Background: an optimization exercise with open tools, aiming at small area. Do not read the settings as production practice. Where RTL was checked, it was by simulation tests only, not by an equivalence proof against the original. Not every run is shown, and edits may drop behaviour that the tests do not exercise. The RTL of runs 3, 21 to 23 and 27 was laid out without a check of its function.

==> design.v <==
module sqrt_u32 (
    input  wire        clk,
    input  wire        rst_n,
    input  wire        valid_in,
    input  wire [31:0] data_i,
    output wire        valid_out,
    output wire [15:0] data_o
);
    reg [1:0] v;
    always @(posedge clk or negedge rst_n)
        if (!rst_n) v <= 2'd0;
        else v <= {v[0], valid_in};
    assign valid_out = v[1];
    wire [31:0] x0_d, x0;
    wire [1:0] r1_d, r1;
    wire [0:0] q1_d, q1;
    wire [29:0] x1_d, x1;
    wire [2:0] r2_d, r2;
    wire [1:0] q2_d, q2;
    wire [27:0] x2_d, x2;
    wire [3:0] r3_d, r3;
    wire [2:0] q3_d, q3;
    wire [25:0] x3_d, x3;
    wire [4:0] r4_d, r4;
    wire [3:0] q4_d, q4;
    wire [23:0] x4_d, x4;
    wire [5:0] r5_d, r5;
    wire [4:0] q5_d, q5;
    wire [21:0] x5_d, x5;
    wire [6:0] r6_d, r6;
    wire [5:0] q6_d, q6;
    wire [19:0] x6_d, x6;
    wire [7:0] r7_d, r7;
    wire [6:0] q7_d, q7;
    wire [17:0] x7_d, x7;
    wire [8:0] r8_d, r8;
    wire [7:0] q8_d, q8;
    wire [15:0] x8_d, x8;
    wire [9:0] r9_d, r9;
    wire [8:0] q9_d, q9;
    wire [13:0] x9_d, x9;
    wire [10:0] r10_d, r10;
    wire [9:0] q10_d, q10;
    wire [11:0] x10_d, x10;
    wire [11:0] r11_d, r11;
    wire [10:0] q11_d, q11;
    wire [9:0] x11_d, x11;
    wire [12:0] r12_d, r12;
    wire [11:0] q12_d, q12;
    wire [7:0] x12_d, x12;
    wire [13:0] r13_d, r13;
    wire [12:0] q13_d, q13;
    wire [5:0] x13_d, x13;
    wire [14:0] r14_d, r14;
    wire [13:0] q14_d, q14;
    wire [3:0] x14_d, x14;
    wire [14:0] q15_d, q15;
    wire [1:0] x15_d, x15;
    wire [15:0] q16_d, q16;
    assign x0_d = data_i;
    assign x0 = x0_d;
    assign r1 = r1_d;
    assign q1 = q1_d;
    assign x1 = x1_d;
    assign r2 = r2_d;
    assign q2 = q2_d;
    assign x2 = x2_d;
    assign r3 = r3_d;
    assign q3 = q3_d;
    assign x3 = x3_d;
    assign r4 = r4_d;
    assign q4 = q4_d;
    assign x4 = x4_d;
    assign r5 = r5_d;
    assign q5 = q5_d;
    assign x5 = x5_d;
    assign r6 = r6_d;
    assign q6 = q6_d;
    assign x6 = x6_d;
    reg  [7:0] r7_q;
    reg  [6:0] q7_q;
    reg  [17:0] x7_q;
    always @(posedge clk) begin
        r7_q <= r7_d;
        q7_q <= q7_d;
        x7_q <= x7_d;
    end
    assign r7 = r7_q;
    assign q7 = q7_q;
    assign x7 = x7_q;
    assign r8 = r8_d;
    assign q8 = q8_d;
    assign x8 = x8_d;
    assign r9 = r9_d;
    assign q9 = q9_d;
    assign x9 = x9_d;
    assign r10 = r10_d;
    assign q10 = q10_d;
    assign x10 = x10_d;
    assign r11 = r11_d;
    assign q11 = q11_d;
    assign x11 = x11_d;
    assign r12 = r12_d;
    assign q12 = q12_d;
    assign x12 = x12_d;
    reg  [13:0] r13_q;
    reg  [12:0] q13_q;
    reg  [5:0] x13_q;
    always @(posedge clk) begin
        r13_q <= r13_d;
        q13_q <= q13_d;
        x13_q <= x13_d;
    end
    assign r13 = r13_q;
    assign q13 = q13_q;
    assign x13 = x13_q;
    assign r14 = r14_d;
    assign q14 = q14_d;
    assign x14 = x14_d;
    assign q15 = q15_d;
    assign x15 = x15_d;
    assign q16 = q16_d;
    wire [1:0] t0 = x0[31:30];
    wire [2:0] d0 = {1'b0, t0} - 3'd1;
    wire ge0 = ~d0[2];
    assign r1_d = ge0 ? d0[1:0] : t0[1:0];
    assign x1_d = x0[29:0];
    assign q1_d = ge0;
    wire [3:0] t1 = {r1, x1[29:28]};
    wire [4:0] c1;
    wire [3:0] d1;
    wire [3:0] n1 = {1'b1, ~q1, 2'b10};
    assign c1[0] = 1'b1;
    assign d1[0] = t1[0] ^ n1[0] ^ c1[0];
    assign c1[1] = (t1[0] & n1[0]) | (t1[0] & c1[0]) | (n1[0] & c1[0]);
    assign d1[1] = t1[1] ^ n1[1] ^ c1[1];
    assign c1[2] = (t1[1] & n1[1]) | (t1[1] & c1[1]) | (n1[1] & c1[1]);
    assign d1[2] = t1[2] ^ n1[2] ^ c1[2];
    assign c1[3] = (t1[2] & n1[2]) | (t1[2] & c1[2]) | (n1[2] & c1[2]);
    assign d1[3] = t1[3] ^ n1[3] ^ c1[3];
    assign c1[4] = (t1[3] & n1[3]) | (t1[3] & c1[3]) | (n1[3] & c1[3]);
    wire ge1 = c1[4];
    assign r2_d = ge1 ? d1[2:0] : t1[2:0];
    assign x2_d = x1[27:0];
    assign q2_d = {q1, ge1};
    wire [4:0] t2 = {r2, x2[27:26]};
    wire [5:0] c2;
    wire [4:0] d2;
    wire [4:0] n2 = {1'b1, ~q2, 2'b10};
    assign c2[0] = 1'b1;
    assign d2[0] = t2[0] ^ n2[0] ^ c2[0];
    assign c2[1] = (t2[0] & n2[0]) | (t2[0] & c2[0]) | (n2[0] & c2[0]);
    assign d2[1] = t2[1] ^ n2[1] ^ c2[1];
    assign c2[2] = (t2[1] & n2[1]) | (t2[1] & c2[1]) | (n2[1] & c2[1]);
    assign d2[2] = t2[2] ^ n2[2] ^ c2[2];
    assign c2[3] = (t2[2] & n2[2]) | (t2[2] & c2[2]) | (n2[2] & c2[2]);
    assign d2[3] = t2[3] ^ n2[3] ^ c2[3];
    assign c2[4] = (t2[3] & n2[3]) | (t2[3] & c2[3]) | (n2[3] & c2[3]);
    assign d2[4] = t2[4] ^ n2[4] ^ c2[4];
    assign c2[5] = (t2[4] & n2[4]) | (t2[4] & c2[4]) | (n2[4] & c2[4]);
    wire ge2 = c2[5];
    assign r3_d = ge2 ? d2[3:0] : t2[3:0];
    assign x3_d = x2[25:0];
    assign q3_d = {q2, ge2};
    wire [5:0] t3 = {r3, x3[25:24]};
    wire [6:0] c3;
    wire [5:0] d3;
    wire [5:0] n3 = {1'b1, ~q3, 2'b10};
    assign c3[0] = 1'b1;
    assign d3[0] = t3[0] ^ n3[0] ^ c3[0];
    assign c3[1] = (t3[0] & n3[0]) | (t3[0] & c3[0]) | (n3[0] & c3[0]);
    assign d3[1] = t3[1] ^ n3[1] ^ c3[1];
    assign c3[2] = (t3[1] & n3[1]) | (t3[1] & c3[1]) | (n3[1] & c3[1]);
    assign d3[2] = t3[2] ^ n3[2] ^ c3[2];
    assign c3[3] = (t3[2] & n3[2]) | (t3[2] & c3[2]) | (n3[2] & c3[2]);
    assign d3[3] = t3[3] ^ n3[3] ^ c3[3];
    assign c3[4] = (t3[3] & n3[3]) | (t3[3] & c3[3]) | (n3[3] & c3[3]);
    assign d3[4] = t3[4] ^ n3[4] ^ c3[4];
    assign c3[5] = (t3[4] & n3[4]) | (t3[4] & c3[4]) | (n3[4] & c3[4]);
    assign d3[5] = t3[5] ^ n3[5] ^ c3[5];
    assign c3[6] = (t3[5] & n3[5]) | (t3[5] & c3[5]) | (n3[5] & c3[5]);
    wire ge3 = c3[6];
    assign r4_d = ge3 ? d3[4:0] : t3[4:0];
    assign x4_d = x3[23:0];
    assign q4_d = {q3, ge3};
    wire [6:0] t4 = {r4, x4[23:22]};
    wire [7:0] c4;
    wire [6:0] d4;
    wire [6:0] n4 = {1'b1, ~q4, 2'b10};
    assign c4[0] = 1'b1;
    assign d4[0] = t4[0] ^ n4[0] ^ c4[0];
    assign c4[1] = (t4[0] & n4[0]) | (t4[0] & c4[0]) | (n4[0] & c4[0]);
    assign d4[1] = t4[1] ^ n4[1] ^ c4[1];
    assign c4[2] = (t4[1] & n4[1]) | (t4[1] & c4[1]) | (n4[1] & c4[1]);
    assign d4[2] = t4[2] ^ n4[2] ^ c4[2];
    assign c4[3] = (t4[2] & n4[2]) | (t4[2] & c4[2]) | (n4[2] & c4[2]);
    assign d4[3] = t4[3] ^ n4[3] ^ c4[3];
    assign c4[4] = (t4[3] & n4[3]) | (t4[3] & c4[3]) | (n4[3] & c4[3]);
    assign d4[4] = t4[4] ^ n4[4] ^ c4[4];
    assign c4[5] = (t4[4] & n4[4]) | (t4[4] & c4[4]) | (n4[4] & c4[4]);
    assign d4[5] = t4[5] ^ n4[5] ^ c4[5];
    assign c4[6] = (t4[5] & n4[5]) | (t4[5] & c4[5]) | (n4[5] & c4[5]);
    assign d4[6] = t4[6] ^ n4[6] ^ c4[6];
    assign c4[7] = (t4[6] & n4[6]) | (t4[6] & c4[6]) | (n4[6] & c4[6]);
    wire ge4 = c4[7];
    assign r5_d = ge4 ? d4[5:0] : t4[5:0];
    assign x5_d = x4[21:0];
    assign q5_d = {q4, ge4};
    wire [7:0] t5 = {r5, x5[21:20]};
    wire [8:0] c5;
    wire [7:0] d5;
    wire [7:0] n5 = {1'b1, ~q5, 2'b10};
    assign c5[0] = 1'b1;
    assign d5[0] = t5[0] ^ n5[0] ^ c5[0];
    assign c5[1] = (t5[0] & n5[0]) | (t5[0] & c5[0]) | (n5[0] & c5[0]);
    assign d5[1] = t5[1] ^ n5[1] ^ c5[1];
    assign c5[2] = (t5[1] & n5[1]) | (t5[1] & c5[1]) | (n5[1] & c5[1]);
    assign d5[2] = t5[2] ^ n5[2] ^ c5[2];
    assign c5[3] = (t5[2] & n5[2]) | (t5[2] & c5[2]) | (n5[2] & c5[2]);
    assign d5[3] = t5[3] ^ n5[3] ^ c5[3];
    assign c5[4] = (t5[3] & n5[3]) | (t5[3] & c5[3]) | (n5[3] & c5[3]);
    assign d5[4] = t5[4] ^ n5[4] ^ c5[4];
    assign c5[5] = (t5[4] & n5[4]) | (t5[4] & c5[4]) | (n5[4] & c5[4]);
    assign d5[5] = t5[5] ^ n5[5] ^ c5[5];
    assign c5[6] = (t5[5] & n5[5]) | (t5[5] & c5[5]) | (n5[5] & c5[5]);
    assign d5[6] = t5[6] ^ n5[6] ^ c5[6];
    assign c5[7] = (t5[6] & n5[6]) | (t5[6] & c5[6]) | (n5[6] & c5[6]);
    assign d5[7] = t5[7] ^ n5[7] ^ c5[7];
    assign c5[8] = (t5[7] & n5[7]) | (t5[7] & c5[7]) | (n5[7] & c5[7]);
    wire ge5 = c5[8];
    assign r6_d = ge5 ? d5[6:0] : t5[6:0];
    assign x6_d = x5[19:0];
    assign q6_d = {q5, ge5};
    wire [8:0] t6 = {r6, x6[19:18]};
    wire [9:0] c6;
    wire [8:0] d6;
    wire [8:0] n6 = {1'b1, ~q6, 2'b10};
    assign c6[0] = 1'b1;
    assign d6[0] = t6[0] ^ n6[0] ^ c6[0];
    assign c6[1] = (t6[0] & n6[0]) | (t6[0] & c6[0]) | (n6[0] & c6[0]);
    assign d6[1] = t6[1] ^ n6[1] ^ c6[1];
    assign c6[2] = (t6[1] & n6[1]) | (t6[1] & c6[1]) | (n6[1] & c6[1]);
    assign d6[2] = t6[2] ^ n6[2] ^ c6[2];
    assign c6[3] = (t6[2] & n6[2]) | (t6[2] & c6[2]) | (n6[2] & c6[2]);
    assign d6[3] = t6[3] ^ n6[3] ^ c6[3];
    assign c6[4] = (t6[3] & n6[3]) | (t6[3] & c6[3]) | (n6[3] & c6[3]);
    assign d6[4] = t6[4] ^ n6[4] ^ c6[4];
    assign c6[5] = (t6[4] & n6[4]) | (t6[4] & c6[4]) | (n6[4] & c6[4]);
    assign d6[5] = t6[5] ^ n6[5] ^ c6[5];
    assign c6[6] = (t6[5] & n6[5]) | (t6[5] & c6[5]) | (n6[5] & c6[5]);
    assign d6[6] = t6[6] ^ n6[6] ^ c6[6];
    assign c6[7] = (t6[6] & n6[6]) | (t6[6] & c6[6]) | (n6[6] & c6[6]);
    assign d6[7] = t6[7] ^ n6[7] ^ c6[7];
    assign c6[8] = (t6[7] & n6[7]) | (t6[7] & c6[7]) | (n6[7] & c6[7]);
    assign d6[8] = t6[8] ^ n6[8] ^ c6[8];
    assign c6[9] = (t6[8] & n6[8]) | (t6[8] & c6[8]) | (n6[8] & c6[8]);
    wire ge6 = c6[9];
    assign r7_d = ge6 ? d6[7:0] : t6[7:0];
    assign x7_d = x6[17:0];
    assign q7_d = {q6, ge6};
    wire [9:0] t7 = {r7, x7[17:16]};
    wire [10:0] c7;
    wire [9:0] d7;
    wire [9:0] n7 = {1'b1, ~q7, 2'b10};
    assign c7[0] = 1'b1;
    assign d7[0] = t7[0] ^ n7[0] ^ c7[0];
    assign c7[1] = (t7[0] & n7[0]) | (t7[0] & c7[0]) | (n7[0] & c7[0]);
    assign d7[1] = t7[1] ^ n7[1] ^ c7[1];
    assign c7[2] = (t7[1] & n7[1]) | (t7[1] & c7[1]) | (n7[1] & c7[1]);
    assign d7[2] = t7[2] ^ n7[2] ^ c7[2];
    assign c7[3] = (t7[2] & n7[2]) | (t7[2] & c7[2]) | (n7[2] & c7[2]);
    assign d7[3] = t7[3] ^ n7[3] ^ c7[3];
    assign c7[4] = (t7[3] & n7[3]) | (t7[3] & c7[3]) | (n7[3] & c7[3]);
    assign d7[4] = t7[4] ^ n7[4] ^ c7[4];
    assign c7[5] = (t7[4] & n7[4]) | (t7[4] & c7[4]) | (n7[4] & c7[4]);
    assign d7[5] = t7[5] ^ n7[5] ^ c7[5];
    assign c7[6] = (t7[5] & n7[5]) | (t7[5] & c7[5]) | (n7[5] & c7[5]);
    assign d7[6] = t7[6] ^ n7[6] ^ c7[6];
    assign c7[7] = (t7[6] & n7[6]) | (t7[6] & c7[6]) | (n7[6] & c7[6]);
    assign d7[7] = t7[7] ^ n7[7] ^ c7[7];
    assign c7[8] = (t7[7] & n7[7]) | (t7[7] & c7[7]) | (n7[7] & c7[7]);
    assign d7[8] = t7[8] ^ n7[8] ^ c7[8];
    assign c7[9] = (t7[8] & n7[8]) | (t7[8] & c7[8]) | (n7[8] & c7[8]);
    assign d7[9] = t7[9] ^ n7[9] ^ c7[9];
    assign c7[10] = (t7[9] & n7[9]) | (t7[9] & c7[9]) | (n7[9] & c7[9]);
    wire ge7 = c7[10];
    assign r8_d = ge7 ? d7[8:0] : t7[8:0];
    assign x8_d = x7[15:0];
    assign q8_d = {q7, ge7};
    wire [10:0] t8 = {r8, x8[15:14]};
    wire [11:0] c8;
    wire [10:0] d8;
    wire [10:0] n8 = {1'b1, ~q8, 2'b10};
    assign c8[0] = 1'b1;
    assign d8[0] = t8[0] ^ n8[0] ^ c8[0];
    assign c8[1] = (t8[0] & n8[0]) | (t8[0] & c8[0]) | (n8[0] & c8[0]);
    assign d8[1] = t8[1] ^ n8[1] ^ c8[1];
    assign c8[2] = (t8[1] & n8[1]) | (t8[1] & c8[1]) | (n8[1] & c8[1]);
    assign d8[2] = t8[2] ^ n8[2] ^ c8[2];
    assign c8[3] = (t8[2] & n8[2]) | (t8[2] & c8[2]) | (n8[2] & c8[2]);
    assign d8[3] = t8[3] ^ n8[3] ^ c8[3];
    assign c8[4] = (t8[3] & n8[3]) | (t8[3] & c8[3]) | (n8[3] & c8[3]);
    assign d8[4] = t8[4] ^ n8[4] ^ c8[4];
    assign c8[5] = (t8[4] & n8[4]) | (t8[4] & c8[4]) | (n8[4] & c8[4]);
    assign d8[5] = t8[5] ^ n8[5] ^ c8[5];
    assign c8[6] = (t8[5] & n8[5]) | (t8[5] & c8[5]) | (n8[5] & c8[5]);
    assign d8[6] = t8[6] ^ n8[6] ^ c8[6];
    assign c8[7] = (t8[6] & n8[6]) | (t8[6] & c8[6]) | (n8[6] & c8[6]);
    assign d8[7] = t8[7] ^ n8[7] ^ c8[7];
    assign c8[8] = (t8[7] & n8[7]) | (t8[7] & c8[7]) | (n8[7] & c8[7]);
    assign d8[8] = t8[8] ^ n8[8] ^ c8[8];
    assign c8[9] = (t8[8] & n8[8]) | (t8[8] & c8[8]) | (n8[8] & c8[8]);
    assign d8[9] = t8[9] ^ n8[9] ^ c8[9];
    assign c8[10] = (t8[9] & n8[9]) | (t8[9] & c8[9]) | (n8[9] & c8[9]);
    assign d8[10] = t8[10] ^ n8[10] ^ c8[10];
    assign c8[11] = (t8[10] & n8[10]) | (t8[10] & c8[10]) | (n8[10] & c8[10]);
    wire ge8 = c8[11];
    assign r9_d = ge8 ? d8[9:0] : t8[9:0];
    assign x9_d = x8[13:0];
    assign q9_d = {q8, ge8};
    wire [11:0] t9 = {r9, x9[13:12]};
    wire [12:0] c9;
    wire [11:0] d9;
    wire [11:0] n9 = {1'b1, ~q9, 2'b10};
    assign c9[0] = 1'b1;
    assign d9[0] = t9[0] ^ n9[0] ^ c9[0];
    assign c9[1] = (t9[0] & n9[0]) | (t9[0] & c9[0]) | (n9[0] & c9[0]);
    assign d9[1] = t9[1] ^ n9[1] ^ c9[1];
    assign c9[2] = (t9[1] & n9[1]) | (t9[1] & c9[1]) | (n9[1] & c9[1]);
    assign d9[2] = t9[2] ^ n9[2] ^ c9[2];
    assign c9[3] = (t9[2] & n9[2]) | (t9[2] & c9[2]) | (n9[2] & c9[2]);
    assign d9[3] = t9[3] ^ n9[3] ^ c9[3];
    assign c9[4] = (t9[3] & n9[3]) | (t9[3] & c9[3]) | (n9[3] & c9[3]);
    assign d9[4] = t9[4] ^ n9[4] ^ c9[4];
    assign c9[5] = (t9[4] & n9[4]) | (t9[4] & c9[4]) | (n9[4] & c9[4]);
    assign d9[5] = t9[5] ^ n9[5] ^ c9[5];
    assign c9[6] = (t9[5] & n9[5]) | (t9[5] & c9[5]) | (n9[5] & c9[5]);
    assign d9[6] = t9[6] ^ n9[6] ^ c9[6];
    assign c9[7] = (t9[6] & n9[6]) | (t9[6] & c9[6]) | (n9[6] & c9[6]);
    assign d9[7] = t9[7] ^ n9[7] ^ c9[7];
    assign c9[8] = (t9[7] & n9[7]) | (t9[7] & c9[7]) | (n9[7] & c9[7]);
    assign d9[8] = t9[8] ^ n9[8] ^ c9[8];
    assign c9[9] = (t9[8] & n9[8]) | (t9[8] & c9[8]) | (n9[8] & c9[8]);
    assign d9[9] = t9[9] ^ n9[9] ^ c9[9];
    assign c9[10] = (t9[9] & n9[9]) | (t9[9] & c9[9]) | (n9[9] & c9[9]);
    assign d9[10] = t9[10] ^ n9[10] ^ c9[10];
    assign c9[11] = (t9[10] & n9[10]) | (t9[10] & c9[10]) | (n9[10] & c9[10]);
    assign d9[11] = t9[11] ^ n9[11] ^ c9[11];
    assign c9[12] = (t9[11] & n9[11]) | (t9[11] & c9[11]) | (n9[11] & c9[11]);
    wire ge9 = c9[12];
    assign r10_d = ge9 ? d9[10:0] : t9[10:0];
    assign x10_d = x9[11:0];
    assign q10_d = {q9, ge9};
    wire [12:0] t10 = {r10, x10[11:10]};
    wire [13:0] c10;
    wire [12:0] d10;
    wire [12:0] n10 = {1'b1, ~q10, 2'b10};
    assign c10[0] = 1'b1;
    assign d10[0] = t10[0] ^ n10[0] ^ c10[0];
    assign c10[1] = (t10[0] & n10[0]) | (t10[0] & c10[0]) | (n10[0] & c10[0]);
    assign d10[1] = t10[1] ^ n10[1] ^ c10[1];
    assign c10[2] = (t10[1] & n10[1]) | (t10[1] & c10[1]) | (n10[1] & c10[1]);
    assign d10[2] = t10[2] ^ n10[2] ^ c10[2];
    assign c10[3] = (t10[2] & n10[2]) | (t10[2] & c10[2]) | (n10[2] & c10[2]);
    assign d10[3] = t10[3] ^ n10[3] ^ c10[3];
    assign c10[4] = (t10[3] & n10[3]) | (t10[3] & c10[3]) | (n10[3] & c10[3]);
    assign d10[4] = t10[4] ^ n10[4] ^ c10[4];
    assign c10[5] = (t10[4] & n10[4]) | (t10[4] & c10[4]) | (n10[4] & c10[4]);
    assign d10[5] = t10[5] ^ n10[5] ^ c10[5];
    assign c10[6] = (t10[5] & n10[5]) | (t10[5] & c10[5]) | (n10[5] & c10[5]);
    assign d10[6] = t10[6] ^ n10[6] ^ c10[6];
    assign c10[7] = (t10[6] & n10[6]) | (t10[6] & c10[6]) | (n10[6] & c10[6]);
    assign d10[7] = t10[7] ^ n10[7] ^ c10[7];
    assign c10[8] = (t10[7] & n10[7]) | (t10[7] & c10[7]) | (n10[7] & c10[7]);
    assign d10[8] = t10[8] ^ n10[8] ^ c10[8];
    assign c10[9] = (t10[8] & n10[8]) | (t10[8] & c10[8]) | (n10[8] & c10[8]);
    assign d10[9] = t10[9] ^ n10[9] ^ c10[9];
    assign c10[10] = (t10[9] & n10[9]) | (t10[9] & c10[9]) | (n10[9] & c10[9]);
    assign d10[10] = t10[10] ^ n10[10] ^ c10[10];
    assign c10[11] = (t10[10] & n10[10]) | (t10[10] & c10[10]) | (n10[10] & c10[10]);
    assign d10[11] = t10[11] ^ n10[11] ^ c10[11];
    assign c10[12] = (t10[11] & n10[11]) | (t10[11] & c10[11]) | (n10[11] & c10[11]);
    assign d10[12] = t10[12] ^ n10[12] ^ c10[12];
    assign c10[13] = (t10[12] & n10[12]) | (t10[12] & c10[12]) | (n10[12] & c10[12]);
    wire ge10 = c10[13];
    assign r11_d = ge10 ? d10[11:0] : t10[11:0];
    assign x11_d = x10[9:0];
    assign q11_d = {q10, ge10};
    wire [13:0] t11 = {r11, x11[9:8]};
    wire [14:0] c11;
    wire [13:0] d11;
    wire [13:0] n11 = {1'b1, ~q11, 2'b10};
    assign c11[0] = 1'b1;
    assign d11[0] = t11[0] ^ n11[0] ^ c11[0];
    assign c11[1] = (t11[0] & n11[0]) | (t11[0] & c11[0]) | (n11[0] & c11[0]);
    assign d11[1] = t11[1] ^ n11[1] ^ c11[1];
    assign c11[2] = (t11[1] & n11[1]) | (t11[1] & c11[1]) | (n11[1] & c11[1]);
    assign d11[2] = t11[2] ^ n11[2] ^ c11[2];
    assign c11[3] = (t11[2] & n11[2]) | (t11[2] & c11[2]) | (n11[2] & c11[2]);
    assign d11[3] = t11[3] ^ n11[3] ^ c11[3];
    assign c11[4] = (t11[3] & n11[3]) | (t11[3] & c11[3]) | (n11[3] & c11[3]);
    assign d11[4] = t11[4] ^ n11[4] ^ c11[4];
    assign c11[5] = (t11[4] & n11[4]) | (t11[4] & c11[4]) | (n11[4] & c11[4]);
    assign d11[5] = t11[5] ^ n11[5] ^ c11[5];
    assign c11[6] = (t11[5] & n11[5]) | (t11[5] & c11[5]) | (n11[5] & c11[5]);
    assign d11[6] = t11[6] ^ n11[6] ^ c11[6];
    assign c11[7] = (t11[6] & n11[6]) | (t11[6] & c11[6]) | (n11[6] & c11[6]);
    assign d11[7] = t11[7] ^ n11[7] ^ c11[7];
    assign c11[8] = (t11[7] & n11[7]) | (t11[7] & c11[7]) | (n11[7] & c11[7]);
    assign d11[8] = t11[8] ^ n11[8] ^ c11[8];
    assign c11[9] = (t11[8] & n11[8]) | (t11[8] & c11[8]) | (n11[8] & c11[8]);
    assign d11[9] = t11[9] ^ n11[9] ^ c11[9];
    assign c11[10] = (t11[9] & n11[9]) | (t11[9] & c11[9]) | (n11[9] & c11[9]);
    assign d11[10] = t11[10] ^ n11[10] ^ c11[10];
    assign c11[11] = (t11[10] & n11[10]) | (t11[10] & c11[10]) | (n11[10] & c11[10]);
    assign d11[11] = t11[11] ^ n11[11] ^ c11[11];
    assign c11[12] = (t11[11] & n11[11]) | (t11[11] & c11[11]) | (n11[11] & c11[11]);
    assign d11[12] = t11[12] ^ n11[12] ^ c11[12];
    assign c11[13] = (t11[12] & n11[12]) | (t11[12] & c11[12]) | (n11[12] & c11[12]);
    assign d11[13] = t11[13] ^ n11[13] ^ c11[13];
    assign c11[14] = (t11[13] & n11[13]) | (t11[13] & c11[13]) | (n11[13] & c11[13]);
    wire ge11 = c11[14];
    assign r12_d = ge11 ? d11[12:0] : t11[12:0];
    assign x12_d = x11[7:0];
    assign q12_d = {q11, ge11};
    wire [14:0] t12 = {r12, x12[7:6]};
    wire [15:0] c12;
    wire [14:0] d12;
    wire [14:0] n12 = {1'b1, ~q12, 2'b10};
    assign c12[0] = 1'b1;
    assign d12[0] = t12[0] ^ n12[0] ^ c12[0];
    assign c12[1] = (t12[0] & n12[0]) | (t12[0] & c12[0]) | (n12[0] & c12[0]);
    assign d12[1] = t12[1] ^ n12[1] ^ c12[1];
    assign c12[2] = (t12[1] & n12[1]) | (t12[1] & c12[1]) | (n12[1] & c12[1]);
    assign d12[2] = t12[2] ^ n12[2] ^ c12[2];
    assign c12[3] = (t12[2] & n12[2]) | (t12[2] & c12[2]) | (n12[2] & c12[2]);
    assign d12[3] = t12[3] ^ n12[3] ^ c12[3];
    assign c12[4] = (t12[3] & n12[3]) | (t12[3] & c12[3]) | (n12[3] & c12[3]);
    assign d12[4] = t12[4] ^ n12[4] ^ c12[4];
    assign c12[5] = (t12[4] & n12[4]) | (t12[4] & c12[4]) | (n12[4] & c12[4]);
    assign d12[5] = t12[5] ^ n12[5] ^ c12[5];
    assign c12[6] = (t12[5] & n12[5]) | (t12[5] & c12[5]) | (n12[5] & c12[5]);
    assign d12[6] = t12[6] ^ n12[6] ^ c12[6];
    assign c12[7] = (t12[6] & n12[6]) | (t12[6] & c12[6]) | (n12[6] & c12[6]);
    assign d12[7] = t12[7] ^ n12[7] ^ c12[7];
    assign c12[8] = (t12[7] & n12[7]) | (t12[7] & c12[7]) | (n12[7] & c12[7]);
    assign d12[8] = t12[8] ^ n12[8] ^ c12[8];
    assign c12[9] = (t12[8] & n12[8]) | (t12[8] & c12[8]) | (n12[8] & c12[8]);
    assign d12[9] = t12[9] ^ n12[9] ^ c12[9];
    assign c12[10] = (t12[9] & n12[9]) | (t12[9] & c12[9]) | (n12[9] & c12[9]);
    assign d12[10] = t12[10] ^ n12[10] ^ c12[10];
    assign c12[11] = (t12[10] & n12[10]) | (t12[10] & c12[10]) | (n12[10] & c12[10]);
    assign d12[11] = t12[11] ^ n12[11] ^ c12[11];
    assign c12[12] = (t12[11] & n12[11]) | (t12[11] & c12[11]) | (n12[11] & c12[11]);
    assign d12[12] = t12[12] ^ n12[12] ^ c12[12];
    assign c12[13] = (t12[12] & n12[12]) | (t12[12] & c12[12]) | (n12[12] & c12[12]);
    assign d12[13] = t12[13] ^ n12[13] ^ c12[13];
    assign c12[14] = (t12[13] & n12[13]) | (t12[13] & c12[13]) | (n12[13] & c12[13]);
    assign d12[14] = t12[14] ^ n12[14] ^ c12[14];
    assign c12[15] = (t12[14] & n12[14]) | (t12[14] & c12[14]) | (n12[14] & c12[14]);
    wire ge12 = c12[15];
    assign r13_d = ge12 ? d12[13:0] : t12[13:0];
    assign x13_d = x12[5:0];
    assign q13_d = {q12, ge12};
    wire [15:0] t13 = {r13, x13[5:4]};
    wire [16:0] c13;
    wire [15:0] d13;
    wire [15:0] n13 = {1'b1, ~q13, 2'b10};
    assign c13[0] = 1'b1;
    assign d13[0] = t13[0] ^ n13[0] ^ c13[0];
    assign c13[1] = (t13[0] & n13[0]) | (t13[0] & c13[0]) | (n13[0] & c13[0]);
    assign d13[1] = t13[1] ^ n13[1] ^ c13[1];
    assign c13[2] = (t13[1] & n13[1]) | (t13[1] & c13[1]) | (n13[1] & c13[1]);
    assign d13[2] = t13[2] ^ n13[2] ^ c13[2];
    assign c13[3] = (t13[2] & n13[2]) | (t13[2] & c13[2]) | (n13[2] & c13[2]);
    assign d13[3] = t13[3] ^ n13[3] ^ c13[3];
    assign c13[4] = (t13[3] & n13[3]) | (t13[3] & c13[3]) | (n13[3] & c13[3]);
    assign d13[4] = t13[4] ^ n13[4] ^ c13[4];
    assign c13[5] = (t13[4] & n13[4]) | (t13[4] & c13[4]) | (n13[4] & c13[4]);
    assign d13[5] = t13[5] ^ n13[5] ^ c13[5];
    assign c13[6] = (t13[5] & n13[5]) | (t13[5] & c13[5]) | (n13[5] & c13[5]);
    assign d13[6] = t13[6] ^ n13[6] ^ c13[6];
    assign c13[7] = (t13[6] & n13[6]) | (t13[6] & c13[6]) | (n13[6] & c13[6]);
    assign d13[7] = t13[7] ^ n13[7] ^ c13[7];
    assign c13[8] = (t13[7] & n13[7]) | (t13[7] & c13[7]) | (n13[7] & c13[7]);
    assign d13[8] = t13[8] ^ n13[8] ^ c13[8];
    assign c13[9] = (t13[8] & n13[8]) | (t13[8] & c13[8]) | (n13[8] & c13[8]);
    assign d13[9] = t13[9] ^ n13[9] ^ c13[9];
    assign c13[10] = (t13[9] & n13[9]) | (t13[9] & c13[9]) | (n13[9] & c13[9]);
    assign d13[10] = t13[10] ^ n13[10] ^ c13[10];
    assign c13[11] = (t13[10] & n13[10]) | (t13[10] & c13[10]) | (n13[10] & c13[10]);
    assign d13[11] = t13[11] ^ n13[11] ^ c13[11];
    assign c13[12] = (t13[11] & n13[11]) | (t13[11] & c13[11]) | (n13[11] & c13[11]);
    assign d13[12] = t13[12] ^ n13[12] ^ c13[12];
    assign c13[13] = (t13[12] & n13[12]) | (t13[12] & c13[12]) | (n13[12] & c13[12]);
    assign d13[13] = t13[13] ^ n13[13] ^ c13[13];
    assign c13[14] = (t13[13] & n13[13]) | (t13[13] & c13[13]) | (n13[13] & c13[13]);
    assign d13[14] = t13[14] ^ n13[14] ^ c13[14];
    assign c13[15] = (t13[14] & n13[14]) | (t13[14] & c13[14]) | (n13[14] & c13[14]);
    assign d13[15] = t13[15] ^ n13[15] ^ c13[15];
    assign c13[16] = (t13[15] & n13[15]) | (t13[15] & c13[15]) | (n13[15] & c13[15]);
    wire ge13 = c13[16];
    assign r14_d = ge13 ? d13[14:0] : t13[14:0];
    assign x14_d = x13[3:0];
    assign q14_d = {q13, ge13};
    wire [16:0] t14 = {r14, x14[3:2]};
    wire [17:0] c14;
    wire [16:0] d14;
    wire [16:0] n14 = {1'b1, ~q14, 2'b10};
    assign c14[0] = 1'b1;
    assign d14[0] = t14[0] ^ n14[0] ^ c14[0];
    assign c14[1] = (t14[0] & n14[0]) | (t14[0] & c14[0]) | (n14[0] & c14[0]);
    assign d14[1] = t14[1] ^ n14[1] ^ c14[1];
    assign c14[2] = (t14[1] & n14[1]) | (t14[1] & c14[1]) | (n14[1] & c14[1]);
    assign d14[2] = t14[2] ^ n14[2] ^ c14[2];
    assign c14[3] = (t14[2] & n14[2]) | (t14[2] & c14[2]) | (n14[2] & c14[2]);
    assign d14[3] = t14[3] ^ n14[3] ^ c14[3];
    assign c14[4] = (t14[3] & n14[3]) | (t14[3] & c14[3]) | (n14[3] & c14[3]);
    assign d14[4] = t14[4] ^ n14[4] ^ c14[4];
    assign c14[5] = (t14[4] & n14[4]) | (t14[4] & c14[4]) | (n14[4] & c14[4]);
    assign d14[5] = t14[5] ^ n14[5] ^ c14[5];
    assign c14[6] = (t14[5] & n14[5]) | (t14[5] & c14[5]) | (n14[5] & c14[5]);
    assign d14[6] = t14[6] ^ n14[6] ^ c14[6];
    assign c14[7] = (t14[6] & n14[6]) | (t14[6] & c14[6]) | (n14[6] & c14[6]);
    assign d14[7] = t14[7] ^ n14[7] ^ c14[7];
    assign c14[8] = (t14[7] & n14[7]) | (t14[7] & c14[7]) | (n14[7] & c14[7]);
    assign d14[8] = t14[8] ^ n14[8] ^ c14[8];
    assign c14[9] = (t14[8] & n14[8]) | (t14[8] & c14[8]) | (n14[8] & c14[8]);
    assign d14[9] = t14[9] ^ n14[9] ^ c14[9];
    assign c14[10] = (t14[9] & n14[9]) | (t14[9] & c14[9]) | (n14[9] & c14[9]);
    assign d14[10] = t14[10] ^ n14[10] ^ c14[10];
    assign c14[11] = (t14[10] & n14[10]) | (t14[10] & c14[10]) | (n14[10] & c14[10]);
    assign d14[11] = t14[11] ^ n14[11] ^ c14[11];
    assign c14[12] = (t14[11] & n14[11]) | (t14[11] & c14[11]) | (n14[11] & c14[11]);
    assign d14[12] = t14[12] ^ n14[12] ^ c14[12];
    assign c14[13] = (t14[12] & n14[12]) | (t14[12] & c14[12]) | (n14[12] & c14[12]);
    assign d14[13] = t14[13] ^ n14[13] ^ c14[13];
    assign c14[14] = (t14[13] & n14[13]) | (t14[13] & c14[13]) | (n14[13] & c14[13]);
    assign d14[14] = t14[14] ^ n14[14] ^ c14[14];
    assign c14[15] = (t14[14] & n14[14]) | (t14[14] & c14[14]) | (n14[14] & c14[14]);
    assign d14[15] = t14[15] ^ n14[15] ^ c14[15];
    assign c14[16] = (t14[15] & n14[15]) | (t14[15] & c14[15]) | (n14[15] & c14[15]);
    assign d14[16] = t14[16] ^ n14[16] ^ c14[16];
    assign c14[17] = (t14[16] & n14[16]) | (t14[16] & c14[16]) | (n14[16] & c14[16]);
    wire ge14 = c14[17];
    assign q15_d = {q14, ge14};
    wire [17:0] a1_a = {d14[15:0], x14[1:0]};
    wire [17:0] a1_n = ~({1'b0, q14, 3'b101});
    wire [18:0] a1_c;
    assign a1_c[0] = 1'b1;
    assign a1_c[1] = (a1_a[0] & a1_n[0]) | (a1_a[0] & a1_c[0]) | (a1_n[0] & a1_c[0]);
    assign a1_c[2] = (a1_a[1] & a1_n[1]) | (a1_a[1] & a1_c[1]) | (a1_n[1] & a1_c[1]);
    assign a1_c[3] = (a1_a[2] & a1_n[2]) | (a1_a[2] & a1_c[2]) | (a1_n[2] & a1_c[2]);
    assign a1_c[4] = (a1_a[3] & a1_n[3]) | (a1_a[3] & a1_c[3]) | (a1_n[3] & a1_c[3]);
    assign a1_c[5] = (a1_a[4] & a1_n[4]) | (a1_a[4] & a1_c[4]) | (a1_n[4] & a1_c[4]);
    assign a1_c[6] = (a1_a[5] & a1_n[5]) | (a1_a[5] & a1_c[5]) | (a1_n[5] & a1_c[5]);
    assign a1_c[7] = (a1_a[6] & a1_n[6]) | (a1_a[6] & a1_c[6]) | (a1_n[6] & a1_c[6]);
    assign a1_c[8] = (a1_a[7] & a1_n[7]) | (a1_a[7] & a1_c[7]) | (a1_n[7] & a1_c[7]);
    assign a1_c[9] = (a1_a[8] & a1_n[8]) | (a1_a[8] & a1_c[8]) | (a1_n[8] & a1_c[8]);
    assign a1_c[10] = (a1_a[9] & a1_n[9]) | (a1_a[9] & a1_c[9]) | (a1_n[9] & a1_c[9]);
    assign a1_c[11] = (a1_a[10] & a1_n[10]) | (a1_a[10] & a1_c[10]) | (a1_n[10] & a1_c[10]);
    assign a1_c[12] = (a1_a[11] & a1_n[11]) | (a1_a[11] & a1_c[11]) | (a1_n[11] & a1_c[11]);
    assign a1_c[13] = (a1_a[12] & a1_n[12]) | (a1_a[12] & a1_c[12]) | (a1_n[12] & a1_c[12]);
    assign a1_c[14] = (a1_a[13] & a1_n[13]) | (a1_a[13] & a1_c[13]) | (a1_n[13] & a1_c[13]);
    assign a1_c[15] = (a1_a[14] & a1_n[14]) | (a1_a[14] & a1_c[14]) | (a1_n[14] & a1_c[14]);
    assign a1_c[16] = (a1_a[15] & a1_n[15]) | (a1_a[15] & a1_c[15]) | (a1_n[15] & a1_c[15]);
    assign a1_c[17] = (a1_a[16] & a1_n[16]) | (a1_a[16] & a1_c[16]) | (a1_n[16] & a1_c[16]);
    assign a1_c[18] = (a1_a[17] & a1_n[17]) | (a1_a[17] & a1_c[17]) | (a1_n[17] & a1_c[17]);
    wire a1 = a1_c[18];
    wire [17:0] a0_a = {t14[15:0], x14[1:0]};
    wire [17:0] a0_n = ~({1'b0, q14, 3'b001});
    wire [18:0] a0_c;
    assign a0_c[0] = 1'b1;
    assign a0_c[1] = (a0_a[0] & a0_n[0]) | (a0_a[0] & a0_c[0]) | (a0_n[0] & a0_c[0]);
    assign a0_c[2] = (a0_a[1] & a0_n[1]) | (a0_a[1] & a0_c[1]) | (a0_n[1] & a0_c[1]);
    assign a0_c[3] = (a0_a[2] & a0_n[2]) | (a0_a[2] & a0_c[2]) | (a0_n[2] & a0_c[2]);
    assign a0_c[4] = (a0_a[3] & a0_n[3]) | (a0_a[3] & a0_c[3]) | (a0_n[3] & a0_c[3]);
    assign a0_c[5] = (a0_a[4] & a0_n[4]) | (a0_a[4] & a0_c[4]) | (a0_n[4] & a0_c[4]);
    assign a0_c[6] = (a0_a[5] & a0_n[5]) | (a0_a[5] & a0_c[5]) | (a0_n[5] & a0_c[5]);
    assign a0_c[7] = (a0_a[6] & a0_n[6]) | (a0_a[6] & a0_c[6]) | (a0_n[6] & a0_c[6]);
    assign a0_c[8] = (a0_a[7] & a0_n[7]) | (a0_a[7] & a0_c[7]) | (a0_n[7] & a0_c[7]);
    assign a0_c[9] = (a0_a[8] & a0_n[8]) | (a0_a[8] & a0_c[8]) | (a0_n[8] & a0_c[8]);
    assign a0_c[10] = (a0_a[9] & a0_n[9]) | (a0_a[9] & a0_c[9]) | (a0_n[9] & a0_c[9]);
    assign a0_c[11] = (a0_a[10] & a0_n[10]) | (a0_a[10] & a0_c[10]) | (a0_n[10] & a0_c[10]);
    assign a0_c[12] = (a0_a[11] & a0_n[11]) | (a0_a[11] & a0_c[11]) | (a0_n[11] & a0_c[11]);
    assign a0_c[13] = (a0_a[12] & a0_n[12]) | (a0_a[12] & a0_c[12]) | (a0_n[12] & a0_c[12]);
    assign a0_c[14] = (a0_a[13] & a0_n[13]) | (a0_a[13] & a0_c[13]) | (a0_n[13] & a0_c[13]);
    assign a0_c[15] = (a0_a[14] & a0_n[14]) | (a0_a[14] & a0_c[14]) | (a0_n[14] & a0_c[14]);
    assign a0_c[16] = (a0_a[15] & a0_n[15]) | (a0_a[15] & a0_c[15]) | (a0_n[15] & a0_c[15]);
    assign a0_c[17] = (a0_a[16] & a0_n[16]) | (a0_a[16] & a0_c[16]) | (a0_n[16] & a0_c[16]);
    assign a0_c[18] = (a0_a[17] & a0_n[17]) | (a0_a[17] & a0_c[17]) | (a0_n[17] & a0_c[17]);
    wire a0 = a0_c[18];
    wire ge15 = ge14 ? a1 : a0;
    assign q16_d = {q15, ge15};
    assign data_o = q16;
endmodule
==> flow/run.sh <==
#!/bin/bash
# Standard layout (standard.sh), except that synthesis skips Yosys's full-adder extraction
# (ADDER_MAP_FILE empty), so ABC maps the carry chains itself.
export BUFFER_PORTS_ARGS="-buffer_cell sky130_fd_sc_hd__buf_1"
set -euo pipefail
export ADDER_MAP_FILE=
bash standard.sh > standard.log 2>&1
==> standard.sh <==
#!/bin/bash
# synth_recipe.tcl (not shown) runs the flow's synth.tcl, then flattens the netlist and writes it again
# the make line also repeats each setting of config.mk as NAME=value (left out here)
make -C /OpenROAD-flow-scripts/flow DESIGN_CONFIG=/design/flow/config.mk WORK_HOME=/design/flow/orfs CLKGATE_MAP_FILE= SYNTH_SCRIPT=/design/flow/synth_recipe.tcl "${@:-finish}"
==> config.mk <==
export PLATFORM = sky130hd
export DESIGN_NAME = sqrt_u32
export DESIGN_NICKNAME = sqrt_u32
export VERILOG_FILES = /design/flow/design.v
export SDC_FILE = /design/flow/constraint.sdc
export NUM_CORES = 4
export LEC_CHECK = 0
export ABC_AREA = 1
export CAP_MARGIN = 20
export CORE_MARGIN = 2
export CORE_UTILIZATION = 55
export PLACE_DENSITY = 0.65
export SLEW_MARGIN = 20
==> constraint.sdc <==
create_clock -name core_clock -period 9.0 [get_ports {clk}]
set_input_delay 1.8000 -clock core_clock [delete_from_list [all_inputs] [get_ports {clk}]]
set_output_delay 1.8000 -clock core_clock [all_outputs]
set_load 0.01 [all_outputs]
==> impl_metrics.toml, run 1 <==
[floorplanning]
dieArea_mm2 = 0.0134
ios = 52
die_x_um = 116
die_y_um = 116

[timing]
worst_pin_slew_ns = 0.895
skew_ns = 0.00686
period_share_pct = 96.2
setup_viol = 0
relSlewSlack_pct = 40.3
grt_setup_unrepaired = "yes"
fmax_ghz = 0.116

[yosys]
yosysWarnings = 1
ys.flop_type = "dfxtp_1"
synth-edff-count = 0
synth_area_per_cell_um2 = 6.11

[cts]
clock-root-buffer = "clkbuf_16"
cts_max_path_buffers = 2
numCtsBuffers = 9
holdBufCountCts = 0
cts-resized-gates = 4

[route]
drt_pass1_iterations = 6
wl_per_cell_um = 11.9
met1_length_um = 7830
drc = 0
drt_iter0_markers = 377
routed_wl_um = 17000
wl_met3_um = 501

[grt]
use_met3_pct = 3.56
use_met1_pct = 30.7
grt_max_degree = 22
grt_remaining_overflow = 0

[place]
globalplace.congestion = 0.895

[critical_path]
crit_type = "flop to flop"
cp.arrival_ns = 8.89
crit_slowest_cell = "dfxtp_4"
cp_max_fo = 8
critPathRequiredTime_ns = 9.23

[finish]
syn2layout_area_growth_pct = 24.5
drive_gt1_share_pct = 26.4
multi_input_area_mm2 = 0.00520
antenna_cells = 0
n_fill_cell = 1106

[run_status]
status = "no timing/DRC/antenna violations"

[min_path]
hold_class = "flop to flop"
-- run 1: through the flow --
step / hold slack (ns) / std cells / TNS [ns]
3_3_place_gp: 0.311 / 1371 / 0
2_1_floorplan: 0.310 / 1122 / 0
6_report: 0.326 / 1435 / 0
5_1_grt: 0.329 / 1435 / -4.58
3_5_place_dp: 0.313 / 1371 / -0.187
4_1_cts: 0.326 / 1387 / 0
-- run 1: kinds of logic after synthesis --
| group | Yosys count | synth area share (%) |
|---|---|---|
| AOI/OAI and AO/OA | 126 | 10.3 |
| xor gates and xnor gates | 105 | 13.4 |
| adders and majority gates | 10 | 1.46 |
| buffers and inverters | 138 | 9.08 |
| DFF | 68 | 20.0 |
| muxes | 3 | 0.438 |
| and+or+nand+nor | 672 | 45.3 |
-- run 1: final timing paths --
check / slack, ns / start / endpoint / cells past startpoint
max in group asynchronous: 7.61 / rst_n / v[1] / 1
min: 0.33 / x7_q[0] / x13_q[0] / 0
max reg2reg: 0.34 / q7_q[0] / r13_q[9] / 106
min in group asynchronous: 1.24 / rst_n / v[0] / 1
min reg2reg: 0.33 / x7_q[0] / x13_q[0] / 0
max: 0.34 / q7_q[0] / r13_q[9] / 106
-- run 1: state kept, by name, summed over array words and instances (netlist names) --
register,count
x7_q,18
r13_q,14
q7_q,7
q13_q,13
v,2
x13_q,6
r7_q,8
-- run 1: synth_stat cells (all sizes together), types with 9 or more instances --
cell type  count  area share, %
xnor2         38            4.9
xor2          67            8.6
or2           42            3.8
a21oi         25            1.8
buf           18            2.4
dfxtp         66             19
maj3          10            1.5
inv          114            6.4
nor2          49            2.7
nand2        512             33
o21ai         74            5.6
nand3         59            5.1
o22ai          9           0.82
-- run 1: worst max-delay path: cells and delay by family, from the launching register on --
family	cells	cell delay, ns
simple gates	97	6.87
compound gates	2	0.34
buf+inv	7	0.87
flops	1	0.39
-- run 1: layout make-up --
cell class / instances / area share (%)
Tap cell: 168 / 2.46
Timing Repair Buffer: 148 / 10.9
Sequential cell: 68 / 16.3
Inverter: 115 / 5.27
Clock buffer: 9 / 2.64
Multi-Input combinational cell: 920 / 61.0
Clock inverter: 7 / 1.45
### Gate families picked out, run 1

Drawn at 4 px/µm.
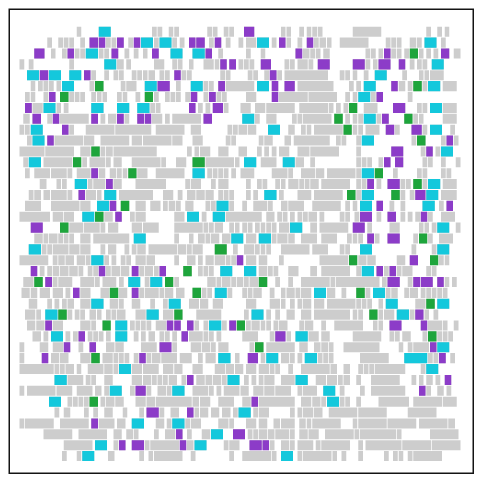
XOR/XNOR gates -> cyan  # cells 105, where spread over the die
AND and OR gates -> green  # cells 42
inverting AOI/OAI gates -> purple  # cells 126, where spread over the die

### Routing congestion map, run 1

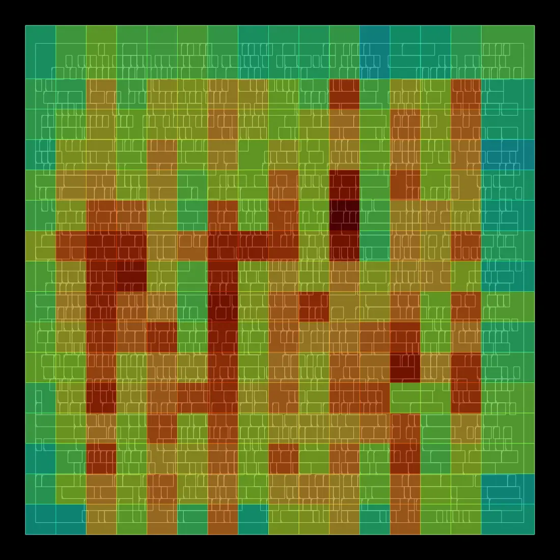
gr busiest metal: met2
met2 usage: 43.3%
fin util: 70.7%

### Where the registers sit, run 1

Drawn at 4 px/µm. Other sequential cells in the stronger grey, the rest of the logic in the fainter grey.
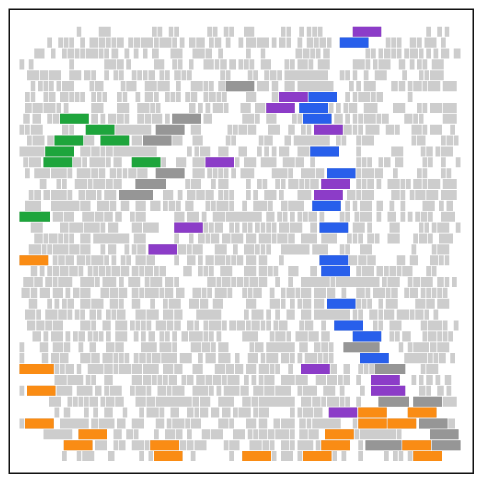
q13_q -> purple  # flops 13
r13_q -> blue  # flops 14
x7_q -> orange  # flops 18
r7_q -> green  # flops 8
not coloured = 15

==> run 2, diff against run 1 <==
--- a/config.mk
+++ b/config.mk
@@ -10,4 +10,4 @@
 export CORE_MARGIN = 2
-export CORE_UTILIZATION = 55
-export PLACE_DENSITY = 0.65
+export CORE_UTILIZATION = 70
+export PLACE_DENSITY = 0.8
 export SLEW_MARGIN = 20
### Gate families picked out, run 2

Drawn at 4 px/µm.
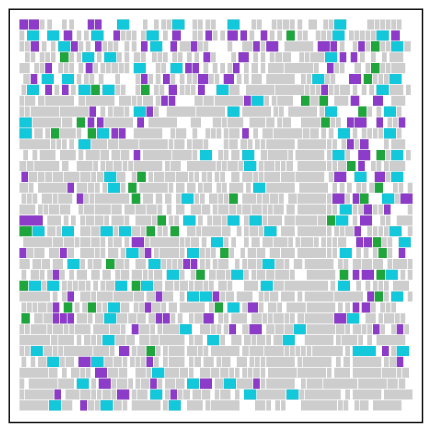
inverting AOI/OAI gates -> purple  # cells 126, where spread over the die
AND and OR gates -> green  # cells 42
XOR/XNOR gates -> cyan  # cells 105, where spread over the die

### I/O pins on the die edge, run 2

Drawn at 4 px/µm. Pins as bars across the die edge, other pins in grey.
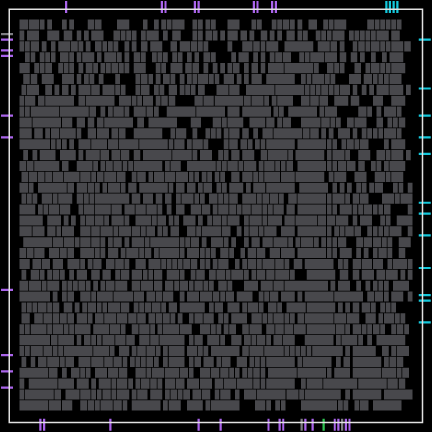
rst_n -> green  # pins 1, direction input, edge bottom
data_o -> cyan  # pins 16, direction output, edge 12 right, 4 top
data_i -> purple  # pins 32, direction input, edge 14 bottom, 9 left, 9 top
all pins by edge = 17 bottom, 13 top, 12 right, 10 left

### Routing congestion map, run 2

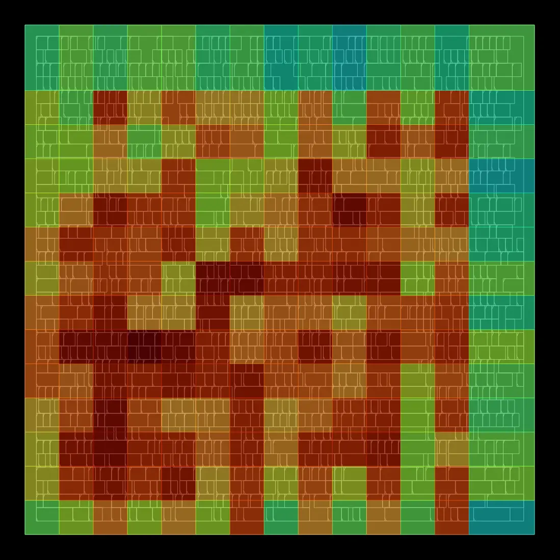
met2 usage: 52.4%
met1 Usage GRT: 34.4%
global-route usage over all layers: 29.3%

==> run 2 against run 1 <==
Effect of this change:
- now fails the layout checks on negative setup slack
- register-to-register slack lost 0.38 ns
- hold slack barely moved
- routed wire length increased by 15%
- non-clock buffer count shrank 12
- critical path type unchanged
- highest routed layer unchanged
==> impl_metrics.toml, run 2 <==
[run_status]
status = "complete, but fails checks"
so_faults = "negative setup slack"

[timing]
holdWs_ns = 0.326
worst_pin_slew_ns = 0.903
fmax_ghz = 0.111
hold_violations = 0
grt_setup_unrepaired = "yes"
relSlewSlack_pct = 39.8
setup_viol = 3
period_share_pct = 100
fin_ws_ns = -0.0413

[finish]
largest_reg_flops = 18
syn2layout_area_growth_pct = 21.5
top_register = "x7_q"
final_core_util_pct = 86.4
drive_gt1_share_pct = 27.1
antenna_cells = 0
top_regs = "x7_q x18, r13_q x14, q13_q x13"

[cts]
clock-root-buffer = "clkbuf_8"
cts_max_path_buffers = 2
clkSlewWorstSetupHoldPaths_ns = 0.10
numCtsBuffers = 9

[critical_path]
crit_type = "flop to flop"
crit_slowest_cell = "dfxtp_2"
cp.arrival_ns = 9.29
crit_buf_inv = 4
critPathRequiredTime_ns = 9.25
cp_max_fo = 8
crit_family = "simple AND/OR/NAND/NOR gates"

[grt]
grt_remaining_overflow = 0
grt_max_degree = 20
grt_pass1_wl_um = 24800
antenna_found_initial = 0

[yosys]
synth.area.top_cells = "nand2_1 23%, dfxtp_1 19%, xor2_1 8.6%"
yosysTopAreaCellShare_pct = 22.8
ys_types = 39
synth_area_per_cell_um2 = 6.11
synth-edff-count = 0
yosysTopAreaCell = "nand2_1"
synth_most_common_cell = "nand2_1"
ys_top_cells_by_count = "417 x nand2_1, 108 x inv_1, 80 x nand2_2"
yosysWarnings = 1
ys.flop_type = "dfxtp_1"

[route]
drc = 0
routed_wl_um = 19600
wl_per_cell_um = 14.1
drt_pass1_iterations = 5

[min_path]
hold_class = "flop to flop"

[place]
globalplace.congestion = 0.966
dp_hpwl_um = 12400

[floorplanning]
die_y_um = 103
ios = 52
dieArea_mm2 = 0.0106
## run 2: through the flow
stage                     instances
after CTS                      1338
after detailed placement       1322
final                          1389
after global routing           1389
after floorplan                1122
after global placement         1322
## run 2: layer usage
layer  up-vias  wire length, µm  track usage, %
li1       3773                -               -
met1      3371             7590            34.4
met2       338             9440            52.4
met3       109             1350            4.27
met4         0             1220            13.9
met5         -                0               0
## run 2: path summary, 6_finish.rpt
kind,startpoint,end,slack (ns),depth (start not counted)
hold reg to reg,x7_q[0],x13_q[0],0.33,0
setup reg to reg,x7_q[17],r13_q[2],-0.04,107
setup / recovery,x7_q[17],r13_q[2],-0.04,107
max in group asynchronous,rst_n,v[1],7.68,1
hold / removal,x7_q[0],x13_q[0],0.33,0
min in group asynchronous,rst_n,v[0],1.20,1
## run 2: what timing repair did
item                       4_1_cts  5_1_grt
setup buffers                    0       46
hold endpoints to repair         0        0
hold buffers                     0        0
gates cloned                     0        5
pin swaps                        0       51
gates resized for setup          3      120
setup endpoints to repair       10       25
## run 2: area by class of cell
cell class	instances	area [µm²]
multi-input cells	921	5280
flip-flops and latches	68	1380
fillers	627	1310
repair buffers	136	851
inverters	115	439
well taps	133	166
clock buffers	9	124
clock inverters	7	83.8
## run 2: cell families after synthesis
family / Yosys count / synth area share, %
AO/OA/AOI/OAI: 126 / 10.3
XOR/XNOR: 105 / 13.4
adder cells (fa/ha/maj): 10 / 1.46
buffers and inverters: 138 / 9.08
flip-flops: 68 / 20.0
multiplexers: 3 / 0.438
AND/OR/NAND/NOR: 672 / 45.3
==> run 3, diff against run 2 <==
--- a/design.v
+++ b/design.v
@@ -8,7 +8,7 @@
 );
-    reg [1:0] v;
+    reg [2:0] v;
     always @(posedge clk or negedge rst_n)
-        if (!rst_n) v <= 2'd0;
-        else v <= {v[0], valid_in};
-    assign valid_out = v[1];
+        if (!rst_n) v <= 3'd0;
+        else v <= {v[1:0], valid_in};
+    assign valid_out = v[2];
     wire [31:0] x0_d, x0;
@@ -102,16 +102,16 @@
     assign x11 = x11_d;
-    assign r12 = r12_d;
-    assign q12 = q12_d;
-    assign x12 = x12_d;
-    reg  [13:0] r13_q;
-    reg  [12:0] q13_q;
-    reg  [5:0] x13_q;
+    reg  [12:0] r12_q;
+    reg  [11:0] q12_q;
+    reg  [7:0] x12_q;
     always @(posedge clk) begin
-        r13_q <= r13_d;
-        q13_q <= q13_d;
-        x13_q <= x13_d;
+        r12_q <= r12_d;
+        q12_q <= q12_d;
+        x12_q <= x12_d;
     end
-    assign r13 = r13_q;
-    assign q13 = q13_q;
-    assign x13 = x13_q;
+    assign r12 = r12_q;
+    assign q12 = q12_q;
+    assign x12 = x12_q;
+    assign r13 = r13_d;
+    assign q13 = q13_d;
+    assign x13 = x13_d;
     assign r14 = r14_d;
@@ -121,3 +121,7 @@
     assign x15 = x15_d;
-    assign q16 = q16_d;
+    reg  [15:0] q16_q;
+    always @(posedge clk) begin
+        q16_q <= q16_d;
+    end
+    assign q16 = q16_q;
     wire [1:0] t0 = x0[31:30];
--- a/config.mk
+++ b/config.mk
@@ -10,4 +10,4 @@
 export CORE_MARGIN = 2
-export CORE_UTILIZATION = 70
-export PLACE_DENSITY = 0.8
+export CORE_UTILIZATION = 55
+export PLACE_DENSITY = 0.65
 export SLEW_MARGIN = 20
### Gate families picked out, run 3

Drawn at 4 px/µm.
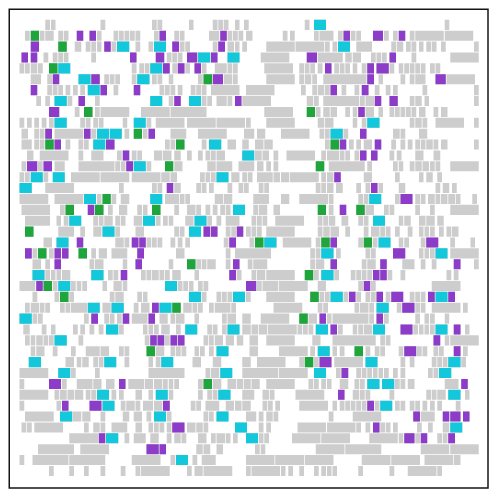
XOR/XNOR gates -> cyan  # cells 91, where spread over the die
AND and OR gates -> green  # cells 35
inverting AOI/OAI gates -> purple  # cells 133, where spread over the die

### Where the registers sit, run 3

Drawn at 4 px/µm. Other sequential cells in the stronger grey, the rest of the logic in the fainter grey.
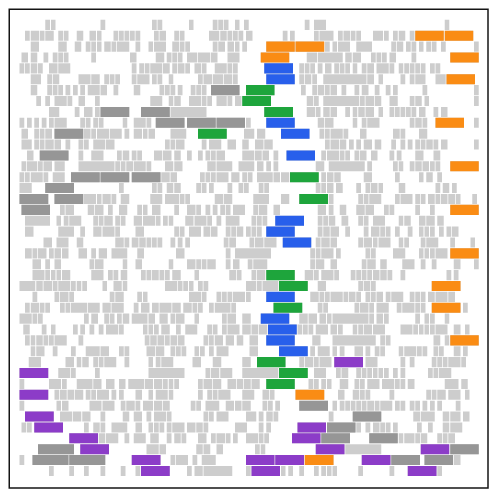
sequential cell area share: 21.6%
storage element area: 0.00172 mm²

### I/O pins on the die edge, run 3

Drawn at 4 px/µm. Pins as bars across the die edge, other pins in grey.
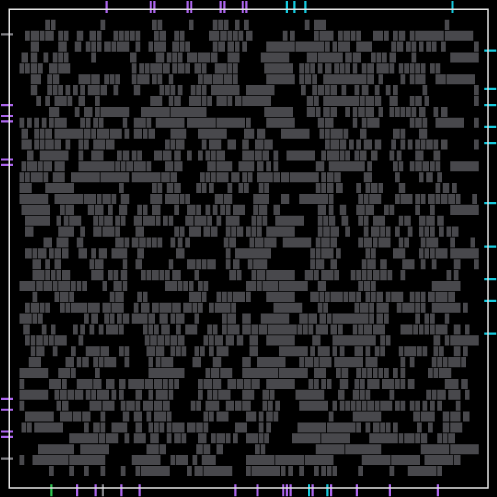
Die Ht: 119 µm
IO buf count: 51
die span in x: 119 µm

==> run 3 against run 2 <==
Effect of this change:
- fmax rose by 13%
- highest routed layer unchanged
- flip-flop and latch count increased by 17
- routed wire length decreased by 23%
- hold slack better by 0.0013 ns
- first-iteration DRC count is 23% lower
- critical path depth fell by 60
- sequential share of layout area rose by 4.9 points
- global-route usage fell by 6.6 points
- worst setup slack better by 1.0 ns
- the run now finishes clean
==> impl_metrics.toml, run 3 <==
[grt]
grt_remaining_overflow = 0
grt_pass1_wl_um = 26900
antenna_found_initial = 0
grt_max_degree = 32

[timing]
setup_viol = 0
holdWs_ns = 0.327
period_share_pct = 89.3
worst_pin_slew_ns = 0.604
fin_setup_tns_ns = 0
grt_setup_unrepaired = "no"

[finish]
largest_reg_flops = 18
antenna_cells = 0
top_regs = "x7_q x18, q16_q x16, r12_q x13"
drive_gt1_share_pct = 15.0
top_register = "x7_q"

[min_path]
whs_path_depth = 0
holdPathEnd = "x12_q[0]"
hold_class = "flop to flop"

[route]
drc = 0
drt_pass1_iterations = 5
wl_per_cell_um = 10.6
routed_wl_um = 15100
drt_iter0_markers = 324

[yosys]
ys_top_cells_by_count = "455 x nand2_1, 122 x inv_1, 96 x nand2_2"
synth_area_per_cell_um2 = 6.15
synth.area.top_cells = "nand2_1 23%, dfxtp_1 22%, nand2_2 8.2%"
synth_most_common_cell = "nand2_1"
synth-edff-count = 0

[critical_path]
crit_slowest_cell = "or2_2"
reg2reg_slack_ns = 1.06
reg2regPathDepth = 87
reg2reg_from = "q7_q[1]"
crit_type = "primary input to flop"
critPathRequiredTime_ns = 9.27
crit_family = "simple AND/OR/NAND/NOR gates"

[place]
dp_hpwl_um = 12200
globalplace.congestion = 0.861

[floorplanning]
dieArea_mm2 = 0.0142

[cts]
clock-root-buffer = "clkbuf_16"
cts_max_path_buffers = 2
clkSlewWorstSetupHoldPaths_ns = 0.06

[run_status]
status = "no timing/DRC/antenna violations"
run 3: cell count changes after synthesis, sizes merged, moves of 6 or more:
cell | before | now
o221ai | 0 | 6
inv | 114 | 133
buf | 18 | 11
o21ai | 74 | 84
dfxtp | 66 | 82
maj3 | 10 | 2
nand2 | 512 | 567
or2 | 42 | 35
xor2 | 67 | 56
nor2 | 49 | 36
nand3 | 59 | 77
run 3: layout make-up:
cell class	instances	area, µm²
Clock buffer	9	225
Fill cell	1330	5170
Inverter	136	526
Timing Repair Buffer	55	221
Sequential cell	85	1720
Tap cell	176	220
Clock inverter	7	105
Multi-Input combinational cell	954	4950
run 3: worst max path at each step:
stage                     depth (start not counted)  startpoint       to
after CTS                                        48  data_i[28]  r7_q[2]
after floorplan                                  46  data_i[28]  r7_q[2]
after detailed placement                         48  data_i[28]  r7_q[2]
after global placement                           49  data_i[30]  r7_q[2]
final                                            47  data_i[30]  r7_q[2]
after global routing                             51  data_i[30]  r7_q[2]
run 3: metrics by stage:
step / std cells / util (%) / area (µm²)
6_report: 1422 / 60.6 / 7960
4_1_cts: 1422 / 60.5 / 7950
2_1_floorplan: 1190 / - / 7310
5_1_grt: 1422 / 60.6 / 7960
3_3_place_gp: 1406 / 58.0 / 7620
3_5_place_dp: 1406 / 58.0 / 7620
run 3: repair_timing:
item / 4_1_cts / 5_1_grt
gates resized for setup: 0 / 4
hold endpoints to repair: 0 / 0
setup endpoints to repair: 0 / 10
setup buffers: 0 / 0
run 3: cell families after synthesis:
| logic type | synth area share [%] |
|---|---|
| xor+xnor | 10.9 |
| mux | 0.274 |
| flops | 23.5 |
| fa+ha+maj | 0.274 |
| buf+inv | 9.05 |
| compound gates | 10.4 |
| simple gates | 45.6 |
run 3: routing by layer:
layer | global-route usage, % | part of all wire, % | up-vias
li1 | - | - | 3820
met2 | 40.4 | 47 | 72
met4 | 5.51 | 1.2 | 0
met3 | 3.78 | 2.6 | 13
met5 | 0 | 0 | -
met1 | 28.8 | 49 | 2977
==> run 4, diff against run 3 <==
--- a/design.v
+++ b/design.v
@@ -99,16 +99,16 @@
     assign x10 = x10_d;
-    assign r11 = r11_d;
-    assign q11 = q11_d;
-    assign x11 = x11_d;
-    reg  [12:0] r12_q;
-    reg  [11:0] q12_q;
-    reg  [7:0] x12_q;
+    reg  [11:0] r11_q;
+    reg  [10:0] q11_q;
+    reg  [9:0] x11_q;
     always @(posedge clk) begin
-        r12_q <= r12_d;
-        q12_q <= q12_d;
-        x12_q <= x12_d;
+        r11_q <= r11_d;
+        q11_q <= q11_d;
+        x11_q <= x11_d;
     end
-    assign r12 = r12_q;
-    assign q12 = q12_q;
-    assign x12 = x12_q;
+    assign r11 = r11_q;
+    assign q11 = q11_q;
+    assign x11 = x11_q;
+    assign r12 = r12_d;
+    assign q12 = q12_d;
+    assign x12 = x12_d;
     assign r13 = r13_d;
### Where the registers sit, run 4

Drawn at 4 px/µm. Other sequential cells in the stronger grey, the rest of the logic in the fainter grey.
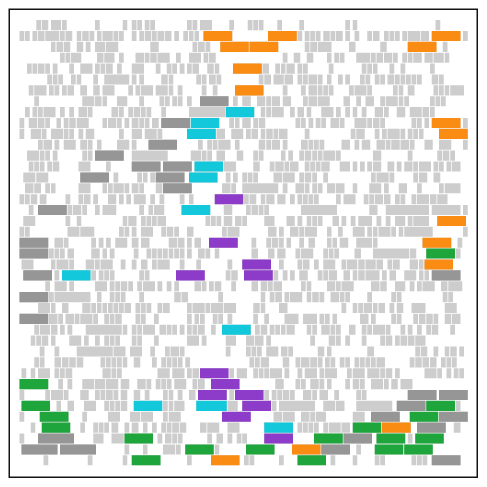
sequential cell area share: 22.1%
fin util: 62.1%

### Gate families picked out, run 4

Drawn at 4 px/µm.
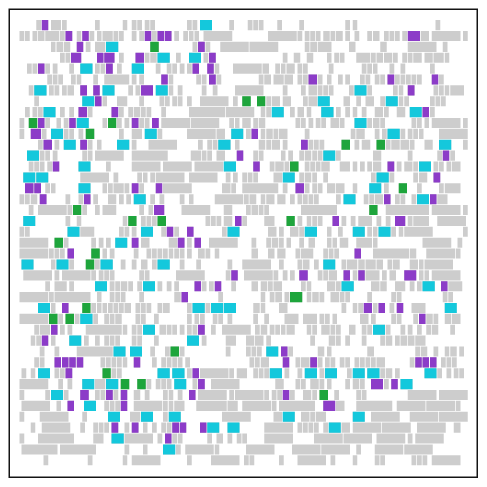
most common cell after layout, fill and taps aside: nand2_1
multi-input combinational area share: 61.0%
Layout Cells excl Fill: 1416

### Routing congestion map, run 4

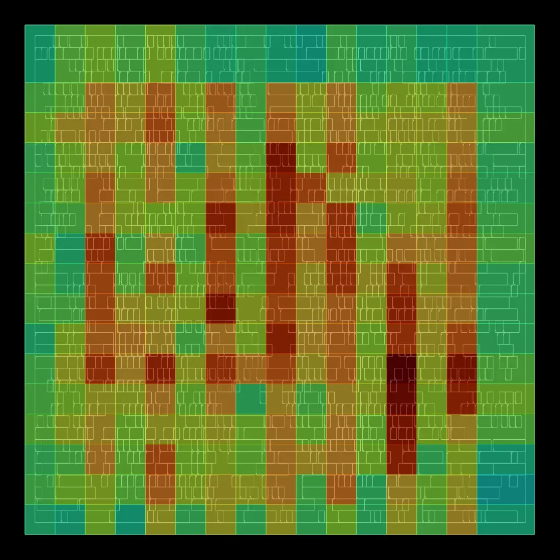
met2 usage: 42.9%
met3 Track Usage GR: 4.36%
Wirelength per Cell: 11.0 µm
met1 Usage GRT: 29.6%
global-route usage over all layers: 24.4%

==> run 4 against run 3 <==
Effect of this change:
- worst setup slack got worse by 0.014 ns
- still clean on timing, DRC and antenna
- die area fell by 4.4%
- synthesized area fell by 4.6%
- fmax shrank 0.17%
- flip-flop and latch count unchanged
- global-route usage grew 1.6 points
- synthesized cell count fell by 1.1%
- clock-buffer cell count up 2
- via count down 0.84%
- critical path type unchanged
==> impl_metrics.toml, run 4 <==
[yosys]
ys_types = 37
ys.flop_type = "dfxtp_1"
synth.area.top_cells = "nand2_1 27%, dfxtp_1 24%, inv_1 6.5%"
yosysWarnings = 1

[place]
place_area_mm2 = 0.00741
dp_hpwl_um = 12600
globalplace.congestion = 0.895
port_buffers = 51

[critical_path]
crit_type = "primary input to flop"
crit_buf_inv = 5
cp_max_fo = 14
crit_family = "simple AND/OR/NAND/NOR gates"
r2r_end = "q16_q[0]"
critPathRequiredTime_ns = 9.26
reg2regPathDepth = 98
reg2reg_from = "x11_q[8]"

[route]
drt_iter0_markers = 315
routed_wl_um = 15600
drt_pass1_iterations = 5
drc = 0

[timing]
grt_setup_unrepaired = "no"
fin_ws_ns = 0.950
worst_pin_slew_ns = 0.511
hold_violations = 0
period_share_pct = 89.4
fin_setup_tns_ns = 0

[finish]
top_regs = "x7_q x18, q16_q x16, r11_q x12"
top_register = "x7_q"
antenna_cells = 0
largest_reg_flops = 18
drive_gt1_share_pct = 11.8
postLayoutCellArea_mm2 = 0.00777
syn2layout_area_growth_pct = 11.3

[cts]
numCtsBuffers = 9
post_cts_buffers = 0
cts_max_path_buffers = 2
holdBufCountCts = 0
clock-root-buffer = "clkbuf_16"

[floorplanning]
dieArea_mm2 = 0.0136
ios = 52
die_y_um = 117

[min_path]
hold_class = "flop to flop"
whs_path_depth = 0

[run_status]
status = "no timing/DRC/antenna violations"

[grt]
antenna_found_initial = 0
-- run 4: worst reg2reg max path: cells and delay by family (launching register included) --
| family | cells | cell delay, ns |
|---|---|---|
| buf+inv | 1 | 0.19 |
| compound gates | 2 | 0.18 |
| flops | 1 | 0.36 |
| simple gates | 95 | 7.06 |
-- run 4: area by class of cell --
class	instances	area, µm²
timing repair buffer	68	319
clock buffer	11	254
clock inverter	4	55.1
multi-input combinational	951	4740
fill	1279	4750
sequential	85	1720
tap	172	215
inverter	125	469
-- run 4: worst max-delay path by stage --
stage / startpoint / slack [ns] / cells after the start / to
2_1_floorplan: data_i[30] / 1.73 / 47 / r7_q[5]
3_3_place_gp: data_i[31] / 0.25 / 47 / r7_q[2]
3_5_place_dp: data_i[31] / 0.17 / 49 / r7_q[2]
4_1_cts: data_i[31] / 0.52 / 47 / r7_q[2]
5_1_grt: data_i[30] / 0.05 / 51 / r7_q[2]
6_report: data_i[30] / 0.95 / 49 / r7_q[2]
-- run 4: cells by family after synthesis --
family | share of synthesized area (%)
compound gates | 8.91
xor+xnor | 12.0
fa+ha+maj | 0.287
buf+inv | 8.25
flops | 24.6
mux | 0.287
simple gates | 45.6
-- run 4: per-stage QoR --
step	cells	util (%)
floorplan	1177	-
global placement	1401	59.2
detailed placement	1401	59.2
CTS	1416	61.7
global route	1416	62.1
finish	1416	62.1
-- run 4: routing by layer --
layer | GRT usage [%] | share of wire, % | up-vias
li1 | - | - | 3778
met3 | 4.36 | 3.3 | 28
met2 | 42.9 | 47 | 103
met5 | 0 | 0 | -
met1 | 29.6 | 46 | 2915
met4 | 9.49 | 3.0 | 0
==> run 5, diff against run 4 <==
--- a/config.mk
+++ b/config.mk
@@ -11,2 +11,3 @@
 export CORE_UTILIZATION = 55
+export CTS_BUF_LIST = sky130_fd_sc_hd__clkbuf_8
 export PLACE_DENSITY = 0.65
### Cell sizes after repair, run 5

Drawn at 4 px/µm.
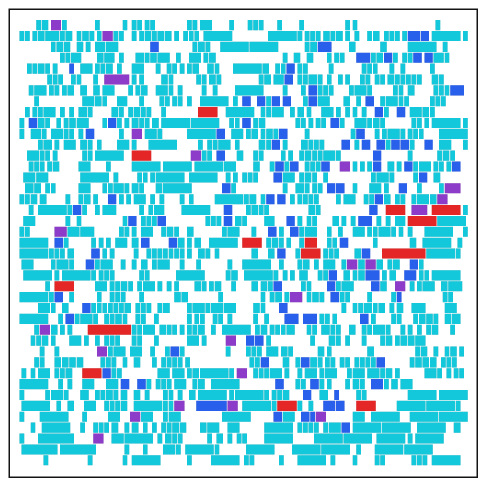
drive 3 to 4 -> purple  # cells 23, share 1.8%
drive 6 and up -> red  # cells 14, share 1.1%
drive 2 -> blue  # cells 109, share 8.8%
drive 1 or less -> cyan  # cells 1098, share 88%

### Routing congestion map, run 5

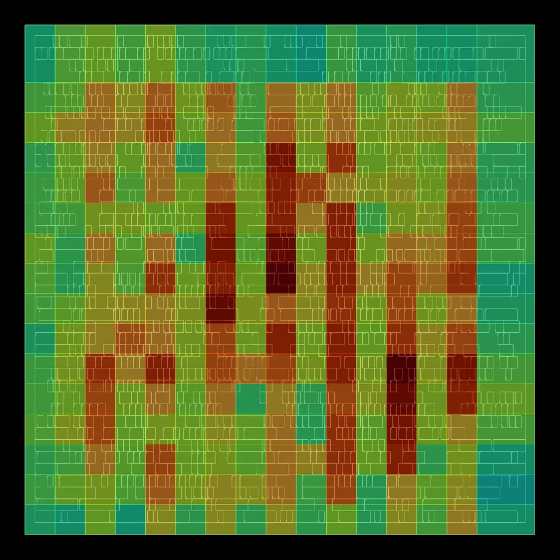
Wirelength per Cell: 11.0 µm
global-route usage over all layers: 24.4%
met2 usage: 42.8%
fin util: 61.2%
met1 Usage GRT: 29.7%

### Gate families picked out, run 5

Drawn at 4 px/µm.
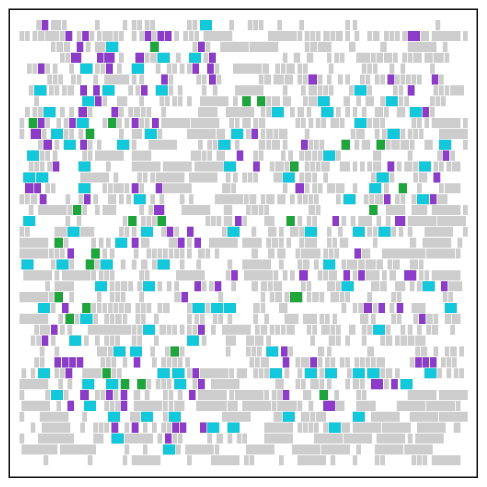
multi-input combinational area share: 61.7%

==> run 5 against run 4 <==
Effect of this change:
- sequential share of layout area increased by 0.30 points
- register-to-register slack worse by 0.07 ns
- first-iteration DRC count increased by 8.6%
- cell area shrank 1.4%
- via count is 0.63% lower
- critical path type unchanged
==> impl_metrics.toml, run 5 <==
[run_status]
status = "no timing/DRC/antenna violations"

[floorplanning]
die_x_um = 117
ios = 52

[critical_path]
cp.arrival_ns = 8.34
crit_end = "r7_q[2]"
crit_slowest_cell = "or2_2"
r2r_end = "q16_q[0]"
critPathRequiredTime_ns = 9.29

[finish]
instances_no_fill = 1416
multi_input_area_mm2 = 0.00473
postLayoutCellArea_mm2 = 0.00766

[place]
dp_hpwl_um = 12600
globalplace.congestion = 0.895

[yosys]
synth_fa_ha_area_share_pct = 0.287
yosysTopAreaCell = "nand2_1"
ys.flop_type = "dfxtp_1"
synth.area.top_cells = "nand2_1 27%, dfxtp_1 24%, inv_1 6.5%"
synth-edff-count = 0
ys_types = 37
yosysWarnings = 1
yosys-mux-area-fraction_pct = 0.287
synth_area_per_cell_um2 = 5.93
ys_top_cells_by_count = "507 x nand2_1, 121 x inv_1, 82 x dfxtp_1"
synth_most_common_cell = "nand2_1"

[grt]
grt_max_degree = 23

[timing]
period_share_pct = 89.4
fin_setup_tns_ns = 0
setup_viol = 0
skew_ns = 0.0313
grt_setup_unrepaired = "no"

[cts]
holdBufCountCts = 0

[min_path]
hold_class = "flop to flop"
hp-start = "x7_q[8]"
## run 5: timing repair
item | 4_1_cts | 5_1_grt
setup endpoints to repair | 0 | 24
resized for setup | 0 | 15
setup buffers | 0 | 0
## run 5: final cells by class
| cell class | instances | area share, % |
|---|---|---|
| multi-input combinational | 951 | 61.7 |
| inverter | 125 | 6.12 |
| tap | 172 | 2.81 |
| clock buffer | 9 | 1.62 |
| timing repair buffer | 68 | 4.16 |
| clock inverter | 6 | 1.16 |
| sequential | 85 | 22.4 |
## run 5: cell families after synthesis
kind of cell    after synthesis
fa+ha+maj                     2
simple gates                736
buf+inv                     141
compound gates              115
xor+xnor                     96
flops                        85
mux                           2
## run 5: per-layer routing
metal  track usage, %  vias up  part of all wire (%)
met5                0        -                     0
met4             9.65        0                   2.9
met3             4.10       28                   2.7
met2             42.8       96                    47
met1             29.7     2884                    47
li1                 -     3773                     -
## run 5: worst min-delay path by stage
| stage | endpoint | slack [ns] | cells past startpoint |
|---|---|---|---|
| 4_1_cts | x11_q[8] | 0.31 | 0 |
| 3_3_place_gp | x11_q[2] | 0.31 | 0 |
| 6_report | x11_q[8] | 0.30 | 0 |
| 5_1_grt | x11_q[8] | 0.33 | 0 |
| 3_5_place_dp | x11_q[2] | 0.31 | 0 |
| 2_1_floorplan | x11_q[0] | 0.31 | 0 |
## run 5: metrics by stage
stage                     setup slack (ns)
final                                0.950
after global routing               0.00321
after CTS                            0.564
after detailed placement             0.174
after global placement               0.254
after floorplan                       1.73
## run 5: critical path, delay by kind of cell
family                 cells  cell delay, ns
XOR/XNOR                   5            0.97
AO/OA/AOI/OAI             10            1.59
buffers and inverters      5            0.41
AND/OR/NAND/NOR           29            3.57
==> run 6, diff against run 5 <==
--- a/config.mk
+++ b/config.mk
@@ -12,2 +12,3 @@
 export CTS_BUF_LIST = sky130_fd_sc_hd__clkbuf_8
+export GPL_TIMING_DRIVEN = 0
 export PLACE_DENSITY = 0.65
### Gate families picked out, run 6

Drawn at 4 px/µm.
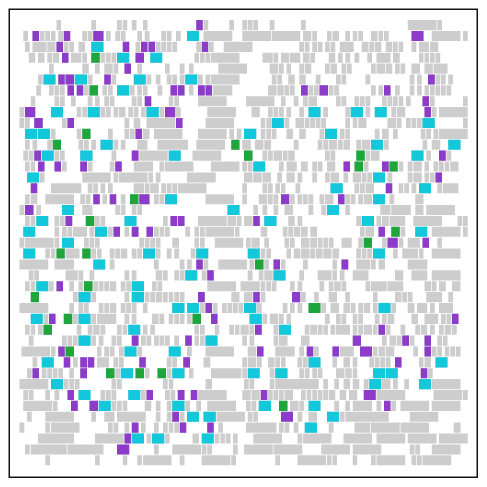
AND and OR gates -> green  # cells 27
inverting AOI/OAI gates -> purple  # cells 113, where spread over the die
XOR/XNOR gates -> cyan  # cells 96, where spread over the die

### Where the registers sit, run 6

Drawn at 4 px/µm. Other sequential cells in the stronger grey, the rest of the logic in the fainter grey.
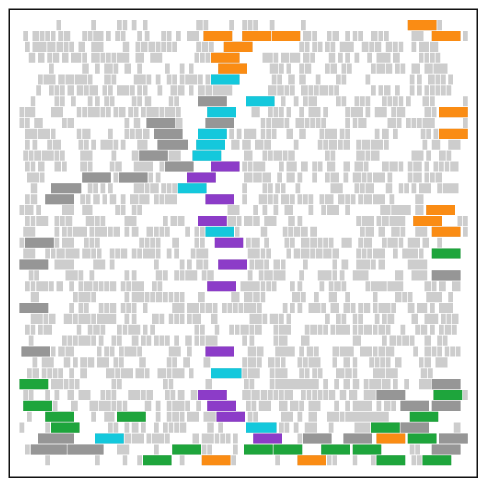
r11_q -> purple  # flops 12
x7_q -> green  # flops 18
q11_q -> cyan  # flops 11
q16_q -> orange  # flops 16

### Routing congestion map, run 6

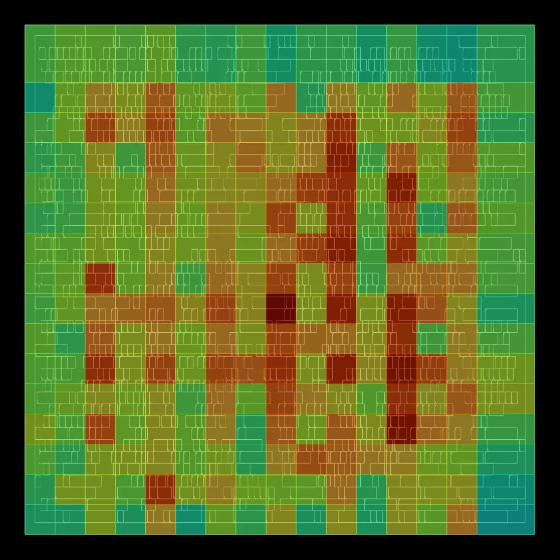
global-route usage over all layers: 25.0%
fin util: 61.0%

==> run 6 against run 5 <==
Effect of this change:
- cell count did not move
- synthesized area is the same
- flip-flop and latch count did not move
- synthesized cell count stayed put
- still clean on timing, DRC and antenna
- non-clock buffer count shrank 1
==> impl_metrics.toml, run 6 <==
[run_status]
status = "no timing/DRC/antenna violations"

[grt]
grt_remaining_overflow = 0
grt_pass1_wl_um = 26800
antenna_found_initial = 0

[yosys]
ys.flop_type = "dfxtp_1"
synth_most_common_cell = "nand2_1"
synth_top_family_by_area = "simple AND/OR/NAND/NOR gates"
yosysWarnings = 1
ys_top_cells_by_count = "507 x nand2_1, 121 x inv_1, 82 x dfxtp_1"
synth.area.top_cells = "nand2_1 27%, dfxtp_1 24%, inv_1 6.5%"
yosysTopAreaCellShare_pct = 27.3
synth_fa_ha_area_share_pct = 0.287
synth-edff-count = 0
yosysTopAreaCell = "nand2_1"
yosysSeqAreaShare_pct = 24.6

[timing]
skew_ns = 0.0271
fmax_ghz = 0.124
holdWs_ns = 0.317
worst_pin_slew_ns = 0.687
relSlewSlack_pct = 53.7
setup_viol = 0
period_share_pct = 89.4
hold_violations = 0
fin_setup_tns_ns = 0

[finish]
antenna_cells = 0
drive_gt1_share_pct = 11.7
syn2layout_area_growth_pct = 9.45
final_common_cell = "nand2_1"
instances_no_fill = 1416
largest_reg_flops = 18

[critical_path]
critPathRequiredTime_ns = 9.26
cp.arrival_ns = 8.31
crit_family = "simple AND/OR/NAND/NOR gates"
crit_slowest_cell = "or2_2"
crit_type = "primary input to flop"
crit_buf_inv = 7

[place]
port_buffers = 51
globalplace.congestion = 0.875
dp_hpwl_um = 12400

[cts]
numCtsBuffers = 9
clock-root-buffer = "clkbuf_8"
clkSlewWorstSetupHoldPaths_ns = 0.12
cts_max_path_buffers = 2

[floorplanning]
die_x_um = 117
ios = 52
die_y_um = 117

[route]
drt_pass1_iterations = 6
num_vias = 6830
wl_per_cell_um = 11.0
drc = 0
## run 6: worst paths after layout
kind                             from  endpoint  slack [ns]  depth (start not counted)
max                        data_i[30]   r7_q[3]        0.95                         50
min in group asynchronous       rst_n      v[0]        1.20                          1
max reg2reg                  q11_q[0]  q16_q[0]        1.07                        100
min reg2reg                   x7_q[4]  x11_q[4]        0.32                          0
min                           x7_q[4]  x11_q[4]        0.32                          0
max in group asynchronous       rst_n      v[2]        7.66                          1
## run 6: kinds of logic after synthesis
kind of cell,after synthesis
adder cells (fa/ha/maj),2
AND/OR/NAND/NOR,736
XOR/XNOR,96
flip-flops,85
AO/OA/AOI/OAI,115
multiplexers,2
buffers and inverters,141
## run 6: timing repair
action                                 4_1_cts  5_1_grt
setup buffers                                0        0
gates resized for setup                      0       17
endpoints found under the hold margin        0        0
setup endpoints to repair                    0       24
## run 6: worst register-to-register path, delay by kind of cell (launching register included)
kind	cells	cell delay [ns]
and+or+nand+nor	95	6.79
DFF	1	0.45
buffers and inverters	3	0.40
AOI/OAI and AO/OA	2	0.20
## run 6: stage by stage
stage | utilization (%) | setup slack (ns) | area [µm²]
6_report | 61.0 | 0.952 | 7640
5_1_grt | 61.0 | -0.0146 | 7640
4_1_cts | 60.8 | 0.603 | 7620
3_5_place_dp | 59.0 | 0.191 | 7390
3_3_place_gp | 59.0 | 0.310 | 7390
2_1_floorplan | - | 1.73 | 6980
## run 6: final cells by class
class | count | area [µm²]
fill | 1280 | 4880
multi-input combinational | 951 | 4700
sequential | 85 | 1720
inverter | 125 | 475
tap | 172 | 215
timing repair buffer | 51 | 191
clock buffer | 9 | 124
buffer | 16 | 108
clock inverter | 7 | 105
## run 6: routing by layer
metal	wire length [µm]	share of wire, %	vias up	global-route usage, %
met2	7570	49	83	44.5
met4	351	2.3	0	8.94
met5	0	0	-	0
li1	-	-	3783	-
met3	410	2.6	26	4.72
met1	7260	47	2938	30.1
==> run 7, diff against run 6 <==
--- a/config.mk
+++ b/config.mk
@@ -8,3 +8,3 @@
 export ABC_AREA = 1
-export CAP_MARGIN = 20
+export CAP_MARGIN = 5
 export CORE_MARGIN = 2
@@ -12,4 +12,3 @@
 export CTS_BUF_LIST = sky130_fd_sc_hd__clkbuf_8
-export GPL_TIMING_DRIVEN = 0
 export PLACE_DENSITY = 0.65
-export SLEW_MARGIN = 20
+export SLEW_MARGIN = 5
### I/O pins on the die edge, run 7

Drawn at 4 px/µm. Pins as bars across the die edge, other pins in grey.
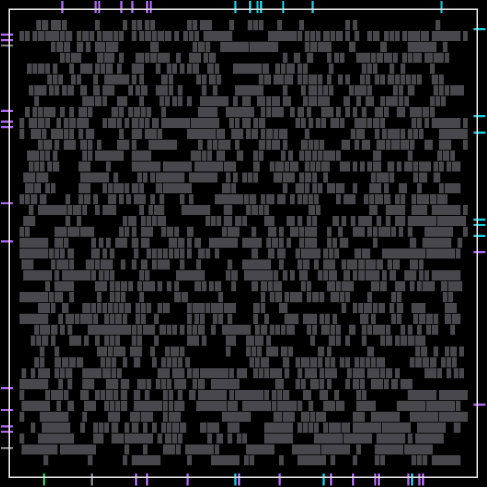
data_o -> cyan  # pins 16, direction output, edge 7 top, 6 right, 3 bottom
rst_n -> green  # pins 1, direction input, edge bottom
data_i -> purple  # pins 32, direction input, edge 12 bottom, 11 left, 7 top, 2 right

### Where the registers sit, run 7

Drawn at 4 px/µm. Other sequential cells in the stronger grey, the rest of the logic in the fainter grey.
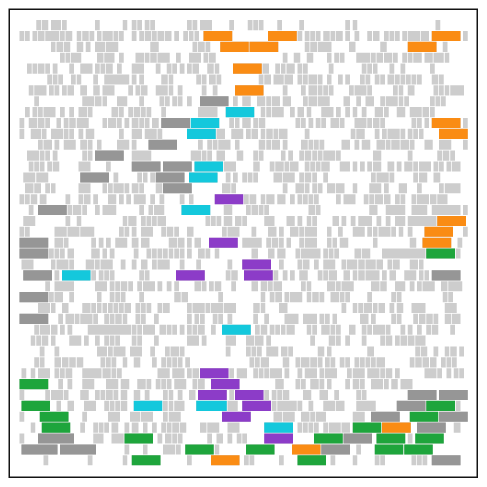
r11_q -> purple  # flops 12, where bottom centre
x7_q -> green  # flops 18
q11_q -> cyan  # flops 11
q16_q -> orange  # flops 16
not coloured = 28

==> run 7 against run 6 <==
Effect of this change:
- still clean
- non-clock buffer count is 1 higher
- routed wire length down 0.26%
- cell area increased by 0.29%
==> impl_metrics.toml, run 7 <==
[grt]
antenna_found_initial = 0
grt_remaining_overflow = 0
grt_pass1_wl_um = 26500

[min_path]
holdPathEnd = "x11_q[8]"
whs_path_depth = 0
hp-start = "x7_q[8]"

[critical_path]
cp.arrival_ns = 8.34
crit_slowest_cell = "or2_2"
reg2regPathDepth = 100
r2r_end = "q16_q[0]"
critPathRequiredTime_ns = 9.29
startpoint = "data_i[30]"

[timing]
setup_viol = 0
fmax_ghz = 0.124
relSlewSlack_pct = 61.4
skew_ns = 0.0313

[finish]
syn2layout_area_growth_pct = 9.77
largest_reg_flops = 18
final_common_cell = "nand2_1"
instances_no_fill = 1416

[route]
drc = 0
drt_iter0_markers = 342
wl_per_cell_um = 11.0
met2_wirelength_um = 7320
drt_pass1_iterations = 5

[place]
port_buffers = 51
dp_hpwl_um = 12600
pre_cts_ws_ns = 0.174

[run_status]
status = "no timing/DRC/antenna violations"

[yosys]
synth.area.top_cells = "nand2_1 27%, dfxtp_1 24%, inv_1 6.5%"
synth_area_per_cell_um2 = 5.93
ys_types = 37
yosysWarnings = 1

[floorplanning]
dieArea_mm2 = 0.0136
ios = 52
die_y_um = 117

[cts]
clkSlewWorstSetupHoldPaths_ns = 0.11
clock-root-buffer = "clkbuf_8"
cts_max_path_buffers = 2
numCtsBuffers = 9
## run 7: repair_timing
| item | CTS | global route |
|---|---|---|
| setup buffers | 0 | 0 |
| endpoints found under the setup margin | 0 | 24 |
| resized for setup | 0 | 15 |
| hold buffers | 0 | 0 |
## run 7: logic make-up (layout without fill, tap and decap cells)
family                     Yosys count  count (layout)  share of synthesized area [%]
AOI/OAI and AO/OA                  115             115                           8.91
xor gates and xnor gates            96              96                           12.0
adders and majority gates            2               2                          0.287
buffers and inverters              141             208                           8.25
DFF                                 85              85                           24.6
muxes                                2               2                          0.287
and+or+nand+nor                    736             736                           45.6
## run 7: layout make-up
cell class	count	area, µm²
repair buffers	68	319
clock buffers	9	124
fillers	1299	4850
inverters	125	469
multi-input cells	951	4730
flip-flops and latches	85	1720
well taps	172	215
clock inverters	6	88.8
## run 7: per-layer routing
layer  track usage [%]  up-vias
li1                  -     3773
met1              29.7     2884
met2              42.8       96
met3              4.10       28
met4              9.65        0
met5                 0        -
## run 7: how the worst max path moves through the flow
stage / slack (ns) / depth (start not counted) / endpoint
3_3_place_gp: 0.25 / 47 / r7_q[2]
3_5_place_dp: 0.17 / 49 / r7_q[2]
2_1_floorplan: 1.73 / 47 / r7_q[5]
4_1_cts: 0.56 / 47 / r7_q[2]
5_1_grt: 0.003 / 101 / q16_q[0]
6_report: 0.95 / 49 / r7_q[2]
## run 7: metrics by stage
stage / util [%] / instance area, µm²
final: 61.2 / 7660
after global routing: 61.2 / 7660
after floorplan: - / 6980
after global placement: 59.2 / 7410
after CTS: 60.9 / 7620
after detailed placement: 59.2 / 7410
==> run 8, diff against run 7 <==
--- a/config.mk
+++ b/config.mk
@@ -8,7 +8,7 @@
 export ABC_AREA = 1
-export CAP_MARGIN = 5
+export CAP_MARGIN = 20
 export CORE_MARGIN = 2
-export CORE_UTILIZATION = 55
+export CORE_UTILIZATION = 50
 export CTS_BUF_LIST = sky130_fd_sc_hd__clkbuf_8
-export PLACE_DENSITY = 0.65
-export SLEW_MARGIN = 5
+export PLACE_DENSITY = 0.6
+export SLEW_MARGIN = 20
### Gate families picked out, run 8

Drawn at 4 px/µm.
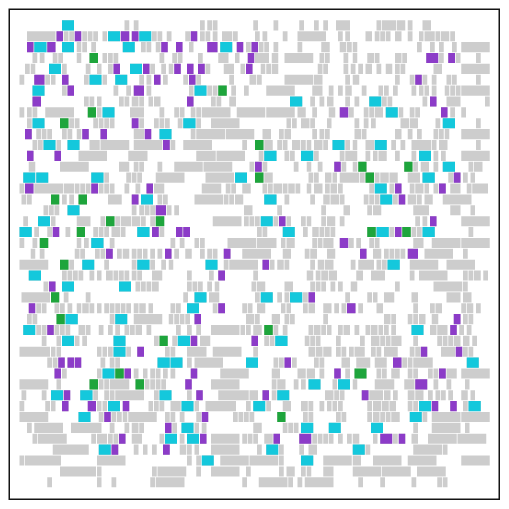
inverting AOI/OAI gates -> purple  # cells 113, where spread over the die
AND and OR gates -> green  # cells 27
XOR/XNOR gates -> cyan  # cells 96, where spread over the die

### Where the registers sit, run 8

Drawn at 4 px/µm. Other sequential cells in the stronger grey, the rest of the logic in the fainter grey.
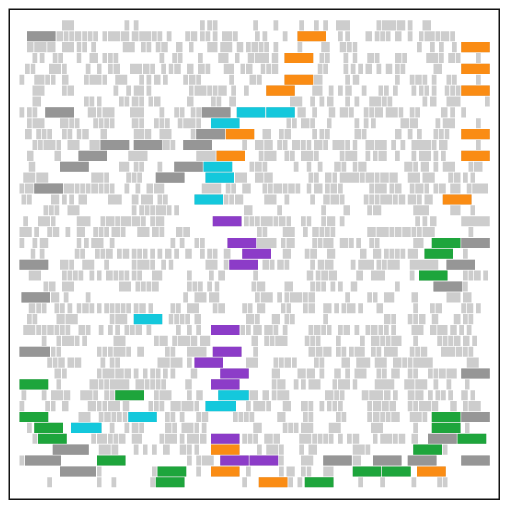
x7_q -> green  # flops 18
r11_q -> purple  # flops 12
q11_q -> cyan  # flops 11
q16_q -> orange  # flops 16

### I/O pins on the die edge, run 8

Drawn at 4 px/µm. Pins as bars across the die edge, other pins in grey.
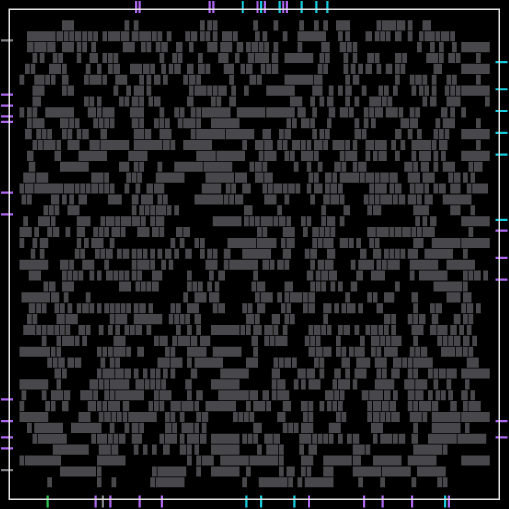
data_o -> cyan  # pins 16, direction output, edge 6 right, 6 top, 4 bottom
rst_n -> green  # pins 1, direction input, edge bottom
data_i -> purple  # pins 32, direction input, edge 10 left, 9 bottom, 8 top, 5 right

==> run 8 against run 7 <==
Effect of this change:
- still clean on timing, DRC and antenna
- global-route usage fell by 2.2 points
- critical path depth increased by 2
- sequential share of layout area rose by 0.067 points
- via count rose by 0.47%
- critical path type unchanged
==> impl_metrics.toml, run 8 <==
[cts]
numCtsBuffers = 9
clock-root-buffer = "clkbuf_8"
holdBufCountCts = 0
cts_max_path_buffers = 2
clkSlewWorstSetupHoldPaths_ns = 0.09

[min_path]
hold_class = "flop to flop"
hp-start = "x7_q[1]"
holdPathEnd = "x11_q[1]"
whs_path_depth = 0

[floorplanning]
die_y_um = 122
ios = 52
dieArea_mm2 = 0.0149
die_x_um = 122

[critical_path]
crit_family = "simple AND/OR/NAND/NOR gates"
reg2regPathDepth = 100
reg2reg_slack_ns = 1.03
cp.arrival_ns = 8.27
reg2reg_from = "x11_q[8]"

[finish]
top_register = "x7_q"
n_fill_cell = 1476
drive_gt1_share_pct = 12.1
top_regs = "x7_q x18, q16_q x16, r11_q x12"
final_common_cell = "nand2_1"
largest_reg_flops = 18

[yosys]
synth.area.top_cells = "nand2_1 27%, dfxtp_1 24%, inv_1 6.5%"
yosysTopAreaCellShare_pct = 27.3
yosysSeqAreaShare_pct = 24.6
synth_most_common_cell = "nand2_1"
ys_types = 37
ys_top_cells_by_count = "507 x nand2_1, 121 x inv_1, 82 x dfxtp_1"
yosysTopAreaCell = "nand2_1"
yosysWarnings = 1
synth-edff-count = 0
ys.flop_type = "dfxtp_1"

[timing]
relSlewSlack_pct = 71.3
period_share_pct = 88.8
fmax_ghz = 0.125
worst_pin_slew_ns = 0.426
fin_setup_tns_ns = 0
hold_violations = 0
skew_ns = 0.0105
holdWs_ns = 0.325
grt_setup_unrepaired = "no"

[route]
routed_wl_um = 16000
num_vias = 6813
drt_pass1_iterations = 5
drc = 0
wl_per_cell_um = 11.2

[grt]
grt_remaining_overflow = 0
grt_max_degree = 17
grt_pass1_wl_um = 26500

[place]
port_buffers = 51
globalplace.congestion = 0.848

[run_status]
status = "no timing/DRC/antenna violations"
## run 8: cells by family (layout without fill, tap and decap cells)
logic type / Yosys count / count (layout) / share of synthesized area [%]
and+or+nand+nor: 736 / 736 / 45.6
buffers and inverters: 141 / 211 / 8.25
AOI/OAI and AO/OA: 115 / 115 / 8.91
xor gates and xnor gates: 96 / 96 / 12.0
DFF: 85 / 85 / 24.6
adders and majority gates: 2 / 2 / 0.287
muxes: 2 / 2 / 0.287
## run 8: timing repair
item	in CTS	in global routing
endpoints found under the setup margin	0	21
setup buffers	0	0
resized for setup	0	16
## run 8: how the worst max path moves through the flow
| stage | depth (start not counted) | end |
|---|---|---|
| finish | 51 | r7_q[2] |
| global route | 102 | q16_q[0] |
| CTS | 98 | q16_q[0] |
| detailed placement | 49 | r7_q[2] |
| global placement | 49 | r7_q[2] |
| floorplan | 47 | r7_q[5] |
## run 8: cell type report
class / instances / area (µm²) / area share [%]
multi-input cells: 951 / 4720 / 61.7
inverters: 125 / 469 / 6.13
flip-flops and latches: 85 / 1720 / 22.5
clock buffers: 10 / 138 / 1.80
clock inverters: 6 / 45.0 / 0.588
repair buffers: 70 / 334 / 4.36
well taps: 180 / 225 / 2.94
## run 8: routing by layer
| metal | track usage [%] | share of wire, % | up-vias |
|---|---|---|---|
| met3 | 4.21 | 2.5 | 15 |
| li1 | - | - | 3773 |
| met4 | 5.75 | 1.6 | 0 |
| met1 | 26.7 | 48 | 2954 |
| met2 | 40.3 | 48 | 71 |
| met5 | 0 | 0 | - |
## run 8: metrics by stage
step | setup WS (ns) | util [%] | instance area [µm²] | instances
global placement | 0.363 | 54.0 | 7430 | 1411
detailed placement | 0.372 | 54.0 | 7430 | 1411
global route | 0.0100 | 55.6 | 7660 | 1427
floorplan | 1.73 | - | 6980 | 1177
finish | 1.01 | 55.6 | 7660 | 1427
CTS | 0.581 | 55.3 | 7620 | 1427
==> run 9, diff against run 8 <==
--- a/config.mk
+++ b/config.mk
@@ -10,5 +10,4 @@
 export CORE_MARGIN = 2
-export CORE_UTILIZATION = 50
-export CTS_BUF_LIST = sky130_fd_sc_hd__clkbuf_8
-export PLACE_DENSITY = 0.6
+export CORE_UTILIZATION = 45
+export PLACE_DENSITY = 0.55
 export SLEW_MARGIN = 20
### Cell sizes after repair, run 9

Drawn at 4 px/µm.
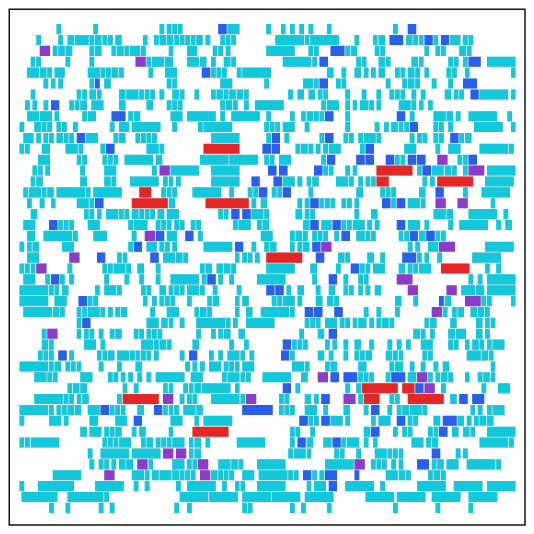
design area: 0.00782 mm²
worst setup margin: 0.988 ns
area delta synth->final: 12.1%

### Gate families picked out, run 9

Drawn at 4 px/µm.
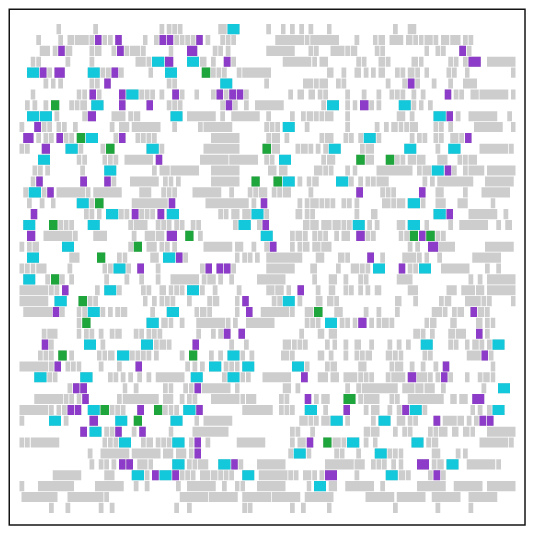
inverting AOI/OAI gates -> purple  # cells 113, where spread over the die
AND and OR gates -> green  # cells 27
XOR/XNOR gates -> cyan  # cells 96, where spread over the die

### Routing congestion map, run 9

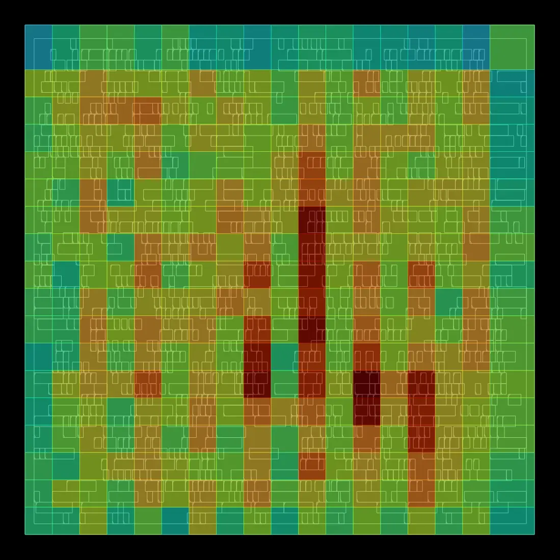
global-route usage over all layers: 21.0%
Wirelength per Cell: 11.6 µm
met1 Usage GRT: 26.2%
met2 usage: 37.5%
fin util: 51.5%

==> run 9 against run 8 <==
Effect of this change:
- die area up 11%
- sequential share of layout area down 0.53 points
- synthesized cell count unchanged
- global-route usage down 1.2 points
- critical path depth down 2
- synthesized area unchanged
- highest routed layer unchanged
- cell count up 0.98%
==> impl_metrics.toml, run 9 <==
[finish]
top_register = "x7_q"
antenna_cells = 0
largest_reg_flops = 18
final_common_cell = "nand2_1"

[yosys]
yosysTopAreaCell = "nand2_1"
ys_top_cells_by_count = "507 x nand2_1, 121 x inv_1, 82 x dfxtp_1"
synth_area_per_cell_um2 = 5.93
synth_most_common_cell = "nand2_1"
yosysTopAreaCellShare_pct = 27.3
synth-edff-count = 0

[timing]
hold_violations = 0
period_share_pct = 89.0
fmax_ghz = 0.125
setup_viol = 0

[critical_path]
crit_slowest_cell = "or2_2"
crit_buf_inv = 5
cp_max_fo = 9
crit_type = "primary input to flop"
critPathRequiredTime_ns = 9.28

[grt]
grt_remaining_overflow = 0
antenna_found_initial = 0
grt_max_degree = 19

[place]
dp_hpwl_um = 13500
pre_cts_ws_ns = 0.326
globalplace.congestion = 0.858
port_buffers = 51

[floorplanning]
die_y_um = 129
ios = 52

[route]
drc = 0

[min_path]
hold_class = "flop to flop"

[cts]
clock-root-buffer = "clkbuf_16"

[run_status]
status = "no timing/DRC/antenna violations"
==> run 9: cell counts after synthesis <==
Identical to the previous run, type by type.
==> run 9: layout make-up <==
type	instances	area [µm²]
Clock buffer	10	229
Clock inverter	6	75.1
Fill cell	1617	7380
Inverter	125	469
Multi-Input combinational cell	951	4720
Sequential cell	85	1720
Tap cell	188	235
Timing Repair Buffer	76	379
==> run 9: stage by stage <==
stage          hold WS (ns)  area, µm²  std cells  utilization (%)
2_1_floorplan         0.310       6980       1177                -
6_report              0.325       7820       1441             51.5
4_1_cts               0.328       7770       1438             51.1
3_5_place_dp          0.313       7470       1422             49.1
3_3_place_gp          0.311       7470       1422             49.1
5_1_grt               0.336       7820       1441             51.5
==> run 9: worst reg2reg max path: cells and delay by family, from the launching register on <==
family          cells  cell delay (ns)
simple gates       98             7.25
flops               1             0.36
buf+inv             1             0.23
compound gates      1             0.03
==> run 9: final timing paths <==
path | from | end | slack, ns | cells after the start
max | data_i[30] | r7_q[2] | 0.99 | 49
min | x7_q[6] | x11_q[6] | 0.33 | 0
max reg2reg | q11_q[1] | q16_q[0] | 1.05 | 100
min reg2reg | x7_q[6] | x11_q[6] | 0.33 | 0
max in group asynchronous | rst_n | v[2] | 7.62 | 1
min in group asynchronous | rst_n | v[1] | 1.24 | 1
==> run 9: cell families (layout without fill, tap and decap cells) <==
kind of cell	count (synthesis)	in the layout	share of synthesized area (%)
adder cells (fa/ha/maj)	2	2	0.287
AO/OA/AOI/OAI	115	115	8.91
AND/OR/NAND/NOR	736	736	45.6
XOR/XNOR	96	96	12.0
flip-flops	85	85	24.6
multiplexers	2	2	0.287
buffers and inverters	141	217	8.25
==> run 9: what timing repair did <==
| action | 4_1_cts | 5_1_grt |
|---|---|---|
| endpoints found under the hold margin | 0 | 0 |
| setup endpoints to repair | 0 | 24 |
| gates resized for setup | 0 | 12 |
| setup buffers | 0 | 3 |
==> run 9: metal layers <==
metal | vias to the layer above | track usage, % | part of all wire, %
li1 | 3795 | - | -
met1 | 2939 | 26.2 | 48
met2 | 78 | 37.5 | 48
met3 | 21 | 3.78 | 2.5
met4 | 0 | 5.37 | 1.6
met5 | - | 0 | 0
==> run 10, diff against run 9 <==
--- a/flow/run.sh
+++ b/flow/run.sh
@@ -3,3 +3,6 @@
 # (ADDER_MAP_FILE empty), so ABC maps the carry chains itself.
+# - input and output ports get the smallest buffer (buf_1).
 export BUFFER_PORTS_ARGS="-buffer_cell sky130_fd_sc_hd__buf_1"
+# - clock tree without dummy loads.
+export CTS_ARGS="-sink_clustering_enable -repair_clock_nets -buf_list sky130_fd_sc_hd__clkbuf_8 -dont_use_dummy_load"
 set -euo pipefail
--- a/config.mk
+++ b/config.mk
@@ -10,4 +10,6 @@
 export CORE_MARGIN = 2
-export CORE_UTILIZATION = 45
-export PLACE_DENSITY = 0.55
+export CORE_UTILIZATION = 55
+export CTS_BUF_LIST = sky130_fd_sc_hd__clkbuf_8
+export GPL_TIMING_DRIVEN = 0
+export PLACE_DENSITY = 0.65
 export SLEW_MARGIN = 20
### Where the registers sit, run 10

Drawn at 4 px/µm. Other sequential cells in the stronger grey, the rest of the logic in the fainter grey.
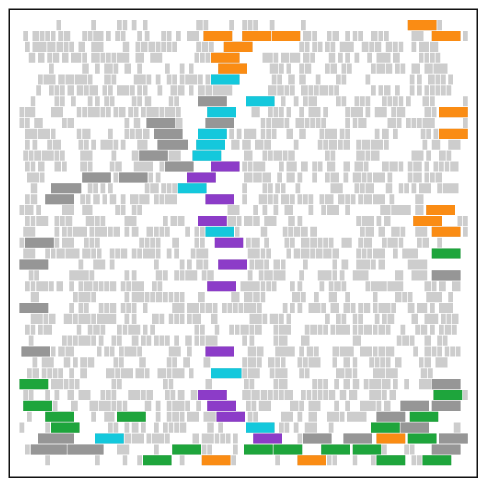
r11_q -> purple  # flops 12
x7_q -> green  # flops 18
q16_q -> orange  # flops 16
q11_q -> cyan  # flops 11
not coloured = 28

### Gate families picked out, run 10

Drawn at 4 px/µm.
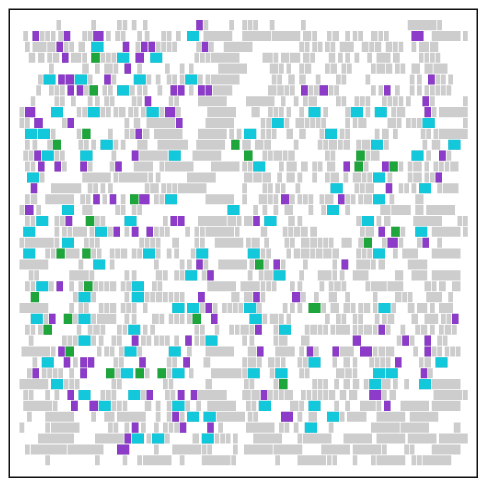
inverting AOI/OAI gates -> purple  # cells 113, where spread over the die
AND and OR gates -> green  # cells 27
XOR/XNOR gates -> cyan  # cells 96, where spread over the die

### Routing congestion map, run 10

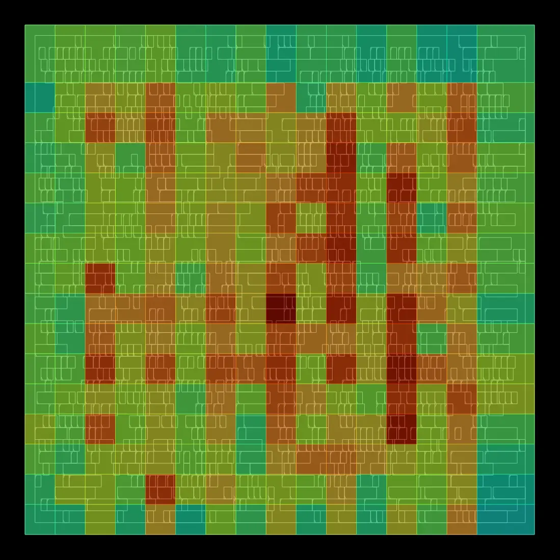
met3 Track Usage GR: 4.46%
fin util: 60.2%
Wirelength per Cell: 11.0 µm

==> run 10 against run 9 <==
Effect of this change:
- non-clock buffer count fell by 9
- clock-buffer cell count fell by 1
- fmax fell by 0.87%
- synthesized area did not move
- core utilization rose by 8.7 points
- still clean on timing, DRC and antenna
- flip-flop and latch count did not move
- routed wire length fell by 7.0%
- hold slack got worse by 0.0049 ns
- highest routed layer unchanged
- die area fell by 18%
- cell count fell by 2.2%
- first-iteration DRC count rose by 0.36%
- via count fell by 0.13%
==> impl_metrics.toml, run 10 <==
[grt]
grt_remaining_overflow = 0
grt_max_degree = 17
track_usage_pct = 24.9

[yosys]
synth_most_common_cell = "nand2_1"
yosysTopAreaCellShare_pct = 27.3
yosysWarnings = 1
synth.area.top_cells = "nand2_1 27%, dfxtp_1 24%, inv_1 6.5%"

[finish]
n_fill_cell = 1292
multi_input_area_mm2 = 0.00470
drive_gt1_share_pct = 11.2
top_register = "x7_q"
final_common_cell = "nand2_1"
largest_reg_flops = 18
final-seq-area_mm2 = 0.00172
top_regs = "x7_q x18, q16_q x16, r11_q x12"

[cts]
clkSlewWorstSetupHoldPaths_ns = 0.09
post_cts_buffers = 0
clock-root-buffer = "clkbuf_8"
holdBufCountCts = 0

[critical_path]
crit_buf_inv = 7
critPathRequiredTime_ns = 9.24
crit_type = "primary input to flop"

[timing]
worst_pin_slew_ns = 0.691
fin_setup_tns_ns = 0
period_share_pct = 89.8
fmax_ghz = 0.124
setup_viol = 0
fin_ws_ns = 0.917
skew_ns = 0.0215

[route]
drt_pass1_iterations = 9
routed_wl_um = 15500
num_vias = 6824

[min_path]
hold_class = "flop to flop"

[floorplanning]
die_x_um = 117
die_y_um = 117

[place]
place_area_mm2 = 0.00739
port_buffers = 51

[run_status]
status = "no timing/DRC/antenna violations"
## run 10: cell count changes in the layout (fill, tap and decap cells not counted), sizes merged
cell,delta
bufinv,-1
buf,-14
inv,-4
clkinv,-1
clkbuf,+4
## run 10: worst reg2reg max path, delay by kind of cell, from the launching register on
family / cells / cell delay (ns)
buffers and inverters: 4 / 0.60
DFF: 1 / 0.44
AOI/OAI and AO/OA: 3 / 0.27
and+or+nand+nor: 92 / 6.50
## run 10: final cells by class
class	count	share of cell area (%)
multi-input cells	951	62.4
flip-flops and latches	85	22.8
inverters	125	6.31
well taps	172	2.86
repair buffers	51	2.54
clock buffers	9	1.64
plain buffers	16	1.43
## run 10: final timing paths
check                            to  cells past startpoint        from  slack, ns
min in group asynchronous      v[0]                      1       rst_n       1.22
max in group asynchronous      v[2]                      1       rst_n       7.64
hold / removal             x11_q[4]                      0     x7_q[4]       0.32
hold reg to reg            x11_q[4]                      0     x7_q[4]       0.32
setup reg to reg           q16_q[0]                     99    q11_q[0]       1.07
setup / recovery            r7_q[3]                     50  data_i[30]       0.92
## run 10: kinds of logic (layout without fill, tap and decap cells)
kind of cell,Yosys count,after routing,share of synthesized area [%]
and+or+nand+nor,736,736,45.6
buffers and inverters,141,201,8.25
AOI/OAI and AO/OA,115,115,8.91
xor gates and xnor gates,96,96,12.0
DFF,85,85,24.6
adders and majority gates,2,2,0.287
muxes,2,2,0.287
## run 10: stage by stage
step                      hold WS [ns]  util (%)
after floorplan                  0.310         -
after global placement           0.311      59.0
after global routing             0.334      60.2
final                            0.320      60.2
after CTS                        0.326      60.0
after detailed placement         0.312      59.0
## run 10: metal layers
layer	wire length (µm)	vias up	GRT usage, %
li1	-	3781	-
met1	7250	2938	30.4
met2	7550	81	44.4
met3	405	24	4.46
met4	299	0	8.16
met5	0	-	0
==> run 11, diff against run 10 <==
--- a/config.mk
+++ b/config.mk
@@ -14,2 +14,3 @@
 export PLACE_DENSITY = 0.65
+export SETUP_SLACK_MARGIN = -0.4
 export SLEW_MARGIN = 20
### Routing congestion map, run 11

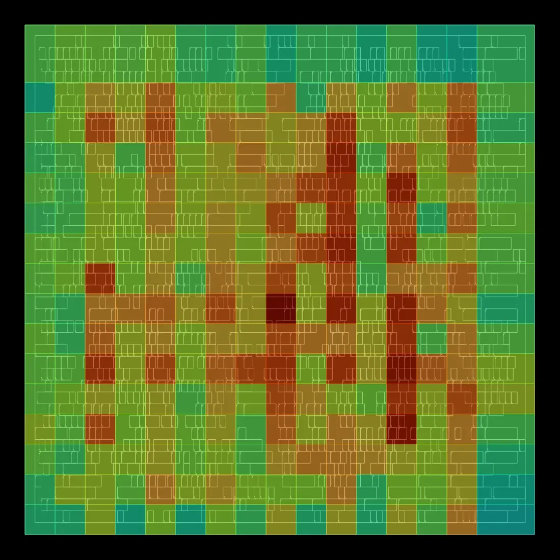
met1 Usage GRT: 30.4%
met2 usage: 44.4%

### Gate families picked out, run 11

Drawn at 4 px/µm.
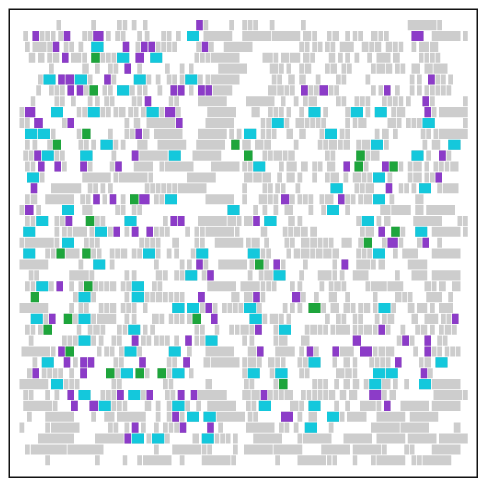
inverting AOI/OAI gates -> purple  # cells 113, where spread over the die
XOR/XNOR gates -> cyan  # cells 96, where spread over the die
AND and OR gates -> green  # cells 27

### Where the registers sit, run 11

Drawn at 4 px/µm. Other sequential cells in the stronger grey, the rest of the logic in the fainter grey.
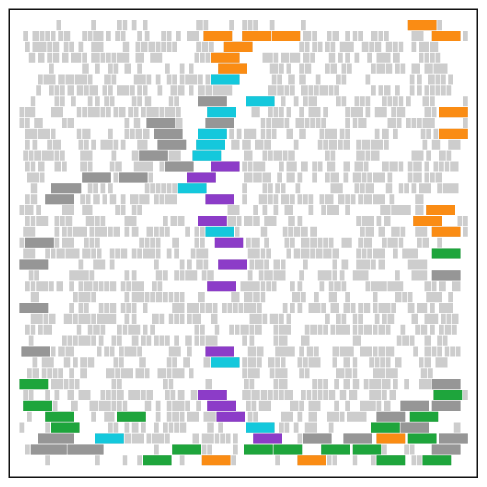
storage element area: 0.00172 mm²
fin util: 60.0%
sequential cell area share: 22.9%

==> run 11 against run 10 <==
Effect of this change:
- critical path type unchanged
- flip-flop and latch count is the same
- largest cell class unchanged
- via count shrank 0.64%
- critical endpoint unchanged
- synthesized cell count unchanged
==> impl_metrics.toml, run 11 <==
[run_status]
status = "no timing/DRC/antenna violations"

[yosys]
ys.flop_type = "dfxtp_1"
synth-edff-count = 0
yosysTopAreaCellShare_pct = 27.3
yosysTopAreaCell = "nand2_1"
ys_top_cells_by_count = "507 x nand2_1, 121 x inv_1, 82 x dfxtp_1"

[finish]
n_fill_cell = 1291
top_regs = "x7_q x18, q16_q x16, r11_q x12"
largest_reg_flops = 18
postLayoutCellArea_mm2 = 0.00752
instances_no_fill = 1409
multi_input_area_mm2 = 0.00469
final_common_cell = "nand2_1"

[route]
drt_iter0_markers = 279
drt_pass1_iterations = 4
wl_per_cell_um = 10.9

[timing]
fin_setup_tns_ns = 0
fin_ws_ns = 0.779
holdWs_ns = 0.321

[critical_path]
crit_type = "primary input to flop"

[place]
dp_hpwl_um = 12400
dp.cells = 1400
place_area_mm2 = 0.00739
port_buffers = 51
globalplace.congestion = 0.875

[cts]
clock-root-buffer = "clkbuf_8"

[grt]
grt_remaining_overflow = 0
grt_pass1_wl_um = 26700

[min_path]
hold_class = "flop to flop"

[floorplanning]
die_x_um = 117
ios = 52
==> run 11: cell counts after synthesis <==
Identical to the previous run, type by type.
==> run 11: repair_timing <==
action,4_1_cts,5_1_grt
endpoints found under the setup margin,0,15
gates resized for setup,0,5
buffers inserted,0,0
hold endpoints to repair,0,0
==> run 11: area by class of cell <==
class | count | share of cell area [%]
Multi-Input combinational cell | 951 | 62.4
Sequential cell | 85 | 22.9
Inverter | 125 | 6.29
Tap cell | 172 | 2.86
Timing Repair Buffer | 51 | 2.55
Clock buffer | 9 | 1.65
Buffer | 16 | 1.42
==> run 11: kinds of logic (layout without fill, tap and decap cells) <==
| logic type | after synthesis | after routing | share of synthesized area [%] |
|---|---|---|---|
| AO/OA/AOI/OAI | 115 | 115 | 8.91 |
| XOR/XNOR | 96 | 96 | 12.0 |
| adder cells (fa/ha/maj) | 2 | 2 | 0.287 |
| buffers and inverters | 141 | 201 | 8.25 |
| flip-flops | 85 | 85 | 24.6 |
| multiplexers | 2 | 2 | 0.287 |
| AND/OR/NAND/NOR | 736 | 736 | 45.6 |
==> run 11: worst max-delay path: cells and delay by family <==
kind                      cells  cell delay [ns]
AOI/OAI and AO/OA             8             1.48
and+or+nand+nor              30             3.41
buffers and inverters         8             1.24
xor gates and xnor gates      3             0.50
==> run 11: routing by layer <==
metal  global-route usage, %  routed length (µm)  vias up
met2                    44.4                7400       71
met1                    30.4                7330     2913
li1                        -                   -     3776
met4                    8.16                 275        0
met3                    4.46                 389       20
met5                       0                   0        -
==> run 11: final timing paths <==
kind / from / endpoint / slack (ns) / cells after the start
min in group asynchronous: rst_n / v[0] / 1.22 / 1
worst min register to register: x7_q[4] / x11_q[4] / 0.32 / 0
worst max-delay path: data_i[31] / r7_q[3] / 0.78 / 49
worst min-delay path: x7_q[4] / x11_q[4] / 0.32 / 0
worst max register to register: q11_q[0] / q16_q[0] / 0.87 / 99
max in group asynchronous: rst_n / v[2] / 7.63 / 1
==> run 12, diff against run 11 <==
--- a/flow/run.sh
+++ b/flow/run.sh
@@ -5,4 +5,4 @@
 export BUFFER_PORTS_ARGS="-buffer_cell sky130_fd_sc_hd__buf_1"
-# - clock tree without dummy loads.
-export CTS_ARGS="-sink_clustering_enable -repair_clock_nets -buf_list sky130_fd_sc_hd__clkbuf_8 -dont_use_dummy_load"
+# - clock tree with larger leaf clusters and no dummy loads.
+export CTS_ARGS="-sink_clustering_enable -repair_clock_nets -buf_list sky130_fd_sc_hd__clkbuf_8 -dont_use_dummy_load -sink_clustering_size 25 -sink_clustering_max_diameter 80"
 set -euo pipefail
--- a/config.mk
+++ b/config.mk
@@ -14,3 +14,2 @@
 export PLACE_DENSITY = 0.65
-export SETUP_SLACK_MARGIN = -0.4
 export SLEW_MARGIN = 20
### I/O pins on the die edge, run 12

Drawn at 4 px/µm. Pins as bars across the die edge, other pins in grey.
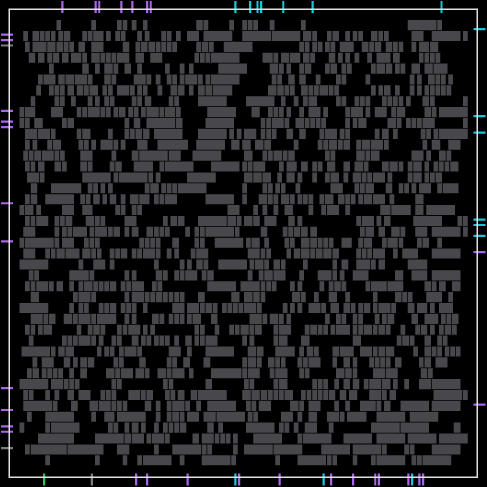
die span in x: 117 µm
Die Ht: 117 µm

### Cell sizes after repair, run 12

Drawn at 4 px/µm.
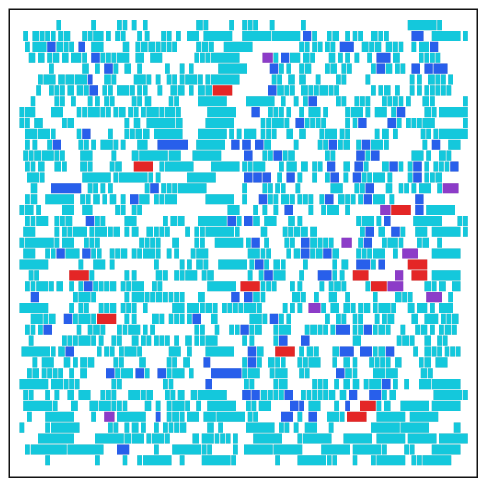
drive 6 and up -> red  # cells 13, share 1.1%
drive 2 -> blue  # cells 116, share 9.4%
drive 3 to 4 -> purple  # cells 10, share 0.81%
drive 1 or less -> cyan  # cells 1098, share 89%

==> run 12 against run 11 <==
Effect of this change:
- first-iteration DRC count unchanged
- register-to-register slack improved by 0.20 ns
- clock-buffer cell count unchanged
- non-clock buffer count unchanged
- synthesized area unchanged
- global-route usage unchanged
- clock skew decreased by 0.00051 ns
- via count increased by 0.65%
- critical endpoint unchanged
- flip-flop and latch count unchanged
==> impl_metrics.toml, run 12 <==
[yosys]
yosys-mux-area-fraction_pct = 0.287
synth_fa_ha_area_share_pct = 0.287
synth-edff-count = 0
synth_area_per_cell_um2 = 5.93
ys.flop_type = "dfxtp_1"
synth_top_family_by_area = "simple AND/OR/NAND/NOR gates"
synth_most_common_cell = "nand2_1"
yosysTopAreaCellShare_pct = 27.3

[critical_path]
crit_type = "primary input to flop"
crit_slowest_cell = "or2_2"
cp_max_fo = 10

[cts]
numCtsBuffers = 9
holdBufCountCts = 0
cts_max_path_buffers = 2

[finish]
syn2layout_area_growth_pct = 7.92
drive_gt1_share_pct = 11.2
n_fill_cell = 1292
largest_reg_flops = 18
final_core_util_pct = 60.2
postLayoutCellArea_mm2 = 0.00753

[floorplanning]
dieArea_mm2 = 0.0136
ios = 52

[timing]
skew_ns = 0.0215
fin_setup_tns_ns = 0
relSlewSlack_pct = 53.4
period_share_pct = 89.8
setup_viol = 0
worst_pin_slew_ns = 0.691
hold_violations = 0
fin_ws_ns = 0.917

[grt]
track_usage_pct = 24.9
grt_remaining_overflow = 0
antenna_found_initial = 0
use_met1_pct = 30.4
use_met3_pct = 4.46
grt_pass1_wl_um = 26700

[min_path]
hold_class = "flop to flop"

[place]
dp_hpwl_um = 12400
port_buffers = 51

[route]
drt_iter0_markers = 279
wl_per_cell_um = 11.0

[run_status]
status = "no timing/DRC/antenna violations"
-- run 12: cell counts after synthesis --
No cell type changed its count.
-- run 12: per-stage QoR --
step,hold slack [ns],std cells
3_5_place_dp,0.312,1400
4_1_cts,0.326,1409
5_1_grt,0.334,1409
2_1_floorplan,0.310,1177
3_3_place_gp,0.311,1400
6_report,0.320,1409
-- run 12: cell families after synthesis --
family                   Yosys count
multiplexers                       2
AND/OR/NAND/NOR                  736
XOR/XNOR                          96
adder cells (fa/ha/maj)            2
flip-flops                        85
AO/OA/AOI/OAI                    115
buffers and inverters            141
-- run 12: worst paths after layout --
| path | endpoint | slack (ns) | from |
|---|---|---|---|
| setup reg to reg | q16_q[0] | 1.07 | q11_q[0] |
| max in group asynchronous | v[2] | 7.64 | rst_n |
| hold reg to reg | x11_q[4] | 0.32 | x7_q[4] |
| setup / recovery | r7_q[3] | 0.92 | data_i[30] |
| hold / removal | x11_q[4] | 0.32 | x7_q[4] |
| min in group asynchronous | v[0] | 1.22 | rst_n |
-- run 12: worst max-delay path, delay by kind of cell --
family,cells,cell delay (ns)
buf+inv,7,0.83
simple gates,29,3.12
xor+xnor,4,0.68
compound gates,10,1.88
-- run 12: final cells by class --
cell class	count	area share (%)
well taps	172	2.86
multi-input cells	951	62.4
flip-flops and latches	85	22.8
clock buffers	9	1.64
plain buffers	16	1.43
inverters	125	6.31
repair buffers	51	2.54
-- run 12: metal layers --
layer	up-vias	routed length (µm)
met1	2938	7250
met2	81	7550
met4	0	299
li1	3781	-
met5	-	0
met3	24	405
-- run 12: repair_timing --
item | in CTS | in global routing
buffers inserted | 0 | 0
setup endpoints to repair | 0 | 24
hold endpoints to repair | 0 | 0
resized for setup | 0 | 18
==> run 13, diff against run 12 <==
==> flow/run.sh (replaced) <==
#!/bin/bash
# Standard layout (standard.sh) with its own logic mapping:
# - synthesis skips Yosys's full-adder extraction (ADDER_MAP_FILE empty), so ABC maps the
#   carry chains itself;
# - ABC runs flow/area.abc instead of ORFS's script. Everything else in synthesis (registers,
#   flattening, renaming) is the standard synthesis script, patched only at the abc call.
export BUFFER_PORTS_ARGS="-buffer_cell sky130_fd_sc_hd__buf_1"
set -euo pipefail
here=$(pwd)
sed 's|^\(\s*\)log_cmd abc {\*}$abc_args|\1log_cmd abc {*}[lreplace $abc_args 1 1 $::env(MY_ABC_SCRIPT)]|' \
  "$FLOW_HOME/scripts/synth.tcl" > "$here/synth_abc.tcl"
grep -q 'MY_ABC_SCRIPT' "$here/synth_abc.tcl"
sed "s|\$::env(SCRIPTS_DIR)/synth.tcl|$here/synth_abc.tcl|" synth_recipe.tcl > "$here/synth_recipe_abc.tcl"
grep -q synth_abc.tcl "$here/synth_recipe_abc.tcl"
sed "s|SYNTH_SCRIPT=[^ ]*|SYNTH_SCRIPT=$here/synth_recipe_abc.tcl|" standard.sh > "$here/standard_abc.sh"
export ADDER_MAP_FILE=
export MY_ABC_SCRIPT="$here/flow/area.abc"
bash "$here/standard_abc.sh" > standard.log 2>&1
==> flow/area.abc (new file) <==
strash
dch
map -B 0.9
topo
### Routing congestion map, run 13

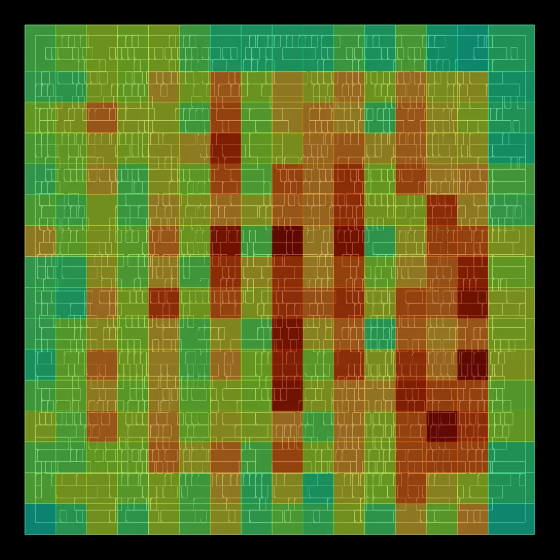
met2 usage: 44.0%
Wirelength per Cell: 11.0 µm
met1 Usage GRT: 27.8%
met3 Track Usage GR: 4.52%

### I/O pins on the die edge, run 13

Drawn at 4 px/µm. Pins as bars across the die edge, other pins in grey.
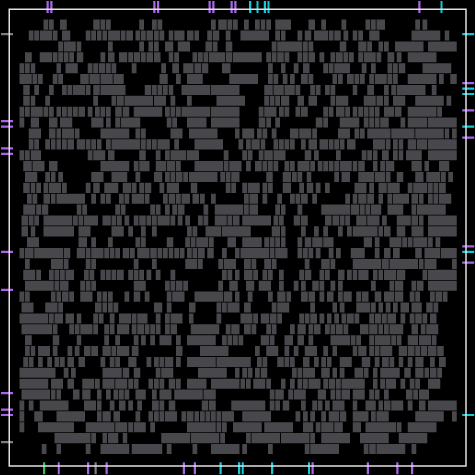
data_i -> purple  # pins 32, direction input, edge 9 top, 9 bottom, 9 left, 5 right
rst_n -> green  # pins 1, direction input, edge bottom
data_o -> cyan  # pins 16, direction output, edge 6 right, 5 top, 5 bottom

### Gate families picked out, run 13

Drawn at 4 px/µm.
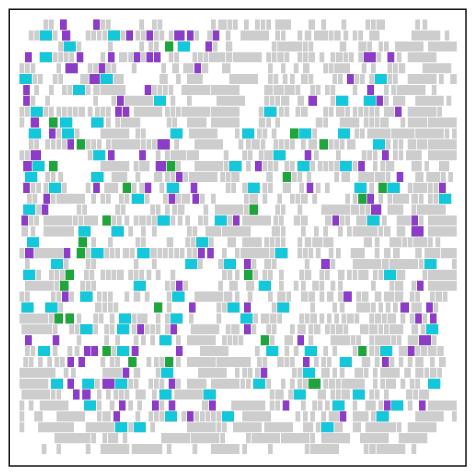
Layout Cells excl Fill: 1398
multi-input combinational area share: 62.0%

==> run 13 against run 12 <==
Effect of this change:
- global-route usage decreased by 1.3 points
- non-clock buffer count is 3 higher
- via count increased by 2.2%
- critical path type is now flop to flop
- highest routed layer unchanged
==> impl_metrics.toml, run 13 <==
[run_status]
status = "no timing/DRC/antenna violations"

[yosys]
yosysWarnings = 1
synth-edff-count = 0
yosysTopAreaCell = "nand2_1"
ys_top_cells_by_count = "574 x nand2_1, 125 x clkinv_1, 82 x dfxtp_1, 82 x o21ai_0, 77 x nand3_1"
synth_fa_ha_area_share_pct = 0.302
yosysTopAreaCellShare_pct = 32.5
synth_compound_area_share_pct = 9.19
synth_top_family_by_area = "simple AND/OR/NAND/NOR gates"
ys.flop_type = "dfxtp_1"
yosysSeqAreaShare_pct = 25.9
ys_types = 22
synthXorXnorAreaFrac_pct = 12.7

[floorplanning]
die_y_um = 114
ios = 52
dieArea_mm2 = 0.0130
die_x_um = 114

[grt]
track_usage_pct = 23.7
grt_pass1_wl_um = 25000
grt_max_degree = 22
antenna_found_initial = 0

[critical_path]
cp.arrival_ns = 8.55
crit_type = "flop to flop"

[route]
drt_pass1_iterations = 8
drc = 0
num_vias = 6977
routed_wl_um = 15300

[timing]
setup_viol = 0
fmax_ghz = 0.121
period_share_pct = 91.9
worst_pin_slew_ns = 1.00
skew_ns = 0.00986
hold_violations = 0

[finish]
largest_reg_flops = 18
final_core_util_pct = 65.2
drive_gt1_share_pct = 12.7
n_fill_cell = 1173
final_common_cell = "nand2_1"
syn2layout_area_growth_pct = 17.0
antenna_cells = 0

[place]
dp_hpwl_um = 11500
globalplace.congestion = 0.849

[cts]
cts_max_path_buffers = 2
holdBufCountCts = 0
numCtsBuffers = 9
-- run 13: repair_timing --
action	CTS	global route
buffers inserted	4	15
pin swaps	2	13
endpoints found under the hold margin	0	0
setup endpoints to repair	6	24
gates resized for setup	33	94
gates cloned	3	1
-- run 13: cell type report --
type	count	share of cell area (%)
multi-input combinational	955	62.0
sequential	85	22.3
inverter	125	6.49
timing repair buffer	70	4.30
tap	147	2.37
clock buffer	9	1.60
clock inverter	7	0.951
-- run 13: cells by family after synthesis --
kind of cell / count (synthesis)
buffers and inverters: 125
and+or+nand+nor: 736
muxes: 2
DFF: 85
AOI/OAI and AO/OA: 115
adders and majority gates: 2
xor gates and xnor gates: 96
-- run 13: worst max-delay path: cells and delay by family (launching register included) --
| kind | cells | cell delay [ns] |
|---|---|---|
| buffers and inverters | 2 | 0.22 |
| AOI/OAI and AO/OA | 2 | 0.17 |
| and+or+nand+nor | 92 | 7.41 |
| DFF | 1 | 0.36 |
-- run 13: per-stage QoR --
stage / hold WS, ns / instance area, µm² / setup WS [ns] / setup TNS (ns)
CTS: 0.337 / 7370 / 0.00177 / 0
finish: 0.333 / 7760 / 0.727 / 0
global placement: 0.310 / 7010 / -2.92 / -7.13
global route: 0.341 / 7760 / -0.213 / -0.223
floorplan: 0.310 / 6630 / 0.0406 / 0
detailed placement: 0.314 / 7010 / -3.03 / -8.24
-- run 13: path summary, 6_finish.rpt --
path	startpoint	end	slack, ns	cells past startpoint
worst max-delay path	x11_q[8]	q16_q[0]	0.73	96
worst min-delay path	x7_q[0]	x11_q[0]	0.33	0
worst max register to register	x11_q[8]	q16_q[0]	0.73	96
worst min register to register	x7_q[0]	x11_q[0]	0.33	0
max in group asynchronous	rst_n	v[1]	7.64	1
min in group asynchronous	rst_n	v[0]	1.21	1
-- run 13: per-layer routing --
metal	track usage, %	vias to the layer above	wire length (µm)
met5	0	-	0
li1	-	3823	-
met4	6.02	0	301
met1	27.8	3058	6940
met3	4.52	20	413
met2	44.0	76	7690
==> run 14, diff against run 13 <==
==> flow/area.abc (replaced) <==
strash
dch
map -B 0.9
topo
stime -c
buffer -c
dnsize -c
### Where the registers sit, run 14

Drawn at 4 px/µm. Other sequential cells in the stronger grey, the rest of the logic in the fainter grey.
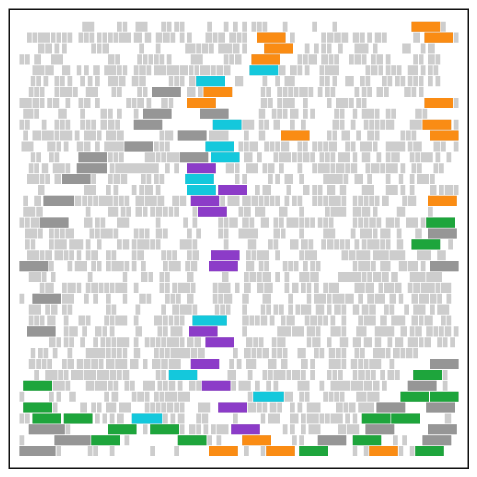
storage element area: 0.00173 mm²
sequential cell area share: 22.7%

### Routing congestion map, run 14

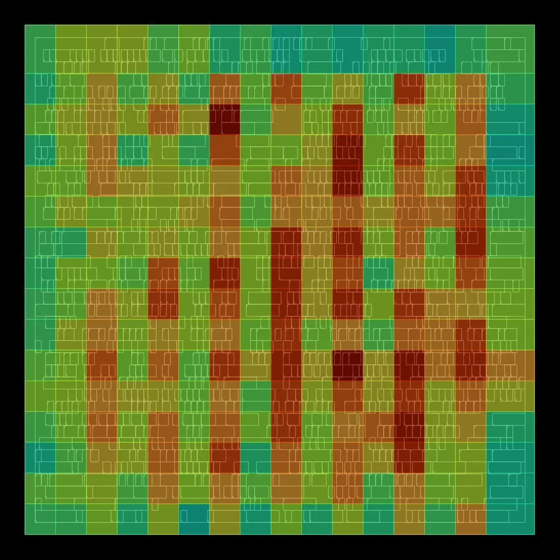
met2 usage: 45.0%
global-route usage over all layers: 24.5%
Wirelength per Cell: 11.1 µm
fin util: 63.6%

### Gate families picked out, run 14

Drawn at 4 px/µm.
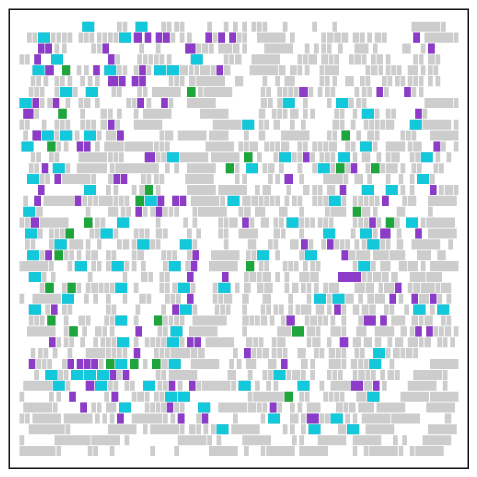
XOR/XNOR gates -> cyan  # cells 96, where spread over the die
AND and OR gates -> green  # cells 27
inverting AOI/OAI gates -> purple  # cells 113, where spread over the die

==> run 14 against run 13 <==
Effect of this change:
- still clean
- worst setup slack improved by 0.11 ns
- clock skew decreased by 0.0027 ns
- routed wire length is 1.6% higher
- register-to-register slack better by 0.11 ns
- flip-flop and latch count stayed put
- critical path depth up 3
- synthesized cell count up 1.4%
- cell count increased by 0.50%
- critical endpoint unchanged
==> impl_metrics.toml, run 14 <==
[run_status]
status = "no timing/DRC/antenna violations"

[critical_path]
cp.arrival_ns = 8.44
crit_end = "q16_q[0]"
cp_max_fo = 9
crit_slowest_cell = "dfxtp_4"
reg2reg_from = "q11_q[0]"
r2r_end = "q16_q[0]"
startpoint = "q11_q[0]"
crit_type = "flop to flop"

[place]
port_buffers = 51
pre_cts_ws_ns = -0.683
dp.cells = 1375

[timing]
period_share_pct = 90.7
fin_setup_tns_ns = 0
fmax_ghz = 0.122
relSlewSlack_pct = 51.0
holdWs_ns = 0.331
worst_pin_slew_ns = 0.728

[finish]
drive_gt1_share_pct = 10.9
top_register = "x7_q"
largest_reg_flops = 18
final_common_cell = "nand2_1"
instances_no_fill = 1405
syn2layout_area_growth_pct = 13.6

[yosys]
ys.flop_type = "dfxtp_1"
synth-edff-count = 0
synth.area.top_cells = "nand2_1 32%, dfxtp_1 25%, inv_1 6.9%"
yosysWarnings = 1
synth_most_common_cell = "nand2_1"
yosysTopAreaCell = "nand2_1"
synth_area_per_cell_um2 = 5.69

[min_path]
hold_class = "flop to flop"

[route]
drt_pass1_iterations = 5
drc = 0

[floorplanning]
die_x_um = 114
dieArea_mm2 = 0.0131
die_y_um = 114

[grt]
grt_remaining_overflow = 0

[cts]
numCtsBuffers = 9
[run 14: cell count changes in the layout (fill, tap and decap cells not counted), sizes merged]
cell and delta:
clkinv -116, bufinv +1, buf -2, inv +115, nand2 -4, clkbuf +13
[run 14: cell families (layout without fill, tap and decap cells)]
logic type	after synthesis	after routing	synth area share, %
compound gates	115	115	9.06
xor+xnor	96	96	12.6
fa+ha+maj	2	2	0.299
buf+inv	141	222	8.00
flops	85	85	25.6
mux	2	2	0.299
simple gates	736	736	44.2
[run 14: through the flow]
stage | cell area (µm²) | utilization (%)
global placement | 7070 | 59.1
detailed placement | 7070 | 59.1
finish | 7610 | 63.6
global route | 7610 | 63.6
floorplan | 6700 | -
CTS | 7360 | 61.5
[run 14: layout make-up]
type	count	area, µm²
sequential	85	1730
fill	1206	4360
tap	147	184
buffer	16	88.8
inverter	125	475
multi-input combinational	951	4640
timing repair buffer	65	297
clock buffer	9	124
clock inverter	7	73.8
[run 14: how the worst min path moves through the flow]
stage                        from  endpoint  slack [ns]  cells after the start
final                     x7_q[2]  x11_q[2]        0.33                      0
after CTS                 x7_q[4]  x11_q[4]        0.34                      0
after global placement    x7_q[2]  x11_q[2]        0.31                      0
after detailed placement  x7_q[6]  x11_q[6]        0.31                      0
after floorplan           x7_q[0]  x11_q[0]        0.31                      0
after global routing      x7_q[4]  x11_q[4]        0.34                      0
[run 14: critical path: cells and delay by family (launching register included)]
| family | cells | cell delay (ns) |
|---|---|---|
| simple gates | 95 | 7.32 |
| flops | 1 | 0.39 |
| buf+inv | 2 | 0.24 |
| compound gates | 2 | 0.11 |
[run 14: what timing repair did]
action / CTS / global route
cloned: 0 / 0
endpoints found under the setup margin: 2 / 24
setup buffers: 7 / 7
hold buffers: 0 / 0
pin swaps: 1 / 11
gates resized for setup: 20 / 81
hold endpoints to repair: 0 / 0
[run 14: routing by layer]
| layer | wire, µm | track usage, % |
|---|---|---|
| met5 | 0 | 0 |
| met4 | 250 | 5.77 |
| met3 | 485 | 5.08 |
| met2 | 7820 | 45.0 |
| met1 | 7040 | 29.2 |
==> run 15, diff against run 14 <==
--- a/flow/run.sh
+++ b/flow/run.sh
@@ -6,3 +6,6 @@
 #   flattening, renaming) is the standard synthesis script, patched only at the abc call.
+# - input and output ports get the smallest buffer (buf_1).
 export BUFFER_PORTS_ARGS="-buffer_cell sky130_fd_sc_hd__buf_1"
+# - clock tree without dummy loads.
+export CTS_ARGS="-sink_clustering_enable -repair_clock_nets -buf_list sky130_fd_sc_hd__clkbuf_8 -dont_use_dummy_load"
 set -euo pipefail
--- a/config.mk
+++ b/config.mk
@@ -14,2 +14,3 @@
 export PLACE_DENSITY = 0.65
+export SETUP_SLACK_MARGIN = -0.4
 export SLEW_MARGIN = 20
### Where the registers sit, run 15

Drawn at 4 px/µm. Other sequential cells in the stronger grey, the rest of the logic in the fainter grey.
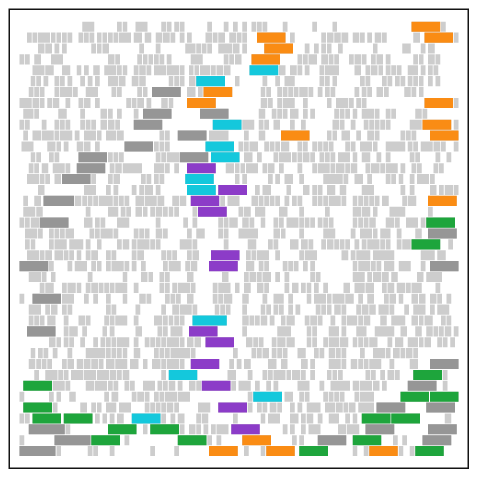
r11_q -> purple  # flops 12
q16_q -> orange  # flops 16
x7_q -> green  # flops 18
q11_q -> cyan  # flops 11

### Gate families picked out, run 15

Drawn at 4 px/µm.
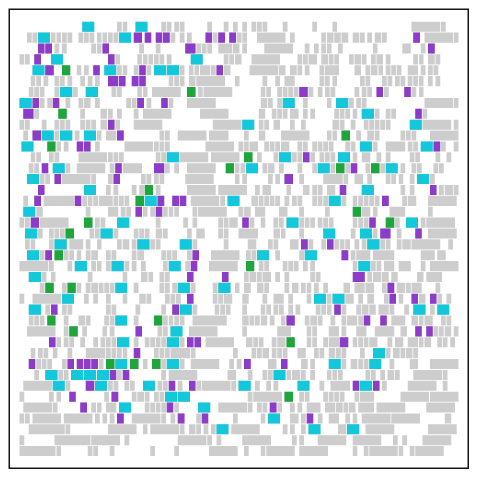
inverting AOI/OAI gates -> purple  # cells 113, where spread over the die
XOR/XNOR gates -> cyan  # cells 96, where spread over the die
AND and OR gates -> green  # cells 27

### Cell sizes after repair, run 15

Drawn at 4 px/µm.
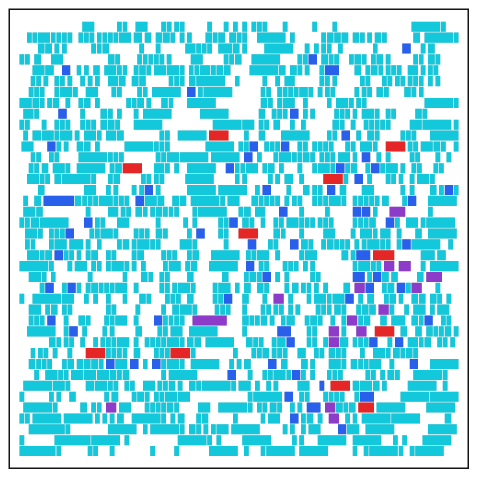
Non-Clock Buffer Count: 75
worst setup margin: 0.587 ns
area delta synth->final: 10.9%

==> run 15 against run 14 <==
Effect of this change:
- critical endpoint unchanged
- hold slack worse by 0.020 ns
- synthesized cell count unchanged
- critical path type unchanged
- still clean on timing, DRC and antenna
- largest cell class unchanged
- clock-buffer cell count unchanged
- clock skew is 0.014 ns higher
==> impl_metrics.toml, run 15 <==
[route]
routed_wl_um = 15400
num_vias = 6856
drt_iter0_markers = 274
drt_pass1_iterations = 5
drc = 0
wl_per_cell_um = 11.0

[floorplanning]
dieArea_mm2 = 0.0131
die_y_um = 114
ios = 52

[finish]
final_common_cell = "nand2_1"
top_regs = "x7_q x18, q16_q x16, r11_q x12"
top_register = "x7_q"
final_core_util_pct = 62.1

[critical_path]
cp.arrival_ns = 8.66
crit_family = "simple AND/OR/NAND/NOR gates"
critPathRequiredTime_ns = 9.25
crit_slowest_cell = "dfxtp_4"
crit_type = "flop to flop"
cp_max_fo = 10

[timing]
hold_violations = 0
worst_pin_slew_ns = 0.832
fmax_ghz = 0.119
skew_ns = 0.0214
holdWs_ns = 0.311
setup_viol = 0
relSlewSlack_pct = 44.0
grt_setup_unrepaired = "yes"

[yosys]
yosysTopAreaCellShare_pct = 32.2
yosysSeqAreaShare_pct = 25.6
synth-edff-count = 0
synth.area.top_cells = "nand2_1 32%, dfxtp_1 25%, inv_1 6.9%"
ys_top_cells_by_count = "574 x nand2_1, 123 x inv_1, 82 x dfxtp_1, 82 x o21ai_0, 77 x nand3_1"
synth_most_common_cell = "nand2_1"
yosysWarnings = 1
ys.flop_type = "dfxtp_1"
yosysTopAreaCell = "nand2_1"
synth_area_per_cell_um2 = 5.69

[run_status]
status = "no timing/DRC/antenna violations"

[cts]
numCtsBuffers = 9
clock-root-buffer = "clkbuf_8"
cts_max_path_buffers = 2
clkSlewWorstSetupHoldPaths_ns = 0.08
holdBufCountCts = 0

[place]
dp_hpwl_um = 12200
place_area_mm2 = 0.00707
globalplace.congestion = 0.863

[grt]
antenna_found_initial = 0
track_usage_pct = 24.1
grt_pass1_wl_um = 25400
grt_remaining_overflow = 0

[min_path]
hold_class = "flop to flop"
==> run 15: changes by cell type in the layout (fill, tap and decap cells not counted), moves of 3 or more <==
cell,before,now
buf_4,14,10
clkbuf_1,8,11
clkbuf_2,5,0
clkinv_2,3,0
dfxtp_1,77,80
dfxtp_2,4,1
inv_2,4,1
nand2_1,525,541
nand2_2,47,32
o21ai_0,73,77
==> run 15: kinds of logic after synthesis <==
| group | count (synthesis) | synth area share, % |
|---|---|---|
| AND/OR/NAND/NOR | 736 | 44.2 |
| buffers and inverters | 141 | 8.00 |
| AO/OA/AOI/OAI | 115 | 9.06 |
| XOR/XNOR | 96 | 12.6 |
| flip-flops | 85 | 25.6 |
| multiplexers | 2 | 0.299 |
| adder cells (fa/ha/maj) | 2 | 0.299 |
==> run 15: area by class of cell <==
class                      instances  area [µm²]  share of cell area, %
buffer                            14        71.3                  0.961
clock buffer                       9         124                   1.67
inverter                         125         482                   6.49
multi-input combinational        952        4580                   61.6
sequential                        85        1720                   23.2
tap                              147         184                   2.48
timing repair buffer              61         267                   3.59
==> run 15: layer usage <==
layer / part of all wire, % / track usage (%)
met5: 0 / 0
met4: 1.8 / 5.85
met3: 2.6 / 4.92
met2: 49 / 44.3
met1: 46 / 28.6
==> run 15: stage by stage <==
stage | cells | worst slack [ns]
floorplan | 1177 | 1.19
global placement | 1375 | -0.531
detailed placement | 1375 | -0.683
CTS | 1383 | -0.348
global route | 1393 | -0.505
finish | 1393 | 0.587
==> run 15: what timing repair did <==
action                                  4_1_cts  5_1_grt
buffers inserted                              0       10
resized for setup                             8       54
gates cloned                                  0        1
endpoints found under the setup margin        2       13
pin swaps                                     0        9
==> run 15: path summary, 6_finish.rpt <==
| path | from | end | slack (ns) | depth (start not counted) |
|---|---|---|---|---|
| worst max-delay path | q11_q[0] | q16_q[0] | 0.59 | 99 |
| worst min-delay path | x7_q[2] | x11_q[2] | 0.31 | 0 |
| worst max register to register | q11_q[0] | q16_q[0] | 0.59 | 99 |
| worst min register to register | x7_q[2] | x11_q[2] | 0.31 | 0 |
| max in group asynchronous | rst_n | v[1] | 7.64 | 1 |
| min in group asynchronous | rst_n | v[0] | 1.22 | 1 |
==> run 16, diff against run 15 <==
==> flow/area.abc (replaced) <==
strash
dch
map -B 0.9
topo
### I/O pins on the die edge, run 16

Drawn at 4 px/µm. Pins as bars across the die edge, other pins in grey.
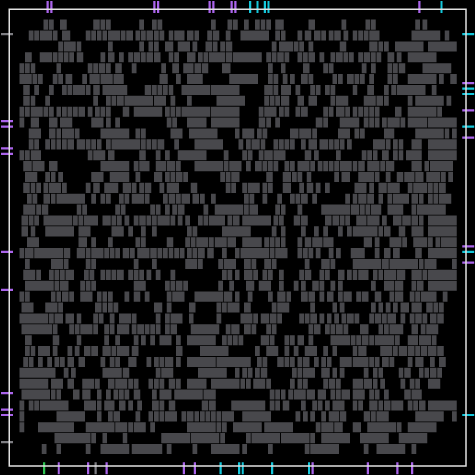
data_o -> cyan  # pins 16, direction output, edge 6 right, 5 top, 5 bottom
data_i -> purple  # pins 32, direction input, edge 9 top, 9 bottom, 9 left, 5 right
rst_n -> green  # pins 1, direction input, edge bottom

### Routing congestion map, run 16

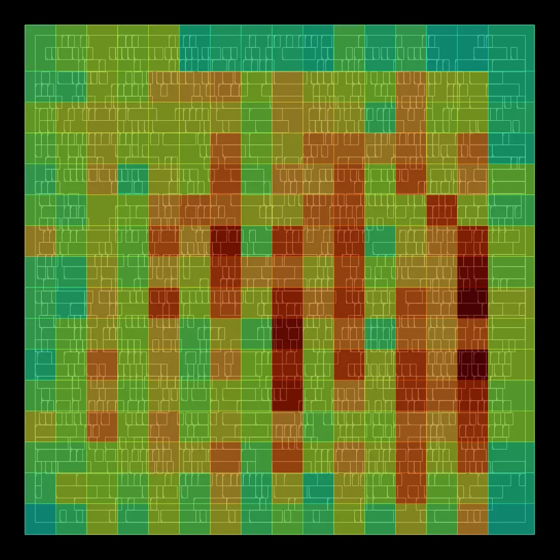
fin util: 63.6%
met1 Usage GRT: 28.0%
global-route usage over all layers: 23.4%

### Cell sizes after repair, run 16

Drawn at 4 px/µm.
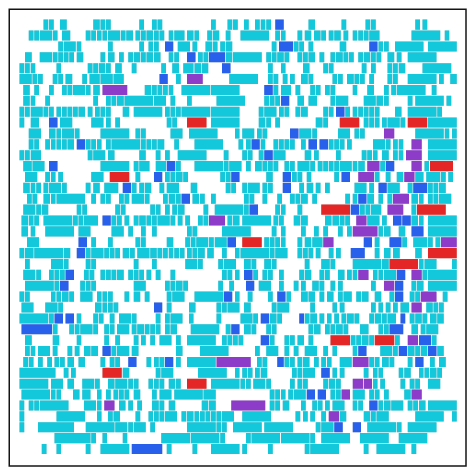
Non-Clock Buffer Count: 66
design area: 0.00757 mm²
worst setup margin: 0.505 ns
area delta synth->final: 14.2%

==> run 16 against run 15 <==
Effect of this change:
- now fails the layout checks on max-capacitance violations, max-slew violations
- critical endpoint unchanged
- critical path type unchanged
- clock-buffer cell count unchanged
- largest cell class unchanged
- first-iteration DRC count up 4.4%
==> impl_metrics.toml, run 16 <==
[yosys]
synth-edff-count = 0
yosysTopAreaCell = "nand2_1"
synth_area_per_cell_um2 = 5.71
ys_top_cells_by_count = "574 x nand2_1, 125 x clkinv_1, 82 x dfxtp_1, 82 x o21ai_0, 77 x nand3_1"
yosysWarnings = 1

[finish]
drive_gt1_share_pct = 9.92
antenna_cells = 0
top_regs = "x7_q x18, q16_q x16, r11_q x12"
final_common_cell = "nand2_1"

[timing]
relSlewSlack_pct = -10.2
slew_violations = 7
period_share_pct = 94.4

[run_status]
status = "complete, but fails checks"
so_faults = "max-capacitance violations, max-slew violations"

[route]
routed_wl_um = 15000
drt_iter0_markers = 286
drt_pass1_iterations = 6

[place]
port_buffers = 51
globalplace.congestion = 0.849
pre_cts_ws_ns = -3.03

[critical_path]
critPathRequiredTime_ns = 9.25
crit_type = "flop to flop"

[floorplanning]
ios = 52
dieArea_mm2 = 0.0130
die_x_um = 114

[grt]
grt_pass1_wl_um = 24800

[job]
drv_cap = 1
-- run 16: cell families after synthesis --
kind of cell	synth area share (%)
AO/OA/AOI/OAI	9.18
XOR/XNOR	12.7
adder cells (fa/ha/maj)	0.302
buffers and inverters	7.07
flip-flops	25.9
multiplexers	0.302
AND/OR/NAND/NOR	44.6
-- run 16: worst max-delay path, delay by kind of cell (launching register included) --
kind | cells | cell delay [ns]
simple gates | 91 | 7.58
compound gates | 3 | 0.28
flops | 1 | 0.39
buf+inv | 1 | 0.05
-- run 16: metrics by stage --
step                      instance area (µm²)  util, %  hold WS, ns
after global placement                   7010     58.8        0.310
after detailed placement                 7010     58.8        0.314
after global routing                     7570     63.6        0.335
final                                    7570     63.6        0.328
after floorplan                          6630        -        0.310
after CTS                                7210     60.6        0.329
-- run 16: worst paths after layout --
kind                             to  startpoint  depth (start not counted)
min                        x11_q[0]     x7_q[0]                          0
max in group asynchronous      v[1]       rst_n                          1
max                        q16_q[0]    q11_q[0]                         95
min in group asynchronous      v[0]       rst_n                          1
min reg2reg                x11_q[0]     x7_q[0]                          0
max reg2reg                q16_q[0]    q11_q[0]                         95
-- run 16: cell type report --
cell class | count | area, µm²
timing repair buffer | 66 | 317
clock buffer | 9 | 124
inverter | 125 | 497
fill | 1181 | 4340
multi-input combinational | 955 | 4730
sequential | 85 | 1730
tap | 147 | 184
-- run 16: what timing repair did --
action	in CTS	in global routing
hold endpoints to repair	0	0
gates resized for setup	22	72
pin swaps	2	8
setup buffers	0	15
setup endpoints to repair	2	24
cloned	2	2
-- run 16: metal layers --
layer	up-vias	routed length (µm)	track usage, %	share of wire [%]
li1	3800	-	-	-
met1	3034	6980	28.0	46
met2	65	7540	42.6	50
met3	11	356	5.10	2.4
met4	0	158	6.10	1.1
met5	-	0	0	0
==> run 17, diff against run 16 <==
==> flow/area.abc (replaced) <==
strash
dch -f
map -a
topo
stime -c
buffer -c
upsize -c
dnsize -c
### Routing congestion map, run 17

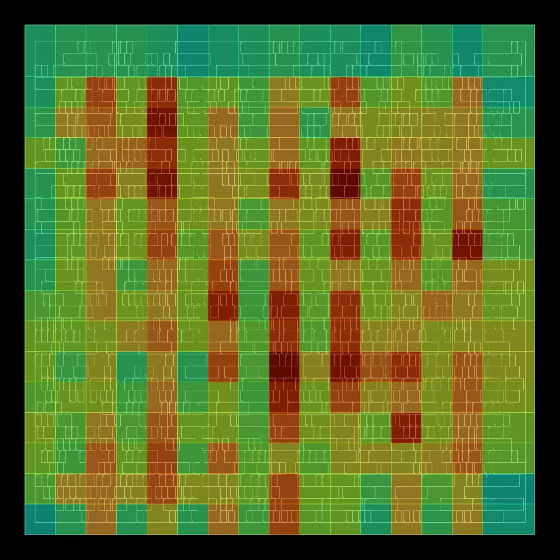
Wirelength per Cell: 11.3 µm
met1 Usage GRT: 28.8%
fin util: 66.0%
met2 usage: 43.5%

### I/O pins on the die edge, run 17

Drawn at 4 px/µm. Pins as bars across the die edge, other pins in grey.
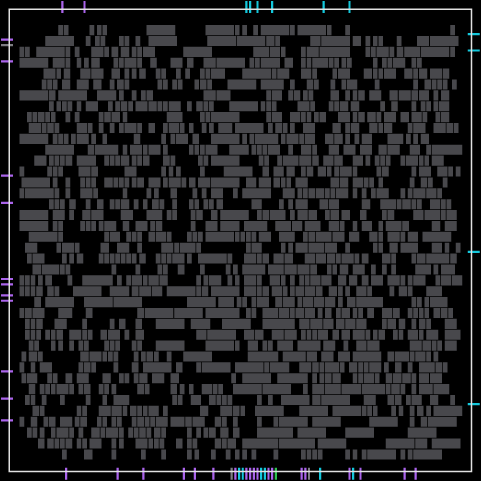
Die Ht: 115 µm
die span in x: 115 µm

### Gate families picked out, run 17

Drawn at 4 px/µm.
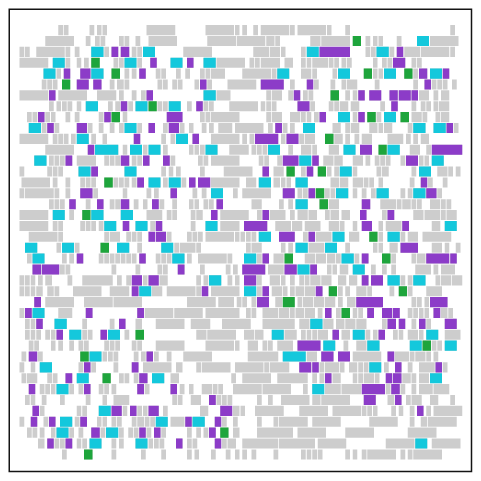
XOR/XNOR gates -> cyan  # cells 108, where spread over the die
inverting AOI/OAI gates -> purple  # cells 175, where spread over the die
AND and OR gates -> green  # cells 33, where spread over the die

==> run 17 against run 16 <==
Effect of this change:
- the layout fails its checks (negative setup slack)
- core utilization rose by 2.4 points
- clock-buffer cell count did not move
==> impl_metrics.toml, run 17 <==
[run_status]
status = "complete, but fails checks"
so_faults = "negative setup slack"

[timing]
relSlewSlack_pct = 57.7
hold_violations = 0
worst_pin_slew_ns = 0.635
fin_ws_ns = -0.386
skew_ns = 0.0334
slew_violations = 0
fin_setup_tns_ns = -0.386
fmax_ghz = 0.107
setup_viol = 1
holdWs_ns = 0.330

[cts]
post_cts_buffers = 36
numCtsBuffers = 9
cts_max_path_buffers = 2
holdBufCountCts = 0
clock-root-buffer = "clkbuf_8"
clkSlewWorstSetupHoldPaths_ns = 0.08

[grt]
grt_max_degree = 16
track_usage_pct = 24.1
grt_remaining_overflow = 0
grt_pass1_wl_um = 25800

[yosys]
yosysSeqAreaShare_pct = 25.2
yosysWarnings = 1
ys.flop_type = "dfxtp_1"
synth_area_per_cell_um2 = 6.35
yosysTopAreaCellShare_pct = 24.1
synth-edff-count = 0
synth_most_common_cell = "nand2_1"
ys_top_cells_by_count = "302 x nand2_1, 148 x nor2_1, 121 x inv_1"
ys_types = 52

[finish]
top_register = "x7_q"
drive_gt1_share_pct = 18.6
antenna_cells = 0
syn2layout_area_growth_pct = 17.2
mostFrequentLayoutCells = "293 x nand2_1, 138 x nor2_1, 119 x inv_1"
n_fill_cell = 1152
layout.nets = 1225

[floorplanning]
dieArea_mm2 = 0.0133

[critical_path]
cp_max_fo = 6
critPathRequiredTime_ns = 9.30
reg2reg_from = "q11_q[0]"
crit_end = "q16_q[0]"
crit_slowest_cell = "dfxtp_4"
r2r_end = "q16_q[0]"
crit_type = "flop to flop"
reg2reg_slack_ns = -0.39
reg2regPathDepth = 85
cp.arrival_ns = 9.68

[place]
port_buffers = 51
globalplace.congestion = 0.841
pre_cts_ws_ns = -0.974
dp_hpwl_um = 11700

[route]
drt_iter0_markers = 265
routed_wl_um = 15300
drt_pass1_iterations = 4
num_vias = 6570

[min_path]
hold_class = "flop to flop"

[job]
drv_cap = 0
-- run 17: changes by cell type after synthesis, moves of 8 or more --
cell,change
clkbuf_1,+9
o21ai_2,+9
nand2_2,+25
nand2_1,-272
a21oi_1,+36
xor2_1,+19
clkinv_1,-123
inv_1,+121
o21ai_0,-23
o21a_1,+8
nand3_1,-66
nor2_1,+100
-- run 17: worst min path at each step --
stage          slack (ns)        to  cells after the start  startpoint
4_1_cts              0.33  x11_q[6]                      0     x7_q[6]
2_1_floorplan        0.31  x11_q[0]                      0     x7_q[0]
3_5_place_dp         0.31  x11_q[5]                      0     x7_q[5]
3_3_place_gp         0.31  x11_q[2]                      0     x7_q[2]
5_1_grt              0.34  x11_q[1]                      0     x7_q[1]
6_report             0.33  x11_q[6]                      0     x7_q[6]
-- run 17: layer usage --
layer	global-route usage [%]	up-vias	wire length [µm]
met5	0	-	0
met4	8.92	0	317
li1	-	3585	-
met1	28.8	2883	6930
met3	3.80	21	401
met2	43.5	81	7640
-- run 17: through the flow --
step,std cells,util [%],area (µm²)
finish,1356,66.0,7970
global route,1356,66.0,7970
CTS,1335,63.4,7650
detailed placement,1290,59.7,7200
global placement,1290,59.7,7200
floorplan,1071,-,6800
-- run 17: kinds of logic after synthesis --
group	Yosys count	synth area share, %
DFF	85	25.2
buffers and inverters	153	9.44
muxes	6	0.883
adders and majority gates	8	1.27
AOI/OAI and AO/OA	183	17.1
xor gates and xnor gates	108	13.9
and+or+nand+nor	528	32.1
-- run 17: worst max-delay path: cells and delay by family, from the launching register on --
| family | cells | cell delay (ns) |
|---|---|---|
| xor gates and xnor gates | 3 | 0.48 |
| DFF | 1 | 0.37 |
| adders and majority gates | 6 | 1.78 |
| and+or+nand+nor | 39 | 2.85 |
| AOI/OAI and AO/OA | 26 | 2.99 |
| buffers and inverters | 11 | 0.87 |
-- run 17: area by class of cell --
class	instances	area, µm²	area share (%)
Inverter	132	508	6.38
Buffer	21	150	1.89
Clock buffer	9	124	1.56
Multi-Input combinational cell	833	4630	58.1
Sequential cell	85	1720	21.6
Tap cell	168	210	2.64
Timing Repair Buffer	108	623	7.82
==> run 18, diff against run 17 <==
==> flow/area.abc (replaced) <==
strash
dc2
dch -f
map -a
topo
stime -c
buffer -c
upsize -c
dnsize -c
### Where the registers sit, run 18

Drawn at 4 px/µm. Other sequential cells in the stronger grey, the rest of the logic in the fainter grey.
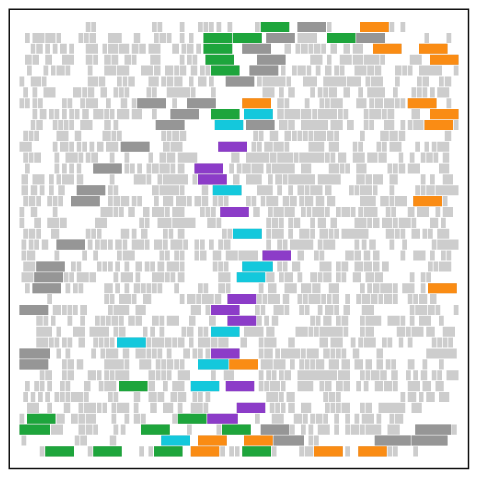
storage element area: 0.00172 mm²
sequential cell area share: 22.6%
fin util: 63.9%

### Routing congestion map, run 18

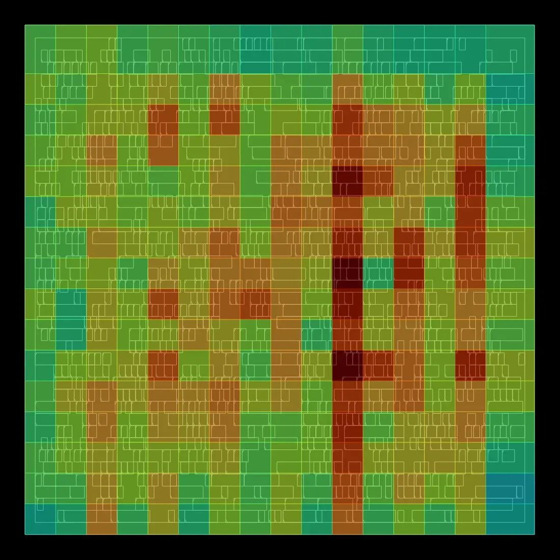
met2 usage: 41.5%
met1 Usage GRT: 28.5%

### Cell sizes after repair, run 18

Drawn at 4 px/µm.
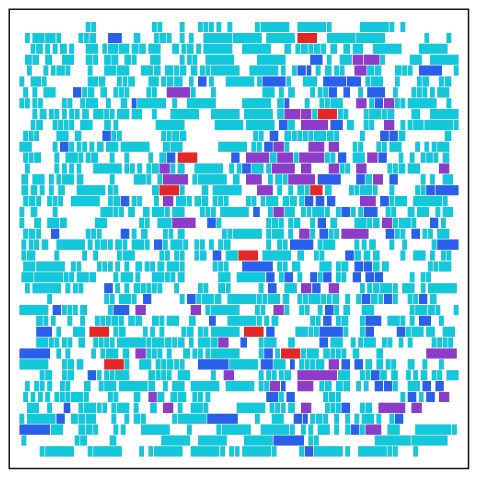
design area: 0.00764 mm²
worst setup margin: -0.201 ns
Non-Clock Buffer Count: 91
area delta synth->final: 13.9%

==> run 18 against run 17 <==
Effect of this change:
- still fails the layout checks on negative setup slack
- register-to-register slack improved by 0.19 ns
- routed wire length down 1.2%
- via count fell by 0.49%
- core utilization shrank 2.2 points
- highest routed layer unchanged
==> impl_metrics.toml, run 18 <==
[run_status]
so_faults = "negative setup slack"
status = "complete, but fails checks"

[place]
globalplace.congestion = 0.866
dp_hpwl_um = 11800

[critical_path]
cp.arrival_ns = 9.49
crit_buf_inv = 6
crit_family = "simple AND/OR/NAND/NOR gates"
cp_max_fo = 7
critPathRequiredTime_ns = 9.29

[route]
drc = 0
drt_pass1_iterations = 5
routed_wl_um = 15100
wl_per_cell_um = 11.5

[finish]
antenna_cells = 0
mostFrequentLayoutCells = "331 x nand2_1, 127 x inv_1, 87 x nor2_1"
largest_reg_flops = 18
top_regs = "x7_q x18, q16_q x16, r11_q x12"
n_fill_cell = 1220
final_common_cell = "nand2_1"
top_register = "x7_q"

[cts]
clkSlewWorstSetupHoldPaths_ns = 0.09
clock-root-buffer = "clkbuf_8"
numCtsBuffers = 9

[timing]
fin_ws_ns = -0.201
skew_ns = 0.0255
slew_violations = 0
relSlewSlack_pct = 56.5
worst_pin_slew_ns = 0.652
period_share_pct = 102
setup_viol = 1
grt_setup_unrepaired = "yes"

[yosys]
ys_top_cells_by_count = "345 x nand2_1, 129 x inv_1, 89 x nor2_1"
yosysTopAreaCell = "dfxtp_1"
ys_types = 51
ys.flop_type = "dfxtp_1"
synth_area_per_cell_um2 = 6.22
synth.area.top_cells = "dfxtp_1 24%, nand2_1 19%, xor2_1 9.3%"
yosysTopAreaCellShare_pct = 24.5
yosysSeqAreaShare_pct = 25.6

[grt]
grt_remaining_overflow = 0
track_usage_pct = 23.4

[floorplanning]
ios = 52
die_x_um = 114
==> run 18: changes by cell type after synthesis, sizes merged, moves of 5 or more <==
cell / delta
a21oi: -6
a31oi: -6
clkbuf: -5
inv: +5
maj3: -5
mux2i: -5
nand2: +55
nand3: +21
nor2: -57
nor3: +6
o21a: -6
o21ai: +21
o221ai: +8
xnor2: -12
==> run 18: cell families after synthesis <==
logic type,count (synthesis),share of synthesized area [%]
and+or+nand+nor,550,35.1
AOI/OAI and AO/OA,190,17.0
buffers and inverters,150,8.68
xor gates and xnor gates,99,13.0
DFF,85,25.6
adders and majority gates,3,0.466
muxes,1,0.149
==> run 18: path summary, 6_finish.rpt <==
kind | start | endpoint | slack, ns | cells after the start
worst max-delay path | r11_q[0] | q16_q[0] | -0.20 | 93
worst min-delay path | x7_q[5] | x11_q[5] | 0.33 | 0
worst max register to register | r11_q[0] | q16_q[0] | -0.20 | 93
worst min register to register | x7_q[5] | x11_q[5] | 0.33 | 0
max in group asynchronous | rst_n | v[0] | 7.63 | 1
min in group asynchronous | rst_n | v[2] | 1.22 | 1
==> run 18: cell type report <==
cell class,instances,area [µm²],share of cell area [%]
multi-input cells,843,4610,60.4
inverters,137,527,6.89
plain buffers,11,60.1,0.786
flip-flops and latches,85,1720,22.6
clock buffers,9,124,1.62
well taps,147,184,2.41
repair buffers,80,409,5.36
==> run 18: stage by stage <==
stage / utilization (%) / instances / TNS, ns / instance area [µm²]
2_1_floorplan: - / 1078 / 0 / 6710
3_3_place_gp: 59.2 / 1276 / -4.49 / 7080
3_5_place_dp: 59.2 / 1276 / -5.87 / 7080
4_1_cts: 60.3 / 1285 / -3.20 / 7210
5_1_grt: 63.9 / 1312 / -5.91 / 7640
6_report: 63.9 / 1312 / -0.201 / 7640
==> run 18: repair_timing <==
action | CTS | global route
pin swaps | 0 | 45
setup endpoints to repair | 3 | 24
setup buffers | 0 | 29
gates resized for setup | 1 | 63
==> run 18: layer usage <==
metal	track usage [%]	share of wire (%)
met1	28.5	45
met2	41.5	49
met3	3.71	2.6
met4	8.62	2.9
met5	0	0
==> run 19, diff against run 18 <==
==> flow/area.abc (replaced) <==
strash
dch
map -B 0.9
topo
stime -c
buffer -c
dnsize -c
--- a/config.mk
+++ b/config.mk
@@ -14,3 +14,3 @@
 export PLACE_DENSITY = 0.65
-export SETUP_SLACK_MARGIN = -0.4
+export SETUP_SLACK_MARGIN = -0.6
 export SLEW_MARGIN = 20
### I/O pins on the die edge, run 19

Drawn at 4 px/µm. Pins as bars across the die edge, other pins in grey.
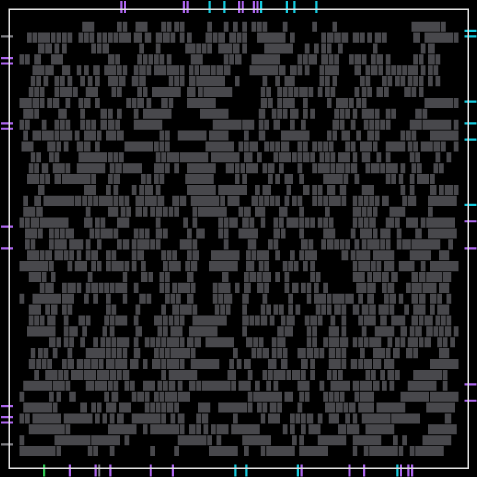
data_i -> purple  # pins 32, direction input, edge 11 bottom, 9 left, 8 top, 4 right
data_o -> cyan  # pins 16, direction output, edge 6 right, 6 top, 4 bottom
rst_n -> green  # pins 1, direction input, edge bottom

### Routing congestion map, run 19

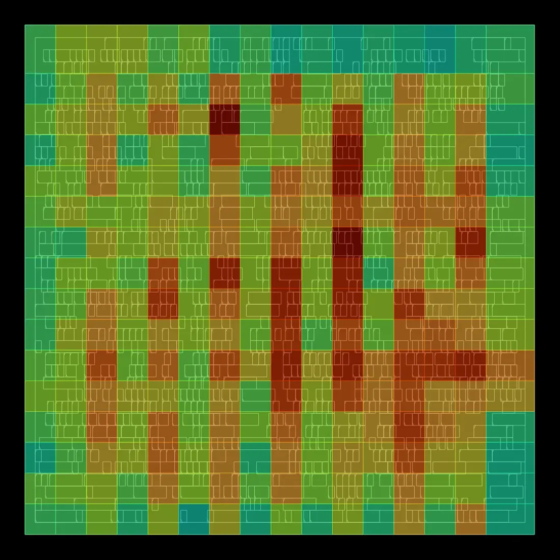
met3 Track Usage GR: 4.92%
met2 usage: 44.4%

### Where the registers sit, run 19

Drawn at 4 px/µm. Other sequential cells in the stronger grey, the rest of the logic in the fainter grey.
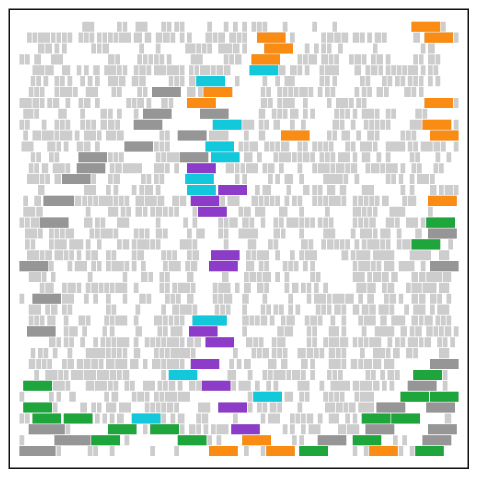
fin util: 62.1%
sequential cell area share: 23.2%
storage element area: 0.00172 mm²

==> run 19 against run 18 <==
Effect of this change:
- the run now finishes clean
- flip-flop and latch count is the same
- cell count grew 6.3%
- worst setup slack gained 0.72 ns
- die area shrank 0.13%
- clock skew shrank 0.0039 ns
- register-to-register slack gained 0.72 ns
- critical path type unchanged
- highest routed layer unchanged
==> impl_metrics.toml, run 19 <==
[cts]
clock-root-buffer = "clkbuf_8"
cts_max_path_buffers = 2
holdBufCountCts = 0
numCtsBuffers = 9
clkSlewWorstSetupHoldPaths_ns = 0.07

[critical_path]
crit_family = "simple AND/OR/NAND/NOR gates"
cp_max_fo = 10
critPathRequiredTime_ns = 9.25
reg2reg_slack_ns = 0.52
crit_buf_inv = 3
crit_slowest_cell = "dfxtp_4"
r2r_end = "q16_q[0]"
cp.arrival_ns = 8.73
reg2regPathDepth = 97
crit_type = "flop to flop"

[floorplanning]
ios = 52
dieArea_mm2 = 0.0131

[yosys]
ys_types = 27
yosysTopAreaCell = "nand2_1"
ys_top_cells_by_count = "574 x nand2_1, 123 x inv_1, 82 x dfxtp_1, 82 x o21ai_0, 77 x nand3_1"
synth-edff-count = 0
ys.flop_type = "dfxtp_1"
synth.area.top_cells = "nand2_1 32%, dfxtp_1 25%, inv_1 6.9%"

[route]
drt_iter0_markers = 304
wl_met3_um = 439
drc = 0
wl_per_cell_um = 11.0
met2_wirelength_um = 7540
num_vias = 6857
met1_length_um = 7070

[finish]
syn2layout_area_growth_pct = 10.9
layout.nets = 1285
postLayoutCellArea_mm2 = 0.00743
drive_gt1_share_pct = 7.21
final_common_cell = "nand2_1"
largest_reg_flops = 18
antenna_cells = 0
top_regs = "x7_q x18, q16_q x16, r11_q x12"

[place]
port_buffers = 51
globalplace.congestion = 0.863
dp_hpwl_um = 12200

[grt]
grt_max_degree = 16
track_usage_pct = 24.1
grt_pass1_wl_um = 25400
grt_remaining_overflow = 0
antenna_found_initial = 0

[min_path]
hp-start = "x7_q[2]"
holdPathEnd = "x11_q[2]"
whs_path_depth = 0

[job]
drv_cap = 0

[run_status]
status = "no timing/DRC/antenna violations"

[timing]
slew_violations = 0
setup_viol = 0
worst_pin_slew_ns = 0.691
hold_violations = 0
fmax_ghz = 0.118
==> run 19: layout make-up <==
class	instances	area [µm²]
buffer	15	86.3
multi-input combinational	951	4550
timing repair buffer	63	279
sequential	85	1720
fill	1228	4530
clock buffer	9	124
tap	147	184
inverter	125	484
==> run 19: what timing repair did <==
| item | in CTS | in global routing |
|---|---|---|
| pin swaps | 0 | 3 |
| endpoints found under the hold margin | 0 | 0 |
| setup endpoints to repair | 2 | 12 |
| buffers inserted | 0 | 12 |
| resized for setup | 3 | 55 |
==> run 19: worst max-delay path by stage <==
| stage | cells after the start | slack (ns) | start | end |
|---|---|---|---|---|
| final | 97 | 0.52 | q11_q[0] | q16_q[0] |
| after global routing | 99 | -0.64 | q11_q[0] | q16_q[0] |
| after CTS | 97 | -0.50 | q11_q[0] | q16_q[0] |
| after detailed placement | 98 | -0.68 | q11_q[0] | q16_q[0] |
| after global placement | 97 | -0.53 | q11_q[0] | q16_q[0] |
| after floorplan | 96 | 1.19 | q11_q[0] | q16_q[0] |
==> run 19: kinds of logic after synthesis <==
kind of cell | Yosys count | share of synthesized area [%]
simple gates | 736 | 44.2
buf+inv | 141 | 8.00
compound gates | 115 | 9.06
mux | 2 | 0.299
flops | 85 | 25.6
fa+ha+maj | 2 | 0.299
xor+xnor | 96 | 12.6
==> run 19: worst reg2reg max path, delay by kind of cell (launching register included) <==
family / cells / cell delay (ns)
flip-flops: 1 / 0.40
AND/OR/NAND/NOR: 91 / 7.32
buffers and inverters: 3 / 0.44
AO/OA/AOI/OAI: 3 / 0.21
==> run 19: routing by layer <==
layer,up-vias,GRT usage (%)
li1,3805,-
met1,2943,28.7
met2,85,44.4
met3,24,4.92
met4,0,5.85
met5,-,0
==> run 19: metrics by stage <==
stage	hold WS [ns]	setup WS [ns]	TNS [ns]	std cells
after CTS	0.322	-0.504	-0.880	1384
after global placement	0.311	-0.531	-0.925	1375
after floorplan	0.310	1.19	0	1177
final	0.313	0.519	0	1395
after global routing	0.317	-0.642	-7.73	1395
after detailed placement	0.313	-0.683	-1.24	1375
==> run 20, diff against run 19 <==
--- a/flow/run.sh
+++ b/flow/run.sh
@@ -10,2 +10,4 @@
 export CTS_ARGS="-sink_clustering_enable -repair_clock_nets -buf_list sky130_fd_sc_hd__clkbuf_8 -dont_use_dummy_load"
+# - after global routing, downsize gates off the critical paths (ORFS power recovery).
+export RECOVER_POWER=100
 set -euo pipefail
--- a/config.mk
+++ b/config.mk
@@ -14,3 +14,3 @@
 export PLACE_DENSITY = 0.65
-export SETUP_SLACK_MARGIN = -0.6
+export SETUP_SLACK_MARGIN = -0.4
 export SLEW_MARGIN = 20
### I/O pins on the die edge, run 20

Drawn at 4 px/µm. Pins as bars across the die edge, other pins in grey.
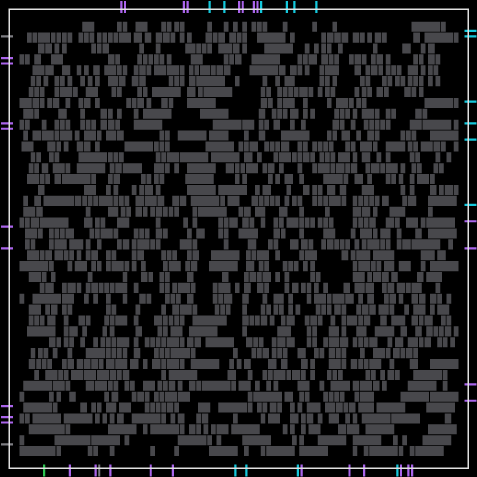
rst_n -> green  # pins 1, direction input, edge bottom
data_o -> cyan  # pins 16, direction output, edge 6 right, 6 top, 4 bottom
data_i -> purple  # pins 32, direction input, edge 11 bottom, 9 left, 8 top, 4 right
all pins by edge = 17 bottom, 14 top, 11 left, 10 right

### Routing congestion map, run 20

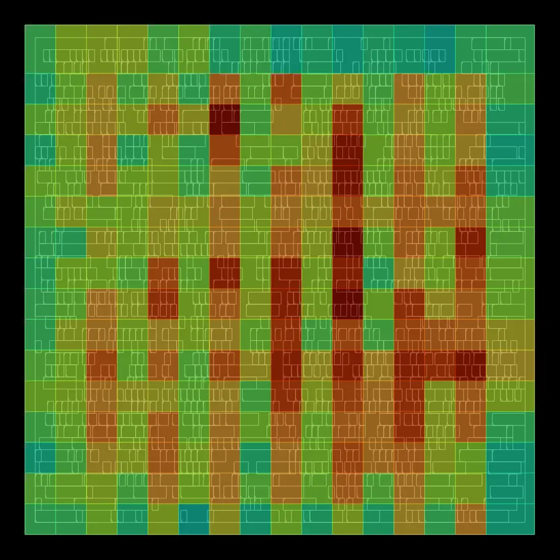
met1 Usage GRT: 28.6%
met2 usage: 44.3%

==> run 20 against run 19 <==
Effect of this change:
- clock-buffer cell count unchanged
- critical endpoint unchanged
- critical path depth increased by 2
- global-route usage about the same
- via count about the same
- register-to-register slack improved by 0.07 ns
- flip-flop and latch count unchanged
==> impl_metrics.toml, run 20 <==
[grt]
grt_max_degree = 16
track_usage_pct = 24.1

[route]
drt_pass1_iterations = 5
drt_iter0_markers = 274
routed_wl_um = 15400

[critical_path]
crit_buf_inv = 4
crit_slowest_cell = "dfxtp_4"
crit_type = "flop to flop"
cp_max_fo = 10
critPathRequiredTime_ns = 9.25

[job]
drv_cap = 0

[finish]
antenna_cells = 0
postLayoutCellArea_mm2 = 0.00742
mostFrequentLayoutCells = "541 x nand2_1, 120 x inv_1, 80 x dfxtp_1"
layout.nets = 1283
top_regs = "x7_q x18, q16_q x16, r11_q x12"

[yosys]
synth_top_family_by_area = "simple AND/OR/NAND/NOR gates"
ys_types = 27
yosys.area_share.simple_pct = 44.2
synth_fa_ha_area_share_pct = 0.299
synth_compound_area_share_pct = 9.06
yosysSeqAreaShare_pct = 25.6

[place]
globalplace.congestion = 0.863
port_buffers = 51

[min_path]
hold_class = "flop to flop"

[run_status]
status = "no timing/DRC/antenna violations"

[timing]
skew_ns = 0.0214
hold_violations = 0
relSlewSlack_pct = 44.0

[floorplanning]
ios = 52
dieArea_mm2 = 0.0131
die_y_um = 114

[cts]
cts_max_path_buffers = 2
holdBufCountCts = 0
numCtsBuffers = 9
## run 20: cell counts after synthesis
Identical to the previous run, type by type.
## run 20: metrics by stage
step                      TNS [ns]  cells  hold slack [ns]  utilization, %
final                            0   1393            0.311            62.1
after global routing         -6.33   1393            0.317            62.1
after CTS                   -0.567   1383            0.322            60.2
after detailed placement     -1.24   1375            0.313            59.1
after global placement      -0.925   1375            0.311            59.1
after floorplan                  0   1177            0.310               -
## run 20: logic make-up after synthesis
| kind of cell | Yosys count |
|---|---|
| AND/OR/NAND/NOR | 736 |
| buffers and inverters | 141 |
| AO/OA/AOI/OAI | 115 |
| XOR/XNOR | 96 |
| flip-flops | 85 |
| multiplexers | 2 |
| adder cells (fa/ha/maj) | 2 |
## run 20: path summary, 6_finish.rpt
| path | endpoint | slack, ns | cells past startpoint |
|---|---|---|---|
| max in group asynchronous | v[1] | 7.64 | 1 |
| hold reg to reg | x11_q[2] | 0.31 | 0 |
| setup / recovery | q16_q[0] | 0.59 | 99 |
| min in group asynchronous | v[0] | 1.22 | 1 |
| setup reg to reg | q16_q[0] | 0.59 | 99 |
| hold / removal | x11_q[2] | 0.31 | 0 |
## run 20: cell type report
type / instances / area, µm²
inverter: 125 / 482
multi-input combinational: 952 / 4580
timing repair buffer: 61 / 267
fill: 1229 / 4540
buffer: 14 / 71.3
tap: 147 / 184
sequential: 85 / 1720
clock buffer: 9 / 124
## run 20: metal layers
layer,vias up,global-route usage [%],part of all wire [%]
met5,-,0,0
met1,2948,28.6,46
met4,0,5.85,1.8
met3,28,4.92,2.6
met2,81,44.3,49
li1,3799,-,-
## run 20: worst register-to-register path, delay by kind of cell (launching register included)
kind	cells	cell delay (ns)
AND/OR/NAND/NOR	92	7.26
buffers and inverters	4	0.41
AO/OA/AOI/OAI	3	0.21
flip-flops	1	0.40
## run 20: timing repair
item                                    4_1_cts  5_1_grt
resized for setup                             8       54
endpoints found under the setup margin        2       13
pin swaps                                     0        9
cloned                                        0        1
setup buffers                                 0       10
==> run 21, diff against run 20 <==
--- a/design.v
+++ b/design.v
@@ -99,16 +99,16 @@
     assign x10 = x10_d;
-    reg  [11:0] r11_q;
-    reg  [10:0] q11_q;
-    reg  [9:0] x11_q;
+    assign r11 = r11_d;
+    assign q11 = q11_d;
+    assign x11 = x11_d;
+    reg  [12:0] r12_q;
+    reg  [11:0] q12_q;
+    reg  [7:0] x12_q;
     always @(posedge clk) begin
-        r11_q <= r11_d;
-        q11_q <= q11_d;
-        x11_q <= x11_d;
+        r12_q <= r12_d;
+        q12_q <= q12_d;
+        x12_q <= x12_d;
     end
-    assign r11 = r11_q;
-    assign q11 = q11_q;
-    assign x11 = x11_q;
-    assign r12 = r12_d;
-    assign q12 = q12_d;
-    assign x12 = x12_d;
+    assign r12 = r12_q;
+    assign q12 = q12_q;
+    assign x12 = x12_q;
     assign r13 = r13_d;
--- a/flow/run.sh
+++ b/flow/run.sh
@@ -6,8 +6,3 @@
 #   flattening, renaming) is the standard synthesis script, patched only at the abc call.
-# - input and output ports get the smallest buffer (buf_1).
 export BUFFER_PORTS_ARGS="-buffer_cell sky130_fd_sc_hd__buf_1"
-# - clock tree without dummy loads.
-export CTS_ARGS="-sink_clustering_enable -repair_clock_nets -buf_list sky130_fd_sc_hd__clkbuf_8 -dont_use_dummy_load"
-# - after global routing, downsize gates off the critical paths (ORFS power recovery).
-export RECOVER_POWER=100
 set -euo pipefail
==> flow/area.abc (replaced) <==
strash
dc2
dch -f
map -a
topo
stime -c
buffer -c
upsize -c
dnsize -c
--- a/config.mk
+++ b/config.mk
@@ -11,6 +11,3 @@
 export CORE_UTILIZATION = 55
-export CTS_BUF_LIST = sky130_fd_sc_hd__clkbuf_8
-export GPL_TIMING_DRIVEN = 0
 export PLACE_DENSITY = 0.65
-export SETUP_SLACK_MARGIN = -0.4
 export SLEW_MARGIN = 20
### Gate families picked out, run 21

Drawn at 4 px/µm.
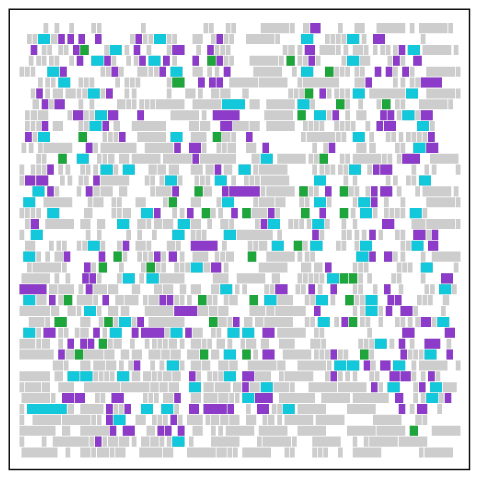
XOR/XNOR gates -> cyan  # cells 104, where spread over the die
inverting AOI/OAI gates -> purple  # cells 182, where spread over the die
AND and OR gates -> green  # cells 42

### I/O pins on the die edge, run 21

Drawn at 4 px/µm. Pins as bars across the die edge, other pins in grey.
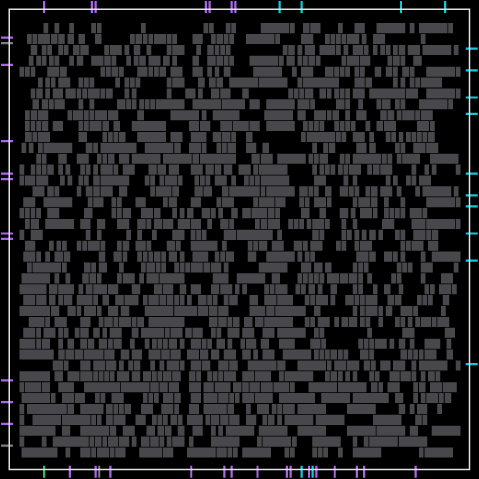
Die Ht: 115 µm
die span in x: 115 µm

### Cell sizes after repair, run 21

Drawn at 4 px/µm.
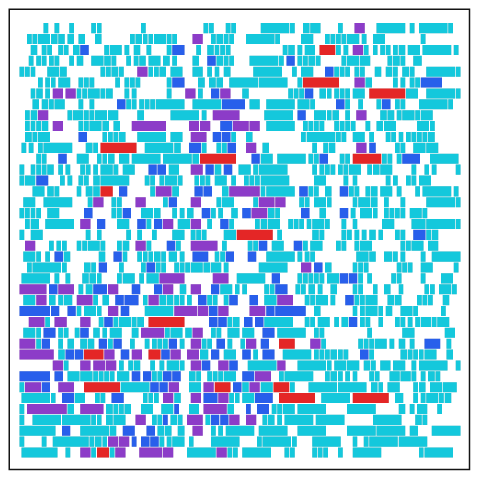
drive 6 and up -> red  # cells 18, share 1.5%
drive 2 -> blue  # cells 133, share 11%
drive 3 to 4 -> purple  # cells 98, share 8.3%
drive 1 or less -> cyan  # cells 934, share 79%

==> run 21 against run 20 <==
Effect of this change:
- now fails the layout checks on negative setup slack
- critical path depth is 3 lower
- sequential share of layout area fell by 1.8 points
==> impl_metrics.toml, run 21 <==
[run_status]
status = "complete, but fails checks"
so_faults = "negative setup slack"

[yosys]
yosysTopAreaCell = "dfxtp_1"
yosysTopAreaCellShare_pct = 24.4
ys_top_cells_by_count = "331 x nand2_1, 109 x inv_1, 108 x nor2_1"
synth-edff-count = 0
yosysWarnings = 1
yosysSeqAreaShare_pct = 25.5
synth_most_common_cell = "nand2_1"
ys_types = 55

[finish]
clock_area_share_pct = 3.43
largest_class = "multi-input gates"
layout.nets = 1213
final-seq-area_mm2 = 0.00173
top_regs = "x7_q x18, q16_q x16, r12_q x13"
final_common_cell = "nand2_1"

[timing]
hold_violations = 0
setup_viol = 2
fmax_ghz = 0.111
relSlewSlack_pct = 65.4
worst_pin_slew_ns = 0.519
fin_ws_ns = -0.00210

[route]
routed_wl_um = 14800
drt_pass1_iterations = 4
met1_length_um = 6850
drc = 0
wl_per_cell_um = 11.2
highest_layer = "met4"

[critical_path]
critPathRequiredTime_ns = 9.23
reg2reg_slack_ns = -0.002
reg2reg_from = "q7_q[0]"
crit_end = "r12_q[1]"
reg2regPathDepth = 96
r2r_end = "r12_q[1]"

[min_path]
hold_class = "flop to flop"

[place]
globalplace.congestion = 0.837

[grt]
use_met3_pct = 5.08

[cts]
clkSlewWorstSetupHoldPaths_ns = 0.06
clock-root-buffer = "clkbuf_16"
run 21: changes by cell type after synthesis, sizes merged, moves of 5 or more:
cell    delta
nand2    -199
nand3     -65
nor2      +65
a21oi     +36
or2       +13
xor2      +10
o221ai     +9
nor3       +8
o21ai      +8
inv        -6
nand3b     -6
o21bai     +5
run 21: worst min-delay path by stage:
stage / startpoint / end / slack, ns / cells past startpoint
6_report: x7_q[6] / x12_q[6] / 0.32 / 0
5_1_grt: x7_q[6] / x12_q[6] / 0.33 / 0
4_1_cts: x7_q[6] / x12_q[6] / 0.33 / 0
3_5_place_dp: x7_q[2] / x12_q[2] / 0.31 / 0
3_3_place_gp: x7_q[2] / x12_q[2] / 0.31 / 0
2_1_floorplan: x7_q[0] / x12_q[0] / 0.31 / 0
run 21: cell families (layout without fill, tap and decap cells):
group	after synthesis	after routing	share of synthesized area, %
compound gates	186	186	16.8
buf+inv	132	253	8.17
fa+ha+maj	3	3	0.464
xor+xnor	104	104	13.5
flops	85	85	25.5
simple gates	552	552	35.6
run 21: what timing repair did:
| item | CTS | global route |
|---|---|---|
| setup buffers | 2 | 46 |
| pin swaps | 0 | 47 |
| endpoints found under the hold margin | 0 | 0 |
| endpoints found under the setup margin | 6 | 22 |
| resized for setup | 2 | 85 |
run 21: critical path: cells and delay by family (launching register included):
kind            cells  cell delay (ns)
fa+ha+maj           1             0.34
flops               1             0.37
compound gates     12             1.55
simple gates       72             5.40
buf+inv             8             0.63
xor+xnor            3             0.52
run 21: through the flow:
step | utilization [%] | hold slack [ns] | cells | setup TNS, ns | area, µm²
floorplan | - | 0.310 | 1062 | 0 | 6740
global placement | 59.7 | 0.313 | 1266 | 0 | 7170
detailed placement | 59.7 | 0.312 | 1266 | -0.104 | 7170
CTS | 62.2 | 0.325 | 1284 | 0 | 7480
global route | 67.4 | 0.326 | 1330 | -10.33 | 8090
finish | 67.4 | 0.324 | 1330 | -0.00346 | 8090
==> run 22, diff against run 21 <==
--- a/config.mk
+++ b/config.mk
@@ -10,4 +10,4 @@
 export CORE_MARGIN = 2
-export CORE_UTILIZATION = 55
-export PLACE_DENSITY = 0.65
+export CORE_UTILIZATION = 70
+export PLACE_DENSITY = 0.8
 export SLEW_MARGIN = 20
### Where the registers sit, run 22

Drawn at 4 px/µm. Other sequential cells in the stronger grey, the rest of the logic in the fainter grey.
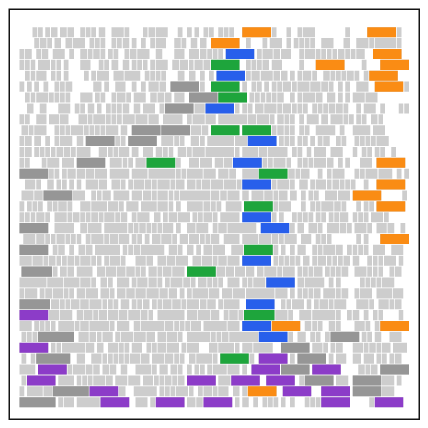
fin util: 85.9%
storage element area: 0.00172 mm²
sequential cell area share: 21.6%

### Routing congestion map, run 22

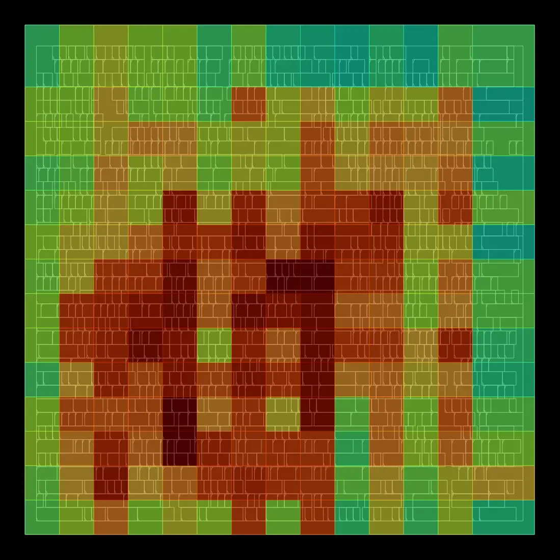
met1 Usage GRT: 33.5%
global-route usage over all layers: 27.7%
Wirelength per Cell: 13.8 µm
met3 Track Usage GR: 4.10%
met2 usage: 49.7%

### I/O pins on the die edge, run 22

Drawn at 4 px/µm. Pins as bars across the die edge, other pins in grey.
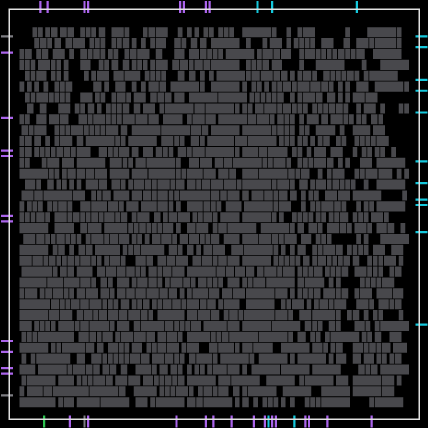
data_o -> cyan  # pins 16, direction output, edge 11 right, 3 top, 2 bottom
data_i -> purple  # pins 32, direction input, edge 14 bottom, 10 left, 8 top
rst_n -> green  # pins 1, direction input, edge bottom

==> run 22 against run 21 <==
Effect of this change:
- still fails the layout checks on negative setup slack
- hold slack better by 0.010 ns
- die area decreased by 21%
- cell count is 2.0% lower
- clock skew grew 0.0077 ns
- sequential share of layout area up 0.26 points
- fmax decreased by 6.3%
- critical path type unchanged
- highest routed layer unchanged
==> impl_metrics.toml, run 22 <==
[job]
drv_cap = 0

[timing]
relSlewSlack_pct = 37.2
hold_violations = 0
period_share_pct = 107
holdWs_ns = 0.334
skew_ns = 0.0149
fin_ws_ns = -0.606
setup_viol = 14

[floorplanning]
die_x_um = 102
ios = 52
dieArea_mm2 = 0.0104
die_y_um = 102

[route]
drc = 0
num_vias = 7181
routed_wl_um = 18000

[critical_path]
crit_slowest_cell = "dfxtp_4"
critPathRequiredTime_ns = 9.32
cp_max_fo = 7
cp.arrival_ns = 9.92
crit_family = "simple AND/OR/NAND/NOR gates"
crit_type = "flop to flop"

[yosys]
yosysTopAreaCellShare_pct = 24.4
synth_compound_area_share_pct = 16.8
synth_most_common_cell = "nand2_1"
synth_area_per_cell_um2 = 6.35
yosysWarnings = 1
synthXorXnorAreaFrac_pct = 13.5
synth_fa_ha_area_share_pct = 0.464
yosysTopAreaCell = "dfxtp_1"
synth.area.top_cells = "dfxtp_1 24%, nand2_1 18%, xor2_1 7.7%"
yosys-mux-area-fraction_pct = 0
yosysSeqAreaShare_pct = 25.5
ys_types = 55
synth_top_family_by_area = "simple AND/OR/NAND/NOR gates"
yosys.area_share.simple_pct = 35.6

[grt]
grt_remaining_overflow = 0
grt_max_degree = 31

[finish]
mostFrequentLayoutCells = "315 x nand2_1, 107 x inv_1, 93 x nor2_1"
top_regs = "x7_q x18, q16_q x16, r12_q x13"
final_common_cell = "nand2_1"
drive_gt1_share_pct = 20.7
n_fill_cell = 572
antenna_cells = 0
layout.nets = 1204

[cts]
clock-root-buffer = "clkbuf_8"
holdBufCountCts = 0
numCtsBuffers = 9
clkSlewWorstSetupHoldPaths_ns = 0.10
cts_max_path_buffers = 2

[place]
port_buffers = 51
dp.cells = 1243

[run_status]
so_faults = "negative setup slack"
status = "complete, but fails checks"

[min_path]
hold_class = "flop to flop"
==> run 22: cell count changes in the layout (fill, tap and decap cells not counted), moves of 4 or more <==
cell and delta:
buf_4 -9, clkbuf_16 -9, clkbuf_8 +8, nor2_2 -4, nor2_4 +4, o21ai_0 -5
o21ai_1 +5
==> run 22: layout make-up <==
cell class                      count  area, µm²  area share [%]
Tap cell                          129        161            2.02
Clock inverter                      6       53.8           0.674
Sequential cell                    85       1720            21.6
Clock buffer                       10        128            1.60
Multi-Input combinational cell    846       4790            60.0
Inverter                          119        474            5.94
Timing Repair Buffer              108        648            8.12
==> run 22: routing by layer <==
layer | GRT usage, % | share of wire, % | vias up
met5 | 0 | 0 | -
met4 | 10.7 | 5.0 | 0
met3 | 4.10 | 6.0 | 96
met2 | 49.7 | 49 | 299
met1 | 33.5 | 40 | 3216
li1 | - | - | 3570
==> run 22: path summary, 6_finish.rpt <==
check	end	depth (start not counted)	slack [ns]	from
worst min register to register	x12_q[4]	0	0.33	x7_q[4]
min in group asynchronous	v[2]	1	1.21	rst_n
max in group asynchronous	v[0]	1	7.62	rst_n
worst max-delay path	r12_q[2]	95	-0.61	q7_q[0]
worst min-delay path	x12_q[4]	0	0.33	x7_q[4]
worst max register to register	r12_q[2]	95	-0.61	q7_q[0]
==> run 22: cell families (layout without fill, tap and decap cells) <==
kind of cell	count (synthesis)	in the layout
AND/OR/NAND/NOR	552	553
AO/OA/AOI/OAI	186	186
buffers and inverters	132	243
XOR/XNOR	104	104
flip-flops	85	85
adder cells (fa/ha/maj)	3	3
==> run 22: timing repair <==
item | CTS | global route
endpoints found under the setup margin | 12 | 24
endpoints found under the hold margin | 0 | 0
gates resized for setup | 4 | 95
setup buffers | 1 | 43
cloned | 0 | 1
pin swaps | 0 | 41
==> run 22: metrics by stage <==
step                worst slack [ns]  area (µm²)  TNS [ns]
finish                        -0.606        7980     -6.59
global route                   -1.11        7980    -13.54
CTS                           0.0346        7310         0
detailed placement           -0.0593        7100    -0.176
global placement               0.292        7100         0
floorplan                      0.972        6740         0
==> run 23, diff against run 22 <==
--- a/config.mk
+++ b/config.mk
@@ -8,6 +8,8 @@
 export ABC_AREA = 1
-export CAP_MARGIN = 20
+export CAP_MARGIN = 5
 export CORE_MARGIN = 2
-export CORE_UTILIZATION = 70
-export PLACE_DENSITY = 0.8
-export SLEW_MARGIN = 20
+export CORE_UTILIZATION = 55
+export CTS_CLUSTER_DIAMETER = 100
+export CTS_CLUSTER_SIZE = 40
+export PLACE_DENSITY = 0.65
+export SLEW_MARGIN = 5
### Where the registers sit, run 23

Drawn at 4 px/µm. Other sequential cells in the stronger grey, the rest of the logic in the fainter grey.
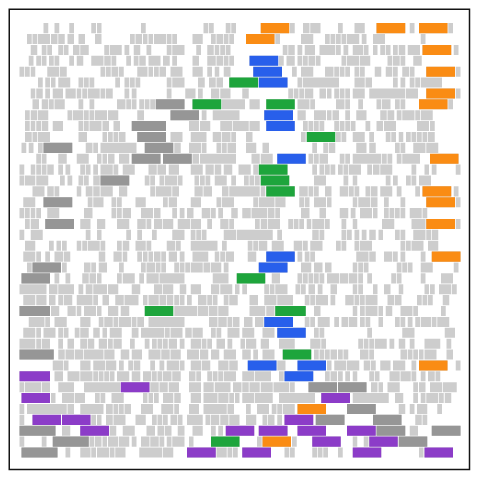
q16_q -> orange  # flops 16
x7_q -> purple  # flops 18
r12_q -> blue  # flops 13
q12_q -> green  # flops 12

### Routing congestion map, run 23

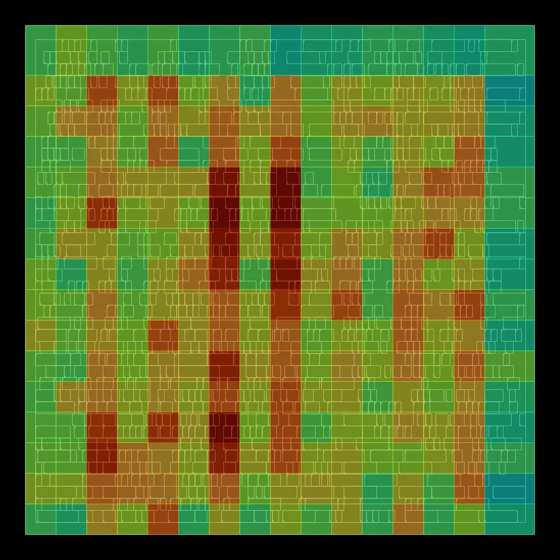
met2 usage: 40.4%
Wirelength per Cell: 11.2 µm
fin util: 67.4%
global-route usage over all layers: 22.8%
met3 Track Usage GR: 5.08%

==> run 23 against run 22 <==
Effect of this change:
- still fails the layout checks on negative setup slack
- non-clock buffer count grew 10
- clock skew shrank 0.0077 ns
- via count shrank 9.7%
- synthesized cell count is the same
- largest cell class unchanged
- cell area grew 1.5%
- register-to-register slack gained 0.60 ns
- routed wire length shrank 17%
- die area grew 26%
- fmax grew 6.7%
==> impl_metrics.toml, run 23 <==
[finish]
syn2layout_area_growth_pct = 20.1
n_fill_cell = 1126
largest_reg_flops = 18
antenna_cells = 0
layout.nets = 1213

[yosys]
synth_area_per_cell_um2 = 6.35
synth.area.top_cells = "dfxtp_1 24%, nand2_1 18%, xor2_1 7.7%"
yosysWarnings = 1
yosys.area_share.simple_pct = 35.6
yosysTopAreaCellShare_pct = 24.4
synth_compound_area_share_pct = 16.8

[place]
place_area_mm2 = 0.00717
globalplace.congestion = 0.837

[min_path]
whs_path_depth = 0
hp-start = "x7_q[6]"
holdPathEnd = "x12_q[6]"

[route]
wl_met3_um = 397
drt_iter0_markers = 285

[timing]
fin_ws_ns = -0.00210
relSlewSlack_pct = 65.4
period_share_pct = 100
worst_pin_slew_ns = 0.519
fmax_ghz = 0.111
setup_viol = 2
skew_ns = 0.00721
hold_violations = 0

[critical_path]
reg2regPathDepth = 96
crit_family = "simple AND/OR/NAND/NOR gates"
critPathRequiredTime_ns = 9.23
cp.arrival_ns = 9.24
crit_buf_inv = 8
startpoint = "q7_q[0]"

[cts]
holdBufCountCts = 0

[grt]
antenna_found_initial = 0
grt_pass1_wl_um = 24300
grt_remaining_overflow = 0

[run_status]
so_faults = "negative setup slack"
status = "complete, but fails checks"

[job]
drv_cap = 0
==> run 23: how the worst max path moves through the flow <==
stage	cells past startpoint	end	slack [ns]
after global routing	92	r12_q[2]	-0.84
after global placement	92	r12_q[6]	0.02
after floorplan	93	r12_q[2]	0.97
final	96	r12_q[1]	-0.002
after detailed placement	93	r12_q[6]	-0.04
after CTS	91	r12_q[2]	0.01
==> run 23: per-stage QoR <==
step | worst slack (ns) | utilization, % | TNS [ns]
after floorplan | 0.972 | - | 0
after global placement | 0.0243 | 59.7 | 0
after detailed placement | -0.0387 | 59.7 | -0.104
after CTS | 0.0118 | 62.2 | 0
after global routing | -0.836 | 67.4 | -10.33
final | -0.00210 | 67.4 | -0.00346
==> run 23: cell families after synthesis <==
family / Yosys count
DFF: 85
and+or+nand+nor: 552
xor gates and xnor gates: 104
adders and majority gates: 3
AOI/OAI and AO/OA: 186
buffers and inverters: 132
==> run 23: worst reg2reg max path: cells and delay by family, from the launching register on <==
| kind | cells | cell delay, ns |
|---|---|---|
| simple gates | 72 | 5.44 |
| compound gates | 12 | 1.55 |
| buf+inv | 8 | 0.63 |
| xor+xnor | 3 | 0.53 |
| flops | 1 | 0.37 |
| fa+ha+maj | 1 | 0.35 |
==> run 23: final cells by class <==
type	count	share of cell area, %
well taps	147	2.27
clock inverters	4	0.386
inverters	119	5.87
multi-input cells	845	58.2
flip-flops and latches	85	21.3
repair buffers	118	8.87
clock buffers	12	3.05
==> run 23: metal layers <==
| layer | global-route usage [%] | vias to the layer above |
|---|---|---|
| met1 | 28.6 | 2835 |
| met5 | 0 | - |
| met4 | 4.42 | 0 |
| met2 | 40.4 | 63 |
| met3 | 5.08 | 8 |
| li1 | - | 3577 |
==> run 23: what timing repair did <==
action	in CTS	in global routing
gates resized for setup	2	85
pin swaps	0	47
setup endpoints to repair	6	22
buffers inserted	2	46
==> run 24, diff against run 23 <==
--- a/design.v
+++ b/design.v
@@ -8,7 +8,7 @@
 );
-    reg [2:0] v;
+    reg [1:0] v;
     always @(posedge clk or negedge rst_n)
-        if (!rst_n) v <= 3'd0;
-        else v <= {v[1:0], valid_in};
-    assign valid_out = v[2];
+        if (!rst_n) v <= 2'd0;
+        else v <= {v[0], valid_in};
+    assign valid_out = v[1];
     wire [31:0] x0_d, x0;
@@ -79,16 +79,16 @@
     assign x6 = x6_d;
-    reg  [7:0] r7_q;
-    reg  [6:0] q7_q;
-    reg  [17:0] x7_q;
+    assign r7 = r7_d;
+    assign q7 = q7_d;
+    assign x7 = x7_d;
+    reg  [8:0] r8_q;
+    reg  [7:0] q8_q;
+    reg  [15:0] x8_q;
     always @(posedge clk) begin
-        r7_q <= r7_d;
-        q7_q <= q7_d;
-        x7_q <= x7_d;
+        r8_q <= r8_d;
+        q8_q <= q8_d;
+        x8_q <= x8_d;
     end
-    assign r7 = r7_q;
-    assign q7 = q7_q;
-    assign x7 = x7_q;
-    assign r8 = r8_d;
-    assign q8 = q8_d;
-    assign x8 = x8_d;
+    assign r8 = r8_q;
+    assign q8 = q8_q;
+    assign x8 = x8_q;
     assign r9 = r9_d;
@@ -121,7 +121,3 @@
     assign x15 = x15_d;
-    reg  [15:0] q16_q;
-    always @(posedge clk) begin
-        q16_q <= q16_d;
-    end
-    assign q16 = q16_q;
+    assign q16 = q16_d;
     wire [1:0] t0 = x0[31:30];
--- a/config.mk
+++ b/config.mk
@@ -8,8 +8,6 @@
 export ABC_AREA = 1
-export CAP_MARGIN = 5
+export CAP_MARGIN = 20
 export CORE_MARGIN = 2
 export CORE_UTILIZATION = 55
-export CTS_CLUSTER_DIAMETER = 100
-export CTS_CLUSTER_SIZE = 40
 export PLACE_DENSITY = 0.65
-export SLEW_MARGIN = 5
+export SLEW_MARGIN = 20
### Where the registers sit, run 24

Drawn at 4 px/µm. Other sequential cells in the stronger grey, the rest of the logic in the fainter grey.
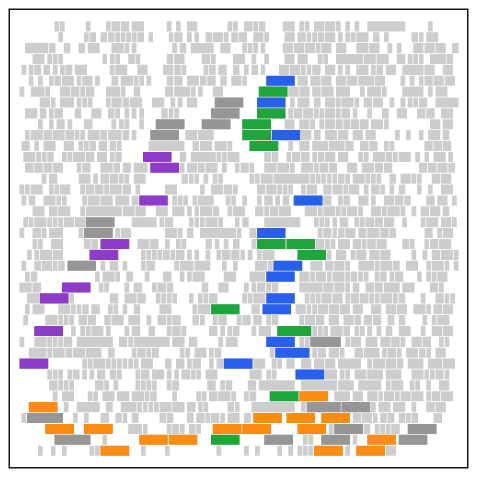
r8_q -> purple  # flops 9, where middle left
x8_q -> orange  # flops 16
q12_q -> green  # flops 12
r12_q -> blue  # flops 13

### Routing congestion map, run 24

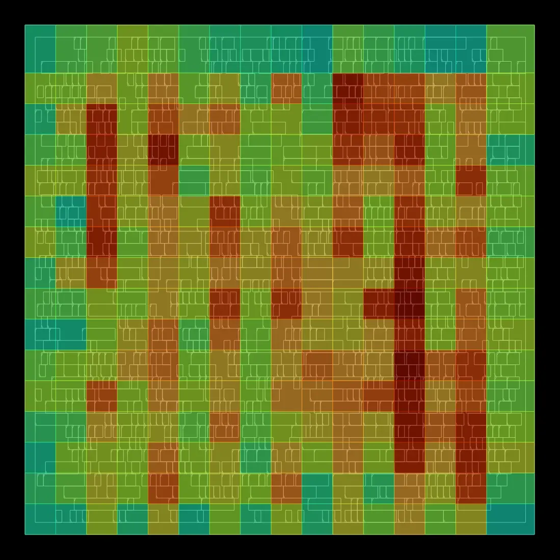
global-route usage over all layers: 25.0%
fin util: 69.2%
met2 usage: 47.1%

### Gate families picked out, run 24

Drawn at 4 px/µm.
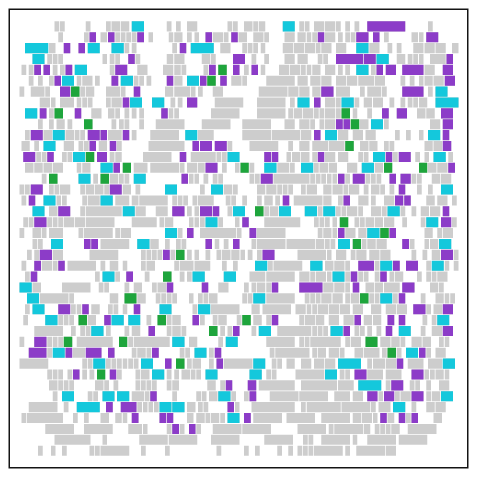
Layout Cells excl Fill: 1364
multi-input combinational area share: 58.1%

==> run 24 against run 23 <==
Effect of this change:
- the layout still fails its checks (negative setup slack)
- largest cell class unchanged
- clock-buffer cell count is 3 lower
- non-clock buffer count is 53 higher
- synthesized cell count is 0.38% lower
- critical path type is now flop to primary output
- first-iteration DRC count is 4.9% lower
- highest routed layer unchanged
- critical endpoint is now data_o[0]
==> impl_metrics.toml, run 24 <==
[cts]
holdBufCountCts = 0
cts_max_path_buffers = 2

[route]
drt_iter0_markers = 271
routed_wl_um = 16200
drc = 0

[timing]
setup_viol = 1
slew_violations = 0
hold_violations = 0
fin_ws_ns = -0.142

[floorplanning]
die_y_um = 114
dieArea_mm2 = 0.0131

[finish]
final_common_cell = "nand2_1"
syn2layout_area_growth_pct = 23.8
antenna_cells = 0

[run_status]
so_faults = "negative setup slack"
status = "complete, but fails checks"

[yosys]
yosysWarnings = 1
synth_most_common_cell = "nand2_1"
yosysTopAreaCellShare_pct = 19.8
ys.flop_type = "dfxtp_1"

[grt]
antenna_found_initial = 0

[place]
dp_hpwl_um = 11400
dp.cells = 1252

[critical_path]
cp.arrival_ns = 7.34

[job]
drv_cap = 0
[run 24: cell types whose count changed after synthesis, moves of 8 or more]
cell / delta
nor2_2: +8
buf_4: +15
dfxtp_1: -16
or2_2: -11
nand2_2: +43
a21oi_1: +8
o21ai_2: +9
nor2_1: -19
nand2_1: -30
o21ai_0: -28
o21ai_1: +9
[run 24: kinds of logic after synthesis]
group           Yosys count  share of synthesized area [%]
compound gates          182                           16.9
xor+xnor                105                           13.9
fa+ha+maj                 2                          0.299
buf+inv                 154                           10.8
flops                    68                           20.5
mux                       4                          0.599
simple gates            543                           37.0
[run 24: repair_timing]
action	in CTS	in global routing
gates resized for setup	24	54
pin swaps	32	48
endpoints found under the setup margin	2	12
setup buffers	80	17
[run 24: final timing paths]
kind | from | end
min in group asynchronous | rst_n | v[1]
worst max register to register | q8_q[1] | r12_q[9]
worst min register to register | x8_q[6] | x12_q[6]
worst min-delay path | x8_q[6] | x12_q[6]
worst max-delay path | q12_q[0] | data_o[0]
max in group asynchronous | rst_n | v[0]
[run 24: layer usage]
metal / up-vias / track usage [%] / share of wire (%)
met3: 35 / 3.23 / 2.2
li1: 3622 / - / -
met5: - / 0 / 0
met1: 3062 / 28.5 / 43
met2: 101 / 47.1 / 52
met4: 0 / 10.0 / 2.8
[run 24: layout make-up]
cell class | count | area (µm²)
Sequential cell | 68 | 1380
Tap cell | 147 | 184
Multi-Input combinational cell | 836 | 4810
Clock buffer | 9 | 225
Fill cell | 1063 | 3680
Timing Repair Buffer | 171 | 1100
Clock inverter | 7 | 81.3
Inverter | 126 | 497
[run 24: stage by stage]
stage / utilization, % / TNS [ns] / instance area [µm²]
after floorplan: - / 0 / 6690
after CTS: 66.8 / -0.151 / 7990
after global placement: 58.6 / -0.154 / 7010
after global routing: 69.2 / -1.38 / 8280
final: 69.2 / -0.142 / 8280
after detailed placement: 58.6 / -0.194 / 7010
==> run 25, diff against run 24 <==
--- a/flow/run.sh
+++ b/flow/run.sh
@@ -6,3 +6,6 @@
 #   flattening, renaming) is the standard synthesis script, patched only at the abc call.
+# - input and output ports get the smallest buffer (buf_1).
 export BUFFER_PORTS_ARGS="-buffer_cell sky130_fd_sc_hd__buf_1"
+# - clock tree without dummy loads.
+export CTS_ARGS="-sink_clustering_enable -repair_clock_nets -buf_list sky130_fd_sc_hd__clkbuf_8 -dont_use_dummy_load"
 set -euo pipefail
==> flow/area.abc (replaced) <==
strash
dch
map -B 0.9
topo
stime -c
buffer -c
dnsize -c
--- a/config.mk
+++ b/config.mk
@@ -11,3 +11,6 @@
 export CORE_UTILIZATION = 55
+export CTS_BUF_LIST = sky130_fd_sc_hd__clkbuf_8
+export GPL_TIMING_DRIVEN = 0
 export PLACE_DENSITY = 0.65
+export SETUP_SLACK_MARGIN = -0.4
 export SLEW_MARGIN = 20
### Routing congestion map, run 25

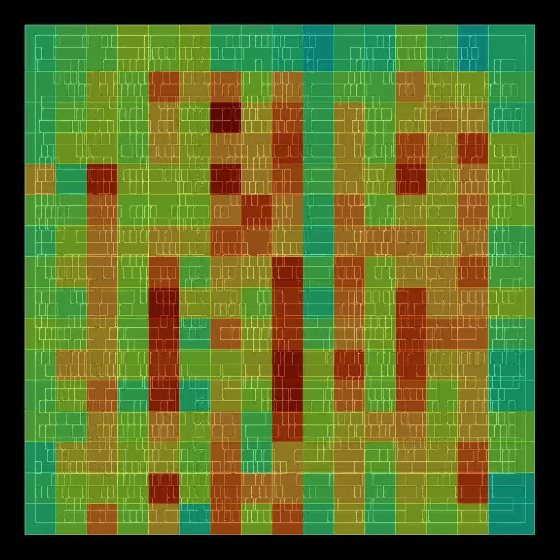
met1 Usage GRT: 29.7%
met3 Track Usage GR: 3.93%
fin util: 62.1%
global-route usage over all layers: 24.5%
met2 usage: 45.1%

### Cell sizes after repair, run 25

Drawn at 4 px/µm.
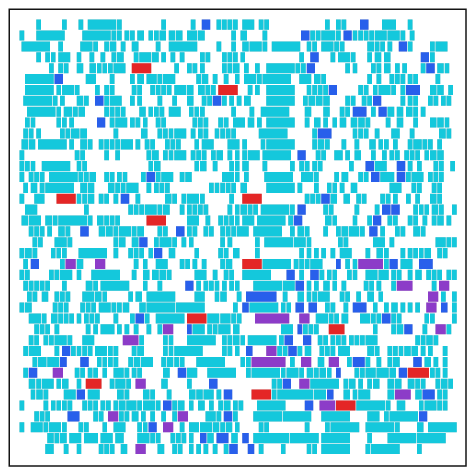
drive 3 to 4 -> purple  # cells 25, share 1.9%
drive 6 and up -> red  # cells 12, share 0.92%
drive 2 -> blue  # cells 86, share 6.6%
drive 1 or less -> cyan  # cells 1175, share 91%

### I/O pins on the die edge, run 25

Drawn at 4 px/µm. Pins as bars across the die edge, other pins in grey.
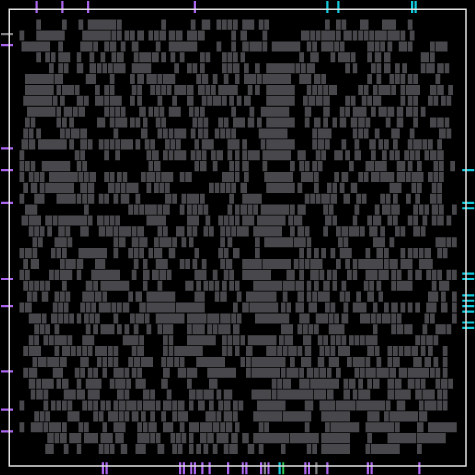
die span in x: 114 µm
Die Ht: 114 µm

==> run 25 against run 24 <==
Effect of this change:
- now clean on timing, DRC and antenna
- routed wire length fell by 5.2%
- hold slack improved by 0.0052 ns
- core utilization fell by 7.1 points
- sequential share of layout area rose by 1.9 points
- flip-flop and latch count did not move
- highest routed layer unchanged
==> impl_metrics.toml, run 25 <==
[critical_path]
crit_slowest_cell = "dfxtp_4"
reg2reg_slack_ns = 0.88
cp.arrival_ns = 6.86
reg2reg_from = "q8_q[0]"
reg2regPathDepth = 76
critPathRequiredTime_ns = 7.20
crit_type = "flop to primary output"
r2r_end = "r12_q[3]"

[route]
routed_wl_um = 15400
drt_pass1_iterations = 5
drc = 0
drt_iter0_markers = 415

[yosys]
synth-edff-count = 0
yosysWarnings = 1
yosysSeqAreaShare_pct = 20.7
synth_area_per_cell_um2 = 5.40
ys_top_cells_by_count = "635 x nand2_1, 126 x inv_1, 87 x nand3_1"
yosysTopAreaCellShare_pct = 35.9
synth.area.top_cells = "nand2_1 36%, dfxtp_1 20%, inv_1 7.1%"
synth_most_common_cell = "nand2_1"

[timing]
setup_viol = 0
slew_violations = 0
worst_pin_slew_ns = 0.779
hold_violations = 0
relSlewSlack_pct = 48.0
skew_ns = 0.00681
fmax_ghz = 0.115

[finish]
layout.nets = 1335
top_register = "x8_q"
syn2layout_area_growth_pct = 11.6
antenna_cells = 0
final_common_cell = "nand2_1"
n_fill_cell = 1278
top_regs = "x8_q x16, r12_q x13, q12_q x12"
postLayoutCellArea_mm2 = 0.00740
instances_no_fill = 1445
drive_gt1_share_pct = 9.48

[place]
port_buffers = 51
place_area_mm2 = 0.00701
dp.cells = 1426
dp_hpwl_um = 12700

[min_path]
whs_path_depth = 0
hp-start = "x8_q[6]"
holdPathEnd = "x12_q[6]"

[cts]
clock-root-buffer = "clkbuf_8"
numCtsBuffers = 9
cts_max_path_buffers = 2
clkSlewWorstSetupHoldPaths_ns = 0.06

[floorplanning]
dieArea_mm2 = 0.0130
ios = 52

[grt]
grt_pass1_wl_um = 26100
grt_remaining_overflow = 0
grt_max_degree = 13
grt_busiest_layer = "met2"

[job]
drv_cap = 0

[run_status]
status = "no timing/DRC/antenna violations"
-- run 25: cell types whose count changed after synthesis, moves of 16 or more --
cell	delta
nand2_1	+334
nand2_2	-80
nand3_1	+80
nor2_1	-50
a21oi_1	-34
inv_1	+19
o21ai_1	-17
o21ai_0	+16
-- run 25: layout make-up --
cell class / count / area [µm²] / share of cell area [%]
Inverter: 127 / 477 / 6.44
Clock buffer: 9 / 124 / 1.67
Buffer: 21 / 136 / 1.84
Timing Repair Buffer: 62 / 279 / 3.77
Sequential cell: 68 / 1380 / 18.6
Tap cell: 147 / 184 / 2.48
Multi-Input combinational cell: 1011 / 4820 / 65.1
-- run 25: per-stage QoR --
step / setup WS, ns / setup TNS [ns]
floorplan: 0.812 / 0
global placement: -0.745 / -5.62
finish: 0.336 / 0
global route: -0.445 / -6.76
detailed placement: -0.832 / -6.56
CTS: -0.373 / -2.22
-- run 25: logic make-up (layout without fill, tap and decap cells) --
kind of cell	Yosys count	count (layout)	share of synthesized area, %
DFF	68	68	20.7
AOI/OAI and AO/OA	106	106	8.53
xor gates and xnor gates	86	86	11.4
buffers and inverters	149	219	8.83
muxes	5	5	0.754
and+or+nand+nor	814	814	49.9
-- run 25: routing by layer --
metal / wire length, µm / up-vias / part of all wire (%)
met5: 0 / - / 0
met4: 175 / 0 / 1.1
met3: 426 / 17 / 2.8
met2: 7670 / 85 / 50
met1: 7140 / 3029 / 46
li1: - / 3950 / -
-- run 25: worst max-delay path: cells and delay by family (launching register included) --
family                 cells  cell delay (ns)
AO/OA/AOI/OAI              1             0.09
buffers and inverters      3             0.27
AND/OR/NAND/NOR           68             5.74
flip-flops                 1             0.35
-- run 25: what timing repair did --
action | CTS | global route
resized for setup | 14 | 63
setup endpoints to repair | 2 | 12
pin swaps | 0 | 10
hold buffers | 0 | 0
buffers inserted | 0 | 11
-- run 25: worst max-delay path by stage --
stage | start | to | depth (start not counted)
finish | q12_q[1] | data_o[0] | 72
global route | data_i[31] | r8_q[2] | 60
CTS | q12_q[0] | data_o[0] | 75
detailed placement | q12_q[0] | data_o[0] | 75
global placement | q12_q[0] | data_o[0] | 75
floorplan | q12_q[1] | data_o[0] | 71
==> run 26, diff against run 25 <==
--- a/flow/run.sh
+++ b/flow/run.sh
@@ -10,2 +10,4 @@
 export CTS_ARGS="-sink_clustering_enable -repair_clock_nets -buf_list sky130_fd_sc_hd__clkbuf_8 -dont_use_dummy_load"
+# - after global routing, downsize gates off the critical paths (ORFS power recovery).
+export RECOVER_POWER=100
 set -euo pipefail
### Gate families picked out, run 26

Drawn at 4 px/µm.
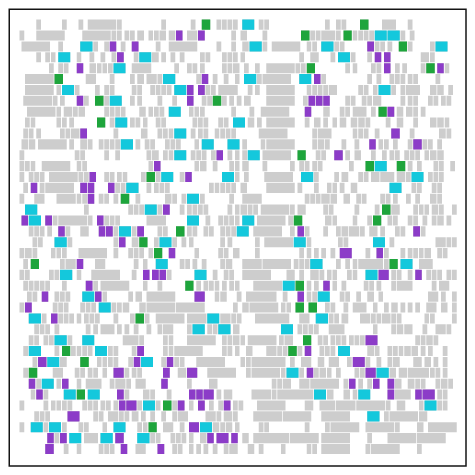
inverting AOI/OAI gates -> purple  # cells 106, where spread over the die
AND and OR gates -> green  # cells 38, where spread over the die
XOR/XNOR gates -> cyan  # cells 86, where spread over the die

### Where the registers sit, run 26

Drawn at 4 px/µm. Other sequential cells in the stronger grey, the rest of the logic in the fainter grey.
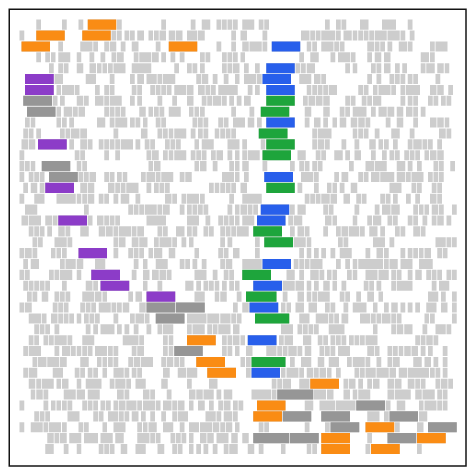
storage element area: 0.00138 mm²

==> run 26 against run 25 <==
Effect of this change:
- synthesized area unchanged
- sequential share of layout area unchanged
- critical path type unchanged
- routed wire length unchanged
- still clean on timing, DRC and antenna
- die area unchanged
==> impl_metrics.toml, run 26 <==
[run_status]
status = "no timing/DRC/antenna violations"

[finish]
instances_no_fill = 1445
top_register = "x8_q"
top_regs = "x8_q x16, r12_q x13, q12_q x12"
syn2layout_area_growth_pct = 11.6
final_common_cell = "nand2_1"
drive_gt1_share_pct = 9.48
layout.nets = 1335
antenna_cells = 0

[yosys]
ys.flop_type = "dfxtp_1"
synth.area.top_cells = "nand2_1 36%, dfxtp_1 20%, inv_1 7.1%"
yosysTopAreaCell = "nand2_1"
synth_area_per_cell_um2 = 5.40
yosysWarnings = 1
yosysTopAreaCellShare_pct = 35.9

[timing]
period_share_pct = 96.3
setup_viol = 0
holdWs_ns = 0.326
fmax_ghz = 0.115
worst_pin_slew_ns = 0.779
relSlewSlack_pct = 48.0

[cts]
cts_max_path_buffers = 2
clkSlewWorstSetupHoldPaths_ns = 0.06
clock-root-buffer = "clkbuf_8"

[route]
routed_wl_um = 15400
drc = 0
num_vias = 7081

[critical_path]
crit_slowest_cell = "dfxtp_4"
cp_max_fo = 7
cp.arrival_ns = 6.86
reg2reg_from = "q8_q[0]"

[floorplanning]
dieArea_mm2 = 0.0130

[min_path]
hold_class = "flop to flop"

[place]
pre_cts_ws_ns = -0.832
globalplace.congestion = 0.844
dp_hpwl_um = 12700

[grt]
antenna_found_initial = 0
grt_pass1_wl_um = 26100
## run 26: cell counts in the layout (fill, tap and decap cells not counted)
Identical to the previous run, type by type.
## run 26: worst max path at each step
stage                end  cells after the start  slack (ns)  startpoint
2_1_floorplan  data_o[0]                     71        0.81    q12_q[1]
3_3_place_gp   data_o[0]                     75       -0.74    q12_q[0]
3_5_place_dp   data_o[0]                     75       -0.83    q12_q[0]
4_1_cts        data_o[0]                     75       -0.37    q12_q[0]
5_1_grt          r8_q[2]                     60       -0.45  data_i[31]
6_report       data_o[0]                     72        0.34    q12_q[1]
## run 26: routing by layer
layer | track usage [%] | vias to the layer above | routed length, µm
met5 | 0 | - | 0
li1 | - | 3950 | -
met3 | 3.93 | 17 | 426
met2 | 45.1 | 85 | 7670
met4 | 5.93 | 0 | 175
met1 | 29.7 | 3029 | 7140
## run 26: logic make-up after synthesis
logic type	count (synthesis)	synth area share [%]
AND/OR/NAND/NOR	814	49.9
buffers and inverters	149	8.83
AO/OA/AOI/OAI	106	8.53
XOR/XNOR	86	11.4
flip-flops	68	20.7
multiplexers	5	0.754
## run 26: layout make-up
type	instances	area (µm²)
Timing Repair Buffer	62	279
Multi-Input combinational cell	1011	4820
Buffer	21	136
Inverter	127	477
Sequential cell	68	1380
Fill cell	1278	4510
Clock buffer	9	124
Tap cell	147	184
## run 26: stage by stage
| stage | setup TNS [ns] | cell area [µm²] |
|---|---|---|
| floorplan | 0 | 6630 |
| global placement | -5.62 | 7010 |
| detailed placement | -6.56 | 7010 |
| CTS | -2.22 | 7170 |
| global route | -6.76 | 7400 |
| finish | 0 | 7400 |
## run 26: worst max-delay path, delay by kind of cell (launching register included)
family | cells | cell delay, ns
AO/OA/AOI/OAI | 1 | 0.09
buffers and inverters | 3 | 0.27
flip-flops | 1 | 0.35
AND/OR/NAND/NOR | 68 | 5.74
## run 26: repair_timing
item                                    in CTS  in global routing
endpoints found under the setup margin       2                 12
gates cloned                                 0                  0
resized for setup                           14                 63
setup buffers                                0                 11
pin swaps                                    0                 10
==> run 27, diff against run 26 <==
--- a/design.v
+++ b/design.v
@@ -76,5 +76,13 @@
     assign x5 = x5_d;
-    assign r6 = r6_d;
-    assign q6 = q6_d;
-    assign x6 = x6_d;
+    reg  [6:0] r6_q;
+    reg  [5:0] q6_q;
+    reg  [19:0] x6_q;
+    always @(posedge clk) begin
+        r6_q <= r6_d;
+        q6_q <= q6_d;
+        x6_q <= x6_d;
+    end
+    assign r6 = r6_q;
+    assign q6 = q6_q;
+    assign x6 = x6_q;
     assign r7 = r7_d;
@@ -82,13 +90,5 @@
     assign x7 = x7_d;
-    reg  [8:0] r8_q;
-    reg  [7:0] q8_q;
-    reg  [15:0] x8_q;
-    always @(posedge clk) begin
-        r8_q <= r8_d;
-        q8_q <= q8_d;
-        x8_q <= x8_d;
-    end
-    assign r8 = r8_q;
-    assign q8 = q8_q;
-    assign x8 = x8_q;
+    assign r8 = r8_d;
+    assign q8 = q8_d;
+    assign x8 = x8_d;
     assign r9 = r9_d;
--- a/flow/run.sh
+++ b/flow/run.sh
@@ -10,4 +10,2 @@
 export CTS_ARGS="-sink_clustering_enable -repair_clock_nets -buf_list sky130_fd_sc_hd__clkbuf_8 -dont_use_dummy_load"
-# - after global routing, downsize gates off the critical paths (ORFS power recovery).
-export RECOVER_POWER=100
 set -euo pipefail
--- a/config.mk
+++ b/config.mk
@@ -14,3 +14,3 @@
 export PLACE_DENSITY = 0.65
-export SETUP_SLACK_MARGIN = -0.4
+export SETUP_SLACK_MARGIN = -0.5
 export SLEW_MARGIN = 20
### Cell sizes after repair, run 27

Drawn at 4 px/µm.
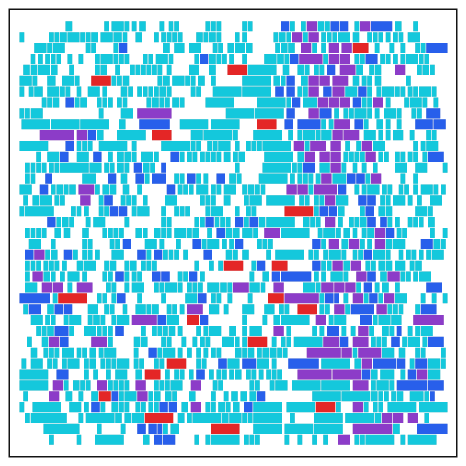
drive 3 to 4 -> purple  # cells 101, share 8.1%
drive 2 -> blue  # cells 133, share 11%
drive 1 or less -> cyan  # cells 995, share 80%
drive 6 and up -> red  # cells 19, share 1.5%

### I/O pins on the die edge, run 27

Drawn at 4 px/µm. Pins as bars across the die edge, other pins in grey.
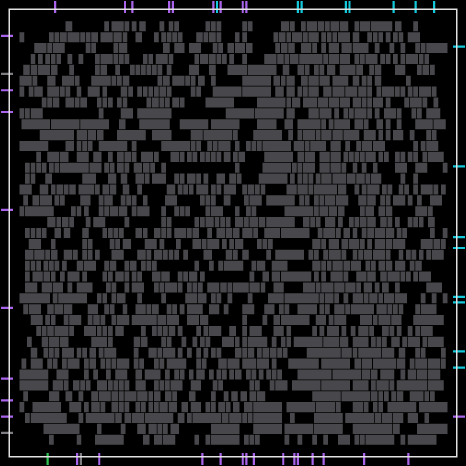
die span in x: 112 µm
Die Ht: 112 µm

### Where the registers sit, run 27

Drawn at 4 px/µm. Other sequential cells in the stronger grey, the rest of the logic in the fainter grey.
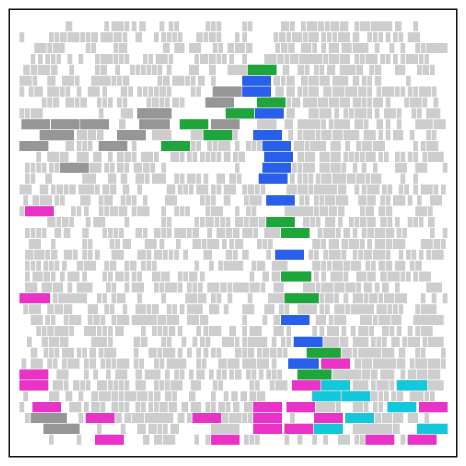
x6_q -> magenta  # flops 20
x12_q -> cyan  # flops 8, where lower right
q12_q -> green  # flops 12
r12_q -> blue  # flops 13
not coloured = 15

==> run 27 against run 26 <==
Effect of this change:
- the layout now fails its checks (negative setup slack)
- register-to-register slack lost 0.48 ns
- clock-buffer cell count is the same
- core utilization grew 7.6 points
- clock skew grew 0.013 ns
- via count shrank 0.32%
- critical path depth shrank 11
- fmax shrank 7.0%
- critical endpoint unchanged
- largest cell class unchanged
==> impl_metrics.toml, run 27 <==
[run_status]
status = "complete, but fails checks"
so_faults = "negative setup slack"

[yosys]
ys_top_cells_by_count = "541 x nand2_1, 118 x inv_1, 80 x o21ai_0"
synth_top_family_by_area = "simple AND/OR/NAND/NOR gates"
synth_fa_ha_area_share_pct = 1.10
yosys-mux-area-fraction_pct = 0.472

[critical_path]
cp_max_fo = 4
startpoint = "x12_q[7]"
reg2reg_slack_ns = 0.40
r2r_end = "r12_q[5]"

[route]
routed_wl_um = 16600

[timing]
fmax_ghz = 0.107
fin_ws_ns = -0.314
setup_viol = 1

[min_path]
hold_class = "flop to flop"

[place]
globalplace.congestion = 0.863
port_buffers = 51

[cts]
clock-root-buffer = "clkbuf_8"

[floorplanning]
dieArea_mm2 = 0.0124

[grt]
grt_pass1_wl_um = 25600
antenna_found_initial = 0

[finish]
top_regs = "x6_q x20, r12_q x13, q12_q x12"
mostFrequentLayoutCells = "467 x nand2_1, 109 x inv_1, 68 x buf_4"
-- run 27: how the worst min path moves through the flow --
stage	startpoint	end	slack (ns)	depth (start not counted)
CTS	x6_q[5]	x12_q[5]	0.30	0
detailed placement	x6_q[1]	x12_q[1]	0.31	0
finish	x6_q[5]	x12_q[5]	0.30	0
global placement	x6_q[1]	x12_q[1]	0.31	0
floorplan	x6_q[0]	x12_q[0]	0.31	0
global route	x6_q[5]	x12_q[5]	0.30	0
-- run 27: metal layers --
layer,share of wire [%],up-vias,track usage (%)
met4,2.9,0,9.38
met3,4.0,41,4.08
li1,-,3769,-
met2,50,139,44.6
met1,43,3109,29.5
met5,0,-,0
-- run 27: cell type report --
class | count | area [µm²] | share of cell area, %
multi-input cells | 920 | 4970 | 62.7
repair buffers | 117 | 694 | 8.76
flip-flops and latches | 68 | 1400 | 17.6
clock buffers | 9 | 124 | 1.56
well taps | 143 | 179 | 2.26
inverters | 120 | 480 | 6.06
plain buffers | 14 | 82.6 | 1.04
-- run 27: repair_timing --
item | 4_1_cts | 5_1_grt
pin swaps | 32 | 61
endpoints found under the setup margin | 16 | 16
gates resized for setup | 77 | 129
cloned | 1 | 1
setup buffers | 45 | 21
-- run 27: through the flow --
step                cell area, µm²  hold WS, ns
floorplan                     6360        0.310
CTS                           7390        0.301
global route                  7930        0.299
global placement              6730        0.310
detailed placement            6730        0.312
finish                        7930        0.301
-- run 27: critical path: cells and delay by family (launching register included) --
family | cells | cell delay [ns]
adder cells (fa/ha/maj) | 5 | 1.56
AO/OA/AOI/OAI | 8 | 0.63
buffers and inverters | 17 | 1.95
XOR/XNOR | 3 | 0.42
AND/OR/NAND/NOR | 28 | 2.19
flip-flops | 1 | 0.36
-- run 27: kinds of logic (layout without fill, tap and decap cells) --
kind of cell / Yosys count / after routing
simple gates: 677 / 678
buf+inv: 141 / 260
compound gates: 129 / 129
xor+xnor: 103 / 103
flops: 68 / 68
fa+ha+maj: 7 / 7
mux: 3 / 3
==> run 28, diff against run 27 <==
--- a/design.v
+++ b/design.v
@@ -76,16 +76,16 @@
     assign x5 = x5_d;
-    reg  [6:0] r6_q;
-    reg  [5:0] q6_q;
-    reg  [19:0] x6_q;
+    assign r6 = r6_d;
+    assign q6 = q6_d;
+    assign x6 = x6_d;
+    reg  [7:0] r7_q;
+    reg  [6:0] q7_q;
+    reg  [17:0] x7_q;
     always @(posedge clk) begin
-        r6_q <= r6_d;
-        q6_q <= q6_d;
-        x6_q <= x6_d;
+        r7_q <= r7_d;
+        q7_q <= q7_d;
+        x7_q <= x7_d;
     end
-    assign r6 = r6_q;
-    assign q6 = q6_q;
-    assign x6 = x6_q;
-    assign r7 = r7_d;
-    assign q7 = q7_d;
-    assign x7 = x7_d;
+    assign r7 = r7_q;
+    assign q7 = q7_q;
+    assign x7 = x7_q;
     assign r8 = r8_d;
@@ -102,16 +102,16 @@
     assign x11 = x11_d;
-    reg  [12:0] r12_q;
-    reg  [11:0] q12_q;
-    reg  [7:0] x12_q;
+    assign r12 = r12_d;
+    assign q12 = q12_d;
+    assign x12 = x12_d;
+    reg  [13:0] r13_q;
+    reg  [12:0] q13_q;
+    reg  [5:0] x13_q;
     always @(posedge clk) begin
-        r12_q <= r12_d;
-        q12_q <= q12_d;
-        x12_q <= x12_d;
+        r13_q <= r13_d;
+        q13_q <= q13_d;
+        x13_q <= x13_d;
     end
-    assign r12 = r12_q;
-    assign q12 = q12_q;
-    assign x12 = x12_q;
-    assign r13 = r13_d;
-    assign q13 = q13_d;
-    assign x13 = x13_d;
+    assign r13 = r13_q;
+    assign q13 = q13_q;
+    assign x13 = x13_q;
     assign r14 = r14_d;
### Gate families picked out, run 28

Drawn at 4 px/µm.
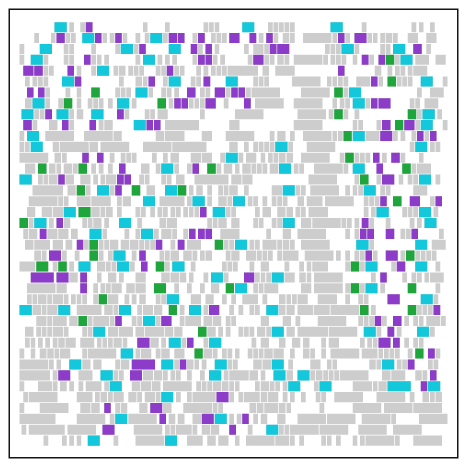
multi-input combinational area share: 64.2%
Layout Cells excl Fill: 1360

### Cell sizes after repair, run 28

Drawn at 4 px/µm.
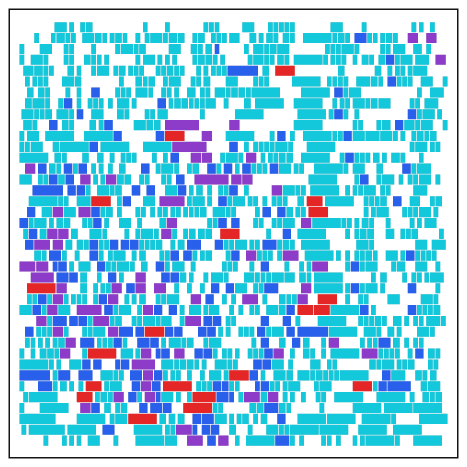
drive 2 -> blue  # cells 167, share 14%
drive 1 or less -> cyan  # cells 960, share 79%
drive 3 to 4 -> purple  # cells 70, share 5.8%
drive 6 and up -> red  # cells 20, share 1.6%

### Where the registers sit, run 28

Drawn at 4 px/µm. Other sequential cells in the stronger grey, the rest of the logic in the fainter grey.
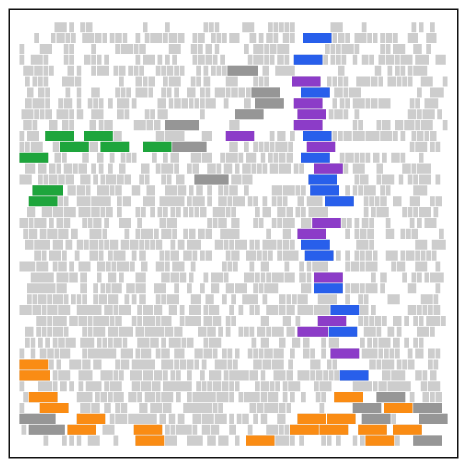
storage element area: 0.00139 mm²
fin util: 68.5%
sequential cell area share: 17.8%

==> run 28 against run 27 <==
Effect of this change:
- the layout still fails its checks (negative setup slack)
- largest cell class unchanged
- synthesized area grew 0.39%
- via count shrank 3.7%
- critical endpoint is now r13_q[8]
- first-iteration DRC count decreased by 16%
- worst setup slack gained 0.097 ns
- register-to-register slack worse by 0.62 ns
- routed wire length fell by 5.3%
- cell area decreased by 1.8%
- sequential share of layout area up 0.19 points
- critical path depth is 49 higher
- global-route usage decreased by 0.54 points
- fmax rose by 1.1%
- core utilization is 1.3 points lower
==> impl_metrics.toml, run 28 <==
[floorplanning]
die_y_um = 112
dieArea_mm2 = 0.0125
ios = 52

[yosys]
synth_area_per_cell_um2 = 5.69
ys.flop_type = "dfxtp_1"
synth.area.top_cells = "nand2_1 30%, dfxtp_1 21%, xor2_1 9.2%"
synth-edff-count = 0
yosysSeqAreaShare_pct = 21.5
ys_types = 28
yosysWarnings = 1

[critical_path]
crit_buf_inv = 2
reg2regPathDepth = 110
crit_end = "r13_q[8]"
cp.depth = 110
crit_family = "simple AND/OR/NAND/NOR gates"
reg2reg_from = "q7_q[2]"
cp.arrival_ns = 9.45
crit_slowest_cell = "dfxtp_4"
reg2reg_slack_ns = -0.22

[timing]
relSlewSlack_pct = 48.2
fin_setup_tns_ns = -2.54
holdWs_ns = 0.329
setup_viol = 15
fmax_ghz = 0.108
period_share_pct = 102
skew_ns = 0.0199
worst_pin_slew_ns = 0.769
fin_ws_ns = -0.217

[grt]
use_met1_pct = 30.1
grt_pass1_wl_um = 25000
grt_busiest_layer = "met2"
met2_usage_pct = 42.9
use_met3_pct = 5.01
antenna_found_initial = 0

[place]
globalplace.congestion = 0.848
port_buffers = 51
pre_cts_ws_ns = -2.60

[finish]
mostFrequentLayoutCells = "407 x nand2_1, 102 x inv_1, 90 x nand2_2"
n_fill_cell = 1077
top_regs = "x7_q x18, r13_q x14, q13_q x13"
antenna_cells = 0
layout.nets = 1254
largest_reg_flops = 18
drive_gt1_share_pct = 21.1
top_register = "x7_q"

[cts]
numCtsBuffers = 9
holdBufCountCts = 0
cts_max_path_buffers = 2
clkSlewWorstSetupHoldPaths_ns = 0.07

[job]
drv_cap = 0

[route]
num_vias = 6798
drt_iter0_markers = 291
wl_per_cell_um = 11.5

[run_status]
status = "complete, but fails checks"
so_faults = "negative setup slack"
## run 28: cell types whose count changed after synthesis, sizes merged, moves of 3 or more
cell and delta:
nand2 -34, nor3 +4, o22ai +5, o21ai -6, xor2 +5, o221ai -8
xnor2 -3, inv -6, nor2 +11, or2 +11, a221oi +5, a21oi +3
maj3 +3
## run 28: cell type report
class	instances	area, µm²	share of cell area [%]
buffer	14	88.8	1.14
clock buffer	9	124	1.59
inverter	115	463	5.95
multi-input combinational	916	5000	64.2
sequential	68	1390	17.8
tap	143	179	2.30
timing repair buffer	95	542	6.96
## run 28: worst min path at each step
stage                  from        to  slack (ns)
floorplan           x7_q[0]  x13_q[0]        0.31
global placement    x7_q[0]  x13_q[0]        0.31
detailed placement  x7_q[2]  x13_q[2]        0.31
CTS                 x7_q[2]  x13_q[2]        0.33
global route        x7_q[4]  x13_q[4]        0.34
finish              x7_q[0]  x13_q[0]        0.33
## run 28: kinds of logic (layout without fill, tap and decap cells)
family,count (synthesis),in the layout,synth area share (%)
AOI/OAI and AO/OA,126,126,10.8
xor gates and xnor gates,105,105,14.4
adders and majority gates,10,10,1.57
and+or+nand+nor,672,672,42.7
DFF,68,68,21.5
buffers and inverters,138,233,8.53
muxes,3,3,0.470
## run 28: repair_timing
item | in CTS | in global routing
pin swaps | 5 | 48
gates cloned | 0 | 1
gates resized for setup | 80 | 149
setup buffers | 15 | 29
endpoints found under the setup margin | 17 | 24
## run 28: metal layers
| metal | up-vias | share of wire, % |
|---|---|---|
| li1 | 3706 | - |
| met1 | 2981 | 46 |
| met2 | 88 | 50 |
| met3 | 23 | 3.2 |
| met4 | 0 | 1.7 |
| met5 | - | 0 |
## run 28: per-stage QoR
step / cells / cell area [µm²]
after floorplan: 1122 / 6380
after global placement: 1316 / 6750
after detailed placement: 1316 / 6750
after CTS: 1335 / 7170
after global routing: 1360 / 7780
final: 1360 / 7780
==> run 29, diff against run 28 <==
--- a/design.v
+++ b/design.v
@@ -79,13 +79,5 @@
     assign x6 = x6_d;
-    reg  [7:0] r7_q;
-    reg  [6:0] q7_q;
-    reg  [17:0] x7_q;
-    always @(posedge clk) begin
-        r7_q <= r7_d;
-        q7_q <= q7_d;
-        x7_q <= x7_d;
-    end
-    assign r7 = r7_q;
-    assign q7 = q7_q;
-    assign x7 = x7_q;
+    assign r7 = r7_d;
+    assign q7 = q7_d;
+    assign x7 = x7_d;
     assign r8 = r8_d;
@@ -93,5 +85,13 @@
     assign x8 = x8_d;
-    assign r9 = r9_d;
-    assign q9 = q9_d;
-    assign x9 = x9_d;
+    reg  [9:0] r9_q;
+    reg  [8:0] q9_q;
+    reg  [13:0] x9_q;
+    always @(posedge clk) begin
+        r9_q <= r9_d;
+        q9_q <= q9_d;
+        x9_q <= x9_d;
+    end
+    assign r9 = r9_q;
+    assign q9 = q9_q;
+    assign x9 = x9_q;
     assign r10 = r10_d;
### Routing congestion map, run 29

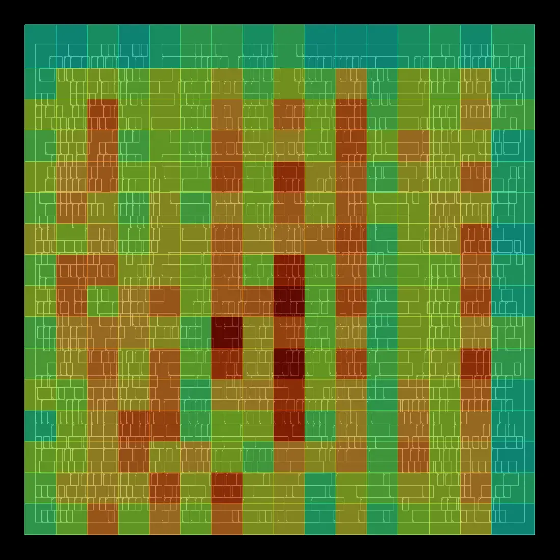
fin util: 63.7%
Wirelength per Cell: 10.4 µm
met2 usage: 45.1%
met1 Usage GRT: 26.5%

### Where the registers sit, run 29

Drawn at 4 px/µm. Other sequential cells in the stronger grey, the rest of the logic in the fainter grey.
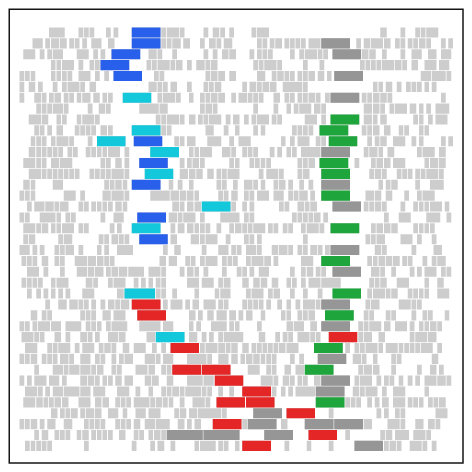
storage element area: 0.00137 mm²

### Cell sizes after repair, run 29

Drawn at 4 px/µm.
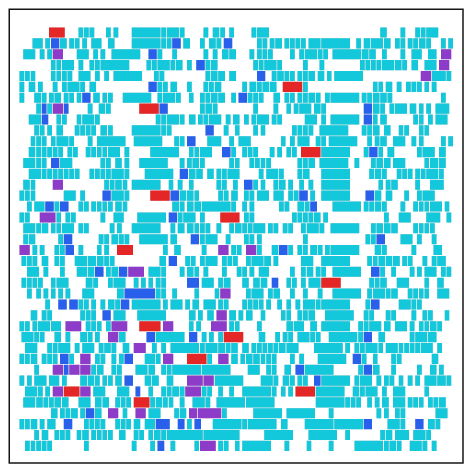
drive 3 to 4 -> purple  # cells 35, share 2.8%
drive 1 or less -> cyan  # cells 1139, share 91%
drive 2 -> blue  # cells 67, share 5.3%
drive 6 and up -> red  # cells 14, share 1.1%

==> run 29 against run 28 <==
Effect of this change:
- now clean on timing, DRC and antenna
- flip-flop and latch count unchanged
- first-iteration DRC count up 12%
- cell area fell by 5.7%
- critical path type is now primary input to flop
- routed wire length decreased by 7.2%
- register-to-register slack gained 1.0 ns
- largest cell class unchanged
==> impl_metrics.toml, run 29 <==
[run_status]
status = "no timing/DRC/antenna violations"

[timing]
fmax_ghz = 0.117
skew_ns = 0.0217
fin_setup_tns_ns = 0
period_share_pct = 95.0
setup_viol = 0
holdWs_ns = 0.328
hold_violations = 0
worst_pin_slew_ns = 0.483
slew_violations = 0

[cts]
cts_max_path_buffers = 2
numCtsBuffers = 9
clkSlewWorstSetupHoldPaths_ns = 0.06
holdBufCountCts = 0
clock-root-buffer = "clkbuf_8"

[job]
drv_cap = 0

[place]
dp_hpwl_um = 12200
port_buffers = 51
globalplace.congestion = 0.848

[grt]
track_usage_pct = 23.4
grt_pass1_wl_um = 24700
grt_max_degree = 17
antenna_found_initial = 0

[finish]
layout.nets = 1292
drive_gt1_share_pct = 9.24
final_common_cell = "nand2_1"
mostFrequentLayoutCells = "549 x nand2_1, 119 x inv_1, 83 x nand3_1"
antenna_cells = 0

[yosys]
syn-num-nets = 1212
syn_area_mm2 = 0.00654
yosysTopAreaCell = "nand2_1"
yosysWarnings = 1
yosysTopAreaCellShare_pct = 32.7
ys.flop_type = "dfxtp_1"
synth_most_common_cell = "nand2_1"
ys_top_cells_by_count = "569 x nand2_1, 125 x inv_1, 84 x nand3_1"
synth.area.top_cells = "nand2_1 33%, dfxtp_1 20%, xor2_1 7.4%"
synth-edff-count = 0
yosysSeqAreaShare_pct = 21.0
ys_types = 31

[critical_path]
crit_type = "primary input to flop"
critPathRequiredTime_ns = 9.24
cp.arrival_ns = 8.78
crit_slowest_cell = "xor2_1"
cp_max_fo = 10

[floorplanning]
die_x_um = 113
dieArea_mm2 = 0.0128
ios = 52
die_y_um = 113

[route]
num_vias = 6778
drc = 0
routed_wl_um = 14500
drt_iter0_markers = 325
run 29: kinds of logic after synthesis:
| family | synth area share (%) |
|---|---|
| fa+ha+maj | 0.612 |
| flops | 21.0 |
| compound gates | 10.6 |
| mux | 0.153 |
| buf+inv | 9.09 |
| simple gates | 45.7 |
| xor+xnor | 12.9 |
run 29: worst max-delay path, delay by kind of cell:
kind	cells	cell delay, ns
AND/OR/NAND/NOR	59	4.60
buffers and inverters	12	1.22
AO/OA/AOI/OAI	6	0.78
XOR/XNOR	2	0.36
run 29: final cells by class:
| cell class | instances | area, µm² |
|---|---|---|
| buffer | 21 | 136 |
| timing repair buffer | 71 | 345 |
| inverter | 126 | 484 |
| multi-input combinational | 960 | 4700 |
| sequential | 68 | 1370 |
| clock buffer | 9 | 124 |
| fill | 1185 | 4180 |
| tap | 143 | 179 |
run 29: routing by layer:
| layer | global-route usage, % | up-vias | wire length (µm) |
|---|---|---|---|
| met5 | 0 | - | 0 |
| met4 | 6.34 | 0 | 198 |
| met3 | 3.59 | 16 | 376 |
| met2 | 45.1 | 86 | 7590 |
| met1 | 26.5 | 2843 | 6380 |
| li1 | - | 3833 | - |
run 29: through the flow:
step	instance area [µm²]	std cells
global placement	6910	1371
floorplan	6540	1177
global route	7340	1398
detailed placement	6910	1371
CTS	7060	1380
finish	7340	1398
run 29: worst paths after layout:
path                            start   endpoint  slack, ns  cells after the start
max                        data_i[28]    r9_q[4]       0.45                     79
min                           x9_q[4]   x13_q[4]       0.33                      0
max reg2reg                   q9_q[1]  r13_q[12]       0.80                     84
min reg2reg                   x9_q[4]   x13_q[4]       0.33                      0
max in group asynchronous       rst_n       v[1]       7.66                      1
min in group asynchronous       rst_n       v[0]       1.22                      1
run 29: what timing repair did:
action                                  4_1_cts  5_1_grt
cloned                                        0        1
buffers inserted                              1       19
pin swaps                                     1        9
gates resized for setup                      11       65
endpoints found under the setup margin       11       26
==> run 30, diff against run 29 <==
==> flow/area.abc (replaced) <==
strash
dc2
dch
map -B 0.9
topo
stime -c
buffer -c
dnsize -c
### Routing congestion map, run 30

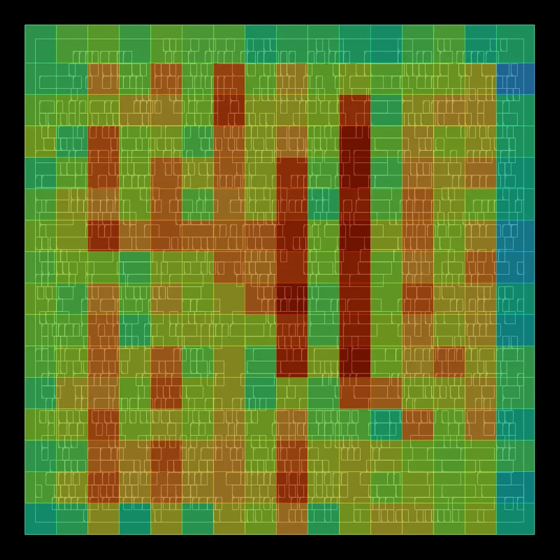
fin util: 61.7%
met1 Usage GRT: 30.1%
Wirelength per Cell: 10.8 µm

### Where the registers sit, run 30

Drawn at 4 px/µm. Other sequential cells in the stronger grey, the rest of the logic in the fainter grey.
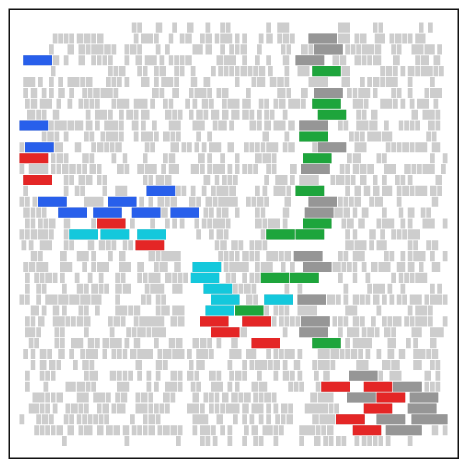
x9_q -> red  # flops 14
q13_q -> green  # flops 13
r9_q -> blue  # flops 10, where middle left
q9_q -> cyan  # flops 9, where centre
not coloured = 22

### Cell sizes after repair, run 30

Drawn at 4 px/µm.
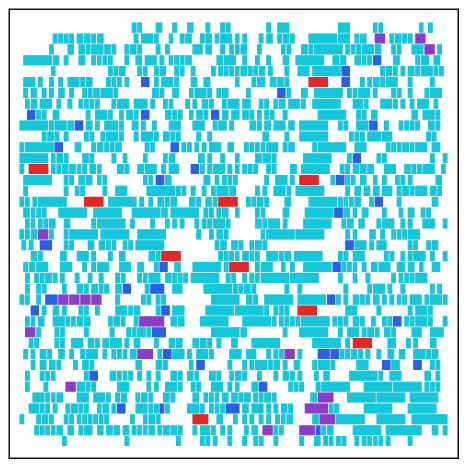
drive 6 and up -> red  # cells 10, share 0.83%
drive 2 -> blue  # cells 42, share 3.5%
drive 1 or less -> cyan  # cells 1137, share 94%
drive 3 to 4 -> purple  # cells 18, share 1.5%

==> run 30 against run 29 <==
Effect of this change:
- global-route usage increased by 0.38 points
- largest cell class unchanged
- critical path type unchanged
- critical path depth decreased by 16
- still clean
- fmax about the same
- synthesized cell count decreased by 2.8%
- flip-flop and latch count unchanged
- synthesized area decreased by 2.2%
==> impl_metrics.toml, run 30 <==
[run_status]
status = "no timing/DRC/antenna violations"

[critical_path]
reg2reg_from = "q9_q[2]"
reg2regPathDepth = 47
cp.arrival_ns = 8.78
cp_max_fo = 10

[grt]
grt_max_degree = 15
track_usage_pct = 23.8

[timing]
fmax_ghz = 0.117
period_share_pct = 95.0
hold_violations = 0
worst_pin_slew_ns = 0.472
slew_violations = 0
relSlewSlack_pct = 68.5

[yosys]
ys.flop_type = "dfxtp_1"
yosysSeqAreaShare_pct = 21.4
synth_area_per_cell_um2 = 5.59
ys_top_cells_by_count = "467 x nand2_1, 131 x inv_1, 112 x nand3_1"
yosysTopAreaCellShare_pct = 27.4
synth.area.top_cells = "nand2_1 27%, dfxtp_1 21%, nand3_1 8.8%"
yosysWarnings = 1

[cts]
cts_max_path_buffers = 2
holdBufCountCts = 0
clkSlewWorstSetupHoldPaths_ns = 0.08

[min_path]
hold_class = "flop to flop"

[finish]
final_common_cell = "nand2_1"
syn2layout_area_growth_pct = 9.58
n_fill_cell = 1216
drive_gt1_share_pct = 5.80
mostFrequentLayoutCells = "464 x nand2_1, 128 x inv_1, 108 x nand3_1"

[floorplanning]
ios = 52
dieArea_mm2 = 0.0125

[place]
pre_cts_ws_ns = -0.711
dp_hpwl_um = 12200
port_buffers = 51
globalplace.congestion = 0.828

[route]
drt_pass1_iterations = 5
drt_iter0_markers = 339
[run 30: changes by cell type in the layout (fill, tap and decap cells not counted), moves of 14 or more]
cell     before  now
nand2_1     549  464
o21ai_0      69   83
nor2_1       29   61
nand3_1      83  108
nand2_2      17    3
buf_4        23    9
[run 30: cells by family after synthesis]
logic type,Yosys count,synth area share [%]
and+or+nand+nor,689,44.4
buffers and inverters,152,9.29
AOI/OAI and AO/OA,145,12.5
xor gates and xnor gates,86,11.8
DFF,68,21.4
muxes,3,0.469
adders and majority gates,1,0.156
[run 30: final cells by class]
class / count / area [µm²] / area share (%)
Timing Repair Buffer: 54 / 214 / 3.05
Multi-Input combinational cell: 924 / 4510 / 64.3
Tap cell: 143 / 179 / 2.55
Buffer: 21 / 116 / 1.66
Inverter: 131 / 495 / 7.07
Sequential cell: 68 / 1370 / 19.6
Clock buffer: 9 / 124 / 1.77
[run 30: repair_timing]
action,CTS,global route
resized for setup,0,38
setup endpoints to repair,0,12
setup buffers,0,3
[run 30: worst max-delay path, delay by kind of cell]
family | cells | cell delay, ns
buffers and inverters | 12 | 1.80
AO/OA/AOI/OAI | 5 | 0.72
AND/OR/NAND/NOR | 46 | 4.40
[run 30: per-layer routing]
metal  wire, µm  share of wire [%]
met2       6820                 47
met5          0                  0
met4        203                1.4
met3        514                3.5
met1       7080                 48
[run 30: worst min-delay path by stage]
stage               startpoint  endpoint
floorplan              x9_q[0]  x13_q[0]
global placement       x9_q[3]  x13_q[3]
detailed placement     x9_q[3]  x13_q[3]
CTS                    x9_q[3]  x13_q[3]
global route           x9_q[5]  x13_q[5]
finish                 x9_q[3]  x13_q[3]
[run 30: through the flow]
step           area (µm²)  TNS, ns  hold slack [ns]
2_1_floorplan        6400        0            0.310
3_3_place_gp         6770    -5.46            0.311
3_5_place_dp         6770    -5.88            0.312
4_1_cts              6890    -2.29            0.332
5_1_grt              7010    -4.69            0.338
6_report             7010        0            0.329

[what the ideal ports hide]
The flow's constraints put no driver on any port. The routed layouts listed below were extracted and timed again, unchanged, in two steps. Step 1 (the two cells are an assumption about what drives the block):
set clk [get_ports {clk}]
set_driving_cell -lib_cell sky130_fd_sc_hd__clkbuf_16 $clk
set_driving_cell -lib_cell sky130_fd_sc_hd__buf_2 [delete_from_list [all_inputs] $clk]
Step 2, shift: input delay + t, output delay - t, t = (earliest + latest rising clock arrival at the registers) / 2. This alone moves slack from input paths to output paths. Three values: ideal ports, drivers, drivers and shift; two values: the first two.
run	shift t [ns]	slack for setup (ns)	worst setup path at the end	latest minus earliest clock arrival (ns)
run 1	0.381	0.343 / 0.343 / 0.343	register to register	0.007 / 0.007
run 2	0.401	-0.041 / -0.041 / -0.041	register to register	0.023 / 0.023
run 3	0.386	0.964 / 0.990 / 0.604	input to register	0.010 / 0.010
run 4	0.386	0.950 / 0.969 / 0.583	input to register	0.019 / 0.019
run 5	0.419	0.950 / 0.967 / 0.548	input to register	0.032 / 0.032
run 6	0.429	0.952 / 0.973 / 0.544	input to register	0.027 / 0.027
run 7	0.419	0.950 / 0.967 / 0.548	input to register	0.032 / 0.032
run 8	0.414	1.009 / 1.029 / 0.615	input to register	0.012 / 0.012
run 9	0.390	0.988 / 1.010 / 0.620	input to register	0.010 / 0.010
run 10	0.413	0.917 / 0.938 / 0.525	input to register	0.021 / 0.022
run 11	0.409	0.779 / 0.798 / 0.389	input to register	0.022 / 0.022
run 12	0.413	0.917 / 0.938 / 0.525	input to register	0.021 / 0.022
run 13	0.416	0.727 / 0.727 / 0.585	input to register	0.011 / 0.010
run 14	0.410	0.835 / 0.835 / 0.580	input to register	0.009 / 0.008
run 15	0.401	0.587 / 0.587 / 0.241	input to register	0.022 / 0.022
run 16	0.400	0.505 / 0.505 / 0.287	input to register	0.026 / 0.025
run 17	0.391	-0.386 / -0.386 / -0.386	register to register	0.039 / 0.038
run 18	0.387	-0.201 / -0.201 / -0.201	register to register	0.025 / 0.026
run 19	0.405	0.519 / 0.519 / 0.246	input to register	0.022 / 0.022
run 20	0.401	0.587 / 0.587 / 0.241	input to register	0.022 / 0.022
run 21	0.389	-0.002 / -0.002 / -0.002	register to register	0.009 / 0.008
run 22	0.418	-0.606 / -0.606 / -0.606	register to register	0.016 / 0.016
run 23	0.389	-0.002 / -0.002 / -0.002	register to register	0.009 / 0.008
run 24	0.371	-0.142 / -0.179 / 0.192	register to output	0.008 / 0.008
run 25	0.379	0.336 / 0.301 / 0.159	input to register	0.014 / 0.014
run 26	0.379	0.336 / 0.301 / 0.159	input to register	0.014 / 0.014
run 27	0.373	-0.314 / -0.351 / 0.022	register to output	0.032 / 0.033
run 28	0.391	-0.217 / -0.217 / -0.217	register to register	0.026 / 0.026
run 29	0.370	0.452 / 0.463 / 0.093	input to register	0.022 / 0.022
run 30	0.378	0.448 / 0.424 / 0.084	input to register	0.026 / 0.025
For run 6, which loses most, drivers alone change the setup slack by +0.021 ns; drivers and shift together by -0.408 ns.
